What follows belongs to an exercise in optimizing a design on an open flow for small area; a production flow would make more cautious choices. Only simulation tests tie the RTL to the original design; equivalence was not proved. Not every run is shown, and edits may drop behaviour that the tests do not exercise.

run_1/gate_families.png
Scale bar: 100 um.
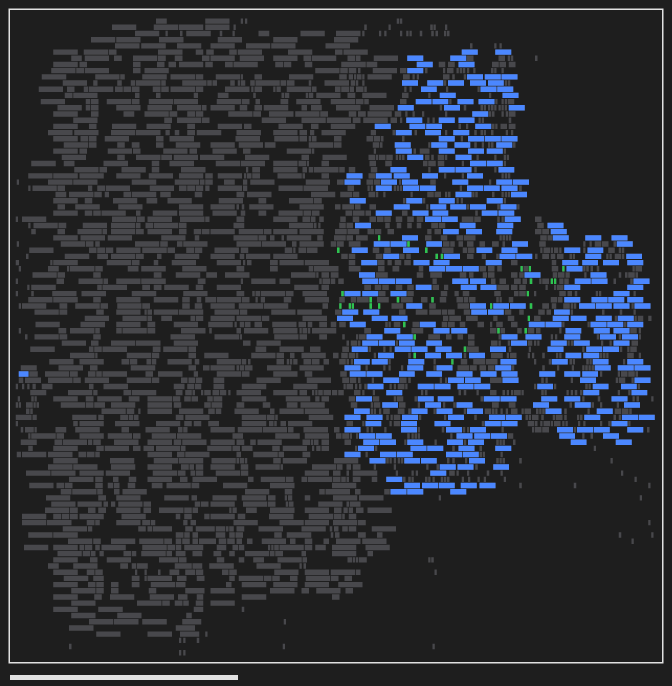
run_1/met4.png
Scale bar: 100 um. Cells faint in the background.
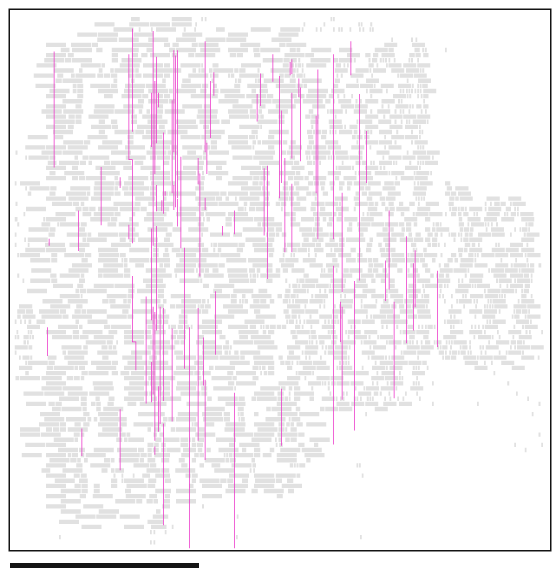
run_1/zoom.png
Scale bar: 5 um. Region (205, 62) to (225, 82) um. Cells in gray, sequential cells in the stronger gray; small squares are vias.
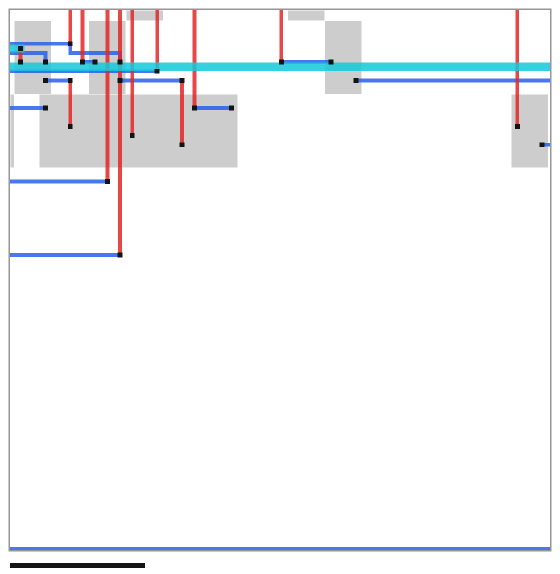
run_1/met2.png
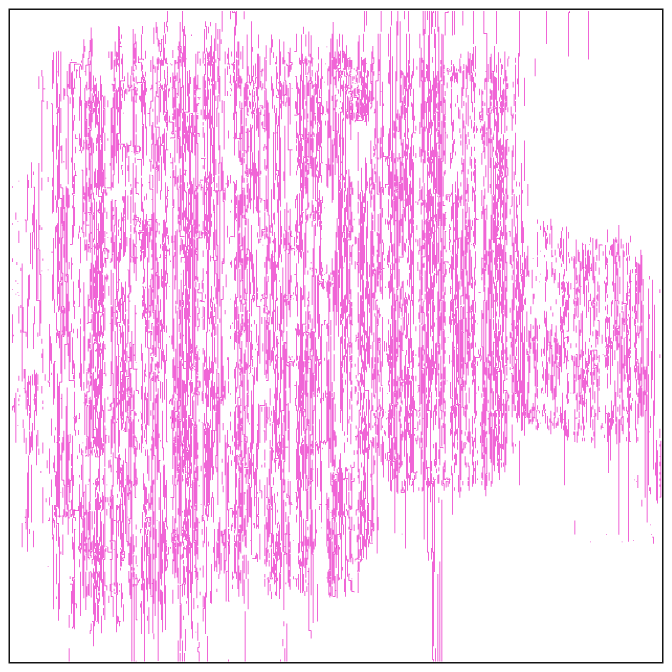
==> design.v <==
module g_fa(input a, input b, input c, output s, output co);
    assign s = a ^ b ^ c;
    assign co = (a & b) | (a & c) | (b & c);
endmodule
module g_ha(input a, input b, output s, output co);
    assign s = a ^ b;
    assign co = a & b;
endmodule
module g_xor2(input a, input b, output y);
    assign y = a ^ b;
endmodule
module g_xnor2(input a, input b, output y);
    assign y = ~(a ^ b);
endmodule
module g_or2(input a, input b, output y);
    assign y = a | b;
endmodule
module g_nor2(input a, input b, output y);
    assign y = ~(a | b);
endmodule
module g_nand2(input a, input b, output y);
    assign y = ~(a & b);
endmodule
module g_inv(input a, output y);
    assign y = ~a;
endmodule
module g_a22o(input a1, input a2, input b1, input b2, output y);
    assign y = (a1 & a2) | (b1 & b2);
endmodule
module g_a22oi(input a1, input a2, input b1, input b2, output y);
    assign y = ~((a1 & a2) | (b1 & b2));
endmodule
module g_and2(input a, input b, output y);
    assign y = a & b;
endmodule
module g_mux2(input a0, input a1, input s, output y);
    assign y = s ? a1 : a0;
endmodule
module ComplexALU(
    input wire [31:0] operand1,
    input wire [31:0] operand2,
    input wire [3:0] opcode,
    input wire kill,           
    output wire [31:0] result
);
    wire sub = opcode[0];
    wire addop = (opcode[3:1] == 3'b000);
    wire is_add = ~kill & addop;
    wire is_mul = ~kill & (opcode == 4'b0010);
    wire w0, w1, w2, w3, w4, w5, w6, w7, w8, w9, w10, w11, w12, w13, w14, w15;
    wire w16, w17, w18, w19, w20, w21, w22, w23, w24, w25, w26, w27, w28, w29, w30, w31;
    wire w32, w33, w34, w35, w36, w37, w38, w39, w40, w41, w42, w43, w44, w45, w46, w47;
    wire w48, w49, w50, w51, w52, w53, w54, w55, w56, w57, w58, w59, w60, w61, w62, w63;
    wire w64, w65, w66, w67, w68, w69, w70, w71, w72, w73, w74, w75, w76, w77, w78, w79;
    wire w80, w81, w82, w83, w84, w85, w86, w87, w88, w89, w90, w91, w92, w93, w94, w95;
    wire w96, w97, w98, w99, w100, w101, w102, w103, w104, w105, w106, w107, w108, w109, w110, w111;
    wire w112, w113, w114, w115, w116, w117, w118, w119, w120, w121, w122, w123, w124, w125, w126, w127;
    wire w128, w129, w130, w131, w132, w133, w134, w135, w136, w137, w138, w139, w140, w141, w142, w143;
    wire w144, w145, w146, w147, w148, w149, w150, w151, w152, w153, w154, w155, w156, w157, w158, w159;
    wire w160, w161, w162, w163, w164, w165, w166, w167, w168, w169, w170, w171, w172, w173, w174, w175;
    wire w176, w177, w178, w179, w180, w181, w182, w183, w184, w185, w186, w187, w188, w189, w190, w191;
    wire w192, w193, w194, w195, w196, w197, w198, w199, w200, w201, w202, w203, w204, w205, w206, w207;
    wire w208, w209, w210, w211, w212, w213, w214, w215, w216, w217, w218, w219, w220, w221, w222, w223;
    wire w224, w225, w226, w227, w228, w229, w230, w231, w232, w233, w234, w235, w236, w237, w238, w239;
    wire w240, w241, w242, w243, w244, w245, w246, w247, w248, w249, w250, w251, w252, w253, w254, w255;
    wire w256, w257, w258, w259, w260, w261, w262, w263, w264, w265, w266, w267, w268, w269, w270, w271;
    wire w272, w273, w274, w275, w276, w277, w278, w279, w280, w281, w282, w283, w284, w285, w286, w287;
    wire w288, w289, w290, w291, w292, w293, w294, w295, w296, w297, w298, w299, w300, w301, w302, w303;
    wire w304, w305, w306, w307, w308, w309, w310, w311, w312, w313, w314, w315, w316, w317, w318, w319;
    wire w320, w321, w322, w323, w324, w325, w326, w327, w328, w329, w330, w331, w332, w333, w334, w335;
    wire w336, w337, w338, w339, w340, w341, w342, w343, w344, w345, w346, w347, w348, w349, w350, w351;
    wire w352, w353, w354, w355, w356, w357, w358, w359, w360, w361, w362, w363, w364, w365, w366, w367;
    wire w368, w369, w370, w371, w372, w373, w374, w375, w376, w377, w378, w379, w380, w381, w382, w383;
    wire w384, w385, w386, w387, w388, w389, w390, w391, w392, w393, w394, w395, w396, w397, w398, w399;
    wire w400, w401, w402, w403, w404, w405, w406, w407, w408, w409, w410, w411, w412, w413, w414, w415;
    wire w416, w417, w418, w419, w420, w421, w422, w423, w424, w425, w426, w427, w428, w429, w430, w431;
    wire w432, w433, w434, w435, w436, w437, w438, w439, w440, w441, w442, w443, w444, w445, w446, w447;
    wire w448, w449, w450, w451, w452, w453, w454, w455, w456, w457, w458, w459, w460, w461, w462, w463;
    wire w464, w465, w466, w467, w468, w469, w470, w471, w472, w473, w474, w475, w476, w477, w478, w479;
    wire w480, w481, w482, w483, w484, w485, w486, w487, w488, w489, w490, w491, w492, w493, w494, w495;
    wire w496, w497, w498, w499, w500, w501, w502, w503, w504, w505, w506, w507, w508, w509, w510, w511;
    wire w512, w513, w514, w515, w516, w517, w518, w519, w520, w521, w522, w523, w524, w525, w526, w527;
    wire w528, w529, w530, w531, w532, w533, w534, w535, w536, w537, w538, w539, w540, w541, w542, w543;
    wire w544, w545, w546, w547, w548, w549, w550, w551, w552, w553, w554, w555, w556, w557, w558, w559;
    wire w560, w561, w562, w563, w564, w565, w566, w567, w568, w569, w570, w571, w572, w573, w574, w575;
    wire w576, w577, w578, w579, w580, w581, w582, w583, w584, w585, w586, w587, w588, w589, w590, w591;
    wire w592, w593, w594, w595, w596, w597, w598, w599, w600, w601, w602, w603, w604, w605, w606, w607;
    wire w608, w609, w610, w611, w612, w613, w614, w615, w616, w617, w618, w619, w620, w621, w622, w623;
    wire w624, w625, w626, w627, w628, w629, w630, w631, w632, w633, w634, w635, w636, w637, w638, w639;
    wire w640, w641, w642, w643, w644, w645, w646, w647, w648, w649, w650, w651, w652, w653, w654, w655;
    wire w656, w657, w658, w659, w660, w661, w662, w663, w664, w665, w666, w667, w668, w669, w670, w671;
    wire w672, w673, w674, w675, w676, w677, w678, w679, w680, w681, w682, w683, w684, w685, w686, w687;
    wire w688, w689, w690, w691, w692, w693, w694, w695, w696, w697, w698, w699, w700, w701, w702, w703;
    wire w704, w705, w706, w707, w708, w709, w710, w711, w712, w713, w714, w715, w716, w717, w718, w719;
    wire w720, w721, w722, w723, w724, w725, w726, w727, w728, w729, w730, w731, w732, w733, w734, w735;
    wire w736, w737, w738, w739, w740, w741, w742, w743, w744, w745, w746, w747, w748, w749, w750, w751;
    wire w752, w753, w754, w755, w756, w757, w758, w759, w760, w761, w762, w763, w764, w765, w766, w767;
    wire w768, w769, w770, w771, w772, w773, w774, w775, w776, w777, w778, w779, w780, w781, w782, w783;
    wire w784, w785, w786, w787, w788, w789, w790, w791, w792, w793, w794, w795, w796, w797, w798, w799;
    wire w800, w801, w802, w803, w804, w805, w806, w807, w808, w809, w810, w811, w812, w813, w814, w815;
    wire w816, w817, w818, w819, w820, w821, w822, w823, w824, w825, w826, w827, w828, w829, w830, w831;
    wire w832, w833, w834, w835, w836, w837, w838, w839, w840, w841, w842, w843, w844, w845, w846, w847;
    wire w848, w849, w850, w851, w852, w853, w854, w855, w856, w857, w858, w859, w860, w861, w862, w863;
    wire w864, w865, w866, w867, w868, w869, w870, w871, w872, w873, w874, w875, w876, w877, w878, w879;
    wire w880, w881, w882, w883, w884, w885, w886, w887, w888, w889, w890, w891, w892, w893, w894, w895;
    wire w896, w897, w898, w899, w900, w901, w902, w903, w904, w905, w906, w907, w908, w909, w910, w911;
    wire w912, w913, w914, w915, w916, w917, w918, w919, w920, w921, w922, w923, w924, w925, w926, w927;
    wire w928, w929, w930, w931, w932, w933, w934, w935, w936, w937, w938, w939, w940, w941, w942, w943;
    wire w944, w945, w946, w947, w948, w949, w950, w951, w952, w953, w954, w955, w956, w957, w958, w959;
    wire w960, w961, w962, w963, w964, w965, w966, w967, w968, w969, w970, w971, w972, w973, w974, w975;
    wire w976, w977, w978, w979, w980, w981, w982, w983, w984, w985, w986, w987, w988, w989, w990, w991;
    wire w992, w993, w994, w995, w996, w997, w998, w999, w1000, w1001, w1002, w1003, w1004, w1005, w1006, w1007;
    wire w1008, w1009, w1010, w1011, w1012, w1013, w1014, w1015, w1016, w1017, w1018, w1019, w1020, w1021, w1022, w1023;
    wire w1024, w1025, w1026, w1027, w1028, w1029, w1030, w1031, w1032, w1033, w1034, w1035, w1036, w1037, w1038, w1039;
    wire w1040, w1041, w1042, w1043, w1044, w1045, w1046, w1047, w1048, w1049, w1050, w1051, w1052, w1053, w1054, w1055;
    wire w1056, w1057, w1058, w1059, w1060, w1061, w1062, w1063, w1064, w1065, w1066, w1067, w1068, w1069, w1070, w1071;
    wire w1072, w1073, w1074, w1075, w1076, w1077, w1078, w1079, w1080, w1081, w1082, w1083, w1084, w1085, w1086, w1087;
    wire w1088, w1089, w1090, w1091, w1092, w1093, w1094, w1095, w1096, w1097, w1098, w1099, w1100, w1101, w1102, w1103;
    wire w1104, w1105, w1106, w1107, w1108, w1109, w1110, w1111, w1112, w1113, w1114, w1115, w1116, w1117, w1118, w1119;
    wire w1120, w1121, w1122, w1123, w1124, w1125, w1126, w1127, w1128, w1129, w1130, w1131, w1132, w1133, w1134, w1135;
    wire w1136, w1137, w1138, w1139, w1140, w1141, w1142, w1143, w1144, w1145, w1146, w1147, w1148, w1149, w1150, w1151;
    wire w1152, w1153, w1154, w1155, w1156, w1157, w1158, w1159, w1160, w1161, w1162, w1163, w1164, w1165, w1166, w1167;
    wire w1168, w1169, w1170, w1171, w1172, w1173, w1174, w1175, w1176, w1177, w1178, w1179, w1180, w1181, w1182, w1183;
    wire w1184, w1185, w1186, w1187, w1188, w1189, w1190, w1191, w1192, w1193, w1194, w1195, w1196, w1197, w1198, w1199;
    wire w1200, w1201, w1202, w1203, w1204, w1205, w1206, w1207, w1208, w1209, w1210, w1211, w1212, w1213, w1214, w1215;
    wire w1216, w1217, w1218, w1219, w1220, w1221, w1222, w1223, w1224, w1225, w1226, w1227, w1228, w1229, w1230, w1231;
    wire w1232, w1233, w1234, w1235, w1236, w1237, w1238, w1239, w1240, w1241, w1242, w1243, w1244, w1245, w1246, w1247;
    wire w1248, w1249, w1250, w1251, w1252, w1253, w1254, w1255, w1256, w1257, w1258, w1259, w1260, w1261, w1262, w1263;
    wire w1264, w1265, w1266, w1267, w1268, w1269, w1270, w1271, w1272, w1273, w1274, w1275, w1276, w1277, w1278, w1279;
    wire w1280, w1281, w1282, w1283, w1284, w1285, w1286, w1287, w1288, w1289, w1290, w1291, w1292, w1293, w1294, w1295;
    wire w1296, w1297, w1298, w1299, w1300, w1301, w1302, w1303, w1304, w1305, w1306, w1307, w1308, w1309, w1310, w1311;
    wire w1312, w1313, w1314, w1315, w1316, w1317, w1318, w1319, w1320, w1321, w1322, w1323, w1324, w1325, w1326, w1327;
    wire w1328, w1329, w1330, w1331, w1332, w1333, w1334, w1335, w1336, w1337, w1338, w1339, w1340, w1341, w1342, w1343;
    wire w1344, w1345, w1346, w1347, w1348, w1349, w1350, w1351, w1352, w1353, w1354, w1355, w1356, w1357, w1358, w1359;
    wire w1360, w1361, w1362, w1363, w1364, w1365, w1366, w1367, w1368, w1369, w1370, w1371, w1372, w1373, w1374, w1375;
    wire w1376, w1377, w1378, w1379, w1380, w1381, w1382, w1383, w1384, w1385, w1386, w1387, w1388, w1389, w1390, w1391;
    wire w1392, w1393, w1394, w1395, w1396, w1397, w1398, w1399, w1400, w1401, w1402, w1403, w1404, w1405, w1406, w1407;
    wire w1408, w1409, w1410, w1411, w1412;
    g_inv u0 (.a(operand2[0]), .y(w0));
    g_inv u1 (.a(operand2[1]), .y(w1));
    g_inv u2 (.a(operand2[2]), .y(w2));
    g_inv u3 (.a(operand2[3]), .y(w3));
    g_inv u4 (.a(operand2[4]), .y(w4));
    g_inv u5 (.a(operand2[5]), .y(w5));
    g_inv u6 (.a(operand2[6]), .y(w6));
    g_inv u7 (.a(operand2[7]), .y(w7));
    g_inv u8 (.a(operand2[8]), .y(w8));
    g_inv u9 (.a(operand2[9]), .y(w9));
    g_inv u10 (.a(operand2[10]), .y(w10));
    g_inv u11 (.a(operand2[11]), .y(w11));
    g_inv u12 (.a(operand2[12]), .y(w12));
    g_inv u13 (.a(operand2[13]), .y(w13));
    g_inv u14 (.a(operand2[14]), .y(w14));
    g_inv u15 (.a(operand2[15]), .y(w15));
    g_xor2 u16 (.a(operand2[16]), .b(sub), .y(w16));
    g_xor2 u17 (.a(operand2[17]), .b(sub), .y(w17));
    g_xor2 u18 (.a(operand2[18]), .b(sub), .y(w18));
    g_xor2 u19 (.a(operand2[19]), .b(sub), .y(w19));
    g_xor2 u20 (.a(operand2[20]), .b(sub), .y(w20));
    g_xor2 u21 (.a(operand2[21]), .b(sub), .y(w21));
    g_xor2 u22 (.a(operand2[22]), .b(sub), .y(w22));
    g_xor2 u23 (.a(operand2[23]), .b(sub), .y(w23));
    g_xor2 u24 (.a(operand2[24]), .b(sub), .y(w24));
    g_xor2 u25 (.a(operand2[25]), .b(sub), .y(w25));
    g_xor2 u26 (.a(operand2[26]), .b(sub), .y(w26));
    g_xor2 u27 (.a(operand2[27]), .b(sub), .y(w27));
    g_xor2 u28 (.a(operand2[28]), .b(sub), .y(w28));
    g_xor2 u29 (.a(operand2[29]), .b(sub), .y(w29));
    g_xor2 u30 (.a(operand2[30]), .b(sub), .y(w30));
    g_xor2 u31 (.a(operand2[31]), .b(sub), .y(w31));
    g_xor2 u32 (.a(operand2[0]), .b(sub), .y(w32));
    g_xor2 u33 (.a(operand2[1]), .b(sub), .y(w33));
    g_xor2 u34 (.a(operand2[2]), .b(sub), .y(w34));
    g_xor2 u35 (.a(operand2[3]), .b(sub), .y(w35));
    g_xor2 u36 (.a(operand2[4]), .b(sub), .y(w36));
    g_xor2 u37 (.a(operand2[5]), .b(sub), .y(w37));
    g_xor2 u38 (.a(operand2[6]), .b(sub), .y(w38));
    g_xor2 u39 (.a(operand2[7]), .b(sub), .y(w39));
    g_xor2 u40 (.a(operand2[8]), .b(sub), .y(w40));
    g_xor2 u41 (.a(operand2[9]), .b(sub), .y(w41));
    g_xor2 u42 (.a(operand2[10]), .b(sub), .y(w42));
    g_xor2 u43 (.a(operand2[11]), .b(sub), .y(w43));
    g_xor2 u44 (.a(operand2[12]), .b(sub), .y(w44));
    g_xor2 u45 (.a(operand2[13]), .b(sub), .y(w45));
    g_xor2 u46 (.a(operand2[14]), .b(sub), .y(w46));
    g_xor2 u47 (.a(operand2[15]), .b(sub), .y(w47));
    g_mux2 u48 (.a0(operand1[0]), .a1(w16), .s(addop), .y(w48));
    g_mux2 u49 (.a0(operand1[1]), .a1(w17), .s(addop), .y(w49));
    g_mux2 u50 (.a0(operand1[2]), .a1(w18), .s(addop), .y(w50));
    g_mux2 u51 (.a0(operand1[3]), .a1(w19), .s(addop), .y(w51));
    g_mux2 u52 (.a0(operand1[4]), .a1(w20), .s(addop), .y(w52));
    g_mux2 u53 (.a0(operand1[5]), .a1(w21), .s(addop), .y(w53));
    g_mux2 u54 (.a0(operand1[6]), .a1(w22), .s(addop), .y(w54));
    g_mux2 u55 (.a0(operand1[7]), .a1(w23), .s(addop), .y(w55));
    g_mux2 u56 (.a0(operand1[8]), .a1(w24), .s(addop), .y(w56));
    g_mux2 u57 (.a0(operand1[9]), .a1(w25), .s(addop), .y(w57));
    g_mux2 u58 (.a0(operand1[10]), .a1(w26), .s(addop), .y(w58));
    g_mux2 u59 (.a0(operand1[11]), .a1(w27), .s(addop), .y(w59));
    g_mux2 u60 (.a0(operand1[12]), .a1(w28), .s(addop), .y(w60));
    g_mux2 u61 (.a0(operand1[13]), .a1(w29), .s(addop), .y(w61));
    g_mux2 u62 (.a0(operand1[14]), .a1(w30), .s(addop), .y(w62));
    g_mux2 u63 (.a0(operand1[15]), .a1(w31), .s(addop), .y(w63));
    g_mux2 u64 (.a0(operand2[16]), .a1(operand1[0]), .s(addop), .y(w64));
    g_mux2 u65 (.a0(operand2[17]), .a1(operand1[1]), .s(addop), .y(w65));
    g_mux2 u66 (.a0(operand2[18]), .a1(operand1[2]), .s(addop), .y(w66));
    g_mux2 u67 (.a0(operand2[19]), .a1(operand1[3]), .s(addop), .y(w67));
    g_mux2 u68 (.a0(operand2[20]), .a1(operand1[4]), .s(addop), .y(w68));
    g_mux2 u69 (.a0(operand2[21]), .a1(operand1[5]), .s(addop), .y(w69));
    g_mux2 u70 (.a0(operand2[22]), .a1(operand1[6]), .s(addop), .y(w70));
    g_mux2 u71 (.a0(operand2[23]), .a1(operand1[7]), .s(addop), .y(w71));
    g_mux2 u72 (.a0(operand2[24]), .a1(operand1[8]), .s(addop), .y(w72));
    g_mux2 u73 (.a0(operand2[25]), .a1(operand1[9]), .s(addop), .y(w73));
    g_mux2 u74 (.a0(operand2[26]), .a1(operand1[10]), .s(addop), .y(w74));
    g_mux2 u75 (.a0(operand2[27]), .a1(operand1[11]), .s(addop), .y(w75));
    g_mux2 u76 (.a0(operand2[28]), .a1(operand1[12]), .s(addop), .y(w76));
    g_mux2 u77 (.a0(operand2[29]), .a1(operand1[13]), .s(addop), .y(w77));
    g_mux2 u78 (.a0(operand2[30]), .a1(operand1[14]), .s(addop), .y(w78));
    g_mux2 u79 (.a0(operand2[31]), .a1(operand1[15]), .s(addop), .y(w79));
    g_fa u80 (.a(operand1[16]), .b(sub), .c(w48), .s(w80), .co(w81));
    g_fa u81 (.a(operand1[17]), .b(w49), .c(w81), .s(w82), .co(w83));
    g_fa u82 (.a(operand1[18]), .b(w50), .c(w83), .s(w84), .co(w85));
    g_fa u83 (.a(operand1[19]), .b(w51), .c(w85), .s(w86), .co(w87));
    g_fa u84 (.a(operand1[20]), .b(w52), .c(w87), .s(w88), .co(w89));
    g_fa u85 (.a(operand1[21]), .b(w53), .c(w89), .s(w90), .co(w91));
    g_fa u86 (.a(operand1[22]), .b(w54), .c(w91), .s(w92), .co(w93));
    g_fa u87 (.a(operand1[23]), .b(w55), .c(w93), .s(w94), .co(w95));
    g_fa u88 (.a(operand1[24]), .b(w56), .c(w95), .s(w96), .co(w97));
    g_fa u89 (.a(operand1[25]), .b(w57), .c(w97), .s(w98), .co(w99));
    g_fa u90 (.a(operand1[26]), .b(w58), .c(w99), .s(w100), .co(w101));
    g_fa u91 (.a(operand1[27]), .b(w59), .c(w101), .s(w102), .co(w103));
    g_fa u92 (.a(operand1[28]), .b(w60), .c(w103), .s(w104), .co(w105));
    g_fa u93 (.a(operand1[29]), .b(w61), .c(w105), .s(w106), .co(w107));
    g_fa u94 (.a(operand1[30]), .b(w62), .c(w107), .s(w108), .co(w109));
    g_xor2 u95 (.a(operand1[31]), .b(w63), .y(w110));
    g_xor2 u96 (.a(w110), .b(w109), .y(w111));
    g_fa u97 (.a(sub), .b(w32), .c(w64), .s(w112), .co(w113));
    g_fa u98 (.a(w33), .b(w65), .c(w113), .s(w114), .co(w115));
    g_fa u99 (.a(w34), .b(w66), .c(w115), .s(w116), .co(w117));
    g_fa u100 (.a(w35), .b(w67), .c(w117), .s(w118), .co(w119));
    g_fa u101 (.a(w36), .b(w68), .c(w119), .s(w120), .co(w121));
    g_fa u102 (.a(w37), .b(w69), .c(w121), .s(w122), .co(w123));
    g_fa u103 (.a(w38), .b(w70), .c(w123), .s(w124), .co(w125));
    g_fa u104 (.a(w39), .b(w71), .c(w125), .s(w126), .co(w127));
    g_fa u105 (.a(w40), .b(w72), .c(w127), .s(w128), .co(w129));
    g_fa u106 (.a(w41), .b(w73), .c(w129), .s(w130), .co(w131));
    g_fa u107 (.a(w42), .b(w74), .c(w131), .s(w132), .co(w133));
    g_fa u108 (.a(w43), .b(w75), .c(w133), .s(w134), .co(w135));
    g_fa u109 (.a(w44), .b(w76), .c(w135), .s(w136), .co(w137));
    g_fa u110 (.a(w45), .b(w77), .c(w137), .s(w138), .co(w139));
    g_fa u111 (.a(w46), .b(w78), .c(w139), .s(w140), .co(w141));
    g_xor2 u112 (.a(w47), .b(w79), .y(w142));
    g_xor2 u113 (.a(w142), .b(w141), .y(w143));
    g_fa u114 (.a(operand2[16]), .b(1'b1), .c(w0), .s(w144), .co(w145));
    g_fa u115 (.a(operand2[17]), .b(w1), .c(w145), .s(w146), .co(w147));
    g_fa u116 (.a(operand2[18]), .b(w2), .c(w147), .s(w148), .co(w149));
    g_fa u117 (.a(operand2[19]), .b(w3), .c(w149), .s(w150), .co(w151));
    g_fa u118 (.a(operand2[20]), .b(w4), .c(w151), .s(w152), .co(w153));
    g_fa u119 (.a(operand2[21]), .b(w5), .c(w153), .s(w154), .co(w155));
    g_fa u120 (.a(operand2[22]), .b(w6), .c(w155), .s(w156), .co(w157));
    g_fa u121 (.a(operand2[23]), .b(w7), .c(w157), .s(w158), .co(w159));
    g_fa u122 (.a(operand2[24]), .b(w8), .c(w159), .s(w160), .co(w161));
    g_fa u123 (.a(operand2[25]), .b(w9), .c(w161), .s(w162), .co(w163));
    g_fa u124 (.a(operand2[26]), .b(w10), .c(w163), .s(w164), .co(w165));
    g_fa u125 (.a(operand2[27]), .b(w11), .c(w165), .s(w166), .co(w167));
    g_fa u126 (.a(operand2[28]), .b(w12), .c(w167), .s(w168), .co(w169));
    g_fa u127 (.a(operand2[29]), .b(w13), .c(w169), .s(w170), .co(w171));
    g_fa u128 (.a(operand2[30]), .b(w14), .c(w171), .s(w172), .co(w173));
    g_xor2 u129 (.a(operand2[31]), .b(w15), .y(w174));
    g_xor2 u130 (.a(w174), .b(w173), .y(w175));
    g_nand2 u131 (.a(operand2[16]), .b(w80), .y(w176));
    g_nand2 u132 (.a(operand2[16]), .b(w82), .y(w177));
    g_nand2 u133 (.a(operand2[16]), .b(w84), .y(w178));
    g_nand2 u134 (.a(operand2[16]), .b(w86), .y(w179));
    g_nand2 u135 (.a(operand2[16]), .b(w88), .y(w180));
    g_nand2 u136 (.a(operand2[16]), .b(w90), .y(w181));
    g_nand2 u137 (.a(operand2[16]), .b(w92), .y(w182));
    g_nand2 u138 (.a(operand2[16]), .b(w94), .y(w183));
    g_nand2 u139 (.a(operand2[16]), .b(w96), .y(w184));
    g_nand2 u140 (.a(operand2[16]), .b(w98), .y(w185));
    g_nand2 u141 (.a(operand2[16]), .b(w100), .y(w186));
    g_nand2 u142 (.a(operand2[16]), .b(w102), .y(w187));
    g_nand2 u143 (.a(operand2[16]), .b(w104), .y(w188));
    g_nand2 u144 (.a(operand2[16]), .b(w106), .y(w189));
    g_nand2 u145 (.a(operand2[16]), .b(w108), .y(w190));
    g_nand2 u146 (.a(operand2[16]), .b(w111), .y(w191));
    g_nand2 u147 (.a(operand2[17]), .b(w80), .y(w192));
    g_nand2 u148 (.a(operand2[17]), .b(w82), .y(w193));
    g_nand2 u149 (.a(operand2[17]), .b(w84), .y(w194));
    g_nand2 u150 (.a(operand2[17]), .b(w86), .y(w195));
    g_nand2 u151 (.a(operand2[17]), .b(w88), .y(w196));
    g_nand2 u152 (.a(operand2[17]), .b(w90), .y(w197));
    g_nand2 u153 (.a(operand2[17]), .b(w92), .y(w198));
    g_nand2 u154 (.a(operand2[17]), .b(w94), .y(w199));
    g_nand2 u155 (.a(operand2[17]), .b(w96), .y(w200));
    g_nand2 u156 (.a(operand2[17]), .b(w98), .y(w201));
    g_nand2 u157 (.a(operand2[17]), .b(w100), .y(w202));
    g_nand2 u158 (.a(operand2[17]), .b(w102), .y(w203));
    g_nand2 u159 (.a(operand2[17]), .b(w104), .y(w204));
    g_nand2 u160 (.a(operand2[17]), .b(w106), .y(w205));
    g_nand2 u161 (.a(operand2[17]), .b(w108), .y(w206));
    g_nand2 u162 (.a(operand2[18]), .b(w80), .y(w207));
    g_nand2 u163 (.a(operand2[18]), .b(w82), .y(w208));
    g_nand2 u164 (.a(operand2[18]), .b(w84), .y(w209));
    g_nand2 u165 (.a(operand2[18]), .b(w86), .y(w210));
    g_nand2 u166 (.a(operand2[18]), .b(w88), .y(w211));
    g_nand2 u167 (.a(operand2[18]), .b(w90), .y(w212));
    g_nand2 u168 (.a(operand2[18]), .b(w92), .y(w213));
    g_nand2 u169 (.a(operand2[18]), .b(w94), .y(w214));
    g_nand2 u170 (.a(operand2[18]), .b(w96), .y(w215));
    g_nand2 u171 (.a(operand2[18]), .b(w98), .y(w216));
    g_nand2 u172 (.a(operand2[18]), .b(w100), .y(w217));
    g_nand2 u173 (.a(operand2[18]), .b(w102), .y(w218));
    g_nand2 u174 (.a(operand2[18]), .b(w104), .y(w219));
    g_nand2 u175 (.a(operand2[18]), .b(w106), .y(w220));
    g_nand2 u176 (.a(operand2[19]), .b(w80), .y(w221));
    g_nand2 u177 (.a(operand2[19]), .b(w82), .y(w222));
    g_nand2 u178 (.a(operand2[19]), .b(w84), .y(w223));
    g_nand2 u179 (.a(operand2[19]), .b(w86), .y(w224));
    g_nand2 u180 (.a(operand2[19]), .b(w88), .y(w225));
    g_nand2 u181 (.a(operand2[19]), .b(w90), .y(w226));
    g_nand2 u182 (.a(operand2[19]), .b(w92), .y(w227));
    g_nand2 u183 (.a(operand2[19]), .b(w94), .y(w228));
    g_nand2 u184 (.a(operand2[19]), .b(w96), .y(w229));
    g_nand2 u185 (.a(operand2[19]), .b(w98), .y(w230));
    g_nand2 u186 (.a(operand2[19]), .b(w100), .y(w231));
    g_nand2 u187 (.a(operand2[19]), .b(w102), .y(w232));
    g_nand2 u188 (.a(operand2[19]), .b(w104), .y(w233));
    g_nand2 u189 (.a(operand2[20]), .b(w80), .y(w234));
    g_nand2 u190 (.a(operand2[20]), .b(w82), .y(w235));
    g_nand2 u191 (.a(operand2[20]), .b(w84), .y(w236));
    g_nand2 u192 (.a(operand2[20]), .b(w86), .y(w237));
    g_nand2 u193 (.a(operand2[20]), .b(w88), .y(w238));
    g_nand2 u194 (.a(operand2[20]), .b(w90), .y(w239));
    g_nand2 u195 (.a(operand2[20]), .b(w92), .y(w240));
    g_nand2 u196 (.a(operand2[20]), .b(w94), .y(w241));
    g_nand2 u197 (.a(operand2[20]), .b(w96), .y(w242));
    g_nand2 u198 (.a(operand2[20]), .b(w98), .y(w243));
    g_nand2 u199 (.a(operand2[20]), .b(w100), .y(w244));
    g_nand2 u200 (.a(operand2[20]), .b(w102), .y(w245));
    g_nand2 u201 (.a(operand2[21]), .b(w80), .y(w246));
    g_nand2 u202 (.a(operand2[21]), .b(w82), .y(w247));
    g_nand2 u203 (.a(operand2[21]), .b(w84), .y(w248));
    g_nand2 u204 (.a(operand2[21]), .b(w86), .y(w249));
    g_nand2 u205 (.a(operand2[21]), .b(w88), .y(w250));
    g_nand2 u206 (.a(operand2[21]), .b(w90), .y(w251));
    g_nand2 u207 (.a(operand2[21]), .b(w92), .y(w252));
    g_nand2 u208 (.a(operand2[21]), .b(w94), .y(w253));
    g_nand2 u209 (.a(operand2[21]), .b(w96), .y(w254));
    g_nand2 u210 (.a(operand2[21]), .b(w98), .y(w255));
    g_nand2 u211 (.a(operand2[21]), .b(w100), .y(w256));
    g_nand2 u212 (.a(operand2[22]), .b(w80), .y(w257));
    g_nand2 u213 (.a(operand2[22]), .b(w82), .y(w258));
    g_nand2 u214 (.a(operand2[22]), .b(w84), .y(w259));
    g_nand2 u215 (.a(operand2[22]), .b(w86), .y(w260));
    g_nand2 u216 (.a(operand2[22]), .b(w88), .y(w261));
    g_nand2 u217 (.a(operand2[22]), .b(w90), .y(w262));
    g_nand2 u218 (.a(operand2[22]), .b(w92), .y(w263));
    g_nand2 u219 (.a(operand2[22]), .b(w94), .y(w264));
    g_nand2 u220 (.a(operand2[22]), .b(w96), .y(w265));
    g_nand2 u221 (.a(operand2[22]), .b(w98), .y(w266));
    g_nand2 u222 (.a(operand2[23]), .b(w80), .y(w267));
    g_nand2 u223 (.a(operand2[23]), .b(w82), .y(w268));
    g_nand2 u224 (.a(operand2[23]), .b(w84), .y(w269));
    g_nand2 u225 (.a(operand2[23]), .b(w86), .y(w270));
    g_nand2 u226 (.a(operand2[23]), .b(w88), .y(w271));
    g_nand2 u227 (.a(operand2[23]), .b(w90), .y(w272));
    g_nand2 u228 (.a(operand2[23]), .b(w92), .y(w273));
    g_nand2 u229 (.a(operand2[23]), .b(w94), .y(w274));
    g_nand2 u230 (.a(operand2[23]), .b(w96), .y(w275));
    g_nand2 u231 (.a(operand2[24]), .b(w80), .y(w276));
    g_nand2 u232 (.a(operand2[24]), .b(w82), .y(w277));
    g_nand2 u233 (.a(operand2[24]), .b(w84), .y(w278));
    g_nand2 u234 (.a(operand2[24]), .b(w86), .y(w279));
    g_nand2 u235 (.a(operand2[24]), .b(w88), .y(w280));
    g_nand2 u236 (.a(operand2[24]), .b(w90), .y(w281));
    g_nand2 u237 (.a(operand2[24]), .b(w92), .y(w282));
    g_nand2 u238 (.a(operand2[24]), .b(w94), .y(w283));
    g_nand2 u239 (.a(operand2[25]), .b(w80), .y(w284));
    g_nand2 u240 (.a(operand2[25]), .b(w82), .y(w285));
    g_nand2 u241 (.a(operand2[25]), .b(w84), .y(w286));
    g_nand2 u242 (.a(operand2[25]), .b(w86), .y(w287));
    g_nand2 u243 (.a(operand2[25]), .b(w88), .y(w288));
    g_nand2 u244 (.a(operand2[25]), .b(w90), .y(w289));
    g_nand2 u245 (.a(operand2[25]), .b(w92), .y(w290));
    g_nand2 u246 (.a(operand2[26]), .b(w80), .y(w291));
    g_nand2 u247 (.a(operand2[26]), .b(w82), .y(w292));
    g_nand2 u248 (.a(operand2[26]), .b(w84), .y(w293));
    g_nand2 u249 (.a(operand2[26]), .b(w86), .y(w294));
    g_nand2 u250 (.a(operand2[26]), .b(w88), .y(w295));
    g_nand2 u251 (.a(operand2[26]), .b(w90), .y(w296));
    g_nand2 u252 (.a(operand2[27]), .b(w80), .y(w297));
    g_nand2 u253 (.a(operand2[27]), .b(w82), .y(w298));
    g_nand2 u254 (.a(operand2[27]), .b(w84), .y(w299));
    g_nand2 u255 (.a(operand2[27]), .b(w86), .y(w300));
    g_nand2 u256 (.a(operand2[27]), .b(w88), .y(w301));
    g_nand2 u257 (.a(operand2[28]), .b(w80), .y(w302));
    g_nand2 u258 (.a(operand2[28]), .b(w82), .y(w303));
    g_nand2 u259 (.a(operand2[28]), .b(w84), .y(w304));
    g_nand2 u260 (.a(operand2[28]), .b(w86), .y(w305));
    g_nand2 u261 (.a(operand2[29]), .b(w80), .y(w306));
    g_nand2 u262 (.a(operand2[29]), .b(w82), .y(w307));
    g_nand2 u263 (.a(operand2[29]), .b(w84), .y(w308));
    g_nand2 u264 (.a(operand2[30]), .b(w80), .y(w309));
    g_nand2 u265 (.a(operand2[30]), .b(w82), .y(w310));
    g_nand2 u266 (.a(operand2[31]), .b(w80), .y(w311));
    g_xnor2 u267 (.a(w192), .b(w177), .y(w312));
    g_or2 u268 (.a(w192), .b(w177), .y(w313));
    g_fa u269 (.a(w207), .b(w193), .c(w313), .s(w314), .co(w315));
    g_xnor2 u270 (.a(w178), .b(w314), .y(w316));
    g_or2 u271 (.a(w178), .b(w314), .y(w317));
    g_fa u272 (.a(w221), .b(w208), .c(w194), .s(w318), .co(w319));
    g_fa u273 (.a(w315), .b(w317), .c(w179), .s(w320), .co(w321));
    g_xnor2 u274 (.a(w318), .b(w320), .y(w322));
    g_or2 u275 (.a(w318), .b(w320), .y(w323));
    g_fa u276 (.a(w234), .b(w222), .c(w209), .s(w324), .co(w325));
    g_fa u277 (.a(w319), .b(w195), .c(w324), .s(w326), .co(w327));
    g_fa u278 (.a(w180), .b(w321), .c(w326), .s(w328), .co(w329));
    g_xnor2 u279 (.a(w323), .b(w328), .y(w330));
    g_or2 u280 (.a(w323), .b(w328), .y(w331));
    g_fa u281 (.a(w246), .b(w235), .c(w223), .s(w332), .co(w333));
    g_fa u282 (.a(w325), .b(w210), .c(w332), .s(w334), .co(w335));
    g_fa u283 (.a(w196), .b(w327), .c(w334), .s(w336), .co(w337));
    g_fa u284 (.a(w181), .b(w329), .c(w336), .s(w338), .co(w339));
    g_xnor2 u285 (.a(w331), .b(w338), .y(w340));
    g_or2 u286 (.a(w331), .b(w338), .y(w341));
    g_fa u287 (.a(w257), .b(w247), .c(w236), .s(w342), .co(w343));
    g_fa u288 (.a(w333), .b(w224), .c(w342), .s(w344), .co(w345));
    g_fa u289 (.a(w211), .b(w335), .c(w344), .s(w346), .co(w347));
    g_fa u290 (.a(w197), .b(w337), .c(w346), .s(w348), .co(w349));
    g_fa u291 (.a(w182), .b(w339), .c(w348), .s(w350), .co(w351));
    g_xnor2 u292 (.a(w341), .b(w350), .y(w352));
    g_or2 u293 (.a(w341), .b(w350), .y(w353));
    g_fa u294 (.a(w267), .b(w258), .c(w248), .s(w354), .co(w355));
    g_fa u295 (.a(w343), .b(w237), .c(w354), .s(w356), .co(w357));
    g_fa u296 (.a(w225), .b(w345), .c(w356), .s(w358), .co(w359));
    g_fa u297 (.a(w212), .b(w347), .c(w358), .s(w360), .co(w361));
    g_fa u298 (.a(w198), .b(w349), .c(w360), .s(w362), .co(w363));
    g_fa u299 (.a(w183), .b(w351), .c(w362), .s(w364), .co(w365));
    g_xnor2 u300 (.a(w353), .b(w364), .y(w366));
    g_or2 u301 (.a(w353), .b(w364), .y(w367));
    g_fa u302 (.a(w276), .b(w268), .c(w259), .s(w368), .co(w369));
    g_fa u303 (.a(w355), .b(w249), .c(w368), .s(w370), .co(w371));
    g_fa u304 (.a(w238), .b(w357), .c(w370), .s(w372), .co(w373));
    g_fa u305 (.a(w226), .b(w359), .c(w372), .s(w374), .co(w375));
    g_fa u306 (.a(w213), .b(w361), .c(w374), .s(w376), .co(w377));
    g_fa u307 (.a(w199), .b(w363), .c(w376), .s(w378), .co(w379));
    g_fa u308 (.a(w184), .b(w365), .c(w378), .s(w380), .co(w381));
    g_xnor2 u309 (.a(w367), .b(w380), .y(w382));
    g_or2 u310 (.a(w367), .b(w380), .y(w383));
    g_fa u311 (.a(w284), .b(w277), .c(w269), .s(w384), .co(w385));
    g_fa u312 (.a(w369), .b(w260), .c(w384), .s(w386), .co(w387));
    g_fa u313 (.a(w250), .b(w371), .c(w386), .s(w388), .co(w389));
    g_fa u314 (.a(w239), .b(w373), .c(w388), .s(w390), .co(w391));
    g_fa u315 (.a(w227), .b(w375), .c(w390), .s(w392), .co(w393));
    g_fa u316 (.a(w214), .b(w377), .c(w392), .s(w394), .co(w395));
    g_fa u317 (.a(w200), .b(w379), .c(w394), .s(w396), .co(w397));
    g_fa u318 (.a(w185), .b(w381), .c(w396), .s(w398), .co(w399));
    g_xnor2 u319 (.a(w383), .b(w398), .y(w400));
    g_or2 u320 (.a(w383), .b(w398), .y(w401));
    g_fa u321 (.a(w291), .b(w285), .c(w278), .s(w402), .co(w403));
    g_fa u322 (.a(w385), .b(w270), .c(w402), .s(w404), .co(w405));
    g_fa u323 (.a(w261), .b(w387), .c(w404), .s(w406), .co(w407));
    g_fa u324 (.a(w251), .b(w389), .c(w406), .s(w408), .co(w409));
    g_fa u325 (.a(w240), .b(w391), .c(w408), .s(w410), .co(w411));
    g_fa u326 (.a(w228), .b(w393), .c(w410), .s(w412), .co(w413));
    g_fa u327 (.a(w215), .b(w395), .c(w412), .s(w414), .co(w415));
    g_fa u328 (.a(w201), .b(w397), .c(w414), .s(w416), .co(w417));
    g_fa u329 (.a(w186), .b(w399), .c(w416), .s(w418), .co(w419));
    g_xnor2 u330 (.a(w401), .b(w418), .y(w420));
    g_or2 u331 (.a(w401), .b(w418), .y(w421));
    g_fa u332 (.a(w297), .b(w292), .c(w286), .s(w422), .co(w423));
    g_fa u333 (.a(w403), .b(w279), .c(w422), .s(w424), .co(w425));
    g_fa u334 (.a(w271), .b(w405), .c(w424), .s(w426), .co(w427));
    g_fa u335 (.a(w262), .b(w407), .c(w426), .s(w428), .co(w429));
    g_fa u336 (.a(w252), .b(w409), .c(w428), .s(w430), .co(w431));
    g_fa u337 (.a(w241), .b(w411), .c(w430), .s(w432), .co(w433));
    g_fa u338 (.a(w229), .b(w413), .c(w432), .s(w434), .co(w435));
    g_fa u339 (.a(w216), .b(w415), .c(w434), .s(w436), .co(w437));
    g_fa u340 (.a(w202), .b(w417), .c(w187), .s(w438), .co(w439));
    g_fa u341 (.a(w436), .b(w419), .c(w438), .s(w440), .co(w441));
    g_xnor2 u342 (.a(w421), .b(w440), .y(w442));
    g_or2 u343 (.a(w421), .b(w440), .y(w443));
    g_fa u344 (.a(w302), .b(w298), .c(w293), .s(w444), .co(w445));
    g_fa u345 (.a(w423), .b(w287), .c(w444), .s(w446), .co(w447));
    g_fa u346 (.a(w280), .b(w425), .c(w446), .s(w448), .co(w449));
    g_fa u347 (.a(w272), .b(w427), .c(w448), .s(w450), .co(w451));
    g_fa u348 (.a(w263), .b(w429), .c(w450), .s(w452), .co(w453));
    g_fa u349 (.a(w253), .b(w431), .c(w452), .s(w454), .co(w455));
    g_fa u350 (.a(w242), .b(w433), .c(w454), .s(w456), .co(w457));
    g_fa u351 (.a(w230), .b(w435), .c(w456), .s(w458), .co(w459));
    g_fa u352 (.a(w217), .b(w437), .c(w203), .s(w460), .co(w461));
    g_fa u353 (.a(w458), .b(w188), .c(w439), .s(w462), .co(w463));
    g_fa u354 (.a(w460), .b(w441), .c(w462), .s(w464), .co(w465));
    g_xnor2 u355 (.a(w443), .b(w464), .y(w466));
    g_or2 u356 (.a(w443), .b(w464), .y(w467));
    g_fa u357 (.a(w306), .b(w303), .c(w299), .s(w468), .co(w469));
    g_fa u358 (.a(w445), .b(w294), .c(w468), .s(w470), .co(w471));
    g_fa u359 (.a(w288), .b(w447), .c(w470), .s(w472), .co(w473));
    g_fa u360 (.a(w281), .b(w449), .c(w472), .s(w474), .co(w475));
    g_fa u361 (.a(w273), .b(w451), .c(w474), .s(w476), .co(w477));
    g_fa u362 (.a(w264), .b(w453), .c(w476), .s(w478), .co(w479));
    g_fa u363 (.a(w254), .b(w455), .c(w478), .s(w480), .co(w481));
    g_fa u364 (.a(w243), .b(w457), .c(w480), .s(w482), .co(w483));
    g_fa u365 (.a(w231), .b(w459), .c(w218), .s(w484), .co(w485));
    g_fa u366 (.a(w482), .b(w204), .c(w461), .s(w486), .co(w487));
    g_fa u367 (.a(w484), .b(w189), .c(w463), .s(w488), .co(w489));
    g_fa u368 (.a(w486), .b(w465), .c(w488), .s(w490), .co(w491));
    g_xnor2 u369 (.a(w467), .b(w490), .y(w492));
    g_or2 u370 (.a(w467), .b(w490), .y(w493));
    g_fa u371 (.a(w309), .b(w307), .c(w304), .s(w494), .co(w495));
    g_fa u372 (.a(w469), .b(w300), .c(w494), .s(w496), .co(w497));
    g_fa u373 (.a(w295), .b(w471), .c(w496), .s(w498), .co(w499));
    g_fa u374 (.a(w289), .b(w473), .c(w498), .s(w500), .co(w501));
    g_fa u375 (.a(w282), .b(w475), .c(w500), .s(w502), .co(w503));
    g_fa u376 (.a(w274), .b(w477), .c(w502), .s(w504), .co(w505));
    g_fa u377 (.a(w265), .b(w479), .c(w504), .s(w506), .co(w507));
    g_fa u378 (.a(w255), .b(w481), .c(w506), .s(w508), .co(w509));
    g_fa u379 (.a(w244), .b(w483), .c(w232), .s(w510), .co(w511));
    g_fa u380 (.a(w508), .b(w219), .c(w485), .s(w512), .co(w513));
    g_fa u381 (.a(w510), .b(w205), .c(w487), .s(w514), .co(w515));
    g_fa u382 (.a(w512), .b(w190), .c(w489), .s(w516), .co(w517));
    g_fa u383 (.a(w514), .b(w491), .c(w516), .s(w518), .co(w519));
    g_xnor2 u384 (.a(w493), .b(w518), .y(w520));
    g_or2 u385 (.a(w493), .b(w518), .y(w521));
    g_xnor2 u386 (.a(w311), .b(w310), .y(w522));
    g_xnor2 u387 (.a(w522), .b(w308), .y(w523));
    g_xnor2 u388 (.a(w523), .b(w495), .y(w524));
    g_xnor2 u389 (.a(w305), .b(w524), .y(w525));
    g_xnor2 u390 (.a(w301), .b(w497), .y(w526));
    g_xnor2 u391 (.a(w525), .b(w526), .y(w527));
    g_xnor2 u392 (.a(w296), .b(w499), .y(w528));
    g_xnor2 u393 (.a(w527), .b(w528), .y(w529));
    g_xnor2 u394 (.a(w290), .b(w501), .y(w530));
    g_xnor2 u395 (.a(w529), .b(w283), .y(w531));
    g_xnor2 u396 (.a(w530), .b(w503), .y(w532));
    g_xnor2 u397 (.a(w531), .b(w275), .y(w533));
    g_xnor2 u398 (.a(w532), .b(w533), .y(w534));
    g_xnor2 u399 (.a(w505), .b(w266), .y(w535));
    g_xnor2 u400 (.a(w534), .b(w535), .y(w536));
    g_xnor2 u401 (.a(w507), .b(w256), .y(w537));
    g_xnor2 u402 (.a(w536), .b(w537), .y(w538));
    g_xnor2 u403 (.a(w509), .b(w245), .y(w539));
    g_xnor2 u404 (.a(w538), .b(w539), .y(w540));
    g_xnor2 u405 (.a(w233), .b(w511), .y(w541));
    g_xnor2 u406 (.a(w540), .b(w541), .y(w542));
    g_xnor2 u407 (.a(w220), .b(w513), .y(w543));
    g_xnor2 u408 (.a(w542), .b(w543), .y(w544));
    g_xnor2 u409 (.a(w206), .b(w515), .y(w545));
    g_xnor2 u410 (.a(w544), .b(w191), .y(w546));
    g_xnor2 u411 (.a(w545), .b(w517), .y(w547));
    g_xnor2 u412 (.a(w546), .b(w547), .y(w548));
    g_xnor2 u413 (.a(w519), .b(w548), .y(w549));
    g_xnor2 u414 (.a(w521), .b(w549), .y(w550));
    g_inv u415 (.a(w176), .y(w551));
    g_inv u416 (.a(w312), .y(w552));
    g_inv u417 (.a(w316), .y(w553));
    g_inv u418 (.a(w322), .y(w554));
    g_inv u419 (.a(w330), .y(w555));
    g_inv u420 (.a(w340), .y(w556));
    g_inv u421 (.a(w352), .y(w557));
    g_inv u422 (.a(w366), .y(w558));
    g_inv u423 (.a(w382), .y(w559));
    g_inv u424 (.a(w400), .y(w560));
    g_inv u425 (.a(w420), .y(w561));
    g_inv u426 (.a(w442), .y(w562));
    g_inv u427 (.a(w466), .y(w563));
    g_inv u428 (.a(w492), .y(w564));
    g_inv u429 (.a(w520), .y(w565));
    g_inv u430 (.a(w550), .y(w566));
    g_nand2 u431 (.a(operand1[0]), .b(w112), .y(w567));
    g_nand2 u432 (.a(operand1[0]), .b(w114), .y(w568));
    g_nand2 u433 (.a(operand1[0]), .b(w116), .y(w569));
    g_nand2 u434 (.a(operand1[0]), .b(w118), .y(w570));
    g_nand2 u435 (.a(operand1[0]), .b(w120), .y(w571));
    g_nand2 u436 (.a(operand1[0]), .b(w122), .y(w572));
    g_nand2 u437 (.a(operand1[0]), .b(w124), .y(w573));
    g_nand2 u438 (.a(operand1[0]), .b(w126), .y(w574));
    g_nand2 u439 (.a(operand1[0]), .b(w128), .y(w575));
    g_nand2 u440 (.a(operand1[0]), .b(w130), .y(w576));
    g_nand2 u441 (.a(operand1[0]), .b(w132), .y(w577));
    g_nand2 u442 (.a(operand1[0]), .b(w134), .y(w578));
    g_nand2 u443 (.a(operand1[0]), .b(w136), .y(w579));
    g_nand2 u444 (.a(operand1[0]), .b(w138), .y(w580));
    g_nand2 u445 (.a(operand1[0]), .b(w140), .y(w581));
    g_nand2 u446 (.a(operand1[0]), .b(w143), .y(w582));
    g_nand2 u447 (.a(operand1[1]), .b(w112), .y(w583));
    g_nand2 u448 (.a(operand1[1]), .b(w114), .y(w584));
    g_nand2 u449 (.a(operand1[1]), .b(w116), .y(w585));
    g_nand2 u450 (.a(operand1[1]), .b(w118), .y(w586));
    g_nand2 u451 (.a(operand1[1]), .b(w120), .y(w587));
    g_nand2 u452 (.a(operand1[1]), .b(w122), .y(w588));
    g_nand2 u453 (.a(operand1[1]), .b(w124), .y(w589));
    g_nand2 u454 (.a(operand1[1]), .b(w126), .y(w590));
    g_nand2 u455 (.a(operand1[1]), .b(w128), .y(w591));
    g_nand2 u456 (.a(operand1[1]), .b(w130), .y(w592));
    g_nand2 u457 (.a(operand1[1]), .b(w132), .y(w593));
    g_nand2 u458 (.a(operand1[1]), .b(w134), .y(w594));
    g_nand2 u459 (.a(operand1[1]), .b(w136), .y(w595));
    g_nand2 u460 (.a(operand1[1]), .b(w138), .y(w596));
    g_nand2 u461 (.a(operand1[1]), .b(w140), .y(w597));
    g_nand2 u462 (.a(operand1[2]), .b(w112), .y(w598));
    g_nand2 u463 (.a(operand1[2]), .b(w114), .y(w599));
    g_nand2 u464 (.a(operand1[2]), .b(w116), .y(w600));
    g_nand2 u465 (.a(operand1[2]), .b(w118), .y(w601));
    g_nand2 u466 (.a(operand1[2]), .b(w120), .y(w602));
    g_nand2 u467 (.a(operand1[2]), .b(w122), .y(w603));
    g_nand2 u468 (.a(operand1[2]), .b(w124), .y(w604));
    g_nand2 u469 (.a(operand1[2]), .b(w126), .y(w605));
    g_nand2 u470 (.a(operand1[2]), .b(w128), .y(w606));
    g_nand2 u471 (.a(operand1[2]), .b(w130), .y(w607));
    g_nand2 u472 (.a(operand1[2]), .b(w132), .y(w608));
    g_nand2 u473 (.a(operand1[2]), .b(w134), .y(w609));
    g_nand2 u474 (.a(operand1[2]), .b(w136), .y(w610));
    g_nand2 u475 (.a(operand1[2]), .b(w138), .y(w611));
    g_nand2 u476 (.a(operand1[3]), .b(w112), .y(w612));
    g_nand2 u477 (.a(operand1[3]), .b(w114), .y(w613));
    g_nand2 u478 (.a(operand1[3]), .b(w116), .y(w614));
    g_nand2 u479 (.a(operand1[3]), .b(w118), .y(w615));
    g_nand2 u480 (.a(operand1[3]), .b(w120), .y(w616));
    g_nand2 u481 (.a(operand1[3]), .b(w122), .y(w617));
    g_nand2 u482 (.a(operand1[3]), .b(w124), .y(w618));
    g_nand2 u483 (.a(operand1[3]), .b(w126), .y(w619));
    g_nand2 u484 (.a(operand1[3]), .b(w128), .y(w620));
    g_nand2 u485 (.a(operand1[3]), .b(w130), .y(w621));
    g_nand2 u486 (.a(operand1[3]), .b(w132), .y(w622));
    g_nand2 u487 (.a(operand1[3]), .b(w134), .y(w623));
    g_nand2 u488 (.a(operand1[3]), .b(w136), .y(w624));
    g_nand2 u489 (.a(operand1[4]), .b(w112), .y(w625));
    g_nand2 u490 (.a(operand1[4]), .b(w114), .y(w626));
    g_nand2 u491 (.a(operand1[4]), .b(w116), .y(w627));
    g_nand2 u492 (.a(operand1[4]), .b(w118), .y(w628));
    g_nand2 u493 (.a(operand1[4]), .b(w120), .y(w629));
    g_nand2 u494 (.a(operand1[4]), .b(w122), .y(w630));
    g_nand2 u495 (.a(operand1[4]), .b(w124), .y(w631));
    g_nand2 u496 (.a(operand1[4]), .b(w126), .y(w632));
    g_nand2 u497 (.a(operand1[4]), .b(w128), .y(w633));
    g_nand2 u498 (.a(operand1[4]), .b(w130), .y(w634));
    g_nand2 u499 (.a(operand1[4]), .b(w132), .y(w635));
    g_nand2 u500 (.a(operand1[4]), .b(w134), .y(w636));
    g_nand2 u501 (.a(operand1[5]), .b(w112), .y(w637));
    g_nand2 u502 (.a(operand1[5]), .b(w114), .y(w638));
    g_nand2 u503 (.a(operand1[5]), .b(w116), .y(w639));
    g_nand2 u504 (.a(operand1[5]), .b(w118), .y(w640));
    g_nand2 u505 (.a(operand1[5]), .b(w120), .y(w641));
    g_nand2 u506 (.a(operand1[5]), .b(w122), .y(w642));
    g_nand2 u507 (.a(operand1[5]), .b(w124), .y(w643));
    g_nand2 u508 (.a(operand1[5]), .b(w126), .y(w644));
    g_nand2 u509 (.a(operand1[5]), .b(w128), .y(w645));
    g_nand2 u510 (.a(operand1[5]), .b(w130), .y(w646));
    g_nand2 u511 (.a(operand1[5]), .b(w132), .y(w647));
    g_nand2 u512 (.a(operand1[6]), .b(w112), .y(w648));
    g_nand2 u513 (.a(operand1[6]), .b(w114), .y(w649));
    g_nand2 u514 (.a(operand1[6]), .b(w116), .y(w650));
    g_nand2 u515 (.a(operand1[6]), .b(w118), .y(w651));
    g_nand2 u516 (.a(operand1[6]), .b(w120), .y(w652));
    g_nand2 u517 (.a(operand1[6]), .b(w122), .y(w653));
    g_nand2 u518 (.a(operand1[6]), .b(w124), .y(w654));
    g_nand2 u519 (.a(operand1[6]), .b(w126), .y(w655));
    g_nand2 u520 (.a(operand1[6]), .b(w128), .y(w656));
    g_nand2 u521 (.a(operand1[6]), .b(w130), .y(w657));
    g_nand2 u522 (.a(operand1[7]), .b(w112), .y(w658));
    g_nand2 u523 (.a(operand1[7]), .b(w114), .y(w659));
    g_nand2 u524 (.a(operand1[7]), .b(w116), .y(w660));
    g_nand2 u525 (.a(operand1[7]), .b(w118), .y(w661));
    g_nand2 u526 (.a(operand1[7]), .b(w120), .y(w662));
    g_nand2 u527 (.a(operand1[7]), .b(w122), .y(w663));
    g_nand2 u528 (.a(operand1[7]), .b(w124), .y(w664));
    g_nand2 u529 (.a(operand1[7]), .b(w126), .y(w665));
    g_nand2 u530 (.a(operand1[7]), .b(w128), .y(w666));
    g_nand2 u531 (.a(operand1[8]), .b(w112), .y(w667));
    g_nand2 u532 (.a(operand1[8]), .b(w114), .y(w668));
    g_nand2 u533 (.a(operand1[8]), .b(w116), .y(w669));
    g_nand2 u534 (.a(operand1[8]), .b(w118), .y(w670));
    g_nand2 u535 (.a(operand1[8]), .b(w120), .y(w671));
    g_nand2 u536 (.a(operand1[8]), .b(w122), .y(w672));
    g_nand2 u537 (.a(operand1[8]), .b(w124), .y(w673));
    g_nand2 u538 (.a(operand1[8]), .b(w126), .y(w674));
    g_nand2 u539 (.a(operand1[9]), .b(w112), .y(w675));
    g_nand2 u540 (.a(operand1[9]), .b(w114), .y(w676));
    g_nand2 u541 (.a(operand1[9]), .b(w116), .y(w677));
    g_nand2 u542 (.a(operand1[9]), .b(w118), .y(w678));
    g_nand2 u543 (.a(operand1[9]), .b(w120), .y(w679));
    g_nand2 u544 (.a(operand1[9]), .b(w122), .y(w680));
    g_nand2 u545 (.a(operand1[9]), .b(w124), .y(w681));
    g_nand2 u546 (.a(operand1[10]), .b(w112), .y(w682));
    g_nand2 u547 (.a(operand1[10]), .b(w114), .y(w683));
    g_nand2 u548 (.a(operand1[10]), .b(w116), .y(w684));
    g_nand2 u549 (.a(operand1[10]), .b(w118), .y(w685));
    g_nand2 u550 (.a(operand1[10]), .b(w120), .y(w686));
    g_nand2 u551 (.a(operand1[10]), .b(w122), .y(w687));
    g_nand2 u552 (.a(operand1[11]), .b(w112), .y(w688));
    g_nand2 u553 (.a(operand1[11]), .b(w114), .y(w689));
    g_nand2 u554 (.a(operand1[11]), .b(w116), .y(w690));
    g_nand2 u555 (.a(operand1[11]), .b(w118), .y(w691));
    g_nand2 u556 (.a(operand1[11]), .b(w120), .y(w692));
    g_nand2 u557 (.a(operand1[12]), .b(w112), .y(w693));
    g_nand2 u558 (.a(operand1[12]), .b(w114), .y(w694));
    g_nand2 u559 (.a(operand1[12]), .b(w116), .y(w695));
    g_nand2 u560 (.a(operand1[12]), .b(w118), .y(w696));
    g_nand2 u561 (.a(operand1[13]), .b(w112), .y(w697));
    g_nand2 u562 (.a(operand1[13]), .b(w114), .y(w698));
    g_nand2 u563 (.a(operand1[13]), .b(w116), .y(w699));
    g_nand2 u564 (.a(operand1[14]), .b(w112), .y(w700));
    g_nand2 u565 (.a(operand1[14]), .b(w114), .y(w701));
    g_nand2 u566 (.a(operand1[15]), .b(w112), .y(w702));
    g_xnor2 u567 (.a(w567), .b(w551), .y(w703));
    g_or2 u568 (.a(w567), .b(w551), .y(w704));
    g_fa u569 (.a(w583), .b(w568), .c(w704), .s(w705), .co(w706));
    g_xnor2 u570 (.a(w705), .b(w552), .y(w707));
    g_or2 u571 (.a(w705), .b(w552), .y(w708));
    g_fa u572 (.a(w598), .b(w584), .c(w569), .s(w709), .co(w710));
    g_fa u573 (.a(w706), .b(w708), .c(w709), .s(w711), .co(w712));
    g_xnor2 u574 (.a(w553), .b(w711), .y(w713));
    g_or2 u575 (.a(w553), .b(w711), .y(w714));
    g_fa u576 (.a(w612), .b(w599), .c(w585), .s(w715), .co(w716));
    g_fa u577 (.a(w570), .b(w710), .c(w715), .s(w717), .co(w718));
    g_fa u578 (.a(w712), .b(w717), .c(w714), .s(w719), .co(w720));
    g_xnor2 u579 (.a(w554), .b(w719), .y(w721));
    g_or2 u580 (.a(w554), .b(w719), .y(w722));
    g_fa u581 (.a(w625), .b(w613), .c(w600), .s(w723), .co(w724));
    g_fa u582 (.a(w586), .b(w716), .c(w723), .s(w725), .co(w726));
    g_fa u583 (.a(w571), .b(w718), .c(w725), .s(w727), .co(w728));
    g_fa u584 (.a(w727), .b(w720), .c(w722), .s(w729), .co(w730));
    g_xnor2 u585 (.a(w555), .b(w729), .y(w731));
    g_or2 u586 (.a(w555), .b(w729), .y(w732));
    g_fa u587 (.a(w637), .b(w626), .c(w614), .s(w733), .co(w734));
    g_fa u588 (.a(w601), .b(w724), .c(w733), .s(w735), .co(w736));
    g_fa u589 (.a(w587), .b(w726), .c(w735), .s(w737), .co(w738));
    g_fa u590 (.a(w572), .b(w728), .c(w737), .s(w739), .co(w740));
    g_fa u591 (.a(w739), .b(w730), .c(w732), .s(w741), .co(w742));
    g_xnor2 u592 (.a(w556), .b(w741), .y(w743));
    g_or2 u593 (.a(w556), .b(w741), .y(w744));
    g_fa u594 (.a(w648), .b(w638), .c(w627), .s(w745), .co(w746));
    g_fa u595 (.a(w615), .b(w734), .c(w745), .s(w747), .co(w748));
    g_fa u596 (.a(w602), .b(w736), .c(w747), .s(w749), .co(w750));
    g_fa u597 (.a(w588), .b(w738), .c(w749), .s(w751), .co(w752));
    g_fa u598 (.a(w573), .b(w740), .c(w751), .s(w753), .co(w754));
    g_fa u599 (.a(w753), .b(w742), .c(w744), .s(w755), .co(w756));
    g_xnor2 u600 (.a(w557), .b(w755), .y(w757));
    g_or2 u601 (.a(w557), .b(w755), .y(w758));
    g_fa u602 (.a(w658), .b(w649), .c(w639), .s(w759), .co(w760));
    g_fa u603 (.a(w628), .b(w746), .c(w759), .s(w761), .co(w762));
    g_fa u604 (.a(w616), .b(w748), .c(w761), .s(w763), .co(w764));
    g_fa u605 (.a(w603), .b(w750), .c(w763), .s(w765), .co(w766));
    g_fa u606 (.a(w589), .b(w752), .c(w765), .s(w767), .co(w768));
    g_fa u607 (.a(w574), .b(w754), .c(w767), .s(w769), .co(w770));
    g_fa u608 (.a(w769), .b(w756), .c(w758), .s(w771), .co(w772));
    g_xnor2 u609 (.a(w558), .b(w771), .y(w773));
    g_or2 u610 (.a(w558), .b(w771), .y(w774));
    g_fa u611 (.a(w667), .b(w659), .c(w650), .s(w775), .co(w776));
    g_fa u612 (.a(w640), .b(w760), .c(w775), .s(w777), .co(w778));
    g_fa u613 (.a(w629), .b(w762), .c(w777), .s(w779), .co(w780));
    g_fa u614 (.a(w617), .b(w764), .c(w779), .s(w781), .co(w782));
    g_fa u615 (.a(w604), .b(w766), .c(w781), .s(w783), .co(w784));
    g_fa u616 (.a(w590), .b(w768), .c(w783), .s(w785), .co(w786));
    g_fa u617 (.a(w575), .b(w770), .c(w785), .s(w787), .co(w788));
    g_fa u618 (.a(w787), .b(w772), .c(w559), .s(w789), .co(w790));
    g_xnor2 u619 (.a(w774), .b(w789), .y(w791));
    g_or2 u620 (.a(w774), .b(w789), .y(w792));
    g_fa u621 (.a(w675), .b(w668), .c(w660), .s(w793), .co(w794));
    g_fa u622 (.a(w651), .b(w776), .c(w793), .s(w795), .co(w796));
    g_fa u623 (.a(w641), .b(w778), .c(w795), .s(w797), .co(w798));
    g_fa u624 (.a(w630), .b(w780), .c(w797), .s(w799), .co(w800));
    g_fa u625 (.a(w618), .b(w782), .c(w799), .s(w801), .co(w802));
    g_fa u626 (.a(w605), .b(w784), .c(w801), .s(w803), .co(w804));
    g_fa u627 (.a(w591), .b(w786), .c(w803), .s(w805), .co(w806));
    g_fa u628 (.a(w576), .b(w788), .c(w805), .s(w807), .co(w808));
    g_fa u629 (.a(w807), .b(w790), .c(w560), .s(w809), .co(w810));
    g_xnor2 u630 (.a(w792), .b(w809), .y(w811));
    g_or2 u631 (.a(w792), .b(w809), .y(w812));
    g_fa u632 (.a(w682), .b(w676), .c(w669), .s(w813), .co(w814));
    g_fa u633 (.a(w661), .b(w794), .c(w813), .s(w815), .co(w816));
    g_fa u634 (.a(w652), .b(w796), .c(w815), .s(w817), .co(w818));
    g_fa u635 (.a(w642), .b(w798), .c(w817), .s(w819), .co(w820));
    g_fa u636 (.a(w631), .b(w800), .c(w819), .s(w821), .co(w822));
    g_fa u637 (.a(w619), .b(w802), .c(w821), .s(w823), .co(w824));
    g_fa u638 (.a(w606), .b(w804), .c(w823), .s(w825), .co(w826));
    g_fa u639 (.a(w592), .b(w806), .c(w825), .s(w827), .co(w828));
    g_fa u640 (.a(w577), .b(w808), .c(w827), .s(w829), .co(w830));
    g_fa u641 (.a(w829), .b(w810), .c(w561), .s(w831), .co(w832));
    g_xnor2 u642 (.a(w812), .b(w831), .y(w833));
    g_or2 u643 (.a(w812), .b(w831), .y(w834));
    g_fa u644 (.a(w688), .b(w683), .c(w677), .s(w835), .co(w836));
    g_fa u645 (.a(w670), .b(w814), .c(w835), .s(w837), .co(w838));
    g_fa u646 (.a(w662), .b(w816), .c(w837), .s(w839), .co(w840));
    g_fa u647 (.a(w653), .b(w818), .c(w839), .s(w841), .co(w842));
    g_fa u648 (.a(w643), .b(w820), .c(w841), .s(w843), .co(w844));
    g_fa u649 (.a(w632), .b(w822), .c(w843), .s(w845), .co(w846));
    g_fa u650 (.a(w620), .b(w824), .c(w845), .s(w847), .co(w848));
    g_fa u651 (.a(w607), .b(w826), .c(w847), .s(w849), .co(w850));
    g_fa u652 (.a(w593), .b(w828), .c(w578), .s(w851), .co(w852));
    g_fa u653 (.a(w849), .b(w830), .c(w851), .s(w853), .co(w854));
    g_fa u654 (.a(w853), .b(w832), .c(w562), .s(w855), .co(w856));
    g_xnor2 u655 (.a(w834), .b(w855), .y(w857));
    g_or2 u656 (.a(w834), .b(w855), .y(w858));
    g_fa u657 (.a(w693), .b(w689), .c(w684), .s(w859), .co(w860));
    g_fa u658 (.a(w678), .b(w836), .c(w859), .s(w861), .co(w862));
    g_fa u659 (.a(w671), .b(w838), .c(w861), .s(w863), .co(w864));
    g_fa u660 (.a(w663), .b(w840), .c(w863), .s(w865), .co(w866));
    g_fa u661 (.a(w654), .b(w842), .c(w865), .s(w867), .co(w868));
    g_fa u662 (.a(w644), .b(w844), .c(w867), .s(w869), .co(w870));
    g_fa u663 (.a(w633), .b(w846), .c(w869), .s(w871), .co(w872));
    g_fa u664 (.a(w621), .b(w848), .c(w871), .s(w873), .co(w874));
    g_fa u665 (.a(w608), .b(w850), .c(w594), .s(w875), .co(w876));
    g_fa u666 (.a(w873), .b(w579), .c(w852), .s(w877), .co(w878));
    g_fa u667 (.a(w875), .b(w854), .c(w877), .s(w879), .co(w880));
    g_fa u668 (.a(w879), .b(w563), .c(w856), .s(w881), .co(w882));
    g_xnor2 u669 (.a(w858), .b(w881), .y(w883));
    g_or2 u670 (.a(w858), .b(w881), .y(w884));
    g_fa u671 (.a(w697), .b(w694), .c(w690), .s(w885), .co(w886));
    g_fa u672 (.a(w685), .b(w860), .c(w885), .s(w887), .co(w888));
    g_fa u673 (.a(w679), .b(w862), .c(w887), .s(w889), .co(w890));
    g_fa u674 (.a(w672), .b(w864), .c(w889), .s(w891), .co(w892));
    g_fa u675 (.a(w664), .b(w866), .c(w891), .s(w893), .co(w894));
    g_fa u676 (.a(w655), .b(w868), .c(w893), .s(w895), .co(w896));
    g_fa u677 (.a(w645), .b(w870), .c(w895), .s(w897), .co(w898));
    g_fa u678 (.a(w634), .b(w872), .c(w897), .s(w899), .co(w900));
    g_fa u679 (.a(w622), .b(w874), .c(w609), .s(w901), .co(w902));
    g_fa u680 (.a(w899), .b(w595), .c(w876), .s(w903), .co(w904));
    g_fa u681 (.a(w901), .b(w580), .c(w878), .s(w905), .co(w906));
    g_fa u682 (.a(w903), .b(w880), .c(w905), .s(w907), .co(w908));
    g_fa u683 (.a(w907), .b(w564), .c(w882), .s(w909), .co(w910));
    g_xnor2 u684 (.a(w884), .b(w909), .y(w911));
    g_or2 u685 (.a(w884), .b(w909), .y(w912));
    g_fa u686 (.a(w700), .b(w698), .c(w695), .s(w913), .co(w914));
    g_fa u687 (.a(w691), .b(w886), .c(w913), .s(w915), .co(w916));
    g_fa u688 (.a(w686), .b(w888), .c(w915), .s(w917), .co(w918));
    g_fa u689 (.a(w680), .b(w890), .c(w917), .s(w919), .co(w920));
    g_fa u690 (.a(w673), .b(w892), .c(w919), .s(w921), .co(w922));
    g_fa u691 (.a(w665), .b(w894), .c(w921), .s(w923), .co(w924));
    g_fa u692 (.a(w656), .b(w896), .c(w923), .s(w925), .co(w926));
    g_fa u693 (.a(w646), .b(w898), .c(w925), .s(w927), .co(w928));
    g_fa u694 (.a(w635), .b(w900), .c(w623), .s(w929), .co(w930));
    g_fa u695 (.a(w927), .b(w610), .c(w902), .s(w931), .co(w932));
    g_fa u696 (.a(w929), .b(w596), .c(w904), .s(w933), .co(w934));
    g_fa u697 (.a(w931), .b(w581), .c(w906), .s(w935), .co(w936));
    g_fa u698 (.a(w933), .b(w908), .c(w935), .s(w937), .co(w938));
    g_fa u699 (.a(w937), .b(w565), .c(w910), .s(w939), .co(w940));
    g_xnor2 u700 (.a(w912), .b(w939), .y(w941));
    g_or2 u701 (.a(w912), .b(w939), .y(w942));
    g_xnor2 u702 (.a(w702), .b(w701), .y(w943));
    g_xnor2 u703 (.a(w943), .b(w699), .y(w944));
    g_xnor2 u704 (.a(w944), .b(w696), .y(w945));
    g_xnor2 u705 (.a(w914), .b(w945), .y(w946));
    g_xnor2 u706 (.a(w692), .b(w916), .y(w947));
    g_xnor2 u707 (.a(w946), .b(w947), .y(w948));
    g_xnor2 u708 (.a(w687), .b(w918), .y(w949));
    g_xnor2 u709 (.a(w948), .b(w949), .y(w950));
    g_xnor2 u710 (.a(w681), .b(w920), .y(w951));
    g_xnor2 u711 (.a(w950), .b(w674), .y(w952));
    g_xnor2 u712 (.a(w951), .b(w922), .y(w953));
    g_xnor2 u713 (.a(w952), .b(w666), .y(w954));
    g_xnor2 u714 (.a(w953), .b(w954), .y(w955));
    g_xnor2 u715 (.a(w924), .b(w657), .y(w956));
    g_xnor2 u716 (.a(w955), .b(w956), .y(w957));
    g_xnor2 u717 (.a(w926), .b(w647), .y(w958));
    g_xnor2 u718 (.a(w957), .b(w958), .y(w959));
    g_xnor2 u719 (.a(w928), .b(w636), .y(w960));
    g_xnor2 u720 (.a(w959), .b(w960), .y(w961));
    g_xnor2 u721 (.a(w624), .b(w930), .y(w962));
    g_xnor2 u722 (.a(w961), .b(w962), .y(w963));
    g_xnor2 u723 (.a(w611), .b(w932), .y(w964));
    g_xnor2 u724 (.a(w963), .b(w964), .y(w965));
    g_xnor2 u725 (.a(w597), .b(w934), .y(w966));
    g_xnor2 u726 (.a(w965), .b(w582), .y(w967));
    g_xnor2 u727 (.a(w966), .b(w936), .y(w968));
    g_xnor2 u728 (.a(w967), .b(w968), .y(w969));
    g_xnor2 u729 (.a(w938), .b(w969), .y(w970));
    g_xnor2 u730 (.a(w970), .b(w566), .y(w971));
    g_xnor2 u731 (.a(w940), .b(w971), .y(w972));
    g_xnor2 u732 (.a(w942), .b(w972), .y(w973));
    g_nand2 u733 (.a(operand1[16]), .b(w144), .y(w974));
    g_nand2 u734 (.a(operand1[16]), .b(w146), .y(w975));
    g_nand2 u735 (.a(operand1[16]), .b(w148), .y(w976));
    g_nand2 u736 (.a(operand1[16]), .b(w150), .y(w977));
    g_nand2 u737 (.a(operand1[16]), .b(w152), .y(w978));
    g_nand2 u738 (.a(operand1[16]), .b(w154), .y(w979));
    g_nand2 u739 (.a(operand1[16]), .b(w156), .y(w980));
    g_nand2 u740 (.a(operand1[16]), .b(w158), .y(w981));
    g_nand2 u741 (.a(operand1[16]), .b(w160), .y(w982));
    g_nand2 u742 (.a(operand1[16]), .b(w162), .y(w983));
    g_nand2 u743 (.a(operand1[16]), .b(w164), .y(w984));
    g_nand2 u744 (.a(operand1[16]), .b(w166), .y(w985));
    g_nand2 u745 (.a(operand1[16]), .b(w168), .y(w986));
    g_nand2 u746 (.a(operand1[16]), .b(w170), .y(w987));
    g_nand2 u747 (.a(operand1[16]), .b(w172), .y(w988));
    g_nand2 u748 (.a(operand1[16]), .b(w175), .y(w989));
    g_nand2 u749 (.a(operand1[17]), .b(w144), .y(w990));
    g_nand2 u750 (.a(operand1[17]), .b(w146), .y(w991));
    g_nand2 u751 (.a(operand1[17]), .b(w148), .y(w992));
    g_nand2 u752 (.a(operand1[17]), .b(w150), .y(w993));
    g_nand2 u753 (.a(operand1[17]), .b(w152), .y(w994));
    g_nand2 u754 (.a(operand1[17]), .b(w154), .y(w995));
    g_nand2 u755 (.a(operand1[17]), .b(w156), .y(w996));
    g_nand2 u756 (.a(operand1[17]), .b(w158), .y(w997));
    g_nand2 u757 (.a(operand1[17]), .b(w160), .y(w998));
    g_nand2 u758 (.a(operand1[17]), .b(w162), .y(w999));
    g_nand2 u759 (.a(operand1[17]), .b(w164), .y(w1000));
    g_nand2 u760 (.a(operand1[17]), .b(w166), .y(w1001));
    g_nand2 u761 (.a(operand1[17]), .b(w168), .y(w1002));
    g_nand2 u762 (.a(operand1[17]), .b(w170), .y(w1003));
    g_nand2 u763 (.a(operand1[17]), .b(w172), .y(w1004));
    g_nand2 u764 (.a(operand1[18]), .b(w144), .y(w1005));
    g_nand2 u765 (.a(operand1[18]), .b(w146), .y(w1006));
    g_nand2 u766 (.a(operand1[18]), .b(w148), .y(w1007));
    g_nand2 u767 (.a(operand1[18]), .b(w150), .y(w1008));
    g_nand2 u768 (.a(operand1[18]), .b(w152), .y(w1009));
    g_nand2 u769 (.a(operand1[18]), .b(w154), .y(w1010));
    g_nand2 u770 (.a(operand1[18]), .b(w156), .y(w1011));
    g_nand2 u771 (.a(operand1[18]), .b(w158), .y(w1012));
    g_nand2 u772 (.a(operand1[18]), .b(w160), .y(w1013));
    g_nand2 u773 (.a(operand1[18]), .b(w162), .y(w1014));
    g_nand2 u774 (.a(operand1[18]), .b(w164), .y(w1015));
    g_nand2 u775 (.a(operand1[18]), .b(w166), .y(w1016));
    g_nand2 u776 (.a(operand1[18]), .b(w168), .y(w1017));
    g_nand2 u777 (.a(operand1[18]), .b(w170), .y(w1018));
    g_nand2 u778 (.a(operand1[19]), .b(w144), .y(w1019));
    g_nand2 u779 (.a(operand1[19]), .b(w146), .y(w1020));
    g_nand2 u780 (.a(operand1[19]), .b(w148), .y(w1021));
    g_nand2 u781 (.a(operand1[19]), .b(w150), .y(w1022));
    g_nand2 u782 (.a(operand1[19]), .b(w152), .y(w1023));
    g_nand2 u783 (.a(operand1[19]), .b(w154), .y(w1024));
    g_nand2 u784 (.a(operand1[19]), .b(w156), .y(w1025));
    g_nand2 u785 (.a(operand1[19]), .b(w158), .y(w1026));
    g_nand2 u786 (.a(operand1[19]), .b(w160), .y(w1027));
    g_nand2 u787 (.a(operand1[19]), .b(w162), .y(w1028));
    g_nand2 u788 (.a(operand1[19]), .b(w164), .y(w1029));
    g_nand2 u789 (.a(operand1[19]), .b(w166), .y(w1030));
    g_nand2 u790 (.a(operand1[19]), .b(w168), .y(w1031));
    g_nand2 u791 (.a(operand1[20]), .b(w144), .y(w1032));
    g_nand2 u792 (.a(operand1[20]), .b(w146), .y(w1033));
    g_nand2 u793 (.a(operand1[20]), .b(w148), .y(w1034));
    g_nand2 u794 (.a(operand1[20]), .b(w150), .y(w1035));
    g_nand2 u795 (.a(operand1[20]), .b(w152), .y(w1036));
    g_nand2 u796 (.a(operand1[20]), .b(w154), .y(w1037));
    g_nand2 u797 (.a(operand1[20]), .b(w156), .y(w1038));
    g_nand2 u798 (.a(operand1[20]), .b(w158), .y(w1039));
    g_nand2 u799 (.a(operand1[20]), .b(w160), .y(w1040));
    g_nand2 u800 (.a(operand1[20]), .b(w162), .y(w1041));
    g_nand2 u801 (.a(operand1[20]), .b(w164), .y(w1042));
    g_nand2 u802 (.a(operand1[20]), .b(w166), .y(w1043));
    g_nand2 u803 (.a(operand1[21]), .b(w144), .y(w1044));
    g_nand2 u804 (.a(operand1[21]), .b(w146), .y(w1045));
    g_nand2 u805 (.a(operand1[21]), .b(w148), .y(w1046));
    g_nand2 u806 (.a(operand1[21]), .b(w150), .y(w1047));
    g_nand2 u807 (.a(operand1[21]), .b(w152), .y(w1048));
    g_nand2 u808 (.a(operand1[21]), .b(w154), .y(w1049));
    g_nand2 u809 (.a(operand1[21]), .b(w156), .y(w1050));
    g_nand2 u810 (.a(operand1[21]), .b(w158), .y(w1051));
    g_nand2 u811 (.a(operand1[21]), .b(w160), .y(w1052));
    g_nand2 u812 (.a(operand1[21]), .b(w162), .y(w1053));
    g_nand2 u813 (.a(operand1[21]), .b(w164), .y(w1054));
    g_nand2 u814 (.a(operand1[22]), .b(w144), .y(w1055));
    g_nand2 u815 (.a(operand1[22]), .b(w146), .y(w1056));
    g_nand2 u816 (.a(operand1[22]), .b(w148), .y(w1057));
    g_nand2 u817 (.a(operand1[22]), .b(w150), .y(w1058));
    g_nand2 u818 (.a(operand1[22]), .b(w152), .y(w1059));
    g_nand2 u819 (.a(operand1[22]), .b(w154), .y(w1060));
    g_nand2 u820 (.a(operand1[22]), .b(w156), .y(w1061));
    g_nand2 u821 (.a(operand1[22]), .b(w158), .y(w1062));
    g_nand2 u822 (.a(operand1[22]), .b(w160), .y(w1063));
    g_nand2 u823 (.a(operand1[22]), .b(w162), .y(w1064));
    g_nand2 u824 (.a(operand1[23]), .b(w144), .y(w1065));
    g_nand2 u825 (.a(operand1[23]), .b(w146), .y(w1066));
    g_nand2 u826 (.a(operand1[23]), .b(w148), .y(w1067));
    g_nand2 u827 (.a(operand1[23]), .b(w150), .y(w1068));
    g_nand2 u828 (.a(operand1[23]), .b(w152), .y(w1069));
    g_nand2 u829 (.a(operand1[23]), .b(w154), .y(w1070));
    g_nand2 u830 (.a(operand1[23]), .b(w156), .y(w1071));
    g_nand2 u831 (.a(operand1[23]), .b(w158), .y(w1072));
    g_nand2 u832 (.a(operand1[23]), .b(w160), .y(w1073));
    g_nand2 u833 (.a(operand1[24]), .b(w144), .y(w1074));
    g_nand2 u834 (.a(operand1[24]), .b(w146), .y(w1075));
    g_nand2 u835 (.a(operand1[24]), .b(w148), .y(w1076));
    g_nand2 u836 (.a(operand1[24]), .b(w150), .y(w1077));
    g_nand2 u837 (.a(operand1[24]), .b(w152), .y(w1078));
    g_nand2 u838 (.a(operand1[24]), .b(w154), .y(w1079));
    g_nand2 u839 (.a(operand1[24]), .b(w156), .y(w1080));
    g_nand2 u840 (.a(operand1[24]), .b(w158), .y(w1081));
    g_nand2 u841 (.a(operand1[25]), .b(w144), .y(w1082));
    g_nand2 u842 (.a(operand1[25]), .b(w146), .y(w1083));
    g_nand2 u843 (.a(operand1[25]), .b(w148), .y(w1084));
    g_nand2 u844 (.a(operand1[25]), .b(w150), .y(w1085));
    g_nand2 u845 (.a(operand1[25]), .b(w152), .y(w1086));
    g_nand2 u846 (.a(operand1[25]), .b(w154), .y(w1087));
    g_nand2 u847 (.a(operand1[25]), .b(w156), .y(w1088));
    g_nand2 u848 (.a(operand1[26]), .b(w144), .y(w1089));
    g_nand2 u849 (.a(operand1[26]), .b(w146), .y(w1090));
    g_nand2 u850 (.a(operand1[26]), .b(w148), .y(w1091));
    g_nand2 u851 (.a(operand1[26]), .b(w150), .y(w1092));
    g_nand2 u852 (.a(operand1[26]), .b(w152), .y(w1093));
    g_nand2 u853 (.a(operand1[26]), .b(w154), .y(w1094));
    g_nand2 u854 (.a(operand1[27]), .b(w144), .y(w1095));
    g_nand2 u855 (.a(operand1[27]), .b(w146), .y(w1096));
    g_nand2 u856 (.a(operand1[27]), .b(w148), .y(w1097));
    g_nand2 u857 (.a(operand1[27]), .b(w150), .y(w1098));
    g_nand2 u858 (.a(operand1[27]), .b(w152), .y(w1099));
    g_nand2 u859 (.a(operand1[28]), .b(w144), .y(w1100));
    g_nand2 u860 (.a(operand1[28]), .b(w146), .y(w1101));
    g_nand2 u861 (.a(operand1[28]), .b(w148), .y(w1102));
    g_nand2 u862 (.a(operand1[28]), .b(w150), .y(w1103));
    g_nand2 u863 (.a(operand1[29]), .b(w144), .y(w1104));
    g_nand2 u864 (.a(operand1[29]), .b(w146), .y(w1105));
    g_nand2 u865 (.a(operand1[29]), .b(w148), .y(w1106));
    g_nand2 u866 (.a(operand1[30]), .b(w144), .y(w1107));
    g_nand2 u867 (.a(operand1[30]), .b(w146), .y(w1108));
    g_nand2 u868 (.a(operand1[31]), .b(w144), .y(w1109));
    g_xnor2 u869 (.a(w974), .b(w551), .y(w1110));
    g_or2 u870 (.a(w974), .b(w551), .y(w1111));
    g_fa u871 (.a(w990), .b(w975), .c(w1111), .s(w1112), .co(w1113));
    g_xnor2 u872 (.a(w1112), .b(w552), .y(w1114));
    g_or2 u873 (.a(w1112), .b(w552), .y(w1115));
    g_fa u874 (.a(w1005), .b(w991), .c(w976), .s(w1116), .co(w1117));
    g_fa u875 (.a(w1113), .b(w1116), .c(w1115), .s(w1118), .co(w1119));
    g_xnor2 u876 (.a(w553), .b(w1118), .y(w1120));
    g_or2 u877 (.a(w553), .b(w1118), .y(w1121));
    g_fa u878 (.a(w1019), .b(w1006), .c(w992), .s(w1122), .co(w1123));
    g_fa u879 (.a(w977), .b(w1117), .c(w1122), .s(w1124), .co(w1125));
    g_fa u880 (.a(w1124), .b(w1119), .c(w1121), .s(w1126), .co(w1127));
    g_xnor2 u881 (.a(w1126), .b(w554), .y(w1128));
    g_or2 u882 (.a(w1126), .b(w554), .y(w1129));
    g_fa u883 (.a(w1032), .b(w1020), .c(w1007), .s(w1130), .co(w1131));
    g_fa u884 (.a(w993), .b(w1123), .c(w1130), .s(w1132), .co(w1133));
    g_fa u885 (.a(w978), .b(w1125), .c(w1132), .s(w1134), .co(w1135));
    g_fa u886 (.a(w1134), .b(w1127), .c(w1129), .s(w1136), .co(w1137));
    g_xnor2 u887 (.a(w555), .b(w1136), .y(w1138));
    g_or2 u888 (.a(w555), .b(w1136), .y(w1139));
    g_fa u889 (.a(w1044), .b(w1033), .c(w1021), .s(w1140), .co(w1141));
    g_fa u890 (.a(w1008), .b(w1131), .c(w1140), .s(w1142), .co(w1143));
    g_fa u891 (.a(w994), .b(w1133), .c(w1142), .s(w1144), .co(w1145));
    g_fa u892 (.a(w979), .b(w1135), .c(w1144), .s(w1146), .co(w1147));
    g_fa u893 (.a(w1146), .b(w1137), .c(w1139), .s(w1148), .co(w1149));
    g_xnor2 u894 (.a(w556), .b(w1148), .y(w1150));
    g_or2 u895 (.a(w556), .b(w1148), .y(w1151));
    g_fa u896 (.a(w1055), .b(w1045), .c(w1034), .s(w1152), .co(w1153));
    g_fa u897 (.a(w1022), .b(w1141), .c(w1152), .s(w1154), .co(w1155));
    g_fa u898 (.a(w1009), .b(w1143), .c(w1154), .s(w1156), .co(w1157));
    g_fa u899 (.a(w995), .b(w1145), .c(w1156), .s(w1158), .co(w1159));
    g_fa u900 (.a(w980), .b(w1147), .c(w1158), .s(w1160), .co(w1161));
    g_fa u901 (.a(w1160), .b(w1149), .c(w1151), .s(w1162), .co(w1163));
    g_xnor2 u902 (.a(w557), .b(w1162), .y(w1164));
    g_or2 u903 (.a(w557), .b(w1162), .y(w1165));
    g_fa u904 (.a(w1065), .b(w1056), .c(w1046), .s(w1166), .co(w1167));
    g_fa u905 (.a(w1035), .b(w1153), .c(w1166), .s(w1168), .co(w1169));
    g_fa u906 (.a(w1023), .b(w1155), .c(w1168), .s(w1170), .co(w1171));
    g_fa u907 (.a(w1010), .b(w1157), .c(w1170), .s(w1172), .co(w1173));
    g_fa u908 (.a(w996), .b(w1159), .c(w1172), .s(w1174), .co(w1175));
    g_fa u909 (.a(w981), .b(w1161), .c(w1174), .s(w1176), .co(w1177));
    g_fa u910 (.a(w1176), .b(w1163), .c(w1165), .s(w1178), .co(w1179));
    g_xnor2 u911 (.a(w558), .b(w1178), .y(w1180));
    g_or2 u912 (.a(w558), .b(w1178), .y(w1181));
    g_fa u913 (.a(w1074), .b(w1066), .c(w1057), .s(w1182), .co(w1183));
    g_fa u914 (.a(w1047), .b(w1167), .c(w1182), .s(w1184), .co(w1185));
    g_fa u915 (.a(w1036), .b(w1169), .c(w1184), .s(w1186), .co(w1187));
    g_fa u916 (.a(w1024), .b(w1171), .c(w1186), .s(w1188), .co(w1189));
    g_fa u917 (.a(w1011), .b(w1173), .c(w1188), .s(w1190), .co(w1191));
    g_fa u918 (.a(w997), .b(w1175), .c(w1190), .s(w1192), .co(w1193));
    g_fa u919 (.a(w982), .b(w1177), .c(w1192), .s(w1194), .co(w1195));
    g_fa u920 (.a(w1194), .b(w1179), .c(w559), .s(w1196), .co(w1197));
    g_xnor2 u921 (.a(w1181), .b(w1196), .y(w1198));
    g_or2 u922 (.a(w1181), .b(w1196), .y(w1199));
    g_fa u923 (.a(w1082), .b(w1075), .c(w1067), .s(w1200), .co(w1201));
    g_fa u924 (.a(w1058), .b(w1183), .c(w1200), .s(w1202), .co(w1203));
    g_fa u925 (.a(w1048), .b(w1185), .c(w1202), .s(w1204), .co(w1205));
    g_fa u926 (.a(w1037), .b(w1187), .c(w1204), .s(w1206), .co(w1207));
    g_fa u927 (.a(w1025), .b(w1189), .c(w1206), .s(w1208), .co(w1209));
    g_fa u928 (.a(w1012), .b(w1191), .c(w1208), .s(w1210), .co(w1211));
    g_fa u929 (.a(w998), .b(w1193), .c(w1210), .s(w1212), .co(w1213));
    g_fa u930 (.a(w983), .b(w1195), .c(w1212), .s(w1214), .co(w1215));
    g_fa u931 (.a(w1214), .b(w1197), .c(w560), .s(w1216), .co(w1217));
    g_xnor2 u932 (.a(w1199), .b(w1216), .y(w1218));
    g_or2 u933 (.a(w1199), .b(w1216), .y(w1219));
    g_fa u934 (.a(w1089), .b(w1083), .c(w1076), .s(w1220), .co(w1221));
    g_fa u935 (.a(w1068), .b(w1201), .c(w1220), .s(w1222), .co(w1223));
    g_fa u936 (.a(w1059), .b(w1203), .c(w1222), .s(w1224), .co(w1225));
    g_fa u937 (.a(w1049), .b(w1205), .c(w1224), .s(w1226), .co(w1227));
    g_fa u938 (.a(w1038), .b(w1207), .c(w1226), .s(w1228), .co(w1229));
    g_fa u939 (.a(w1026), .b(w1209), .c(w1228), .s(w1230), .co(w1231));
    g_fa u940 (.a(w1013), .b(w1211), .c(w1230), .s(w1232), .co(w1233));
    g_fa u941 (.a(w999), .b(w1213), .c(w1232), .s(w1234), .co(w1235));
    g_fa u942 (.a(w984), .b(w1215), .c(w1234), .s(w1236), .co(w1237));
    g_fa u943 (.a(w1236), .b(w1217), .c(w561), .s(w1238), .co(w1239));
    g_xnor2 u944 (.a(w1219), .b(w1238), .y(w1240));
    g_or2 u945 (.a(w1219), .b(w1238), .y(w1241));
    g_fa u946 (.a(w1095), .b(w1090), .c(w1084), .s(w1242), .co(w1243));
    g_fa u947 (.a(w1077), .b(w1221), .c(w1242), .s(w1244), .co(w1245));
    g_fa u948 (.a(w1069), .b(w1223), .c(w1244), .s(w1246), .co(w1247));
    g_fa u949 (.a(w1060), .b(w1225), .c(w1246), .s(w1248), .co(w1249));
    g_fa u950 (.a(w1050), .b(w1227), .c(w1248), .s(w1250), .co(w1251));
    g_fa u951 (.a(w1039), .b(w1229), .c(w1250), .s(w1252), .co(w1253));
    g_fa u952 (.a(w1027), .b(w1231), .c(w1252), .s(w1254), .co(w1255));
    g_fa u953 (.a(w1014), .b(w1233), .c(w1254), .s(w1256), .co(w1257));
    g_fa u954 (.a(w1000), .b(w1235), .c(w985), .s(w1258), .co(w1259));
    g_fa u955 (.a(w1256), .b(w1237), .c(w1258), .s(w1260), .co(w1261));
    g_fa u956 (.a(w1260), .b(w1239), .c(w562), .s(w1262), .co(w1263));
    g_xnor2 u957 (.a(w1241), .b(w1262), .y(w1264));
    g_or2 u958 (.a(w1241), .b(w1262), .y(w1265));
    g_fa u959 (.a(w1100), .b(w1096), .c(w1091), .s(w1266), .co(w1267));
    g_fa u960 (.a(w1085), .b(w1243), .c(w1266), .s(w1268), .co(w1269));
    g_fa u961 (.a(w1078), .b(w1245), .c(w1268), .s(w1270), .co(w1271));
    g_fa u962 (.a(w1070), .b(w1247), .c(w1270), .s(w1272), .co(w1273));
    g_fa u963 (.a(w1061), .b(w1249), .c(w1272), .s(w1274), .co(w1275));
    g_fa u964 (.a(w1051), .b(w1251), .c(w1274), .s(w1276), .co(w1277));
    g_fa u965 (.a(w1040), .b(w1253), .c(w1276), .s(w1278), .co(w1279));
    g_fa u966 (.a(w1028), .b(w1255), .c(w1278), .s(w1280), .co(w1281));
    g_fa u967 (.a(w1015), .b(w1257), .c(w1001), .s(w1282), .co(w1283));
    g_fa u968 (.a(w1280), .b(w986), .c(w1259), .s(w1284), .co(w1285));
    g_fa u969 (.a(w1282), .b(w1261), .c(w1284), .s(w1286), .co(w1287));
    g_fa u970 (.a(w1286), .b(w563), .c(w1263), .s(w1288), .co(w1289));
    g_xnor2 u971 (.a(w1265), .b(w1288), .y(w1290));
    g_or2 u972 (.a(w1265), .b(w1288), .y(w1291));
    g_fa u973 (.a(w1104), .b(w1101), .c(w1097), .s(w1292), .co(w1293));
    g_fa u974 (.a(w1092), .b(w1267), .c(w1292), .s(w1294), .co(w1295));
    g_fa u975 (.a(w1086), .b(w1269), .c(w1294), .s(w1296), .co(w1297));
    g_fa u976 (.a(w1079), .b(w1271), .c(w1296), .s(w1298), .co(w1299));
    g_fa u977 (.a(w1071), .b(w1273), .c(w1298), .s(w1300), .co(w1301));
    g_fa u978 (.a(w1062), .b(w1275), .c(w1300), .s(w1302), .co(w1303));
    g_fa u979 (.a(w1052), .b(w1277), .c(w1302), .s(w1304), .co(w1305));
    g_fa u980 (.a(w1041), .b(w1279), .c(w1304), .s(w1306), .co(w1307));
    g_fa u981 (.a(w1029), .b(w1281), .c(w1016), .s(w1308), .co(w1309));
    g_fa u982 (.a(w1306), .b(w1002), .c(w1283), .s(w1310), .co(w1311));
    g_fa u983 (.a(w1308), .b(w987), .c(w1285), .s(w1312), .co(w1313));
    g_fa u984 (.a(w1310), .b(w1287), .c(w1312), .s(w1314), .co(w1315));
    g_fa u985 (.a(w1314), .b(w564), .c(w1289), .s(w1316), .co(w1317));
    g_xnor2 u986 (.a(w1291), .b(w1316), .y(w1318));
    g_or2 u987 (.a(w1291), .b(w1316), .y(w1319));
    g_fa u988 (.a(w1107), .b(w1105), .c(w1102), .s(w1320), .co(w1321));
    g_fa u989 (.a(w1098), .b(w1293), .c(w1320), .s(w1322), .co(w1323));
    g_fa u990 (.a(w1093), .b(w1295), .c(w1322), .s(w1324), .co(w1325));
    g_fa u991 (.a(w1087), .b(w1297), .c(w1324), .s(w1326), .co(w1327));
    g_fa u992 (.a(w1080), .b(w1299), .c(w1326), .s(w1328), .co(w1329));
    g_fa u993 (.a(w1072), .b(w1301), .c(w1328), .s(w1330), .co(w1331));
    g_fa u994 (.a(w1063), .b(w1303), .c(w1330), .s(w1332), .co(w1333));
    g_fa u995 (.a(w1053), .b(w1305), .c(w1332), .s(w1334), .co(w1335));
    g_fa u996 (.a(w1042), .b(w1307), .c(w1030), .s(w1336), .co(w1337));
    g_fa u997 (.a(w1334), .b(w1017), .c(w1309), .s(w1338), .co(w1339));
    g_fa u998 (.a(w1336), .b(w1003), .c(w1311), .s(w1340), .co(w1341));
    g_fa u999 (.a(w1338), .b(w988), .c(w1313), .s(w1342), .co(w1343));
    g_fa u1000 (.a(w1340), .b(w1315), .c(w1342), .s(w1344), .co(w1345));
    g_fa u1001 (.a(w1344), .b(w565), .c(w1317), .s(w1346), .co(w1347));
    g_xnor2 u1002 (.a(w1319), .b(w1346), .y(w1348));
    g_or2 u1003 (.a(w1319), .b(w1346), .y(w1349));
    g_xnor2 u1004 (.a(w1109), .b(w1108), .y(w1350));
    g_xnor2 u1005 (.a(w1350), .b(w1106), .y(w1351));
    g_xnor2 u1006 (.a(w1351), .b(w1103), .y(w1352));
    g_xnor2 u1007 (.a(w1321), .b(w1352), .y(w1353));
    g_xnor2 u1008 (.a(w1099), .b(w1323), .y(w1354));
    g_xnor2 u1009 (.a(w1353), .b(w1354), .y(w1355));
    g_xnor2 u1010 (.a(w1094), .b(w1325), .y(w1356));
    g_xnor2 u1011 (.a(w1355), .b(w1356), .y(w1357));
    g_xnor2 u1012 (.a(w1088), .b(w1327), .y(w1358));
    g_xnor2 u1013 (.a(w1357), .b(w1081), .y(w1359));
    g_xnor2 u1014 (.a(w1358), .b(w1329), .y(w1360));
    g_xnor2 u1015 (.a(w1359), .b(w1073), .y(w1361));
    g_xnor2 u1016 (.a(w1360), .b(w1331), .y(w1362));
    g_xnor2 u1017 (.a(w1361), .b(w1064), .y(w1363));
    g_xnor2 u1018 (.a(w1362), .b(w1363), .y(w1364));
    g_xnor2 u1019 (.a(w1333), .b(w1054), .y(w1365));
    g_xnor2 u1020 (.a(w1364), .b(w1365), .y(w1366));
    g_xnor2 u1021 (.a(w1335), .b(w1043), .y(w1367));
    g_xnor2 u1022 (.a(w1366), .b(w1367), .y(w1368));
    g_xnor2 u1023 (.a(w1031), .b(w1337), .y(w1369));
    g_xnor2 u1024 (.a(w1368), .b(w1369), .y(w1370));
    g_xnor2 u1025 (.a(w1018), .b(w1339), .y(w1371));
    g_xnor2 u1026 (.a(w1370), .b(w1371), .y(w1372));
    g_xnor2 u1027 (.a(w1004), .b(w1341), .y(w1373));
    g_xnor2 u1028 (.a(w1372), .b(w989), .y(w1374));
    g_xnor2 u1029 (.a(w1373), .b(w1343), .y(w1375));
    g_xnor2 u1030 (.a(w1374), .b(w1375), .y(w1376));
    g_xnor2 u1031 (.a(w1345), .b(w1376), .y(w1377));
    g_xnor2 u1032 (.a(w1377), .b(w566), .y(w1378));
    g_xnor2 u1033 (.a(w1347), .b(w1378), .y(w1379));
    g_xnor2 u1034 (.a(w1349), .b(w1379), .y(w1380));
    g_a22o u1035 (.a1(is_mul), .a2(w1110), .b1(is_add), .b2(w112), .y(w1381));
    g_a22o u1036 (.a1(is_mul), .a2(w1114), .b1(is_add), .b2(w114), .y(w1382));
    g_a22o u1037 (.a1(is_mul), .a2(w1120), .b1(is_add), .b2(w116), .y(w1383));
    g_a22o u1038 (.a1(is_mul), .a2(w1128), .b1(is_add), .b2(w118), .y(w1384));
    g_a22o u1039 (.a1(is_mul), .a2(w1138), .b1(is_add), .b2(w120), .y(w1385));
    g_a22o u1040 (.a1(is_mul), .a2(w1150), .b1(is_add), .b2(w122), .y(w1386));
    g_a22o u1041 (.a1(is_mul), .a2(w1164), .b1(is_add), .b2(w124), .y(w1387));
    g_a22o u1042 (.a1(is_mul), .a2(w1180), .b1(is_add), .b2(w126), .y(w1388));
    g_a22o u1043 (.a1(is_mul), .a2(w1198), .b1(is_add), .b2(w128), .y(w1389));
    g_a22o u1044 (.a1(is_mul), .a2(w1218), .b1(is_add), .b2(w130), .y(w1390));
    g_a22o u1045 (.a1(is_mul), .a2(w1240), .b1(is_add), .b2(w132), .y(w1391));
    g_a22o u1046 (.a1(is_mul), .a2(w1264), .b1(is_add), .b2(w134), .y(w1392));
    g_a22o u1047 (.a1(is_mul), .a2(w1290), .b1(is_add), .b2(w136), .y(w1393));
    g_a22o u1048 (.a1(is_mul), .a2(w1318), .b1(is_add), .b2(w138), .y(w1394));
    g_a22o u1049 (.a1(is_mul), .a2(w1348), .b1(is_add), .b2(w140), .y(w1395));
    g_a22o u1050 (.a1(is_mul), .a2(w1380), .b1(is_add), .b2(w143), .y(w1396));
    g_a22o u1051 (.a1(is_mul), .a2(w703), .b1(is_add), .b2(w80), .y(w1397));
    g_a22o u1052 (.a1(is_mul), .a2(w707), .b1(is_add), .b2(w82), .y(w1398));
    g_a22o u1053 (.a1(is_mul), .a2(w713), .b1(is_add), .b2(w84), .y(w1399));
    g_a22o u1054 (.a1(is_mul), .a2(w721), .b1(is_add), .b2(w86), .y(w1400));
    g_a22o u1055 (.a1(is_mul), .a2(w731), .b1(is_add), .b2(w88), .y(w1401));
    g_a22o u1056 (.a1(is_mul), .a2(w743), .b1(is_add), .b2(w90), .y(w1402));
    g_a22o u1057 (.a1(is_mul), .a2(w757), .b1(is_add), .b2(w92), .y(w1403));
    g_a22o u1058 (.a1(is_mul), .a2(w773), .b1(is_add), .b2(w94), .y(w1404));
    g_a22o u1059 (.a1(is_mul), .a2(w791), .b1(is_add), .b2(w96), .y(w1405));
    g_a22o u1060 (.a1(is_mul), .a2(w811), .b1(is_add), .b2(w98), .y(w1406));
    g_a22o u1061 (.a1(is_mul), .a2(w833), .b1(is_add), .b2(w100), .y(w1407));
    g_a22o u1062 (.a1(is_mul), .a2(w857), .b1(is_add), .b2(w102), .y(w1408));
    g_a22o u1063 (.a1(is_mul), .a2(w883), .b1(is_add), .b2(w104), .y(w1409));
    g_a22o u1064 (.a1(is_mul), .a2(w911), .b1(is_add), .b2(w106), .y(w1410));
    g_a22o u1065 (.a1(is_mul), .a2(w941), .b1(is_add), .b2(w108), .y(w1411));
    g_a22o u1066 (.a1(is_mul), .a2(w973), .b1(is_add), .b2(w111), .y(w1412));
    assign result = {w1412, w1411, w1410, w1409, w1408, w1407, w1406, w1405, w1404, w1403, w1402, w1401, w1400, w1399, w1398, w1397, w1396, w1395, w1394, w1393, w1392, w1391, w1390, w1389, w1388, w1387, w1386, w1385, w1384, w1383, w1382, w1381};
endmodule
module g_a222oi(input a1, input a2, input b1, input b2, input c1, input c2, output y);
    assign y = ~((a1 & a2) | (b1 & b2) | (c1 & c2));
endmodule
module g_and3(input a, input b, input c, output y);
    assign y = a & b & c;
endmodule
module g_nand4(input a, input b, input c, input d, output y);
    assign y = ~(a & b & c & d);
endmodule
module g_nand2r(input a, input b, output y);
    assign y = ~(a & b);
endmodule
module rd_bit(input [15:0] sel, input [15:0] d, output y);
    wire [5:0] n;
    wire m;
    g_a222oi u0(sel[0], d[0], sel[1], d[1], sel[2], d[2], n[0]);
    g_a222oi u1(sel[3], d[3], sel[4], d[4], sel[5], d[5], n[1]);
    g_a222oi u2(sel[6], d[6], sel[7], d[7], sel[8], d[8], n[2]);
    g_a222oi u3(sel[9], d[9], sel[10], d[10], sel[11], d[11], n[3]);
    g_a222oi u4(sel[12], d[12], sel[13], d[13], sel[14], d[14], n[4]);
    g_nand2r u5(sel[15], d[15], n[5]);
    g_and3 u6(n[0], n[1], n[2], m);
    g_nand4 u7(m, n[3], n[4], n[5], y);
endmodule
module rd_dec(input [3:0] a, output [15:0] sel);
    assign sel = 16'd1 << a;
endmodule
module RegisterFile(
    input wire [511:0] q,
    input wire [3:0] read_addr1,
    input wire [3:0] read_addr2,
    output wire [31:0] read_data1,
    output wire [31:0] read_data2
);
    wire [15:0] sel1, sel2;
    rd_dec d1(read_addr1, sel1);
    rd_dec d2(read_addr2, sel2);
    genvar b, r;
    generate
        for (b = 0; b < 32; b = b + 1) begin : bits
            wire [15:0] col;
            for (r = 0; r < 16; r = r + 1) begin : regs
                assign col[r] = q[32 * r + b];
            end
            rd_bit m1(sel1, col, read_data1[b]);
            rd_bit m2(sel2, col, read_data2[b]);
        end
    endgenerate
endmodule
module Processor(
    input wire clk,
    input wire rst,
    input wire [15:0] instruction,
    output reg [4:0] pc,
    output wire [31:0] result,
    output wire [31:0] data_1,
    output wire [31:0] data_2
);
reg [31:0] registers [15:0];
wire [511:0] q;
genvar r;
generate
    for (r = 0; r < 16; r = r + 1) begin : flat
        assign q[32 * r +: 32] = registers[r];
    end
endgenerate
RegisterFile reg_file_inst(
    .q(q),
    .read_addr1(instruction[11:8]),
    .read_addr2(instruction[7:4]),
    .read_data1(data_1),
    .read_data2(data_2)
);
ComplexALU alu(
    .operand1(data_1),
    .operand2(data_2),
    .opcode(instruction[15:12]),
    .kill(rst),
    .result(result)
);
wire [15:0] wsel = 16'd1 << instruction[3:0];
wire [31:0] wd0 = result | ({32{rst}} & 32'h00010002);
wire [31:0] wd1 = result | ({32{rst}} & 32'h00030004);
integer i;
always @(posedge clk) begin
    if (rst | wsel[0]) registers[0] <= wd0;
    if (rst | wsel[1]) registers[1] <= wd1;
    for (i = 2; i < 16; i = i + 1)
        if (rst | wsel[i]) registers[i] <= result;
end
always @(posedge clk) begin
    if (rst)
        pc <= 5'd0;
    else
        pc <= pc + 1;
end
endmodule
==> flow/run.sh <==
#!/bin/bash
# The standard layout (standard.sh) with three changes:
#  - ports are buffered with buf_1 instead of the default port buffer,
#  - CTS builds its tree from clkbuf_8 with clusters of at most 14 sinks,
#  - CTS inserts no dummy loads.
# The whole make output goes to flow.log; ORFS keeps each step's log under orfs/logs.
set -euo pipefail
export BUFFER_PORTS_ARGS="-buffer_cell sky130_fd_sc_hd__buf_1"
export CTS_ARGS="-sink_clustering_enable -repair_clock_nets -dont_use_dummy_load -buf_list sky130_fd_sc_hd__clkbuf_8 -sink_clustering_size 14 -sink_clustering_max_diameter 60"
bash standard.sh > flow.log 2>&1
==> standard.sh <==
#!/bin/bash
# synth_recipe.tcl (not shown) runs the flow's synth.tcl, then flattens the netlist and writes it again
# the make line also repeats each setting of config.mk as NAME=value (left out here)
make -C /OpenROAD-flow-scripts/flow DESIGN_CONFIG=/design/flow/config.mk WORK_HOME=/design/flow/orfs CLKGATE_MAP_FILE= SYNTH_SCRIPT=/design/flow/synth_recipe.tcl "${@:-finish}"
==> config.mk <==
export PLATFORM = sky130hd
export DESIGN_NAME = Processor
export DESIGN_NICKNAME = Processor
export VERILOG_FILES = /design/flow/design.v
export SDC_FILE = /design/flow/constraint.sdc
export NUM_CORES = 4
export LEC_CHECK = 0
export CAP_MARGIN = 0
export CORE_MARGIN = 2
export CORE_UTILIZATION = 40
export SLEW_MARGIN = 0
export SYNTH_HIERARCHICAL = 1
==> constraint.sdc <==
create_clock -name core_clock -period 25.0 [get_ports {clk}]
set_input_delay 5.0000 -clock core_clock [delete_from_list [all_inputs] [get_ports {clk}]]
set_output_delay 5.0000 -clock core_clock [all_outputs]
set_load 0.01 [all_outputs]
==> results.sh, run 1 <==
export IMPL_cts_tree="yes"
export IMPL_setup_tns_ps=0
export IMPL_initial_core_util=0.404
export IMPL_rsz0062_at_grt="false"
export IMPL_crit_family="adder cells"
export IMPL_syn_cell_area_mm2=0.0319
export IMPL_reg_largest_list="registers (512), pc (5)"
export IMPL_use_met2=0.420
export IMPL_signal_buffers=203
export IMPL_timing_critical_path_buf_inv=3
export IMPL_ff_latch_area_mm2=0.0155
export IMPL_nFlopsAndLatches=517
export IMPL_drtPass1Iterations=9
export IMPL_path_clk_slew_ps=90
export IMPL_multiInputGateArea_mm2=0.0161
export IMPL_arrival_ps=18460
export IMPL_core_mm2=0.0790
export IMPL_fmax_ghz=0.0426
export IMPL_seq_area_frac=0.446
export IMPL_ys_flop_type="edfxtp_1"
export IMPL_finalMaxSlewViolations=0
export IMPL_reg2reg_to="registers[10][31]"
export IMPL_wl_met3_um=11300
export IMPL_synth_top_cells_by_count="edfxtp_1 (512), nand2_1 (472), fa_1 (346), a222oi_1 (320), xnor2_1 (136)"
export IMPL_synth_area_leader_cell="edfxtp_1"
export IMPL_clock_area_frac=0.0171
export IMPL_drc_errors=0
export IMPL_yosys_area_share_simple=0.106
export IMPL_grt_max_degree=36
export IMPL_critical_path_slowest_cell="fa_1"
export IMPL_worstHoldPathCells=1
export IMPL_nClkBuffers=43
export IMPL_status="timing/DRC/antenna clean"
export IMPL_slew_headroom=0.221
export IMPL_min_from="pc[0]"
export IMPL_critPathCapture="result[31]"
export IMPL_grt_antenna_before_repair=5
export IMPL_synth_adder_area_share=0.218
export IMPL_synth_xor_xnor_area_share=0.0478
export IMPL_finalSetupViolCount=0
export IMPL_place_hpwl_um=72700
export IMPL_buf_share=0.0312
export IMPL_synth_edf_count=512
export IMPL_ys_async_sr_fraction=0
export IMPL_clk_path_buf_depth=3
export IMPL_htree_levels=2
export IMPL_use_met3=0.0410
export IMPL_dominant_cells="multi-input combinational cells"
export IMPL_hold_class="register to register"
export IMPL_ant_nets=0
export IMPL_synth_warnings=8
export IMPL_hold_ws_ps=471
export IMPL_avgSynthCellArea_um2=14.4
export IMPL_crit_fanout=31
export IMPL_fin_nets=2785
export IMPL_cts_buffers=43
export IMPL_cts_sinks=517
export IMPL_chipWidth_um=286
export IMPL_grt_overflow=0
export IMPL_yosys_register_bits=517
export IMPL_grt_pass1_wl_um=156000
export IMPL_skew_ps=66.3
export IMPL_hold_end="pc[0]"
export IMPL_nWellTaps=1050
export IMPL_synth_compound_area_frac=0.113
export IMPL_multi_input_area_share=0.464
export IMPL_crit_required_ps=20000
export IMPL_hold_viol_final=0
About gate_families.png:
legend:
  adder and majority cells:
    color: blue
    cells: 347
  inverters:
    color: green
    cells: 32

About met4.png:
wire length on this layer: 3,620 um
nets with wire on the layer: 68
share of all routed wire: 3.4%

About zoom.png:
legend:
  met2:
    color: red
  met3:
    color: cyan
  met1:
    color: blue
cells with their middle in the window: 5
sequential cells in the window: 0
most frequent: nand2_1 (2), buf_1 (2), fa_1 (1)

About met2.png:
wire length on this layer: 50.5 mm
share of all routed wire: 47%
nets with wire on the layer: 2,568
longest straight run: 75.0 um

-- run 1: through the flow --
step | cells | setup WS (ps) | utilization | cell area (um2)
finish | 3469 | 1540 | 0.439 | 34700
global route | 3468 | 1150 | 0.439 | 34700
CTS | 3468 | 1660 | 0.439 | 34700
detailed placement | 3425 | 1660 | 0.431 | 34100
global placement | 3425 | 1850 | 0.431 | 34100
floorplan | 2215 | 1520 | - | 31900
-- run 1: layout by cell type, fill, tap and decap left out, types with 12 or more instances in the layout --
master / instances
buf_4: 85
nand4_1: 64
nand2_1: 472
fa_1: 346
xor2_1: 38
edfxtp_1: 512
and3_1: 64
or2_1: 44
buf_1: 116
inv_1: 32
a22o_1: 32
and4bb_2: 12
a222oi_1: 320
clkbuf_8: 43
mux2_4: 32
xnor2_1: 136
==> run 1 -> run 2 <==
--- a/config.mk
+++ b/config.mk
@@ -5,8 +5,8 @@
 export SDC_FILE = /design/flow/constraint.sdc
 export NUM_CORES = 4
 export LEC_CHECK = 0
-export CAP_MARGIN = 0
+export CAP_MARGIN = 20
 export CORE_MARGIN = 2
 export CORE_UTILIZATION = 40
-export SLEW_MARGIN = 0
+export SLEW_MARGIN = 20
 export SYNTH_HIERARCHICAL = 1
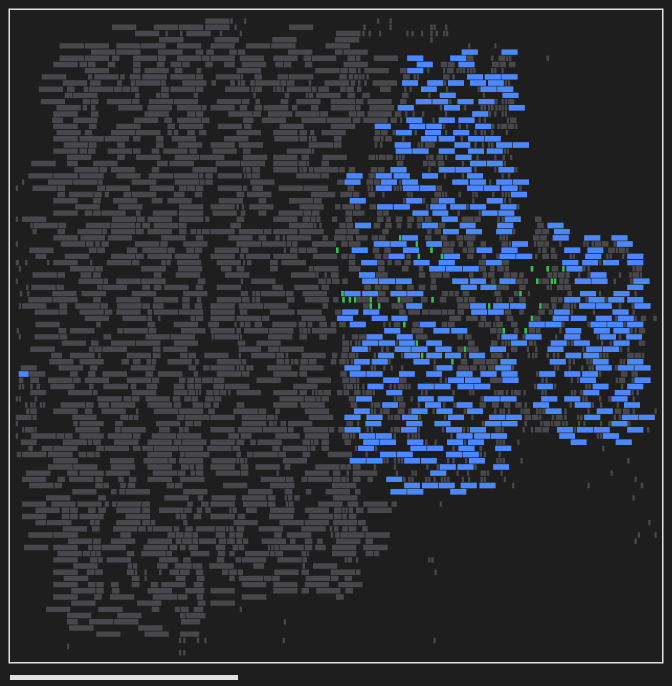
run_2/gate_families.png
Scale bar: 100 um.
legend:
  adder and majority cells:
    color: blue
    cells: 347
  inverters:
    color: green
    cells: 32

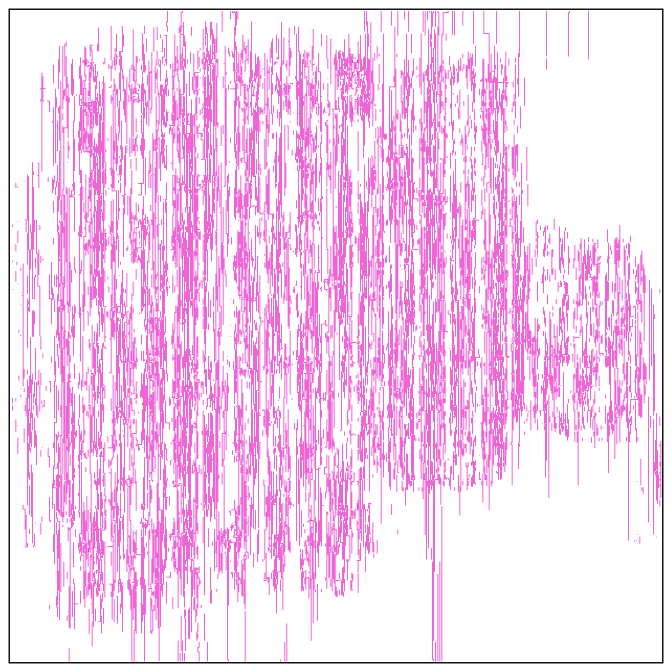
run_2/met2.png
wire length on this layer: 50.7 mm
nets with wire on the layer: 2,564
main direction: vertical
share of all routed wire: 47%

==> results.sh, run 2 <==
export IMPL_signal_buffers=204
export IMPL_synth_top_cells_by_count="edfxtp_1 (512), nand2_1 (472), fa_1 (346), a222oi_1 (320), xnor2_1 (136)"
export IMPL_nWellTaps=1050
export IMPL_use_met3=0.0427
export IMPL_wl_met3_um=11100
export IMPL_slew_headroom=0.253
export IMPL_ant_nets=0
export IMPL_routedLengthMet1_um=41100
export IMPL_yosys_register_bits=517
export IMPL_grt_pass1_wl_um=156000
export IMPL_chipWidth_um=286
export IMPL_crit_fanout=31
export IMPL_avgSynthCellArea_um2=14.4
export IMPL_multi_input_area_share=0.464
export IMPL_use_met2=0.422
export IMPL_fmax_ghz=0.0425
export IMPL_cts_buffers=43
export IMPL_place_area_mm2=0.0341
export IMPL_hold_ws_ps=479
export IMPL_grt_busiest_layer="met2"
export IMPL_ys_async_sr_fraction=0
export IMPL_crit_required_ps=20000
export IMPL_drc_errors=0
export IMPL_fin_nets=2786
export IMPL_fin_ws_ps=1470
export IMPL_clock_area_frac=0.0170
export IMPL_synth_area_leader_cell="edfxtp_1"
export IMPL_drive_gt1_frac=0.0881
export IMPL_grt_overflow=0
export IMPL_drtPass1Iterations=13
export IMPL_syn_cell_area_mm2=0.0319
export IMPL_cts_tree="yes"
export IMPL_initial_core_util=0.404
export IMPL_rsz0062_at_grt="false"
export IMPL_multiInputGateArea_mm2=0.0161
export IMPL_dp_cells=3425
export IMPL_arrival_ps=18530
export IMPL_fillCellCount=7042
export IMPL_critPathMostFrequentCell="fa_1"
export IMPL_gp_congestion=0.924
export IMPL_finalSetupViolCount=0
export IMPL_dp_slack_ps=1680
export IMPL_synth_warnings=8
export IMPL_hold_class="register to register"
export IMPL_cts_sinks=517
export IMPL_nFlopsAndLatches=517
export IMPL_synthTopCellsByArea="edfxtp_1 (48%), fa_1 (22%), a222oi_1 (10%)"
export IMPL_design_area_mm2=0.0347
export IMPL_nClkBuffers=43
export IMPL_grt_antenna_before_repair=5
export IMPL_clk_path_buf_depth=3
export IMPL_ff_latch_area_mm2=0.0155
export IMPL_critical_path_slowest_cell="fa_1"
export IMPL_status="timing/DRC/antenna clean"
export IMPL_fin_util=0.439
export IMPL_hold_viol_final=0
export IMPL_htree_levels=2
export IMPL_dominant_cells="multi-input combinational cells"
export IMPL_core_mm2=0.0790
export IMPL_setup_tns_ps=0
export IMPL_routed_wirelength_um=107000
export IMPL_place_hpwl_um=72800
export IMPL_maxCapViolCount=0
export IMPL_instances_no_fill=3472
export IMPL_finalMaxSlewViolations=0
export IMPL_reg_largest_list="registers (512), pc (5)"
export IMPL_buf_share=0.0320
export IMPL_mostFrequentLayoutCells="edfxtp_1 (512), nand2_1 (472), fa_1 (346)"
export IMPL_mostFrequentLayoutCell="edfxtp_1"
export IMPL_skew_ps=53.4
export IMPL_seq_area_frac=0.446
export IMPL_ys_flop_type="edfxtp_1"
export IMPL_yosysMostFrequentCell="edfxtp_1"
export IMPL_path_clk_slew_ps=80
export IMPL_grt_max_degree=36
export IMPL_synth_edf_count=512
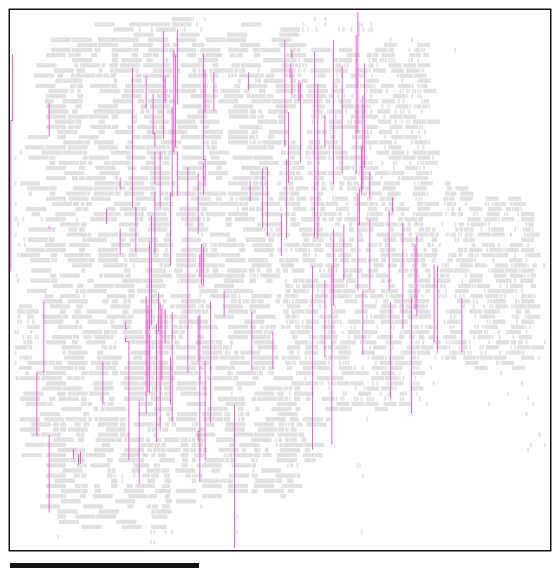
run_2/met4.png
Scale bar: 100 um. Cells faint in the background.
share of all routed wire: 3.7%
main direction: vertical
nets with wire on the layer: 75
longest straight run: 109 um
wire length on this layer: 3,980 um

-- run 2: logic make-up (layout without fill, tap and decap cells) --
| group | count (synthesis) | after routing | synth area share |
|---|---|---|---|
| simple gates | 699 | 699 | 0.106 |
| other cells | 1 | 4 | 0.000118 |
| xor+xnor | 174 | 174 | 0.0478 |
| buf+inv | 75 | 279 | 0.0138 |
| compound gates | 368 | 368 | 0.113 |
| fa+ha+maj | 347 | 347 | 0.218 |
| mux | 34 | 34 | 0.0158 |
| flops | 517 | 517 | 0.485 |
-- run 2: final timing paths --
kind / start / cells after the start / to / slack, ps
setup / recovery: instruction[8] / 32 / result[31] / 1470
hold / removal: pc[0] / 1 / pc[0] / 480
setup reg to reg: registers[0][1] / 29 / registers[13][31] / 12040
hold reg to reg: pc[0] / 1 / pc[0] / 480
-- run 2: worst max-delay path: cells and delay by family --
family                   cells  cell delay [ps]
XOR/XNOR                     1              160
buffers and inverters        3             1150
multiplexers                 1              530
AO/OA/AOI/OAI                2             1340
adder cells (fa/ha/maj)     16             7560
AND/OR/NAND/NOR              9             2750
==> run 2 -> run 3 <==
--- a/design.v
+++ b/design.v
@@ -45,6 +45,7 @@
 );
     wire sub = opcode[0];
     wire addop = (opcode[3:1] == 3'b000);
+    wire naddop = ~addop;
     wire is_add = ~kill & addop;
     wire is_mul = ~kill & (opcode == 4'b0010);
     wire w0, w1, w2, w3, w4, w5, w6, w7, w8, w9, w10, w11, w12, w13, w14, w15;
@@ -184,38 +185,38 @@
     g_xor2 u45 (.a(operand2[13]), .b(sub), .y(w45));
     g_xor2 u46 (.a(operand2[14]), .b(sub), .y(w46));
     g_xor2 u47 (.a(operand2[15]), .b(sub), .y(w47));
-    g_mux2 u48 (.a0(operand1[0]), .a1(w16), .s(addop), .y(w48));
-    g_mux2 u49 (.a0(operand1[1]), .a1(w17), .s(addop), .y(w49));
-    g_mux2 u50 (.a0(operand1[2]), .a1(w18), .s(addop), .y(w50));
-    g_mux2 u51 (.a0(operand1[3]), .a1(w19), .s(addop), .y(w51));
-    g_mux2 u52 (.a0(operand1[4]), .a1(w20), .s(addop), .y(w52));
-    g_mux2 u53 (.a0(operand1[5]), .a1(w21), .s(addop), .y(w53));
-    g_mux2 u54 (.a0(operand1[6]), .a1(w22), .s(addop), .y(w54));
-    g_mux2 u55 (.a0(operand1[7]), .a1(w23), .s(addop), .y(w55));
-    g_mux2 u56 (.a0(operand1[8]), .a1(w24), .s(addop), .y(w56));
-    g_mux2 u57 (.a0(operand1[9]), .a1(w25), .s(addop), .y(w57));
-    g_mux2 u58 (.a0(operand1[10]), .a1(w26), .s(addop), .y(w58));
-    g_mux2 u59 (.a0(operand1[11]), .a1(w27), .s(addop), .y(w59));
-    g_mux2 u60 (.a0(operand1[12]), .a1(w28), .s(addop), .y(w60));
-    g_mux2 u61 (.a0(operand1[13]), .a1(w29), .s(addop), .y(w61));
-    g_mux2 u62 (.a0(operand1[14]), .a1(w30), .s(addop), .y(w62));
-    g_mux2 u63 (.a0(operand1[15]), .a1(w31), .s(addop), .y(w63));
-    g_mux2 u64 (.a0(operand2[16]), .a1(operand1[0]), .s(addop), .y(w64));
-    g_mux2 u65 (.a0(operand2[17]), .a1(operand1[1]), .s(addop), .y(w65));
-    g_mux2 u66 (.a0(operand2[18]), .a1(operand1[2]), .s(addop), .y(w66));
-    g_mux2 u67 (.a0(operand2[19]), .a1(operand1[3]), .s(addop), .y(w67));
-    g_mux2 u68 (.a0(operand2[20]), .a1(operand1[4]), .s(addop), .y(w68));
-    g_mux2 u69 (.a0(operand2[21]), .a1(operand1[5]), .s(addop), .y(w69));
-    g_mux2 u70 (.a0(operand2[22]), .a1(operand1[6]), .s(addop), .y(w70));
-    g_mux2 u71 (.a0(operand2[23]), .a1(operand1[7]), .s(addop), .y(w71));
-    g_mux2 u72 (.a0(operand2[24]), .a1(operand1[8]), .s(addop), .y(w72));
-    g_mux2 u73 (.a0(operand2[25]), .a1(operand1[9]), .s(addop), .y(w73));
-    g_mux2 u74 (.a0(operand2[26]), .a1(operand1[10]), .s(addop), .y(w74));
-    g_mux2 u75 (.a0(operand2[27]), .a1(operand1[11]), .s(addop), .y(w75));
-    g_mux2 u76 (.a0(operand2[28]), .a1(operand1[12]), .s(addop), .y(w76));
-    g_mux2 u77 (.a0(operand2[29]), .a1(operand1[13]), .s(addop), .y(w77));
-    g_mux2 u78 (.a0(operand2[30]), .a1(operand1[14]), .s(addop), .y(w78));
-    g_mux2 u79 (.a0(operand2[31]), .a1(operand1[15]), .s(addop), .y(w79));
+    g_a22o u48 (.a1(naddop), .a2(operand1[0]), .b1(addop), .b2(w16), .y(w48));
+    g_a22o u49 (.a1(naddop), .a2(operand1[1]), .b1(addop), .b2(w17), .y(w49));
+    g_a22o u50 (.a1(naddop), .a2(operand1[2]), .b1(addop), .b2(w18), .y(w50));
+    g_a22o u51 (.a1(naddop), .a2(operand1[3]), .b1(addop), .b2(w19), .y(w51));
+    g_a22o u52 (.a1(naddop), .a2(operand1[4]), .b1(addop), .b2(w20), .y(w52));
+    g_a22o u53 (.a1(naddop), .a2(operand1[5]), .b1(addop), .b2(w21), .y(w53));
+    g_a22o u54 (.a1(naddop), .a2(operand1[6]), .b1(addop), .b2(w22), .y(w54));
+    g_a22o u55 (.a1(naddop), .a2(operand1[7]), .b1(addop), .b2(w23), .y(w55));
+    g_a22o u56 (.a1(naddop), .a2(operand1[8]), .b1(addop), .b2(w24), .y(w56));
+    g_a22o u57 (.a1(naddop), .a2(operand1[9]), .b1(addop), .b2(w25), .y(w57));
+    g_a22o u58 (.a1(naddop), .a2(operand1[10]), .b1(addop), .b2(w26), .y(w58));
+    g_a22o u59 (.a1(naddop), .a2(operand1[11]), .b1(addop), .b2(w27), .y(w59));
+    g_a22o u60 (.a1(naddop), .a2(operand1[12]), .b1(addop), .b2(w28), .y(w60));
+    g_a22o u61 (.a1(naddop), .a2(operand1[13]), .b1(addop), .b2(w29), .y(w61));
+    g_a22o u62 (.a1(naddop), .a2(operand1[14]), .b1(addop), .b2(w30), .y(w62));
+    g_a22o u63 (.a1(naddop), .a2(operand1[15]), .b1(addop), .b2(w31), .y(w63));
+    g_a22o u64 (.a1(naddop), .a2(operand2[16]), .b1(addop), .b2(operand1[0]), .y(w64));
+    g_a22o u65 (.a1(naddop), .a2(operand2[17]), .b1(addop), .b2(operand1[1]), .y(w65));
+    g_a22o u66 (.a1(naddop), .a2(operand2[18]), .b1(addop), .b2(operand1[2]), .y(w66));
+    g_a22o u67 (.a1(naddop), .a2(operand2[19]), .b1(addop), .b2(operand1[3]), .y(w67));
+    g_a22o u68 (.a1(naddop), .a2(operand2[20]), .b1(addop), .b2(operand1[4]), .y(w68));
+    g_a22o u69 (.a1(naddop), .a2(operand2[21]), .b1(addop), .b2(operand1[5]), .y(w69));
+    g_a22o u70 (.a1(naddop), .a2(operand2[22]), .b1(addop), .b2(operand1[6]), .y(w70));
+    g_a22o u71 (.a1(naddop), .a2(operand2[23]), .b1(addop), .b2(operand1[7]), .y(w71));
+    g_a22o u72 (.a1(naddop), .a2(operand2[24]), .b1(addop), .b2(operand1[8]), .y(w72));
+    g_a22o u73 (.a1(naddop), .a2(operand2[25]), .b1(addop), .b2(operand1[9]), .y(w73));
+    g_a22o u74 (.a1(naddop), .a2(operand2[26]), .b1(addop), .b2(operand1[10]), .y(w74));
+    g_a22o u75 (.a1(naddop), .a2(operand2[27]), .b1(addop), .b2(operand1[11]), .y(w75));
+    g_a22o u76 (.a1(naddop), .a2(operand2[28]), .b1(addop), .b2(operand1[12]), .y(w76));
+    g_a22o u77 (.a1(naddop), .a2(operand2[29]), .b1(addop), .b2(operand1[13]), .y(w77));
+    g_a22o u78 (.a1(naddop), .a2(operand2[30]), .b1(addop), .b2(operand1[14]), .y(w78));
+    g_a22o u79 (.a1(naddop), .a2(operand2[31]), .b1(addop), .b2(operand1[15]), .y(w79));
     g_fa u80 (.a(operand1[16]), .b(sub), .c(w48), .s(w80), .co(w81));
     g_fa u81 (.a(operand1[17]), .b(w49), .c(w81), .s(w82), .co(w83));
     g_fa u82 (.a(operand1[18]), .b(w50), .c(w83), .s(w84), .co(w85));
--- a/config.mk
+++ b/config.mk
@@ -7,6 +7,7 @@
 export LEC_CHECK = 0
 export CAP_MARGIN = 20
 export CORE_MARGIN = 2
-export CORE_UTILIZATION = 40
+export CORE_UTILIZATION = 60
+export PLACE_DENSITY = 0.75
 export SLEW_MARGIN = 20
 export SYNTH_HIERARCHICAL = 1
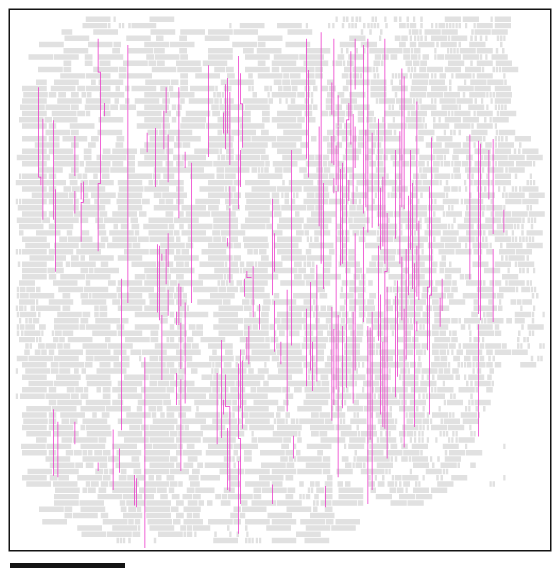
run_3/met4.png
Scale bar: 50 um. Cells faint in the background.
longest straight run: 116 um
nets with wire on the layer: 119
wire length on this layer: 5,690 um
share of all routed wire: 5.7%

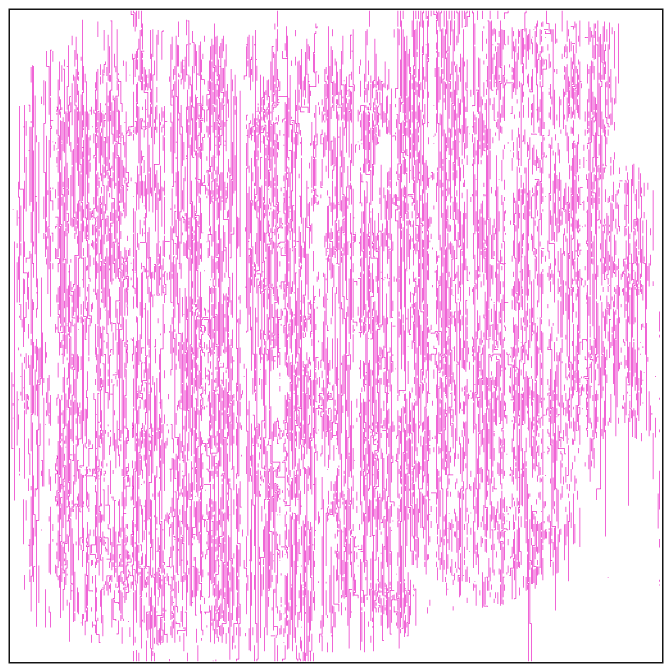
run_3/met2.png
share of all routed wire: 46%
nets with wire on the layer: 2,553
longest straight run: 92.8 um
main direction: vertical
wire length on this layer: 45.9 mm

==> results.sh, run 3 <==
export IMPL_finalCritPeriodShare=0.928
export IMPL_routed_via_count=23400
export IMPL_r2r_slack_ps=12750
export IMPL_synth_top_area_share=0.485
export IMPL_grt_pass1_wl_um=147000
export IMPL_drtPass1Iterations=12
export IMPL_hold_viol_final=0
export IMPL_cts_tree="yes"
export IMPL_area_growth_pct=7.44
export IMPL_path_clk_slew_ps=80
export IMPL_largest_register_ffs=512
export IMPL_critPathMostFrequentCell="fa_1"
export IMPL_critPathCapture="result[30]"
export IMPL_use_met2=0.577
export IMPL_yosys_area_share_simple=0.107
export IMPL_synth_seq_area_share=0.488
export IMPL_ctsHoldBuffers=0
export IMPL_initial_core_util=0.605
export IMPL_avgSynthCellArea_um2=14.3
export IMPL_slew_headroom=0.240
export IMPL_grt_antenna_before_repair=3
export IMPL_dieArea_mm2=0.0547
export IMPL_ant_nets=0
export IMPL_place_hpwl_um=68300
export IMPL_grt_use_total=0.368
export IMPL_finalMaxSlewViolations=0
export IMPL_crit_family="adder cells"
export IMPL_htree_levels=2
export IMPL_drc_errors=0
export IMPL_cts_sinks=517
export IMPL_arrival_ps=18200
export IMPL_clk_path_buf_depth=3
export IMPL_critical_path_slowest_cell="fa_1"
export IMPL_finalSetupViolCount=0
export IMPL_chipWidth_um=234
export IMPL_yosys_register_bits=517
export IMPL_core_mm2=0.0524
export IMPL_cts_buffers=43
export IMPL_cts_root_buf="clkbuf_8"
export IMPL_rsz0062_at_grt="false"
export IMPL_synth_area_leader_cell="edfxtp_1"
export IMPL_end_kind="primary output"
export IMPL_mostFrequentLayoutCell="edfxtp_1"
export IMPL_synth_fp_nets=2581
export IMPL_crit_required_ps=20000
export IMPL_rows=84
export IMPL_yosysMostFrequentCell="edfxtp_1"
export IMPL_syn_cell_area_mm2=0.0317
export IMPL_drtIter0Drc=4843
export IMPL_crit_start="instruction[6]"
export IMPL_reg2reg_to="registers[10][30]"
export IMPL_muxShareOfSynthArea=0.000710
export IMPL_setup_tns_ps=0
export IMPL_largest_register="registers"
export IMPL_min_from="pc[0]"
export IMPL_cts_resized=0
export IMPL_fillCellCount=3811
export IMPL_wl_per_cell_um=31.8
export IMPL_wl_met2_um=45900
export IMPL_ys_async_sr_fraction=0
export IMPL_crit_fanout=21
export IMPL_timing_critical_path_buf_inv=4
export IMPL_routedLengthMet1_um=33700
export IMPL_r2r_cells=29
export IMPL_gp_congestion=0.941
export IMPL_wl_met3_um=13900
export IMPL_ys_flop_type="edfxtp_1"
export IMPL_synth_edf_count=512
export IMPL_grt_use_met1=0.487
export IMPL_skew_ps=42.3
export IMPL_synth_top_family_by_area="adder cells"
export IMPL_timing_rr_start="registers[6][0]"
export IMPL_ios=119
export IMPL_synthTopCellsByArea="edfxtp_1 (48%), fa_1 (22%), a222oi_1 (10%)"
export IMPL_fmax_ghz=0.0431
export IMPL_finalCriticalPeriod_ps=23200
export IMPL_grt_max_degree=36
export IMPL_synth_compound_area_frac=0.123
export IMPL_reg_largest_list="registers (512), pc (5)"
export IMPL_drive_gt1_frac=0.0747
export IMPL_fin_util=0.650
export IMPL_use_met3=0.0833
export IMPL_synth_top_cells_by_count="edfxtp_1 (512), nand2_1 (472), fa_1 (346), a222oi_1 (320), xnor2_1 (136)"
export IMPL_die_h_um=234
export IMPL_routed_wirelength_um=99200
export IMPL_worst_path_largest_cell_delay_ps=900
export IMPL_mostFrequentLayoutCells="edfxtp_1 (512), nand2_1 (472), fa_1 (346)"
export IMPL_synth_adder_area_share=0.219
export IMPL_crit_cells=34
export IMPL_status="timing/DRC/antenna clean"
export IMPL_synth_xor_xnor_area_share=0.0481
export IMPL_fin_nets=2790
export IMPL_worst_setup_path_start_kind="input pin"
export IMPL_grt_busiest_layer="met2"
export IMPL_synth_warnings=8
export IMPL_design_area_mm2=0.0341
export IMPL_maxCapViolCount=0
export IMPL_grt_overflow=0
export IMPL_routed_top_layer="met4"
export IMPL_clock_latency_ps=610
export IMPL_place_area_mm2=0.0335
export IMPL_hold_class="register to register"
export IMPL_synth_cell_types=37
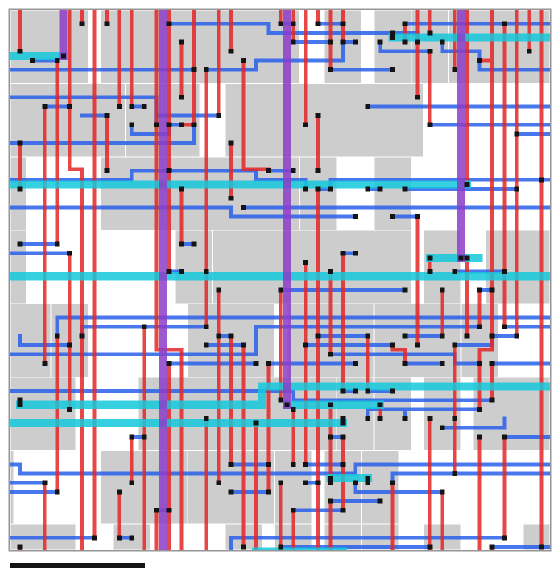
run_3/zoom.png
Scale bar: 5 um. Region (165, 48) to (185, 68) um. Cells in gray, sequential cells in the stronger gray; small squares are vias.
legend:
  met2:
    color: red
  met3:
    color: cyan
  met4:
    color: purple
  met1:
    color: blue
cells with their middle in the window: 29
sequential cells in the window: 0
most frequent: nand2_1 (17), fa_1 (7), xnor2_1 (5)

-- run 3: area by class of cell --
class,count,area [um2],area share
inverter,33,124,0.00364
multi-input combinational,1623,15900,0.466
timing repair buffer,207,1120,0.0328
clock buffer,43,592,0.0174
sequential,517,15500,0.454
tap,688,861,0.0253
antenna,4,10.0,0.000294
-- run 3: how the worst min path moves through the flow --
stage          cells past startpoint     to  slack [ps]
6_report                           1  pc[0]         470
5_1_grt                            1  pc[0]         500
4_1_cts                            1  pc[0]         470
3_5_place_dp                       1  pc[0]         450
3_3_place_gp                       1  pc[0]         450
2_1_floorplan                      1  pc[0]         470
-- run 3: per-stage QoR --
stage	worst slack, ps	hold slack (ps)	instances
floorplan	2770	469	2216
global placement	2220	445	3067
detailed placement	1940	454	3067
CTS	1940	473	3110
global route	1470	495	3112
finish	1800	474	3115
==> run 3 -> run 4 <==
--- a/config.mk
+++ b/config.mk
@@ -7,7 +7,6 @@
 export LEC_CHECK = 0
 export CAP_MARGIN = 20
 export CORE_MARGIN = 2
-export CORE_UTILIZATION = 60
-export PLACE_DENSITY = 0.75
+export CORE_UTILIZATION = 40
 export SLEW_MARGIN = 20
 export SYNTH_HIERARCHICAL = 1
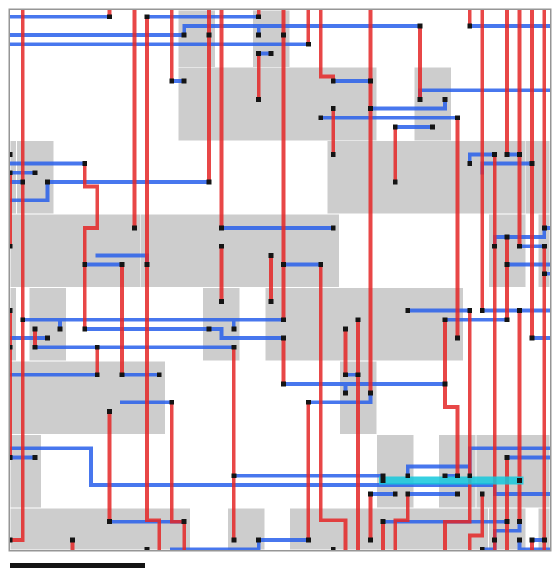
run_4/zoom.png
Scale bar: 5 um. Region (204, 61) to (224, 81) um. Cells in gray, sequential cells in the stronger gray; small squares are vias.
legend:
  met1:
    color: blue
  met3:
    color: cyan
  met2:
    color: red
sequential cells in the window: 0
most frequent: nand2_1 (12), fa_1 (8)
cells with their middle in the window: 20

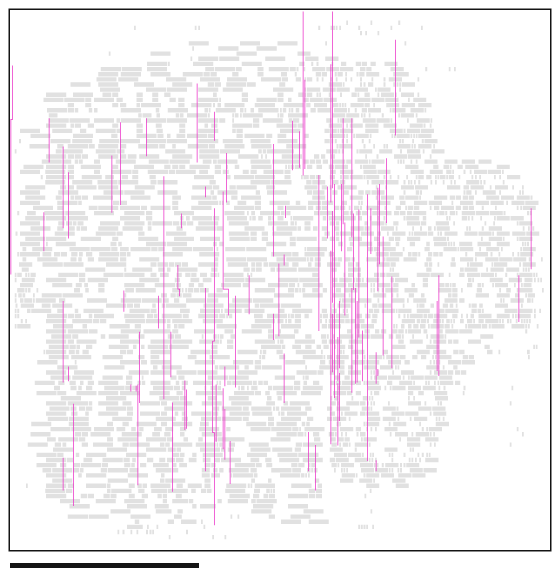
run_4/met4.png
Scale bar: 100 um. Cells faint in the background.
main direction: vertical
share of all routed wire: 3.4%
nets with wire on the layer: 67
wire length on this layer: 3,610 um
longest straight run: 141 um

==> results.sh, run 4 <==
export IMPL_status="timing/DRC/antenna clean"
export IMPL_synth_top_area_share=0.485
export IMPL_instances_no_fill=3465
export IMPL_clock_latency_ps=610
export IMPL_synth_xor_xnor_area_share=0.0481
export IMPL_slew_headroom=0.238
export IMPL_grt_pass1_wl_um=155000
export IMPL_mostFrequentLayoutCell="edfxtp_1"
export IMPL_fin_util=0.438
export IMPL_synth_seq_area_share=0.488
export IMPL_min_from="pc[0]"
export IMPL_avgSynthCellArea_um2=14.3
export IMPL_design_area_mm2=0.0345
export IMPL_worst_path_largest_cell_delay_ps=1050
export IMPL_critical_path_slowest_cell="fa_1"
export IMPL_htree_levels=2
export IMPL_fin_nets=2779
export IMPL_ctsHoldBuffers=0
export IMPL_drtIter0Drc=4222
export IMPL_grt_busiest_layer="met2"
export IMPL_mostFrequentLayoutCells="edfxtp_1 (512), nand2_1 (472), fa_1 (346)"
export IMPL_multiInputGateArea_mm2=0.0159
export IMPL_reg_largest_list="registers (512), pc (5)"
export IMPL_critPathMostFrequentCell="fa_1"
export IMPL_finalCritPeriodShare=0.930
export IMPL_setup_tns_ps=0
export IMPL_largest_register_ffs=512
export IMPL_core_mm2=0.0787
export IMPL_worst_setup_path_start_kind="input pin"
export IMPL_yosys_area_share_simple=0.107
export IMPL_fin_ws_ps=1750
export IMPL_grt_max_degree=34
export IMPL_muxShareOfSynthArea=0.000710
export IMPL_rows=103
export IMPL_grt_overflow=0
export IMPL_ios=119
export IMPL_end_kind="primary output"
export IMPL_routed_via_count=22900
export IMPL_timing_critical_path_buf_inv=5
export IMPL_crit_required_ps=20000
export IMPL_wl_per_cell_um=30.8
export IMPL_largest_register="registers"
export IMPL_place_area_mm2=0.0338
export IMPL_grt_use_met1=0.344
export IMPL_synth_top_cells_by_count="edfxtp_1 (512), nand2_1 (472), fa_1 (346), a222oi_1 (320), xnor2_1 (136)"
export IMPL_synth_fp_nets=2581
export IMPL_r2r_slack_ps=12480
export IMPL_routedLengthMet1_um=40700
export IMPL_hold_class="register to register"
export IMPL_use_met3=0.0472
export IMPL_hold_viol_final=0
export IMPL_finalSetupViolCount=0
export IMPL_synthTopCellsByArea="edfxtp_1 (48%), fa_1 (22%), a222oi_1 (10%)"
export IMPL_finalMaxSlewViolations=0
export IMPL_cts_tree="yes"
export IMPL_syn_cell_area_mm2=0.0317
export IMPL_yosysMostFrequentCell="edfxtp_1"
export IMPL_crit_start="instruction[5]"
export IMPL_synth_warnings=8
export IMPL_drc_errors=0
export IMPL_clk_path_buf_depth=3
export IMPL_arrival_ps=18250
export IMPL_path_clk_slew_ps=80
export IMPL_synth_area_leader_cell="edfxtp_1"
export IMPL_yosys_register_bits=517
export IMPL_grt_antenna_before_repair=3
export IMPL_crit_family="adder cells"
export IMPL_die_h_um=286
export IMPL_hold_ws_ps=478
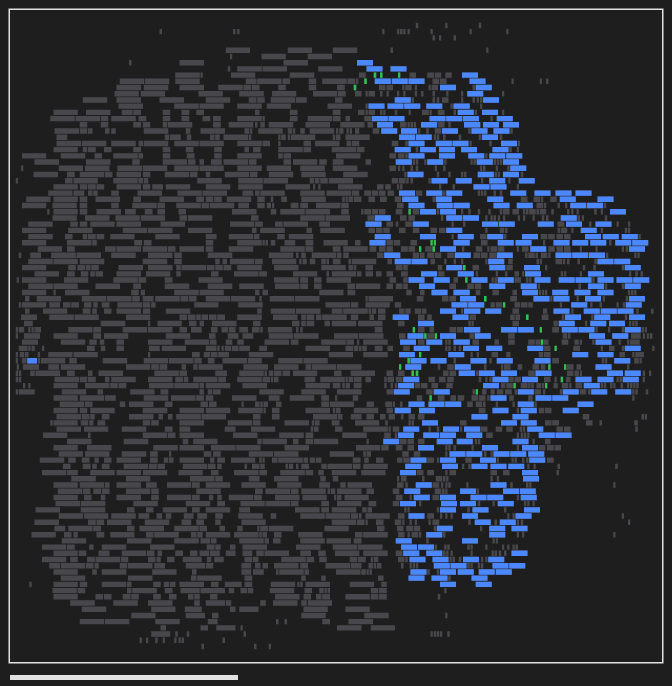
run_4/gate_families.png
Scale bar: 100 um.
legend:
  adder and majority cells:
    color: blue
    cells: 347
  inverters:
    color: green
    cells: 33

==> run 4: cell counts after synthesis <==
No cell type changed its count.
==> run 4: per-module statistics from Yosys, one instance, submodules excluded, a selection <==
module      cell area, um2  flip-flops and latches  copies in the design
g_nand2               3.75                       0                   408
g_fa                  20.0                       0                   346
g_and3                6.26                       0                    64
ComplexALU             278                       0                     1
Processor            15800                     517                     1
g_nand2r              3.75                       0                    64
rd_dec                 226                       0                     2
g_a22o                8.76                       0                    64
g_or2                 6.26                       0                    44
g_xnor2               8.76                       0                   135
g_inv                 3.75                       0                    32
g_xor2                8.76                       0                    38
g_nand4               6.26                       0                    64
==> run 4: area by class of cell <==
| class | count | share of cell area |
|---|---|---|
| multi-input cells | 1623 | 0.462 |
| clock buffers | 43 | 0.0172 |
| inverters | 33 | 0.00360 |
| repair buffers | 196 | 0.0299 |
| well taps | 1050 | 0.0381 |
| flip-flops and latches | 517 | 0.449 |
| diodes | 3 | 0.000218 |
==> run 4: final timing paths <==
path                                    endpoint  depth (start not counted)
worst min-delay path                       pc[0]                          1
worst max-delay path                  result[15]                         37
worst max register to register  registers[1][15]                         33
worst min register to register             pc[0]                          1
==> run 4 -> run 5 <==
==> flow/run.sh (replaced) <==
#!/bin/bash
# The standard layout (standard.sh) with these changes after synthesis:
#  - ports are buffered with buf_1 instead of the default port buffer,
#  - CTS builds its tree from clkbuf_8 with clusters of at most 16 sinks and
#    inserts no dummy loads.
# Synthesis is the standard synthesis, unchanged. Make output goes to
# synth.log and layout.log; ORFS keeps each step's own log under orfs/logs.
set -euo pipefail
bash standard.sh synth > synth.log 2>&1
export BUFFER_PORTS_ARGS="-buffer_cell sky130_fd_sc_hd__buf_1"
export CTS_ARGS="-sink_clustering_enable -repair_clock_nets -dont_use_dummy_load -buf_list sky130_fd_sc_hd__clkbuf_8 -sink_clustering_size 16 -sink_clustering_max_diameter 70"
bash standard.sh > layout.log 2>&1
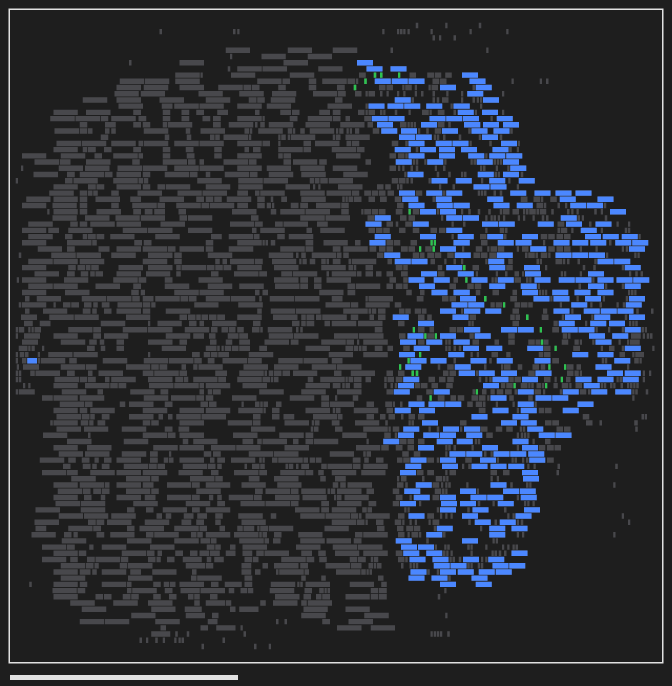
run_5/gate_families.png
Scale bar: 100 um.
legend:
  inverters:
    color: green
    cells: 33
  adder and majority cells:
    color: blue
    cells: 347

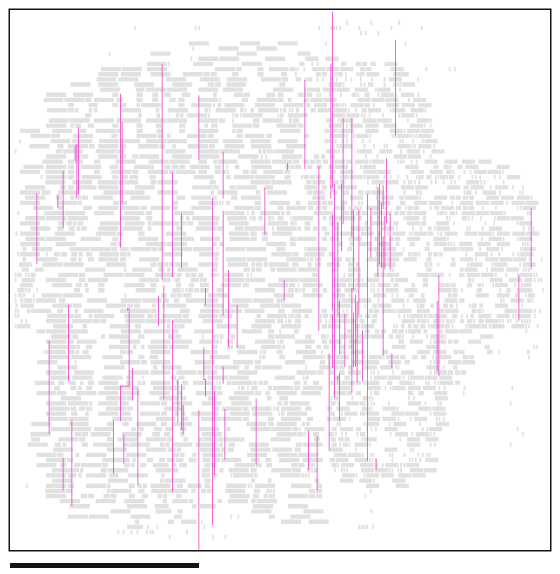
run_5/met4.png
Scale bar: 100 um. Cells faint in the background.
nets with wire on the layer: 62
main direction: vertical
longest straight run: 173 um

==> results.sh, run 5 <==
export IMPL_finalSetupViolCount=0
export IMPL_largest_register="registers"
export IMPL_avgSynthCellArea_um2=14.3
export IMPL_crit_cells=37
export IMPL_routed_wirelength_um=107000
export IMPL_nWellTaps=1050
export IMPL_cts_sinks=517
export IMPL_grt_use_total=0.256
export IMPL_finalMaxSlewViolations=0
export IMPL_rsz0062_at_grt="false"
export IMPL_buf_share=0.0300
export IMPL_drive_gt1_frac=0.0702
export IMPL_routed_via_count=22900
export IMPL_synth_edf_count=512
export IMPL_mostFrequentLayoutCell="edfxtp_1"
export IMPL_use_met3=0.0467
export IMPL_wl_met3_um=11700
export IMPL_clock_latency_ps=610
export IMPL_drc_errors=0
export IMPL_multi_input_area_share=0.463
export IMPL_mostFrequentLayoutCells="edfxtp_1 (512), nand2_1 (472), fa_1 (346)"
export IMPL_critical_path_slowest_cell="fa_1"
export IMPL_finalCriticalPeriod_ps=23230
export IMPL_ff_latch_area_mm2=0.0155
export IMPL_finalCritPeriodShare=0.929
export IMPL_dieArea_mm2=0.0815
export IMPL_grt_busiest_layer="met2"
export IMPL_drtIter0Drc=4425
export IMPL_worstHoldPathCells=1
export IMPL_yosys_register_bits=517
export IMPL_routed_top_layer="met4"
export IMPL_yosysMostFrequentCell="edfxtp_1"
export IMPL_crit_family="adder cells"
export IMPL_multiInputGateArea_mm2=0.0159
export IMPL_r2r_slack_ps=12490
export IMPL_r2r_cells=33
export IMPL_grt_max_degree=34
export IMPL_grt_overflow=0
export IMPL_synth_top_family_by_area="adder cells"
export IMPL_place_hpwl_um=72700
export IMPL_gp_congestion=0.908
export IMPL_synth_cell_types=37
export IMPL_end_kind="primary output"
export IMPL_ant_nets=0
export IMPL_dominant_cells="multi-input combinational cells"
export IMPL_critPathMostFrequentCell="fa_1"
export IMPL_synth_fp_nets=2581
export IMPL_crit_fanout=32
export IMPL_fillCellCount=7145
export IMPL_synth_xor_xnor_area_share=0.0481
export IMPL_worst_setup_path_start_kind="input pin"
export IMPL_cts_tree="yes"
export IMPL_synth_warnings=8
export IMPL_fin_util=0.437
export IMPL_signal_buffers=196
export IMPL_rows=103
export IMPL_skew_ps=49.8
export IMPL_use_met2=0.423
export IMPL_inverters=33
export IMPL_core_mm2=0.0787
export IMPL_ctsHoldBuffers=0
export IMPL_grt_pass1_wl_um=155000
export IMPL_seq_area_frac=0.450
export IMPL_drtPass1Iterations=11
export IMPL_setup_tns_ps=0
export IMPL_largest_register_ffs=512
export IMPL_die_h_um=286
export IMPL_status="timing/DRC/antenna clean"
export IMPL_hold_viol_final=0
export IMPL_maxCapViolCount=0
export IMPL_reg_largest_list="registers (512), pc (5)"
export IMPL_synth_seq_area_share=0.488
export IMPL_grt_antenna_before_repair=3
export IMPL_muxShareOfSynthArea=0.000710
export IMPL_nClkBuffers=38
export IMPL_antenna_cells=1
export IMPL_cts_root_buf="clkbuf_8"
export IMPL_wl_per_cell_um=30.8
export IMPL_ios=119
export IMPL_cts_buffers=38
export IMPL_clock_area_frac=0.0152
export IMPL_htree_levels=2
export IMPL_fin_nets=2774
export IMPL_chipWidth_um=286
export IMPL_clk_path_buf_depth=3
export IMPL_wl_met2_um=50900
export IMPL_ys_async_sr_fraction=0
export IMPL_nFlopsAndLatches=517
export IMPL_synth_compound_area_frac=0.123
export IMPL_yosys_area_share_simple=0.107
export IMPL_fmax_ghz=0.0430
export IMPL_grt_use_met1=0.344
export IMPL_synth_area_leader_cell="edfxtp_1"
export IMPL_synth_top_cells_by_count="edfxtp_1 (512), nand2_1 (472), fa_1 (346), a222oi_1 (320), xnor2_1 (136)"
export IMPL_synth_adder_area_share=0.219
export IMPL_hold_class="register to register"
export IMPL_multi_input_cells=1623
export IMPL_cts_resized=0
export IMPL_crit_required_ps=20000
export IMPL_ys_flop_type="edfxtp_1"
export IMPL_syn_cell_area_mm2=0.0317
export IMPL_synth_top_area_share=0.485
export IMPL_arrival_ps=18230
export IMPL_path_clk_slew_ps=90
export IMPL_synthTopCellsByArea="edfxtp_1 (48%), fa_1 (22%), a222oi_1 (10%)"
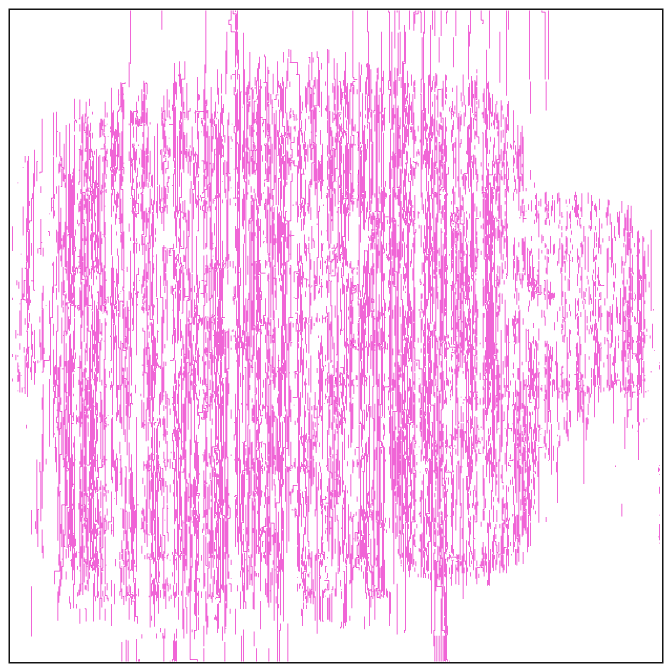
run_5/met2.png
longest straight run: 96.4 um
nets with wire on the layer: 2,535
wire length on this layer: 50.9 mm
main direction: vertical
share of all routed wire: 48%

## run 5: worst paths after layout
| check | startpoint | endpoint |
|---|---|---|
| worst max register to register | registers[6][16] | registers[11][15] |
| worst min-delay path | pc[0] | pc[0] |
| worst min register to register | pc[0] | pc[0] |
| worst max-delay path | instruction[5] | result[15] |
## run 5: stage by stage
stage / instance area (um2) / setup WS [ps] / cells
6_report: 34400 / 1770 / 3458
5_1_grt: 34400 / 1290 / 3458
4_1_cts: 34400 / 1820 / 3457
3_5_place_dp: 33800 / 1790 / 3419
3_3_place_gp: 33800 / 1970 / 3419
2_1_floorplan: 31700 / 2770 / 2216
## run 5: cell families (layout without fill, tap and decap cells)
| family | Yosys count | after routing |
|---|---|---|
| xor+xnor | 174 | 174 |
| compound gates | 400 | 400 |
| other cells | 1 | 2 |
| flops | 517 | 517 |
| fa+ha+maj | 347 | 347 |
| mux | 2 | 2 |
| simple gates | 699 | 699 |
| buf+inv | 76 | 267 |
## run 5: worst reg2reg max path: cells and delay by family (launching register included)
kind,cells,cell delay [ps]
fa+ha+maj,15,7130
simple gates,10,2480
compound gates,3,1260
xor+xnor,3,500
flops,1,420
buf+inv,2,380
==> run 5 -> run 6 <==
==> flow/run.sh (replaced) <==
#!/bin/bash
# The standard layout (standard.sh) with these changes after synthesis:
#  - ports are buffered with buf_1 instead of the default port buffer,
#  - CTS builds its tree from clkbuf_8 with clusters of at most 16 sinks and
#    inserts no dummy loads,
#  - the resizer may not use the large buf_4..buf_16 buffers (it uses buf_1/buf_2).
# Synthesis is the standard synthesis, unchanged. Make output goes to
# synth.log and layout.log; ORFS keeps each step's own log under orfs/logs.
set -euo pipefail
bash standard.sh synth > synth.log 2>&1
export BUFFER_PORTS_ARGS="-buffer_cell sky130_fd_sc_hd__buf_1"
export CTS_ARGS="-sink_clustering_enable -repair_clock_nets -dont_use_dummy_load -buf_list sky130_fd_sc_hd__clkbuf_8 -sink_clustering_size 16 -sink_clustering_max_diameter 70"
export DONT_USE_CELLS="sky130_fd_sc_hd__buf_4 sky130_fd_sc_hd__buf_6 sky130_fd_sc_hd__buf_8 sky130_fd_sc_hd__buf_12 sky130_fd_sc_hd__buf_16"
bash standard.sh > layout.log 2>&1
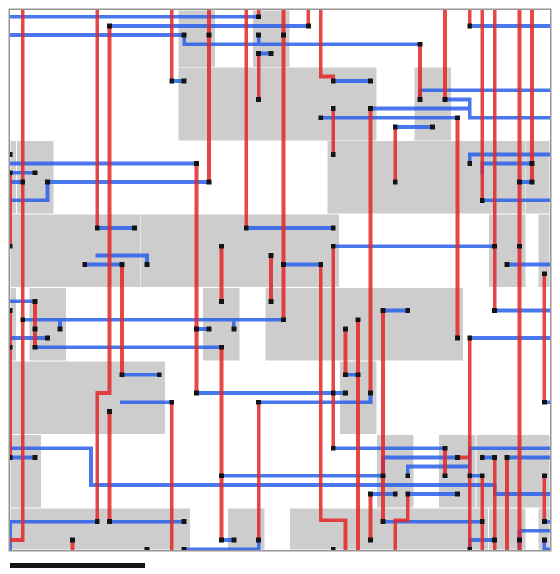
run_6/zoom.png
Scale bar: 5 um. Region (204, 61) to (224, 81) um. Cells in gray, sequential cells in the stronger gray; small squares are vias.
legend:
  met2:
    color: red
  met1:
    color: blue
sequential cells in the window: 0
most frequent: nand2_1 (12), fa_1 (8)
cells with their middle in the window: 20

==> results.sh, run 6 <==
export IMPL_critical_path_slowest_cell="fa_1"
export IMPL_fmax_ghz=0.0430
export IMPL_fin_ws_ps=1770
export IMPL_grt_pass1_wl_um=155000
export IMPL_dominant_cells="multi-input combinational cells"
export IMPL_multiInputGateArea_mm2=0.0159
export IMPL_hold_viol_final=0
export IMPL_synth_edf_count=512
export IMPL_ff_latch_area_mm2=0.0155
export IMPL_buf_share=0.0300
export IMPL_finalSetupViolCount=0
export IMPL_signal_buffers=196
export IMPL_routed_wirelength_um=107000
export IMPL_grt_use_met1=0.344
export IMPL_place_hpwl_um=72700
export IMPL_largest_register="registers"
export IMPL_initial_core_util=0.403
export IMPL_synth_top_area_share=0.485
export IMPL_routed_via_count=22900
export IMPL_dp_slack_ps=1790
export IMPL_ios=119
export IMPL_grt_busiest_layer="met2"
export IMPL_drive_gt1_frac=0.0702
export IMPL_area_growth_pct=8.42
export IMPL_timing_critical_path_buf_inv=5
export IMPL_grt_use_total=0.256
export IMPL_inverters=33
export IMPL_fillCellCount=7145
export IMPL_multi_input_area_share=0.463
export IMPL_reg_largest_list="registers (512), pc (5)"
export IMPL_chipWidth_um=286
export IMPL_clock_latency_ps=610
export IMPL_crit_fanout=32
export IMPL_synth_area_leader_cell="edfxtp_1"
export IMPL_avgSynthCellArea_um2=14.3
export IMPL_setup_tns_ps=0
export IMPL_cts_tree="yes"
export IMPL_ys_async_sr_fraction=0
export IMPL_use_met2=0.423
export IMPL_finalCritPeriodShare=0.929
export IMPL_grt_max_degree=34
export IMPL_rsz0062_at_grt="false"
export IMPL_synth_fp_nets=2581
export IMPL_clk_path_buf_depth=3
export IMPL_slew_headroom=0.246
export IMPL_drtIter0Drc=4425
export IMPL_cts_resized=0
export IMPL_synthTopCellsByArea="edfxtp_1 (48%), fa_1 (22%), a222oi_1 (10%)"
export IMPL_hold_class="register to register"
export IMPL_routedLengthMet1_um=40400
export IMPL_critPathMostFrequentCell="fa_1"
export IMPL_finalCriticalPeriod_ps=23230
export IMPL_worst_setup_path_start_kind="input pin"
export IMPL_cts_sinks=517
export IMPL_path_clk_slew_ps=90
export IMPL_grt_overflow=0
export IMPL_nClkBuffers=38
export IMPL_nWellTaps=1050
export IMPL_end_kind="primary output"
export IMPL_synth_top_cells_by_count="edfxtp_1 (512), nand2_1 (472), fa_1 (346), a222oi_1 (320), xnor2_1 (136)"
export IMPL_crit_required_ps=20000
export IMPL_wl_per_cell_um=30.8
export IMPL_yosysMostFrequentCell="edfxtp_1"
export IMPL_core_mm2=0.0787
export IMPL_htree_levels=2
export IMPL_nFlopsAndLatches=517
export IMPL_multi_input_cells=1623
export IMPL_ctsHoldBuffers=0
export IMPL_antenna_cells=1
export IMPL_place_area_mm2=0.0338
export IMPL_use_met3=0.0467
export IMPL_cts_buffers=38
export IMPL_rows=103
export IMPL_design_area_mm2=0.0344
export IMPL_drc_errors=0
export IMPL_routed_top_layer="met4"
export IMPL_maxCapViolCount=0
export IMPL_wl_met2_um=50900
export IMPL_ys_flop_type="edfxtp_1"
export IMPL_synth_seq_area_share=0.488
export IMPL_ant_nets=0
export IMPL_fin_util=0.437
export IMPL_syn_cell_area_mm2=0.0317
export IMPL_synth_cell_types=37
export IMPL_arrival_ps=18230
export IMPL_finalMaxSlewViolations=0
export IMPL_synth_warnings=8
export IMPL_gp_congestion=0.908
export IMPL_instances_no_fill=3458
export IMPL_dp_cells=3419
export IMPL_drtPass1Iterations=11
export IMPL_crit_family="adder cells"
export IMPL_mostFrequentLayoutCell="edfxtp_1"
export IMPL_grt_antenna_before_repair=3
export IMPL_seq_area_frac=0.450
export IMPL_largest_register_ffs=512
export IMPL_dieArea_mm2=0.0815
export IMPL_yosys_register_bits=517
export IMPL_mostFrequentLayoutCells="edfxtp_1 (512), nand2_1 (472), fa_1 (346)"
export IMPL_cts_root_buf="clkbuf_8"
export IMPL_fin_nets=2774
export IMPL_status="timing/DRC/antenna clean"
export IMPL_skew_ps=49.8
export IMPL_hold_ws_ps=479
export IMPL_die_h_um=286
export IMPL_wl_met3_um=11700
==> run 6: cell counts after synthesis <==
No cell type changed its count.
==> run 6: Yosys stat by module, one instance, submodules excluded, excerpt <==
module / flops+latches / cells
g_xor2: 0 / 1
rd_dec: 0 / 20
g_nand4: 0 / 1
g_inv: 0 / 1
ComplexALU: 0 / 38
g_a22o: 0 / 1
g_xnor2: 0 / 1
g_nand2r: 0 / 1
g_nand2: 0 / 1
g_fa: 0 / 1
g_and3: 0 / 1
Processor: 517 / 559
g_or2: 0 / 1
g_a222oi: 0 / 1
==> run 6: cells by family after synthesis <==
| family | count (synthesis) | synth area share |
|---|---|---|
| simple gates | 699 | 0.107 |
| mux | 2 | 0.000710 |
| fa+ha+maj | 347 | 0.219 |
| other cells | 1 | 0.000118 |
| xor+xnor | 174 | 0.0481 |
| buf+inv | 76 | 0.0140 |
| flops | 517 | 0.488 |
| compound gates | 400 | 0.123 |
==> run 6: final timing paths <==
check | startpoint | end | slack [ps] | cells after the start
setup / recovery | instruction[5] | result[15] | 1770 | 37
hold / removal | pc[0] | pc[0] | 480 | 1
setup reg to reg | registers[6][16] | registers[11][15] | 12490 | 33
hold reg to reg | pc[0] | pc[0] | 480 | 1
--- run 7: outline of the changes from run 6 ---
design.v: 1305 -> 1307 lines; modules unchanged: 20
  ComplexALU: edited, 1170 -> 1172 lines
==> flow/run.sh (replaced) <==
#!/bin/bash
# The standard layout (standard.sh) with these changes after synthesis:
#  - ports are buffered with buf_1 instead of the default port buffer,
#  - CTS builds its tree from clkbuf_8 with clusters of at most 16 sinks and
#    inserts no dummy loads.
# Synthesis is the standard synthesis, unchanged. Make output goes to
# synth.log and layout.log; ORFS keeps each step's own log under orfs/logs.
set -euo pipefail
bash standard.sh synth > synth.log 2>&1
export BUFFER_PORTS_ARGS="-buffer_cell sky130_fd_sc_hd__buf_1"
export CTS_ARGS="-sink_clustering_enable -repair_clock_nets -dont_use_dummy_load -buf_list sky130_fd_sc_hd__clkbuf_8 -sink_clustering_size 16 -sink_clustering_max_diameter 70"
bash standard.sh > layout.log 2>&1
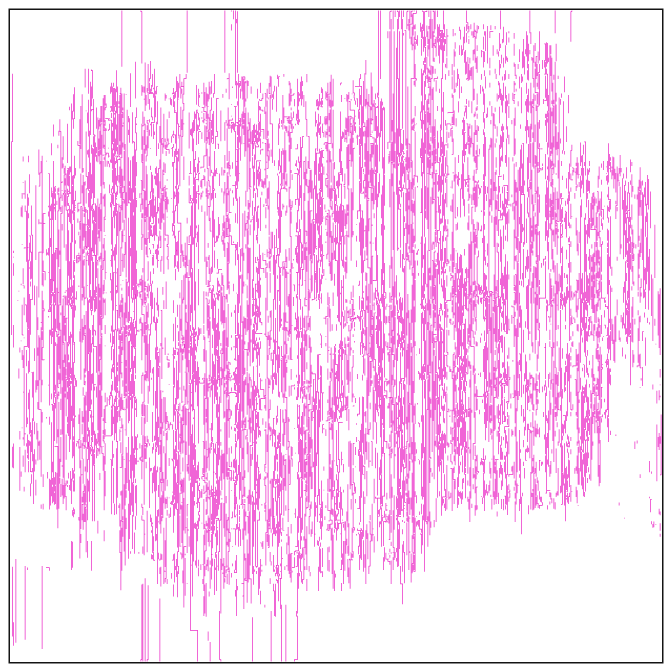
run_7/met2.png
wire length on this layer: 51.1 mm
main direction: vertical

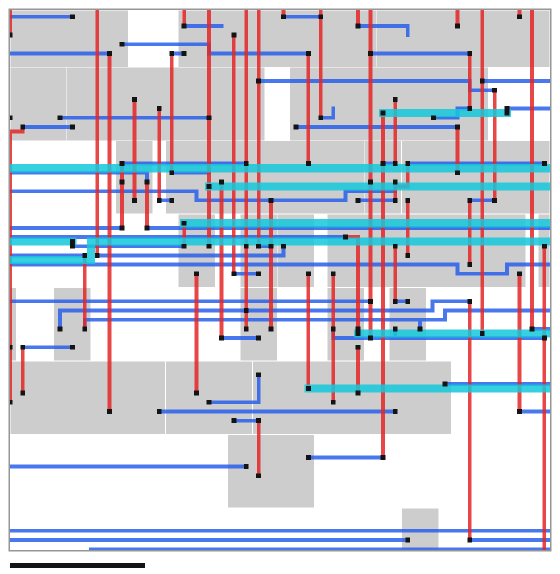
run_7/zoom.png
Scale bar: 5 um. Region (204, 61) to (224, 81) um. Cells in gray, sequential cells in the stronger gray; small squares are vias.
legend:
  met3:
    color: cyan
  met2:
    color: red
  met1:
    color: blue
most frequent: fa_1 (10), nand2_1 (8)
cells with their middle in the window: 22
sequential cells in the window: 0

==> results.sh, run 7 <==
export IMPL_status="timing/DRC/antenna clean"
export IMPL_crit_cells=34
export IMPL_r2r_cells=30
export IMPL_grt_overflow=0
export IMPL_finalCriticalPeriod_ps=23880
export IMPL_slew_headroom=0.164
export IMPL_hold_class="register to register"
export IMPL_initial_core_util=0.403
export IMPL_cts_root_buf="clkbuf_8"
export IMPL_cts_buffers=38
export IMPL_ctsHoldBuffers=0
export IMPL_crit_family="adder cells"
export IMPL_nWellTaps=1050
export IMPL_area_growth_pct=8.70
export IMPL_buf_share=0.0323
export IMPL_grt_max_degree=34
export IMPL_worst_path_largest_cell_delay_ps=870
export IMPL_synth_warnings=8
export IMPL_wl_met2_um=51100
export IMPL_finalMaxSlewViolations=0
export IMPL_yosys_register_bits=517
export IMPL_fin_ws_ps=1120
export IMPL_inverters=49
export IMPL_synth_compound_area_frac=0.124
export IMPL_nClkBuffers=38
export IMPL_crit_fanout=18
export IMPL_antenna_cells=2
export IMPL_dominant_cells="multi-input combinational cells"
export IMPL_synthTopCellsByArea="edfxtp_1 (49%), fa_1 (22%), a222oi_1 (11%)"
export IMPL_place_area_mm2=0.0338
export IMPL_place_hpwl_um=75500
export IMPL_grt_busiest_layer="met2"
export IMPL_routed_wirelength_um=111000
export IMPL_grt_use_met1=0.349
export IMPL_multiInputGateArea_mm2=0.0158
export IMPL_cts_tree="yes"
export IMPL_hold_end="pc[0]"
export IMPL_clock_area_frac=0.0152
export IMPL_skew_ps=82.0
export IMPL_synth_top_family_by_area="adder cells"
export IMPL_path_clk_slew_ps=100
export IMPL_routed_via_count=23500
export IMPL_multi_input_area_share=0.459
export IMPL_dieArea_mm2=0.0814
export IMPL_dp_slack_ps=1340
export IMPL_core_mm2=0.0786
export IMPL_seq_area_frac=0.450
export IMPL_wl_per_cell_um=32.1
export IMPL_min_from="pc[0]"
export IMPL_worst_setup_path_start_kind="input pin"
export IMPL_ant_nets=0
export IMPL_largest_register_ffs=512
export IMPL_drtIter0Drc=4636
export IMPL_finalCritPeriodShare=0.955
export IMPL_timing_rr_start="registers[3][17]"
export IMPL_routed_top_layer="met5"
export IMPL_chipWidth_um=285
export IMPL_synth_fp_nets=2583
export IMPL_drive_gt1_frac=0.0720
export IMPL_synth_adder_area_share=0.219
export IMPL_end_kind="primary output"
export IMPL_reg2reg_to="registers[6][15]"
export IMPL_synth_top_area_share=0.486
export IMPL_synth_cell_types=38
export IMPL_ios=119
export IMPL_finalSetupViolCount=0
export IMPL_worstHoldPathCells=1
export IMPL_yosys_area_share_simple=0.108
export IMPL_syn_cell_area_mm2=0.0317
export IMPL_ff_latch_area_mm2=0.0155
export IMPL_arrival_ps=18880
export IMPL_ys_flop_type="edfxtp_1"
export IMPL_rsz0062_at_grt="false"
export IMPL_signal_buffers=204
export IMPL_mostFrequentLayoutCells="edfxtp_1 (512), nand2_1 (472), fa_1 (345)"
export IMPL_avgSynthCellArea_um2=14.3
export IMPL_maxCapViolCount=0
export IMPL_synth_seq_area_share=0.489
export IMPL_timing_critical_path_buf_inv=4
export IMPL_grt_use_total=0.268
export IMPL_r2r_slack_ps=11980
export IMPL_fillCellCount=7146
export IMPL_synth_area_leader_cell="edfxtp_1"
export IMPL_synth_edf_count=512
export IMPL_grt_antenna_before_repair=3
export IMPL_largest_register="registers"
export IMPL_clock_latency_ps=620
export IMPL_critPathCapture="result[15]"
export IMPL_muxShareOfSynthArea=0.000711
export IMPL_crit_required_ps=20000
export IMPL_synth_top_cells_by_count="edfxtp_1 (512), nand2_1 (472), fa_1 (345), a222oi_1 (336), xnor2_1 (136)"
export IMPL_cts_sinks=517
export IMPL_drc_errors=0
export IMPL_synth_xor_xnor_area_share=0.0437
export IMPL_fmax_ghz=0.0419
export IMPL_ys_async_sr_fraction=0
export IMPL_clk_path_buf_depth=3
export IMPL_wl_met3_um=14100
export IMPL_cts_resized=0
export IMPL_multi_input_cells=1609
export IMPL_fin_nets=2784
export IMPL_hold_viol_final=0
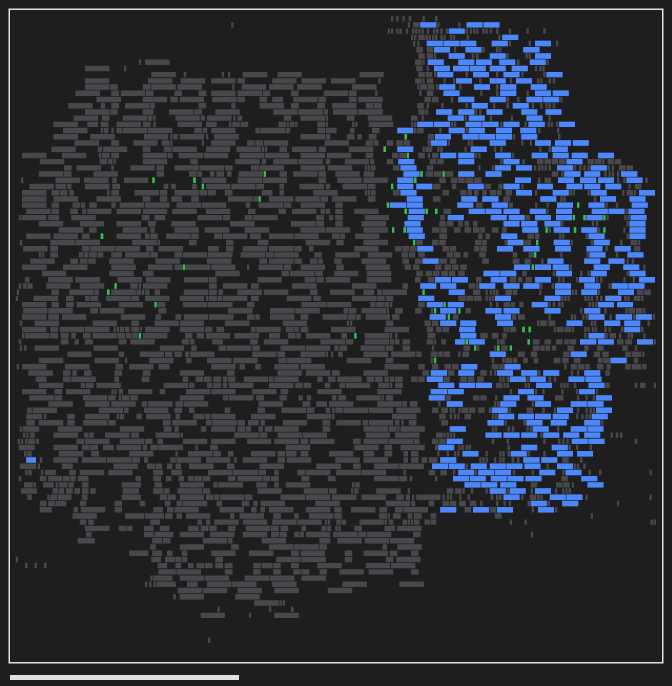
run_7/gate_families.png
Scale bar: 100 um.
legend:
  inverters:
    color: green
    cells: 49
  adder and majority cells:
    color: blue
    cells: 347

## run 7: changes by cell type after synthesis, sizes merged
cell and delta:
a222oi +16, a22o -16, inv +16, xor2 -16
and2 +1, and2b +1, fa -1, ha +1
## run 7: worst register-to-register path: cells and delay by family, from the launching register on
kind / cells / cell delay (ps)
buffers and inverters: 1 / 380
XOR/XNOR: 1 / 130
AND/OR/NAND/NOR: 9 / 2740
AO/OA/AOI/OAI: 3 / 1450
flip-flops: 1 / 400
adder cells (fa/ha/maj): 16 / 7560
## run 7: cell families after synthesis
family | Yosys count
AND/OR/NAND/NOR | 701
flip-flops | 517
AO/OA/AOI/OAI | 400
adder cells (fa/ha/maj) | 347
XOR/XNOR | 158
buffers and inverters | 92
multiplexers | 2
other | 1
## run 7: through the flow
step | std cells | utilization | hold WS, ps
6_report | 3469 | 0.438 | 484
3_5_place_dp | 3425 | 0.430 | 469
4_1_cts | 3463 | 0.437 | 488
2_1_floorplan | 2218 | - | 469
5_1_grt | 3468 | 0.438 | 518
3_3_place_gp | 3425 | 0.430 | 441
==> run 7 -> run 8 <==
--- a/design.v
+++ b/design.v
@@ -1233,7 +1233,27 @@
     g_nand4 u7(m, n[3], n[4], n[5], y);
 endmodule
 module rd_dec(input [3:0] a, output [15:0] sel);
-    assign sel = 16'd1 << a;
+    wire [3:0] na, hn, ln;
+    g_inv i0(a[0], na[0]);
+    g_inv i1(a[1], na[1]);
+    g_inv i2(a[2], na[2]);
+    g_inv i3(a[3], na[3]);
+    g_nand2 h0(na[3], na[2], hn[0]);
+    g_nand2 h1(na[3], a[2], hn[1]);
+    g_nand2 h2(a[3], na[2], hn[2]);
+    g_nand2 h3(a[3], a[2], hn[3]);
+    g_nand2 l0(na[1], na[0], ln[0]);
+    g_nand2 l1(na[1], a[0], ln[1]);
+    g_nand2 l2(a[1], na[0], ln[2]);
+    g_nand2 l3(a[1], a[0], ln[3]);
+    genvar k, j;
+    generate
+        for (k = 0; k < 4; k = k + 1) begin : hi
+            for (j = 0; j < 4; j = j + 1) begin : lo
+                g_nor2 n(hn[k], ln[j], sel[4 * k + j]);
+            end
+        end
+    endgenerate
 endmodule
 module RegisterFile(
     input wire [511:0] q,
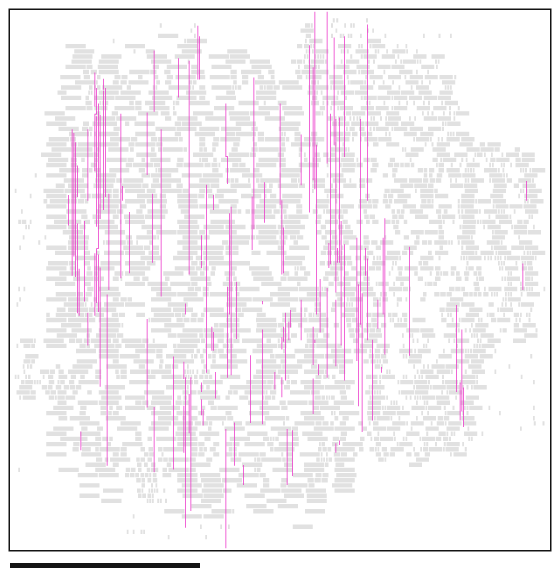
run_8/met4.png
Scale bar: 100 um. Cells faint in the background.
longest straight run: 112 um
share of all routed wire: 4.4%
main direction: vertical
wire length on this layer: 4,920 um
nets with wire on the layer: 95

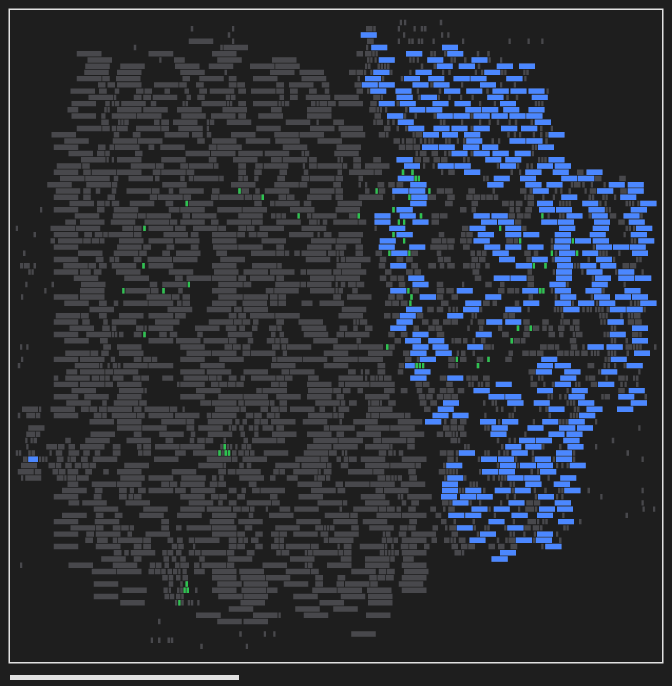
run_8/gate_families.png
Scale bar: 100 um.
legend:
  adder and majority cells:
    color: blue
    cells: 347
  inverters:
    color: green
    cells: 57

==> results.sh, run 8 <==
export IMPL_finalCriticalPeriod_ps=23420
export IMPL_die_h_um=284
export IMPL_reg2reg_to="registers[14][15]"
export IMPL_synth_top_family_by_area="adder cells"
export IMPL_drtPass1Iterations=13
export IMPL_chipWidth_um=284
export IMPL_core_mm2=0.0776
export IMPL_drtIter0Drc=5477
export IMPL_worstHoldPathCells=1
export IMPL_grt_pass1_wl_um=160000
export IMPL_wl_per_cell_um=31.9
export IMPL_skew_ps=57.3
export IMPL_cts_sinks=517
export IMPL_gp_congestion=0.967
export IMPL_ys_flop_type="edfxtp_1"
export IMPL_fin_ws_ps=1580
export IMPL_worst_setup_path_start_kind="input pin"
export IMPL_design_area_mm2=0.0341
export IMPL_crit_cells=35
export IMPL_path_clk_slew_ps=100
export IMPL_synth_compound_area_frac=0.125
export IMPL_synth_top_cells_by_count="edfxtp_1 (512), nand2_1 (488), fa_1 (345), a222oi_1 (336), xnor2_1 (136)"
export IMPL_dp_slack_ps=1780
export IMPL_rows=102
export IMPL_synth_area_leader_cell="edfxtp_1"
export IMPL_ys_async_sr_fraction=0
export IMPL_setup_tns_ps=0
export IMPL_crit_family="adder cells"
export IMPL_synth_edf_count=512
export IMPL_hold_end="pc[0]"
export IMPL_status="timing/DRC/antenna clean"
export IMPL_cts_resized=0
export IMPL_muxShareOfSynthArea=0.000717
export IMPL_reg_largest_list="registers (512), pc (5)"
export IMPL_r2r_slack_ps=11810
export IMPL_timing_critical_path_buf_inv=4
export IMPL_hold_ws_ps=476
export IMPL_routed_wirelength_um=111000
export IMPL_min_from="pc[0]"
export IMPL_place_hpwl_um=76500
export IMPL_synth_xor_xnor_area_share=0.0440
export IMPL_grt_use_total=0.269
export IMPL_yosysMostFrequentCell="edfxtp_1"
export IMPL_area_growth_pct=8.62
export IMPL_drc_errors=0
export IMPL_slew_headroom=0.248
export IMPL_mostFrequentLayoutCell="edfxtp_1"
export IMPL_ctsHoldBuffers=0
export IMPL_synth_cell_types=34
export IMPL_largest_register_ffs=512
export IMPL_cts_root_buf="clkbuf_8"
export IMPL_timing_rr_start="registers[6][17]"
export IMPL_fillCellCount=7112
export IMPL_synth_fp_nets=2599
export IMPL_place_area_mm2=0.0336
export IMPL_routed_via_count=23300
export IMPL_finalCritPeriodShare=0.937
export IMPL_finalMaxSlewViolations=0
export IMPL_crit_required_ps=20000
export IMPL_crit_start="instruction[4]"
export IMPL_dieArea_mm2=0.0808
export IMPL_synth_seq_area_share=0.493
export IMPL_yosys_register_bits=517
export IMPL_ios=119
export IMPL_ff_latch_area_mm2=0.0155
export IMPL_critPathMostFrequentCell="fa_1"
export IMPL_fin_nets=2799
export IMPL_initial_core_util=0.405
export IMPL_hold_viol_final=0
export IMPL_grt_max_degree=34
export IMPL_r2r_cells=30
export IMPL_criticalPathCategory="input pin to primary output"
export IMPL_largest_register="registers"
export IMPL_critical_path_slowest_cell="fa_1"
export IMPL_clock_latency_ps=620
export IMPL_worst_path_largest_cell_delay_ps=900
export IMPL_synth_adder_area_share=0.221
export IMPL_grt_antenna_before_repair=4
export IMPL_finalSetupViolCount=0
export IMPL_critPathCapture="result[15]"
export IMPL_htree_levels=2
export IMPL_cts_tree="yes"
export IMPL_synthTopCellsByArea="edfxtp_1 (49%), fa_1 (22%), a222oi_1 (11%)"
export IMPL_synth_top_area_share=0.489
export IMPL_drive_gt1_frac=0.0724
export IMPL_rsz0062_at_grt="false"
export IMPL_mostFrequentLayoutCells="edfxtp_1 (512), nand2_1 (488), fa_1 (345)"
export IMPL_grt_overflow=0
export IMPL_fmax_ghz=0.0427
export IMPL_syn_cell_area_mm2=0.0314
export IMPL_ant_nets=0
export IMPL_clk_path_buf_depth=3
export IMPL_crit_fanout=18
export IMPL_yosys_area_share_simple=0.102
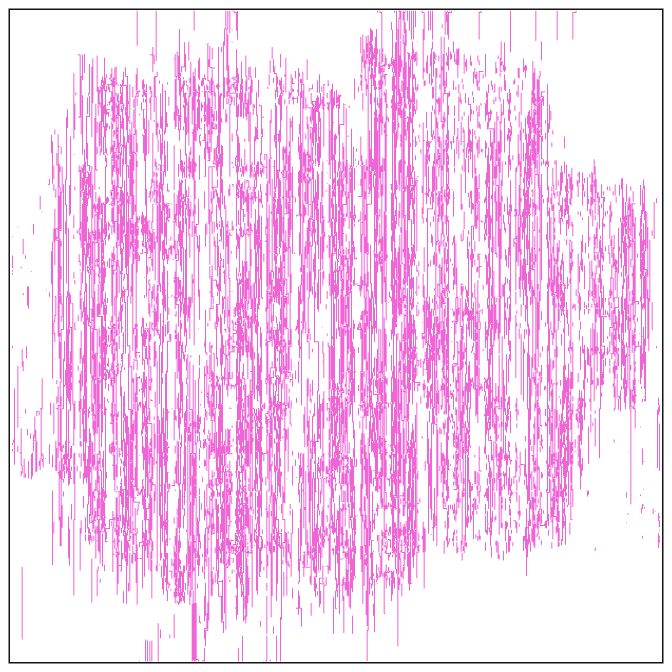
run_8/met2.png
nets with wire on the layer: 2,569
wire length on this layer: 51.3 mm
main direction: vertical
share of all routed wire: 46%
longest straight run: 110 um

run 8: per-layer routing:
metal	share of wire	GRT usage
met5	0.00013	0
met2	0.46	0.429
met4	0.044	0.110
met1	0.37	0.362
met3	0.12	0.0517
run 8: through the flow:
step | util | instances
after CTS | 0.440 | 3471
after detailed placement | 0.433 | 3433
after floorplan | - | 2234
final | 0.440 | 3473
after global routing | 0.440 | 3473
after global placement | 0.433 | 3432
run 8: cell type report:
cell class | instances | area share
Inverter | 57 | 0.00627
Multi-Input combinational cell | 1625 | 0.457
Sequential cell | 517 | 0.453
Tap cell | 1040 | 0.0381
Antenna cell | 1 | 0.0000733
Clock buffer | 38 | 0.0153
Timing Repair Buffer | 195 | 0.0302
run 8: cell families after synthesis:
kind of cell | Yosys count
AO/OA/AOI/OAI | 400
buffers and inverters | 92
AND/OR/NAND/NOR | 717
multiplexers | 2
adder cells (fa/ha/maj) | 347
other | 1
flip-flops | 517
XOR/XNOR | 158
==> run 8 -> run 9 <==
--- a/design.v
+++ b/design.v
@@ -1217,6 +1217,9 @@
 module g_nand4(input a, input b, input c, input d, output y);
     assign y = ~(a & b & c & d);
 endmodule
+module g_o21ai(input a1, input a2, input b1, output y);
+    assign y = ~((a1 | a2) & b1);
+endmodule
 module g_nand2r(input a, input b, output y);
     assign y = ~(a & b);
 endmodule
@@ -1255,6 +1258,31 @@
         end
     endgenerate
 endmodule
+module wr_dec(input [3:0] a, input rst, output [15:0] we);
+    wire [3:0] na, hn, ln;
+    wire nrst;
+    g_inv i0(a[0], na[0]);
+    g_inv i1(a[1], na[1]);
+    g_inv i2(a[2], na[2]);
+    g_inv i3(a[3], na[3]);
+    g_inv ir(rst, nrst);
+    g_nand2 h0(na[3], na[2], hn[0]);
+    g_nand2 h1(na[3], a[2], hn[1]);
+    g_nand2 h2(a[3], na[2], hn[2]);
+    g_nand2 h3(a[3], a[2], hn[3]);
+    g_nand2 l0(na[1], na[0], ln[0]);
+    g_nand2 l1(na[1], a[0], ln[1]);
+    g_nand2 l2(a[1], na[0], ln[2]);
+    g_nand2 l3(a[1], a[0], ln[3]);
+    genvar k, j;
+    generate
+        for (k = 0; k < 4; k = k + 1) begin : hi
+            for (j = 0; j < 4; j = j + 1) begin : lo
+                g_o21ai n(hn[k], ln[j], nrst, we[4 * k + j]);
+            end
+        end
+    endgenerate
+endmodule
 module RegisterFile(
     input wire [511:0] q,
     input wire [3:0] read_addr1,
@@ -1308,15 +1336,16 @@
     .kill(rst),
     .result(result)
 );
-wire [15:0] wsel = 16'd1 << instruction[3:0];
+wire [15:0] we;
+wr_dec wdec(.a(instruction[3:0]), .rst(rst), .we(we));
 wire [31:0] wd0 = result | ({32{rst}} & 32'h00010002);
 wire [31:0] wd1 = result | ({32{rst}} & 32'h00030004);
 integer i;
 always @(posedge clk) begin
-    if (rst | wsel[0]) registers[0] <= wd0;
-    if (rst | wsel[1]) registers[1] <= wd1;
+    if (we[0]) registers[0] <= wd0;
+    if (we[1]) registers[1] <= wd1;
     for (i = 2; i < 16; i = i + 1)
-        if (rst | wsel[i]) registers[i] <= result;
+        if (we[i]) registers[i] <= result;
 end
 always @(posedge clk) begin
     if (rst)
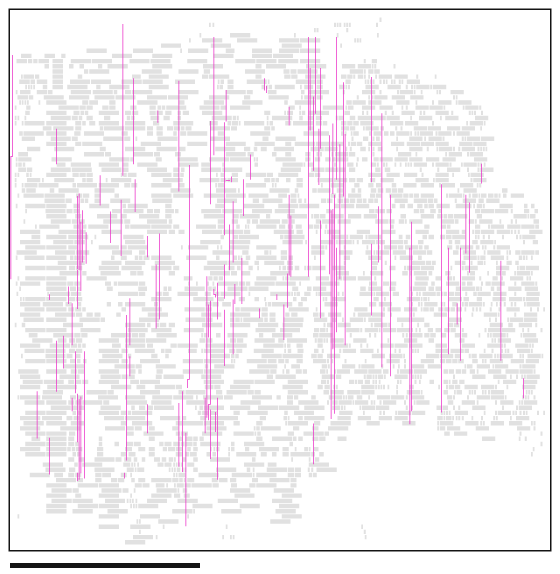
run_9/met4.png
Scale bar: 100 um. Cells faint in the background.
wire length on this layer: 4,240 um
main direction: vertical
share of all routed wire: 3.9%
nets with wire on the layer: 83
longest straight run: 133 um

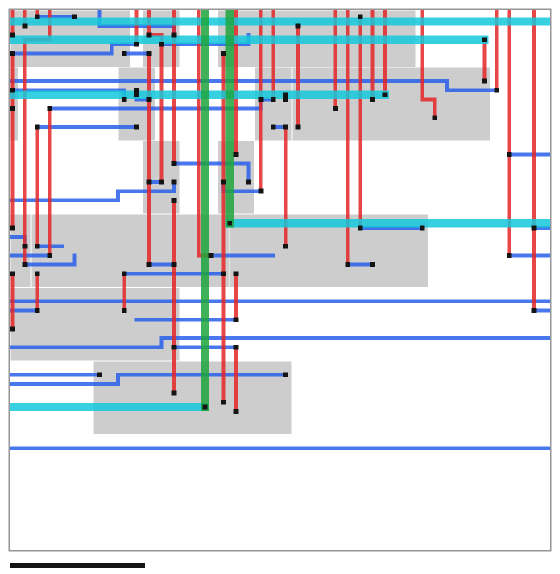
run_9/zoom.png
Scale bar: 5 um. Region (203, 61) to (223, 81) um. Cells in gray, sequential cells in the stronger gray; small squares are vias.
legend:
  met2:
    color: red
  met3:
    color: cyan
  met4:
    color: green
  met1:
    color: blue
sequential cells in the window: 0
cells with their middle in the window: 13
most frequent: fa_1 (7), nand2_1 (6)

==> results.sh, run 9 <==
export IMPL_wl_met3_um=12200
export IMPL_area_growth_pct=10.3
export IMPL_gp_congestion=0.937
export IMPL_hold_end="pc[0]"
export IMPL_arrival_ps=18430
export IMPL_signal_buffers=221
export IMPL_ys_flop_type="edfxtp_1"
export IMPL_grt_use_total=0.266
export IMPL_setup_tns_ps=0
export IMPL_fin_util=0.446
export IMPL_cts_resized=0
export IMPL_synth_adder_area_share=0.221
export IMPL_crit_family="adder cells"
export IMPL_reg2reg_to="registers[5][31]"
export IMPL_worst_path_largest_cell_delay_ps=980
export IMPL_wl_met2_um=50800
export IMPL_nClkBuffers=39
export IMPL_min_from="pc[0]"
export IMPL_finalSetupViolCount=0
export IMPL_die_h_um=284
export IMPL_muxShareOfSynthArea=0.000958
export IMPL_synthTopCellsByArea="edfxtp_1 (49%), fa_1 (22%), a222oi_1 (11%)"
export IMPL_hold_viol_final=0
export IMPL_ios=119
export IMPL_synth_fp_nets=2604
export IMPL_yosysMostFrequentCell="edfxtp_1"
export IMPL_criticalPathCategory="input pin to primary output"
export IMPL_place_area_mm2=0.0340
export IMPL_maxCapViolCount=0
export IMPL_r2r_slack_ps=11990
export IMPL_synth_compound_area_frac=0.123
export IMPL_cts_sinks=517
export IMPL_reg_largest_list="registers (512), pc (5)"
export IMPL_largest_register="registers"
export IMPL_end_kind="primary output"
export IMPL_dp_cells=3467
export IMPL_critPathMostFrequentCell="fa_1"
export IMPL_fin_ws_ps=1570
export IMPL_cts_buffers=39
export IMPL_finalMaxSlewViolations=0
export IMPL_use_met2=0.429
export IMPL_multi_input_area_share=0.457
export IMPL_routedLengthMet1_um=42100
export IMPL_drive_gt1_frac=0.0791
export IMPL_path_clk_slew_ps=90
export IMPL_grt_antenna_before_repair=4
export IMPL_drc_errors=0
export IMPL_dominant_cells="multi-input combinational cells"
export IMPL_timing_critical_path_buf_inv=4
export IMPL_htree_levels=2
export IMPL_grt_busiest_layer="met2"
export IMPL_clock_area_frac=0.0155
export IMPL_synth_cell_types=27
export IMPL_slew_headroom=0.246
export IMPL_critical_path_slowest_cell="fa_1"
export IMPL_ant_nets=0
export IMPL_routed_wirelength_um=109000
export IMPL_syn_cell_area_mm2=0.0313
export IMPL_synth_top_cells_by_count="edfxtp_1 (512), nand2_1 (496), fa_1 (345), a222oi_1 (336), xnor2_1 (136)"
export IMPL_antenna_cells=2
export IMPL_synth_area_leader_cell="edfxtp_1"
export IMPL_nWellTaps=1040
export IMPL_status="timing/DRC/antenna clean"
export IMPL_clk_path_buf_depth=3
export IMPL_drtIter0Drc=4829
export IMPL_avgSynthCellArea_um2=14.0
export IMPL_crit_fanout=32
export IMPL_multiInputGateArea_mm2=0.0158
export IMPL_synth_xor_xnor_area_share=0.0442
export IMPL_chipWidth_um=284
export IMPL_synth_warnings=8
export IMPL_skew_ps=72.3
export IMPL_buf_share=0.0352
export IMPL_mostFrequentLayoutCell="edfxtp_1"
export IMPL_instances_no_fill=3508
export IMPL_worst_setup_path_start_kind="input pin"
export IMPL_timing_rr_start="registers[0][1]"
export IMPL_design_area_mm2=0.0346
export IMPL_synth_seq_area_share=0.494
export IMPL_yosys_register_bits=517
export IMPL_routed_top_layer="met5"
export IMPL_ctsHoldBuffers=0
export IMPL_grt_overflow=0
export IMPL_seq_area_frac=0.448
export IMPL_dp_slack_ps=1770
export IMPL_routed_via_count=23300
export IMPL_mostFrequentLayoutCells="edfxtp_1 (512), nand2_1 (496), fa_1 (345)"
export IMPL_ys_async_sr_fraction=0
export IMPL_multi_input_cells=1627
export IMPL_dieArea_mm2=0.0806
export IMPL_grt_max_degree=34
export IMPL_fmax_ghz=0.0427
export IMPL_nFlopsAndLatches=517
export IMPL_yosys_area_share_simple=0.101
export IMPL_cts_root_buf="clkbuf_8"
export IMPL_rsz0062_at_grt="false"
export IMPL_wl_per_cell_um=31.2
export IMPL_clock_latency_ps=600
export IMPL_largest_register_ffs=512
export IMPL_place_hpwl_um=75500
export IMPL_grt_use_met1=0.364
export IMPL_use_met3=0.0438
export IMPL_inverters=62
export IMPL_ff_latch_area_mm2=0.0155
export IMPL_core_mm2=0.0775
export IMPL_grt_pass1_wl_um=159000
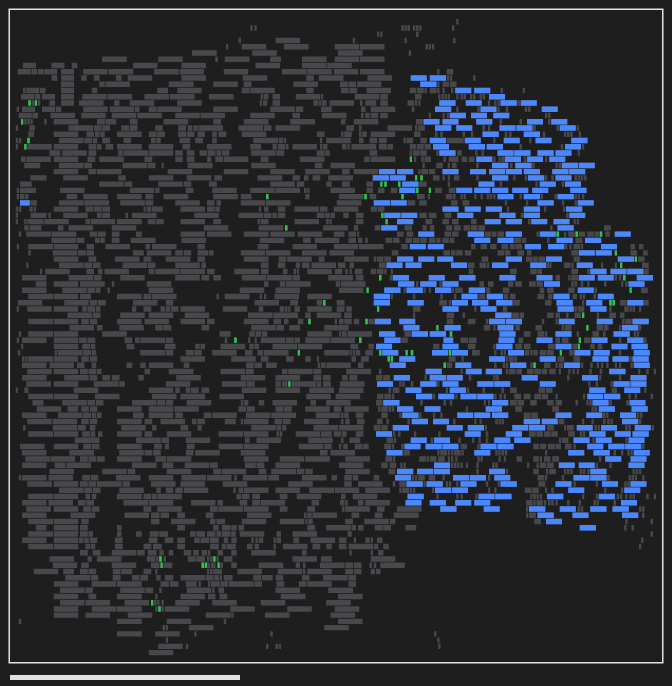
run_9/gate_families.png
Scale bar: 100 um.
legend:
  inverters:
    color: green
    cells: 62
  adder and majority cells:
    color: blue
    cells: 347

[run 9: logic make-up after synthesis]
family | after synthesis
compound gates | 400
fa+ha+maj | 347
simple gates | 719
flops | 517
other cells | 1
mux | 2
xor+xnor | 158
buf+inv | 95
[run 9: how the worst max path moves through the flow]
stage / from / to / slack, ps / cells after the start
6_report: instruction[11] / result[31] / 1570 / 35
3_3_place_gp: instruction[11] / result[15] / 1940 / 36
3_5_place_dp: instruction[11] / result[31] / 1770 / 35
4_1_cts: instruction[11] / result[31] / 1720 / 35
5_1_grt: instruction[11] / result[15] / 1120 / 36
2_1_floorplan: instruction[4] / result[15] / 3130 / 37
[run 9: Yosys stat by module (local to each module, per instance), a selection]
module	times used	flip-flops and latches	cells	area, um2
g_o21ai	16	0	1	5.00
g_nand2	432	0	1	3.75
g_nor2	32	0	1	3.75
g_xor2	22	0	1	8.76
g_inv	61	0	1	3.75
ComplexALU	1	0	40	293
g_fa	345	0	1	20.0
g_a22o	48	0	1	8.76
g_nand4	64	0	1	6.26
==> run 9 -> run 10 <==
==> flow/run.sh (replaced) <==
#!/bin/bash
# The standard layout (standard.sh) with these changes after synthesis:
#  - ports are buffered with buf_1 instead of the default port buffer,
#  - CTS builds its tree from clkbuf_8 with clusters of at most 14 sinks and
#    inserts no dummy loads.
# Synthesis is the standard synthesis, unchanged. Make output goes to
# synth.log and layout.log; ORFS keeps each step's own log under orfs/logs.
set -euo pipefail
bash standard.sh synth > synth.log 2>&1
export BUFFER_PORTS_ARGS="-buffer_cell sky130_fd_sc_hd__buf_1"
export CTS_ARGS="-sink_clustering_enable -repair_clock_nets -dont_use_dummy_load -buf_list sky130_fd_sc_hd__clkbuf_8 -sink_clustering_size 14 -sink_clustering_max_diameter 60"
bash standard.sh > layout.log 2>&1
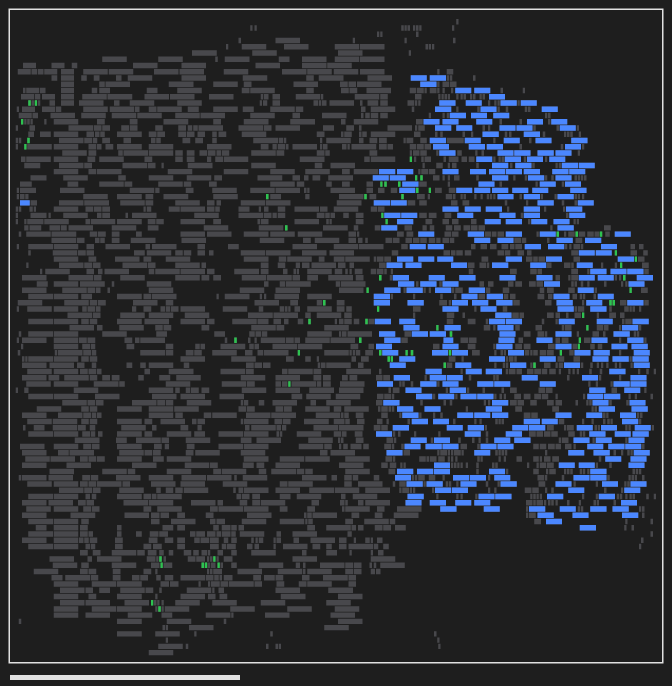
run_10/gate_families.png
Scale bar: 100 um.
legend:
  inverters:
    color: green
    cells: 62
  adder and majority cells:
    color: blue
    cells: 347

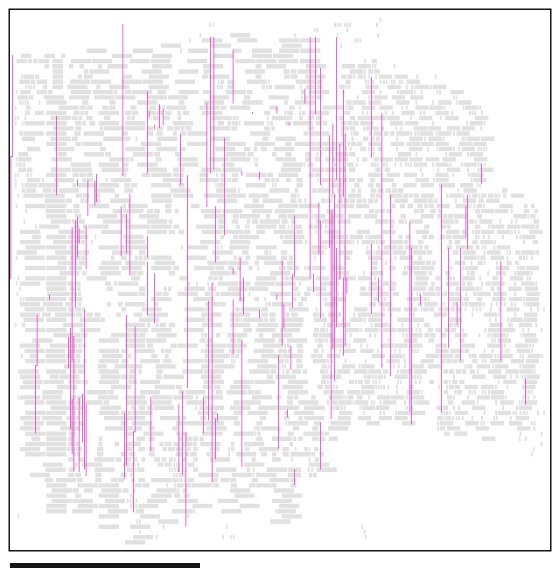
run_10/met4.png
Scale bar: 100 um. Cells faint in the background.
longest straight run: 133 um
share of all routed wire: 4.1%
nets with wire on the layer: 89
wire length on this layer: 4,460 um

==> results.sh, run 10 <==
export IMPL_synth_top_family_by_area="adder cells"
export IMPL_slew_headroom=0.246
export IMPL_grt_pass1_wl_um=159000
export IMPL_critPathCapture="result[31]"
export IMPL_hold_ws_ps=473
export IMPL_synth_warnings=8
export IMPL_finalMaxSlewViolations=0
export IMPL_synth_cell_types=27
export IMPL_grt_pass1_vias=23600
export IMPL_avgSynthCellArea_um2=14.0
export IMPL_area_growth_pct=10.5
export IMPL_use_met3=0.0432
export IMPL_cts_sinks=517
export IMPL_path_clk_slew_ps=60
export IMPL_end_kind="primary output"
export IMPL_critPathMostFrequentCell="fa_1"
export IMPL_muxShareOfSynthArea=0.000958
export IMPL_crit_required_ps=20000
export IMPL_synth_xor_xnor_area_share=0.0442
export IMPL_instances_no_fill=3512
export IMPL_critical_path_slowest_cell="fa_1"
export IMPL_synth_edf_count=512
export IMPL_largest_register_ffs=512
export IMPL_worst_path_largest_cell_delay_ps=1000
export IMPL_crit_family="adder cells"
export IMPL_dp_cells=3467
export IMPL_hold_class="register to register"
export IMPL_finalCritPeriodShare=0.935
export IMPL_yosys_area_share_simple=0.101
export IMPL_arrival_ps=18370
export IMPL_hold_viol_final=0
export IMPL_fin_nets=2838
export IMPL_drtIter0Drc=4511
export IMPL_setup_tns_ps=0
export IMPL_crit_cells=35
export IMPL_status="timing/DRC/antenna clean"
export IMPL_routedLengthMet1_um=41500
export IMPL_ctsHoldBuffers=0
export IMPL_ant_nets=0
export IMPL_dieArea_mm2=0.0806
export IMPL_timing_rr_start="registers[0][1]"
export IMPL_cts_resized=0
export IMPL_grt_use_met1=0.362
export IMPL_gp_congestion=0.937
export IMPL_grt_overflow=0
export IMPL_synth_area_leader_cell="edfxtp_1"
export IMPL_grt_busiest_layer="met2"
export IMPL_die_h_um=284
export IMPL_r2r_cells=29
export IMPL_wl_per_cell_um=31.1
export IMPL_synth_adder_area_share=0.221
export IMPL_criticalPathCategory="input pin to primary output"
export IMPL_clk_path_buf_depth=3
export IMPL_timing_critical_path_buf_inv=4
export IMPL_synthTopCellsByArea="edfxtp_1 (49%), fa_1 (22%), a222oi_1 (11%)"
export IMPL_yosys_register_bits=517
export IMPL_largest_register="registers"
export IMPL_reg_largest_list="registers (512), pc (5)"
export IMPL_tightestPinTransition_ps=1130
export IMPL_maxCapViolCount=0
export IMPL_cts_tree="yes"
export IMPL_core_mm2=0.0775
export IMPL_routed_wirelength_um=109000
export IMPL_portBuffers=118
export IMPL_ios=119
export IMPL_drive_gt1_frac=0.0809
export IMPL_yosysMostFrequentCell="edfxtp_1"
export IMPL_synth_seq_area_share=0.494
export IMPL_fin_util=0.447
export IMPL_chipWidth_um=284
export IMPL_reg2reg_to="registers[12][31]"
export IMPL_place_hpwl_um=75500
export IMPL_syn_cell_area_mm2=0.0313
export IMPL_use_met2=0.428
export IMPL_clock_latency_ps=620
export IMPL_crit_fanout=32
export IMPL_synth_cells=2239
export IMPL_ys_async_sr_fraction=0
export IMPL_drc_errors=0
export IMPL_r2r_slack_ps=12050
export IMPL_fmax_ghz=0.0428
export IMPL_finalCriticalPeriod_ps=23370
export IMPL_synth_compound_area_frac=0.123
export IMPL_synth_top_cells_by_count="edfxtp_1 (512), nand2_1 (496), fa_1 (345), a222oi_1 (336), xnor2_1 (136)"
export IMPL_routed_via_count=23300
export IMPL_rows=102
export IMPL_finalSetupViolCount=0
export IMPL_crit_start="instruction[11]"
export IMPL_wl_met3_um=12400
export IMPL_via_per_inst=6.65
export IMPL_skew_ps=67.4
export IMPL_rsz0062_at_grt="false"
export IMPL_routed_top_layer="met5"
export IMPL_mostFrequentLayoutCell="edfxtp_1"
export IMPL_worst_setup_path_start_kind="input pin"
export IMPL_grt_max_degree=34
export IMPL_htree_levels=2
export IMPL_drtPass1Iterations=14
export IMPL_cts_setup_buffers=0
export IMPL_mostFrequentLayoutCells="edfxtp_1 (512), nand2_1 (496), fa_1 (345)"
export IMPL_wl_met2_um=50700
export IMPL_synth_top_area_share=0.491
export IMPL_ys_flop_type="edfxtp_1"
export IMPL_initial_core_util=0.405
export IMPL_synth_fp_nets=2604
export IMPL_cts_buffers=44
export IMPL_grt_antenna_before_repair=6
export IMPL_cts_root_buf="clkbuf_8"
export IMPL_grt_use_total=0.265
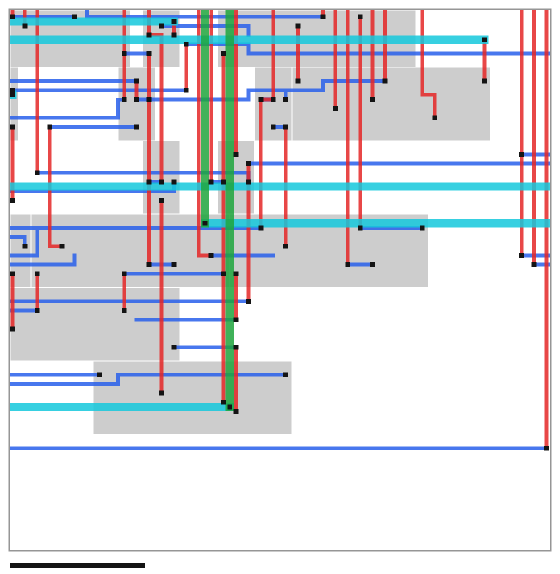
run_10/zoom.png
Scale bar: 5 um. Region (203, 61) to (223, 81) um. Cells in gray, sequential cells in the stronger gray; small squares are vias.
legend:
  met1:
    color: blue
  met2:
    color: red
  met4:
    color: green
  met3:
    color: cyan
most frequent: fa_1 (7), nand2_1 (6)
cells with their middle in the window: 13
sequential cells in the window: 0

-- run 10: final cells by class --
class / instances / area, um2
fill: 6973 / 42800
clock buffer: 44 / 606
timing repair buffer: 221 / 1220
multi-input combinational: 1627 / 15800
tap: 1040 / 1300
inverter: 62 / 233
antenna: 1 / 2.50
sequential: 517 / 15500
-- run 10: per-stage QoR --
step           area (um2)  setup slack, ps
2_1_floorplan       31300             3130
6_report            34600             1630
4_1_cts             34600             1720
3_5_place_dp        34000             1770
3_3_place_gp        34000             1940
5_1_grt             34600             1120
-- run 10: worst min path at each step --
stage               cells past startpoint  start    end
floorplan                               1  pc[0]  pc[0]
global placement                        1  pc[0]  pc[0]
detailed placement                      1  pc[0]  pc[0]
CTS                                     1  pc[0]  pc[0]
global route                            1  pc[0]  pc[0]
finish                                  1  pc[0]  pc[0]
-- run 10: logic make-up after synthesis --
family          after synthesis
buf+inv                      95
compound gates              400
simple gates                719
xor+xnor                    158
other cells                   1
mux                           2
flops                       517
fa+ha+maj                   347
==> run 10 -> run 11 <==
--- a/design.v
+++ b/design.v
@@ -1217,9 +1217,6 @@
 module g_nand4(input a, input b, input c, input d, output y);
     assign y = ~(a & b & c & d);
 endmodule
-module g_o21ai(input a1, input a2, input b1, output y);
-    assign y = ~((a1 | a2) & b1);
-endmodule
 module g_nand2r(input a, input b, output y);
     assign y = ~(a & b);
 endmodule
@@ -1258,31 +1255,6 @@
         end
     endgenerate
 endmodule
-module wr_dec(input [3:0] a, input rst, output [15:0] we);
-    wire [3:0] na, hn, ln;
-    wire nrst;
-    g_inv i0(a[0], na[0]);
-    g_inv i1(a[1], na[1]);
-    g_inv i2(a[2], na[2]);
-    g_inv i3(a[3], na[3]);
-    g_inv ir(rst, nrst);
-    g_nand2 h0(na[3], na[2], hn[0]);
-    g_nand2 h1(na[3], a[2], hn[1]);
-    g_nand2 h2(a[3], na[2], hn[2]);
-    g_nand2 h3(a[3], a[2], hn[3]);
-    g_nand2 l0(na[1], na[0], ln[0]);
-    g_nand2 l1(na[1], a[0], ln[1]);
-    g_nand2 l2(a[1], na[0], ln[2]);
-    g_nand2 l3(a[1], a[0], ln[3]);
-    genvar k, j;
-    generate
-        for (k = 0; k < 4; k = k + 1) begin : hi
-            for (j = 0; j < 4; j = j + 1) begin : lo
-                g_o21ai n(hn[k], ln[j], nrst, we[4 * k + j]);
-            end
-        end
-    endgenerate
-endmodule
 module RegisterFile(
     input wire [511:0] q,
     input wire [3:0] read_addr1,
@@ -1336,16 +1308,15 @@
     .kill(rst),
     .result(result)
 );
-wire [15:0] we;
-wr_dec wdec(.a(instruction[3:0]), .rst(rst), .we(we));
+wire [15:0] wsel = 16'd1 << instruction[3:0];
 wire [31:0] wd0 = result | ({32{rst}} & 32'h00010002);
 wire [31:0] wd1 = result | ({32{rst}} & 32'h00030004);
 integer i;
 always @(posedge clk) begin
-    if (we[0]) registers[0] <= wd0;
-    if (we[1]) registers[1] <= wd1;
+    if (rst | wsel[0]) registers[0] <= wd0;
+    if (rst | wsel[1]) registers[1] <= wd1;
     for (i = 2; i < 16; i = i + 1)
-        if (we[i]) registers[i] <= result;
+        if (rst | wsel[i]) registers[i] <= result;
 end
 always @(posedge clk) begin
     if (rst)
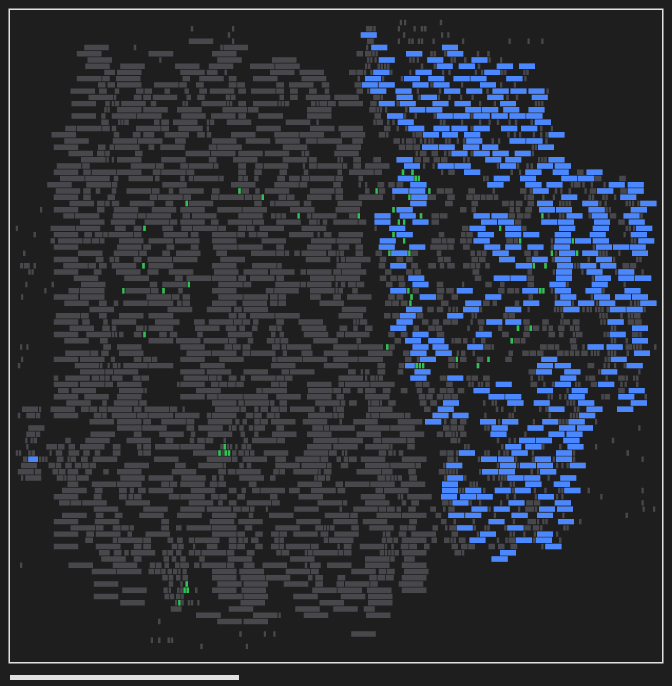
run_11/gate_families.png
Scale bar: 100 um.
legend:
  adder and majority cells:
    color: blue
    cells: 347
  inverters:
    color: green
    cells: 57

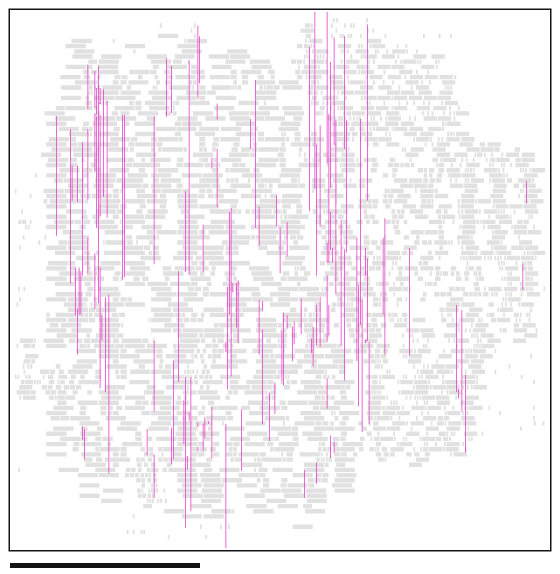
run_11/met4.png
Scale bar: 100 um. Cells faint in the background.
wire length on this layer: 4,920 um
main direction: vertical
nets with wire on the layer: 95
longest straight run: 112 um
share of all routed wire: 4.4%

==> results.sh, run 11 <==
export IMPL_status="timing/DRC/antenna clean"
export IMPL_drtPass1Iterations=15
export IMPL_synth_cells=2234
export IMPL_place_hpwl_um=76500
export IMPL_htree_levels=2
export IMPL_crit_start="instruction[5]"
export IMPL_synth_top_cells_by_count="edfxtp_1 (512), nand2_1 (488), fa_1 (345), a222oi_1 (336), xnor2_1 (136)"
export IMPL_ios=119
export IMPL_synth_xor_xnor_area_share=0.0440
export IMPL_via_per_inst=6.66
export IMPL_yosys_area_share_simple=0.102
export IMPL_path_clk_slew_ps=90
export IMPL_cts_root_buf="clkbuf_8"
export IMPL_synth_edf_count=512
export IMPL_portBuffers=118
export IMPL_worstHoldPathCells=1
export IMPL_routed_wirelength_um=111000
export IMPL_synthTopCellsByArea="edfxtp_1 (49%), fa_1 (22%), a222oi_1 (11%)"
export IMPL_worst_setup_path_start_kind="input pin"
export IMPL_fin_util=0.441
export IMPL_tightestPinTransition_ps=1130
export IMPL_criticalPathCategory="input pin to primary output"
export IMPL_timing_rr_start="registers[6][17]"
export IMPL_syn_cell_area_mm2=0.0314
export IMPL_routed_via_count=23200
export IMPL_grt_pass1_vias=23400
export IMPL_crit_required_ps=20000
export IMPL_grt_max_degree=34
export IMPL_yosys_register_bits=517
export IMPL_reg2reg_to="registers[6][15]"
export IMPL_core_mm2=0.0776
export IMPL_dp_slack_ps=1780
export IMPL_cts_tree="yes"
export IMPL_hold_class="register to register"
export IMPL_hold_viol_final=0
export IMPL_finalCritPeriodShare=0.940
export IMPL_synth_warnings=8
export IMPL_synth_cell_types=34
export IMPL_largest_register="registers"
export IMPL_synth_area_leader_cell="edfxtp_1"
export IMPL_arrival_ps=18490
export IMPL_gp_congestion=0.967
export IMPL_ys_flop_type="edfxtp_1"
export IMPL_initial_core_util=0.405
export IMPL_grt_antenna_before_repair=3
export IMPL_slew_headroom=0.248
export IMPL_instances_no_fill=3480
export IMPL_place_area_mm2=0.0336
export IMPL_drive_gt1_frac=0.0747
export IMPL_finalCriticalPeriod_ps=23490
export IMPL_maxCapViolCount=0
export IMPL_synth_seq_area_share=0.493
export IMPL_drc_errors=0
export IMPL_hold_end="pc[0]"
export IMPL_avgSynthCellArea_um2=14.1
export IMPL_grt_overflow=0
export IMPL_crit_fanout=18
export IMPL_dp_cells=3433
export IMPL_chipWidth_um=284
export IMPL_drtIter0Drc=5383
export IMPL_min_from="pc[0]"
export IMPL_cts_sinks=517
export IMPL_rsz0062_at_grt="false"
export IMPL_wl_per_cell_um=31.9
export IMPL_r2r_cells=30
export IMPL_mostFrequentLayoutCells="edfxtp_1 (512), nand2_1 (488), fa_1 (345)"
export IMPL_area_growth_pct=8.89
export IMPL_critical_path_slowest_cell="fa_1"
export IMPL_synth_compound_area_frac=0.125
export IMPL_die_h_um=284
export IMPL_end_kind="primary output"
export IMPL_mostFrequentLayoutCell="edfxtp_1"
export IMPL_skew_ps=86.7
export IMPL_crit_family="adder cells"
export IMPL_synth_fp_nets=2599
export IMPL_rows=102
export IMPL_clock_latency_ps=630
export IMPL_largest_register_ffs=512
export IMPL_cts_setup_buffers=0
export IMPL_critPathMostFrequentCell="fa_1"
export IMPL_yosysMostFrequentCell="edfxtp_1"
export IMPL_dieArea_mm2=0.0808
export IMPL_fmax_ghz=0.0426
export IMPL_grt_use_total=0.269
export IMPL_cts_resized=0
export IMPL_timing_critical_path_buf_inv=4
export IMPL_design_area_mm2=0.0342
export IMPL_synth_top_area_share=0.489
export IMPL_ys_async_sr_fraction=0
export IMPL_fin_ws_ps=1510
export IMPL_muxShareOfSynthArea=0.000717
export IMPL_ctsHoldBuffers=0
export IMPL_synth_adder_area_share=0.221
export IMPL_crit_cells=35
export IMPL_finalSetupViolCount=0
export IMPL_ant_nets=0
export IMPL_fin_nets=2805
export IMPL_r2r_slack_ps=11790
export IMPL_grt_pass1_wl_um=160000
export IMPL_finalMaxSlewViolations=0
export IMPL_worst_path_largest_cell_delay_ps=900
export IMPL_hold_ws_ps=473
export IMPL_reg_largest_list="registers (512), pc (5)"
export IMPL_setup_tns_ps=0
export IMPL_cts_buffers=44
export IMPL_synth_top_family_by_area="adder cells"
export IMPL_clk_path_buf_depth=3
export IMPL_critPathCapture="result[15]"
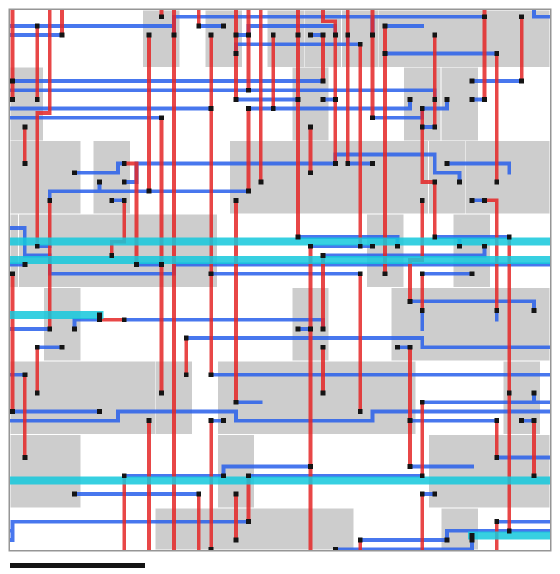
run_11/zoom.png
Scale bar: 5 um. Region (203, 61) to (223, 81) um. Cells in gray, sequential cells in the stronger gray; small squares are vias.
legend:
  met1:
    color: blue
  met2:
    color: red
  met3:
    color: cyan
most frequent: nand2_1 (18), fa_1 (8), buf_1 (1)
sequential cells in the window: 0
cells with their middle in the window: 27

[run 11: modules after synthesis, one instance, submodules excluded, excerpt]
| module | flip-flops and latches | area (um2) | times used |
|---|---|---|---|
| g_nand2r | 0 | 3.75 | 64 |
| g_xor2 | 0 | 8.76 | 22 |
| g_xnor2 | 0 | 8.76 | 135 |
| g_nand2 | 0 | 3.75 | 424 |
| g_a22o | 0 | 8.76 | 48 |
| g_nor2 | 0 | 3.75 | 32 |
| g_inv | 0 | 3.75 | 56 |
| g_ha | 0 | 12.5 | 1 |
| g_a222oi | 0 | 10.0 | 336 |
| g_fa | 0 | 20.0 | 345 |
| ComplexALU | 0 | 293 | 1 |
| g_nand4 | 0 | 6.26 | 64 |
[run 11: final cells by class]
cell class | instances | area, um2
Antenna cell | 2 | 5.00
Clock buffer | 44 | 606
Fill cell | 7099 | 43400
Inverter | 57 | 214
Multi-Input combinational cell | 1625 | 15600
Sequential cell | 517 | 15500
Tap cell | 1040 | 1300
Timing Repair Buffer | 195 | 1030
[run 11: per-layer routing]
metal	wire length (um)	share of wire	GRT usage
met1	41800	0.38	0.364
met2	51600	0.46	0.430
met3	12800	0.11	0.0506
met4	4920	0.044	0.108
met5	14	0.00013	0

[afterwards: timing with drivers on the ports]
The results above use ideal ports. As a check the final layouts listed here were re-extracted and re-timed, cells and wires unchanged. Step 1: set_driving_cell puts a clkbuf_16 on clk and a buf_2 on each other input, an assumption about the parent block. Step 2 adds t to the input delays and takes it off the output delays; t is the mean of the earliest and latest rising clock arrival at the registers after step 1. Input paths then give back, and output paths get back, about the clock's delay inside the block. Slacks: ideal / step 1 / step 2; pairs: ideal / step 1.
| run | t (ns) | setup slack, ns | worst setup path after step 2 |
|---|---|---|---|
| run 1 | 0.621 | 1.543 / 1.487 / 1.487 | input to output |
| run 2 | 0.629 | 1.470 / 1.410 / 1.410 | input to output |
| run 3 | 0.642 | 1.798 / 1.770 / 1.770 | input to output |
| run 4 | 0.639 | 1.749 / 1.712 / 1.712 | input to output |
| run 5 | 0.637 | 1.765 / 1.728 / 1.728 | input to output |
| run 6 | 0.637 | 1.765 / 1.728 / 1.728 | input to output |
| run 7 | 0.623 | 1.125 / 1.075 / 1.075 | input to output |
| run 8 | 0.641 | 1.585 / 1.556 / 1.556 | input to output |
| run 9 | 0.621 | 1.566 / 1.523 / 1.523 | input to output |
| run 10 | 0.639 | 1.628 / 1.583 / 1.583 | input to output |
| run 11 | 0.637 | 1.506 / 1.472 / 1.473 | input to output |
After both steps every run listed still meets setup and hold. The setup slack of run 2, which loses most, moves by -0.060 ns with the drivers and by -0.060 ns with both steps.
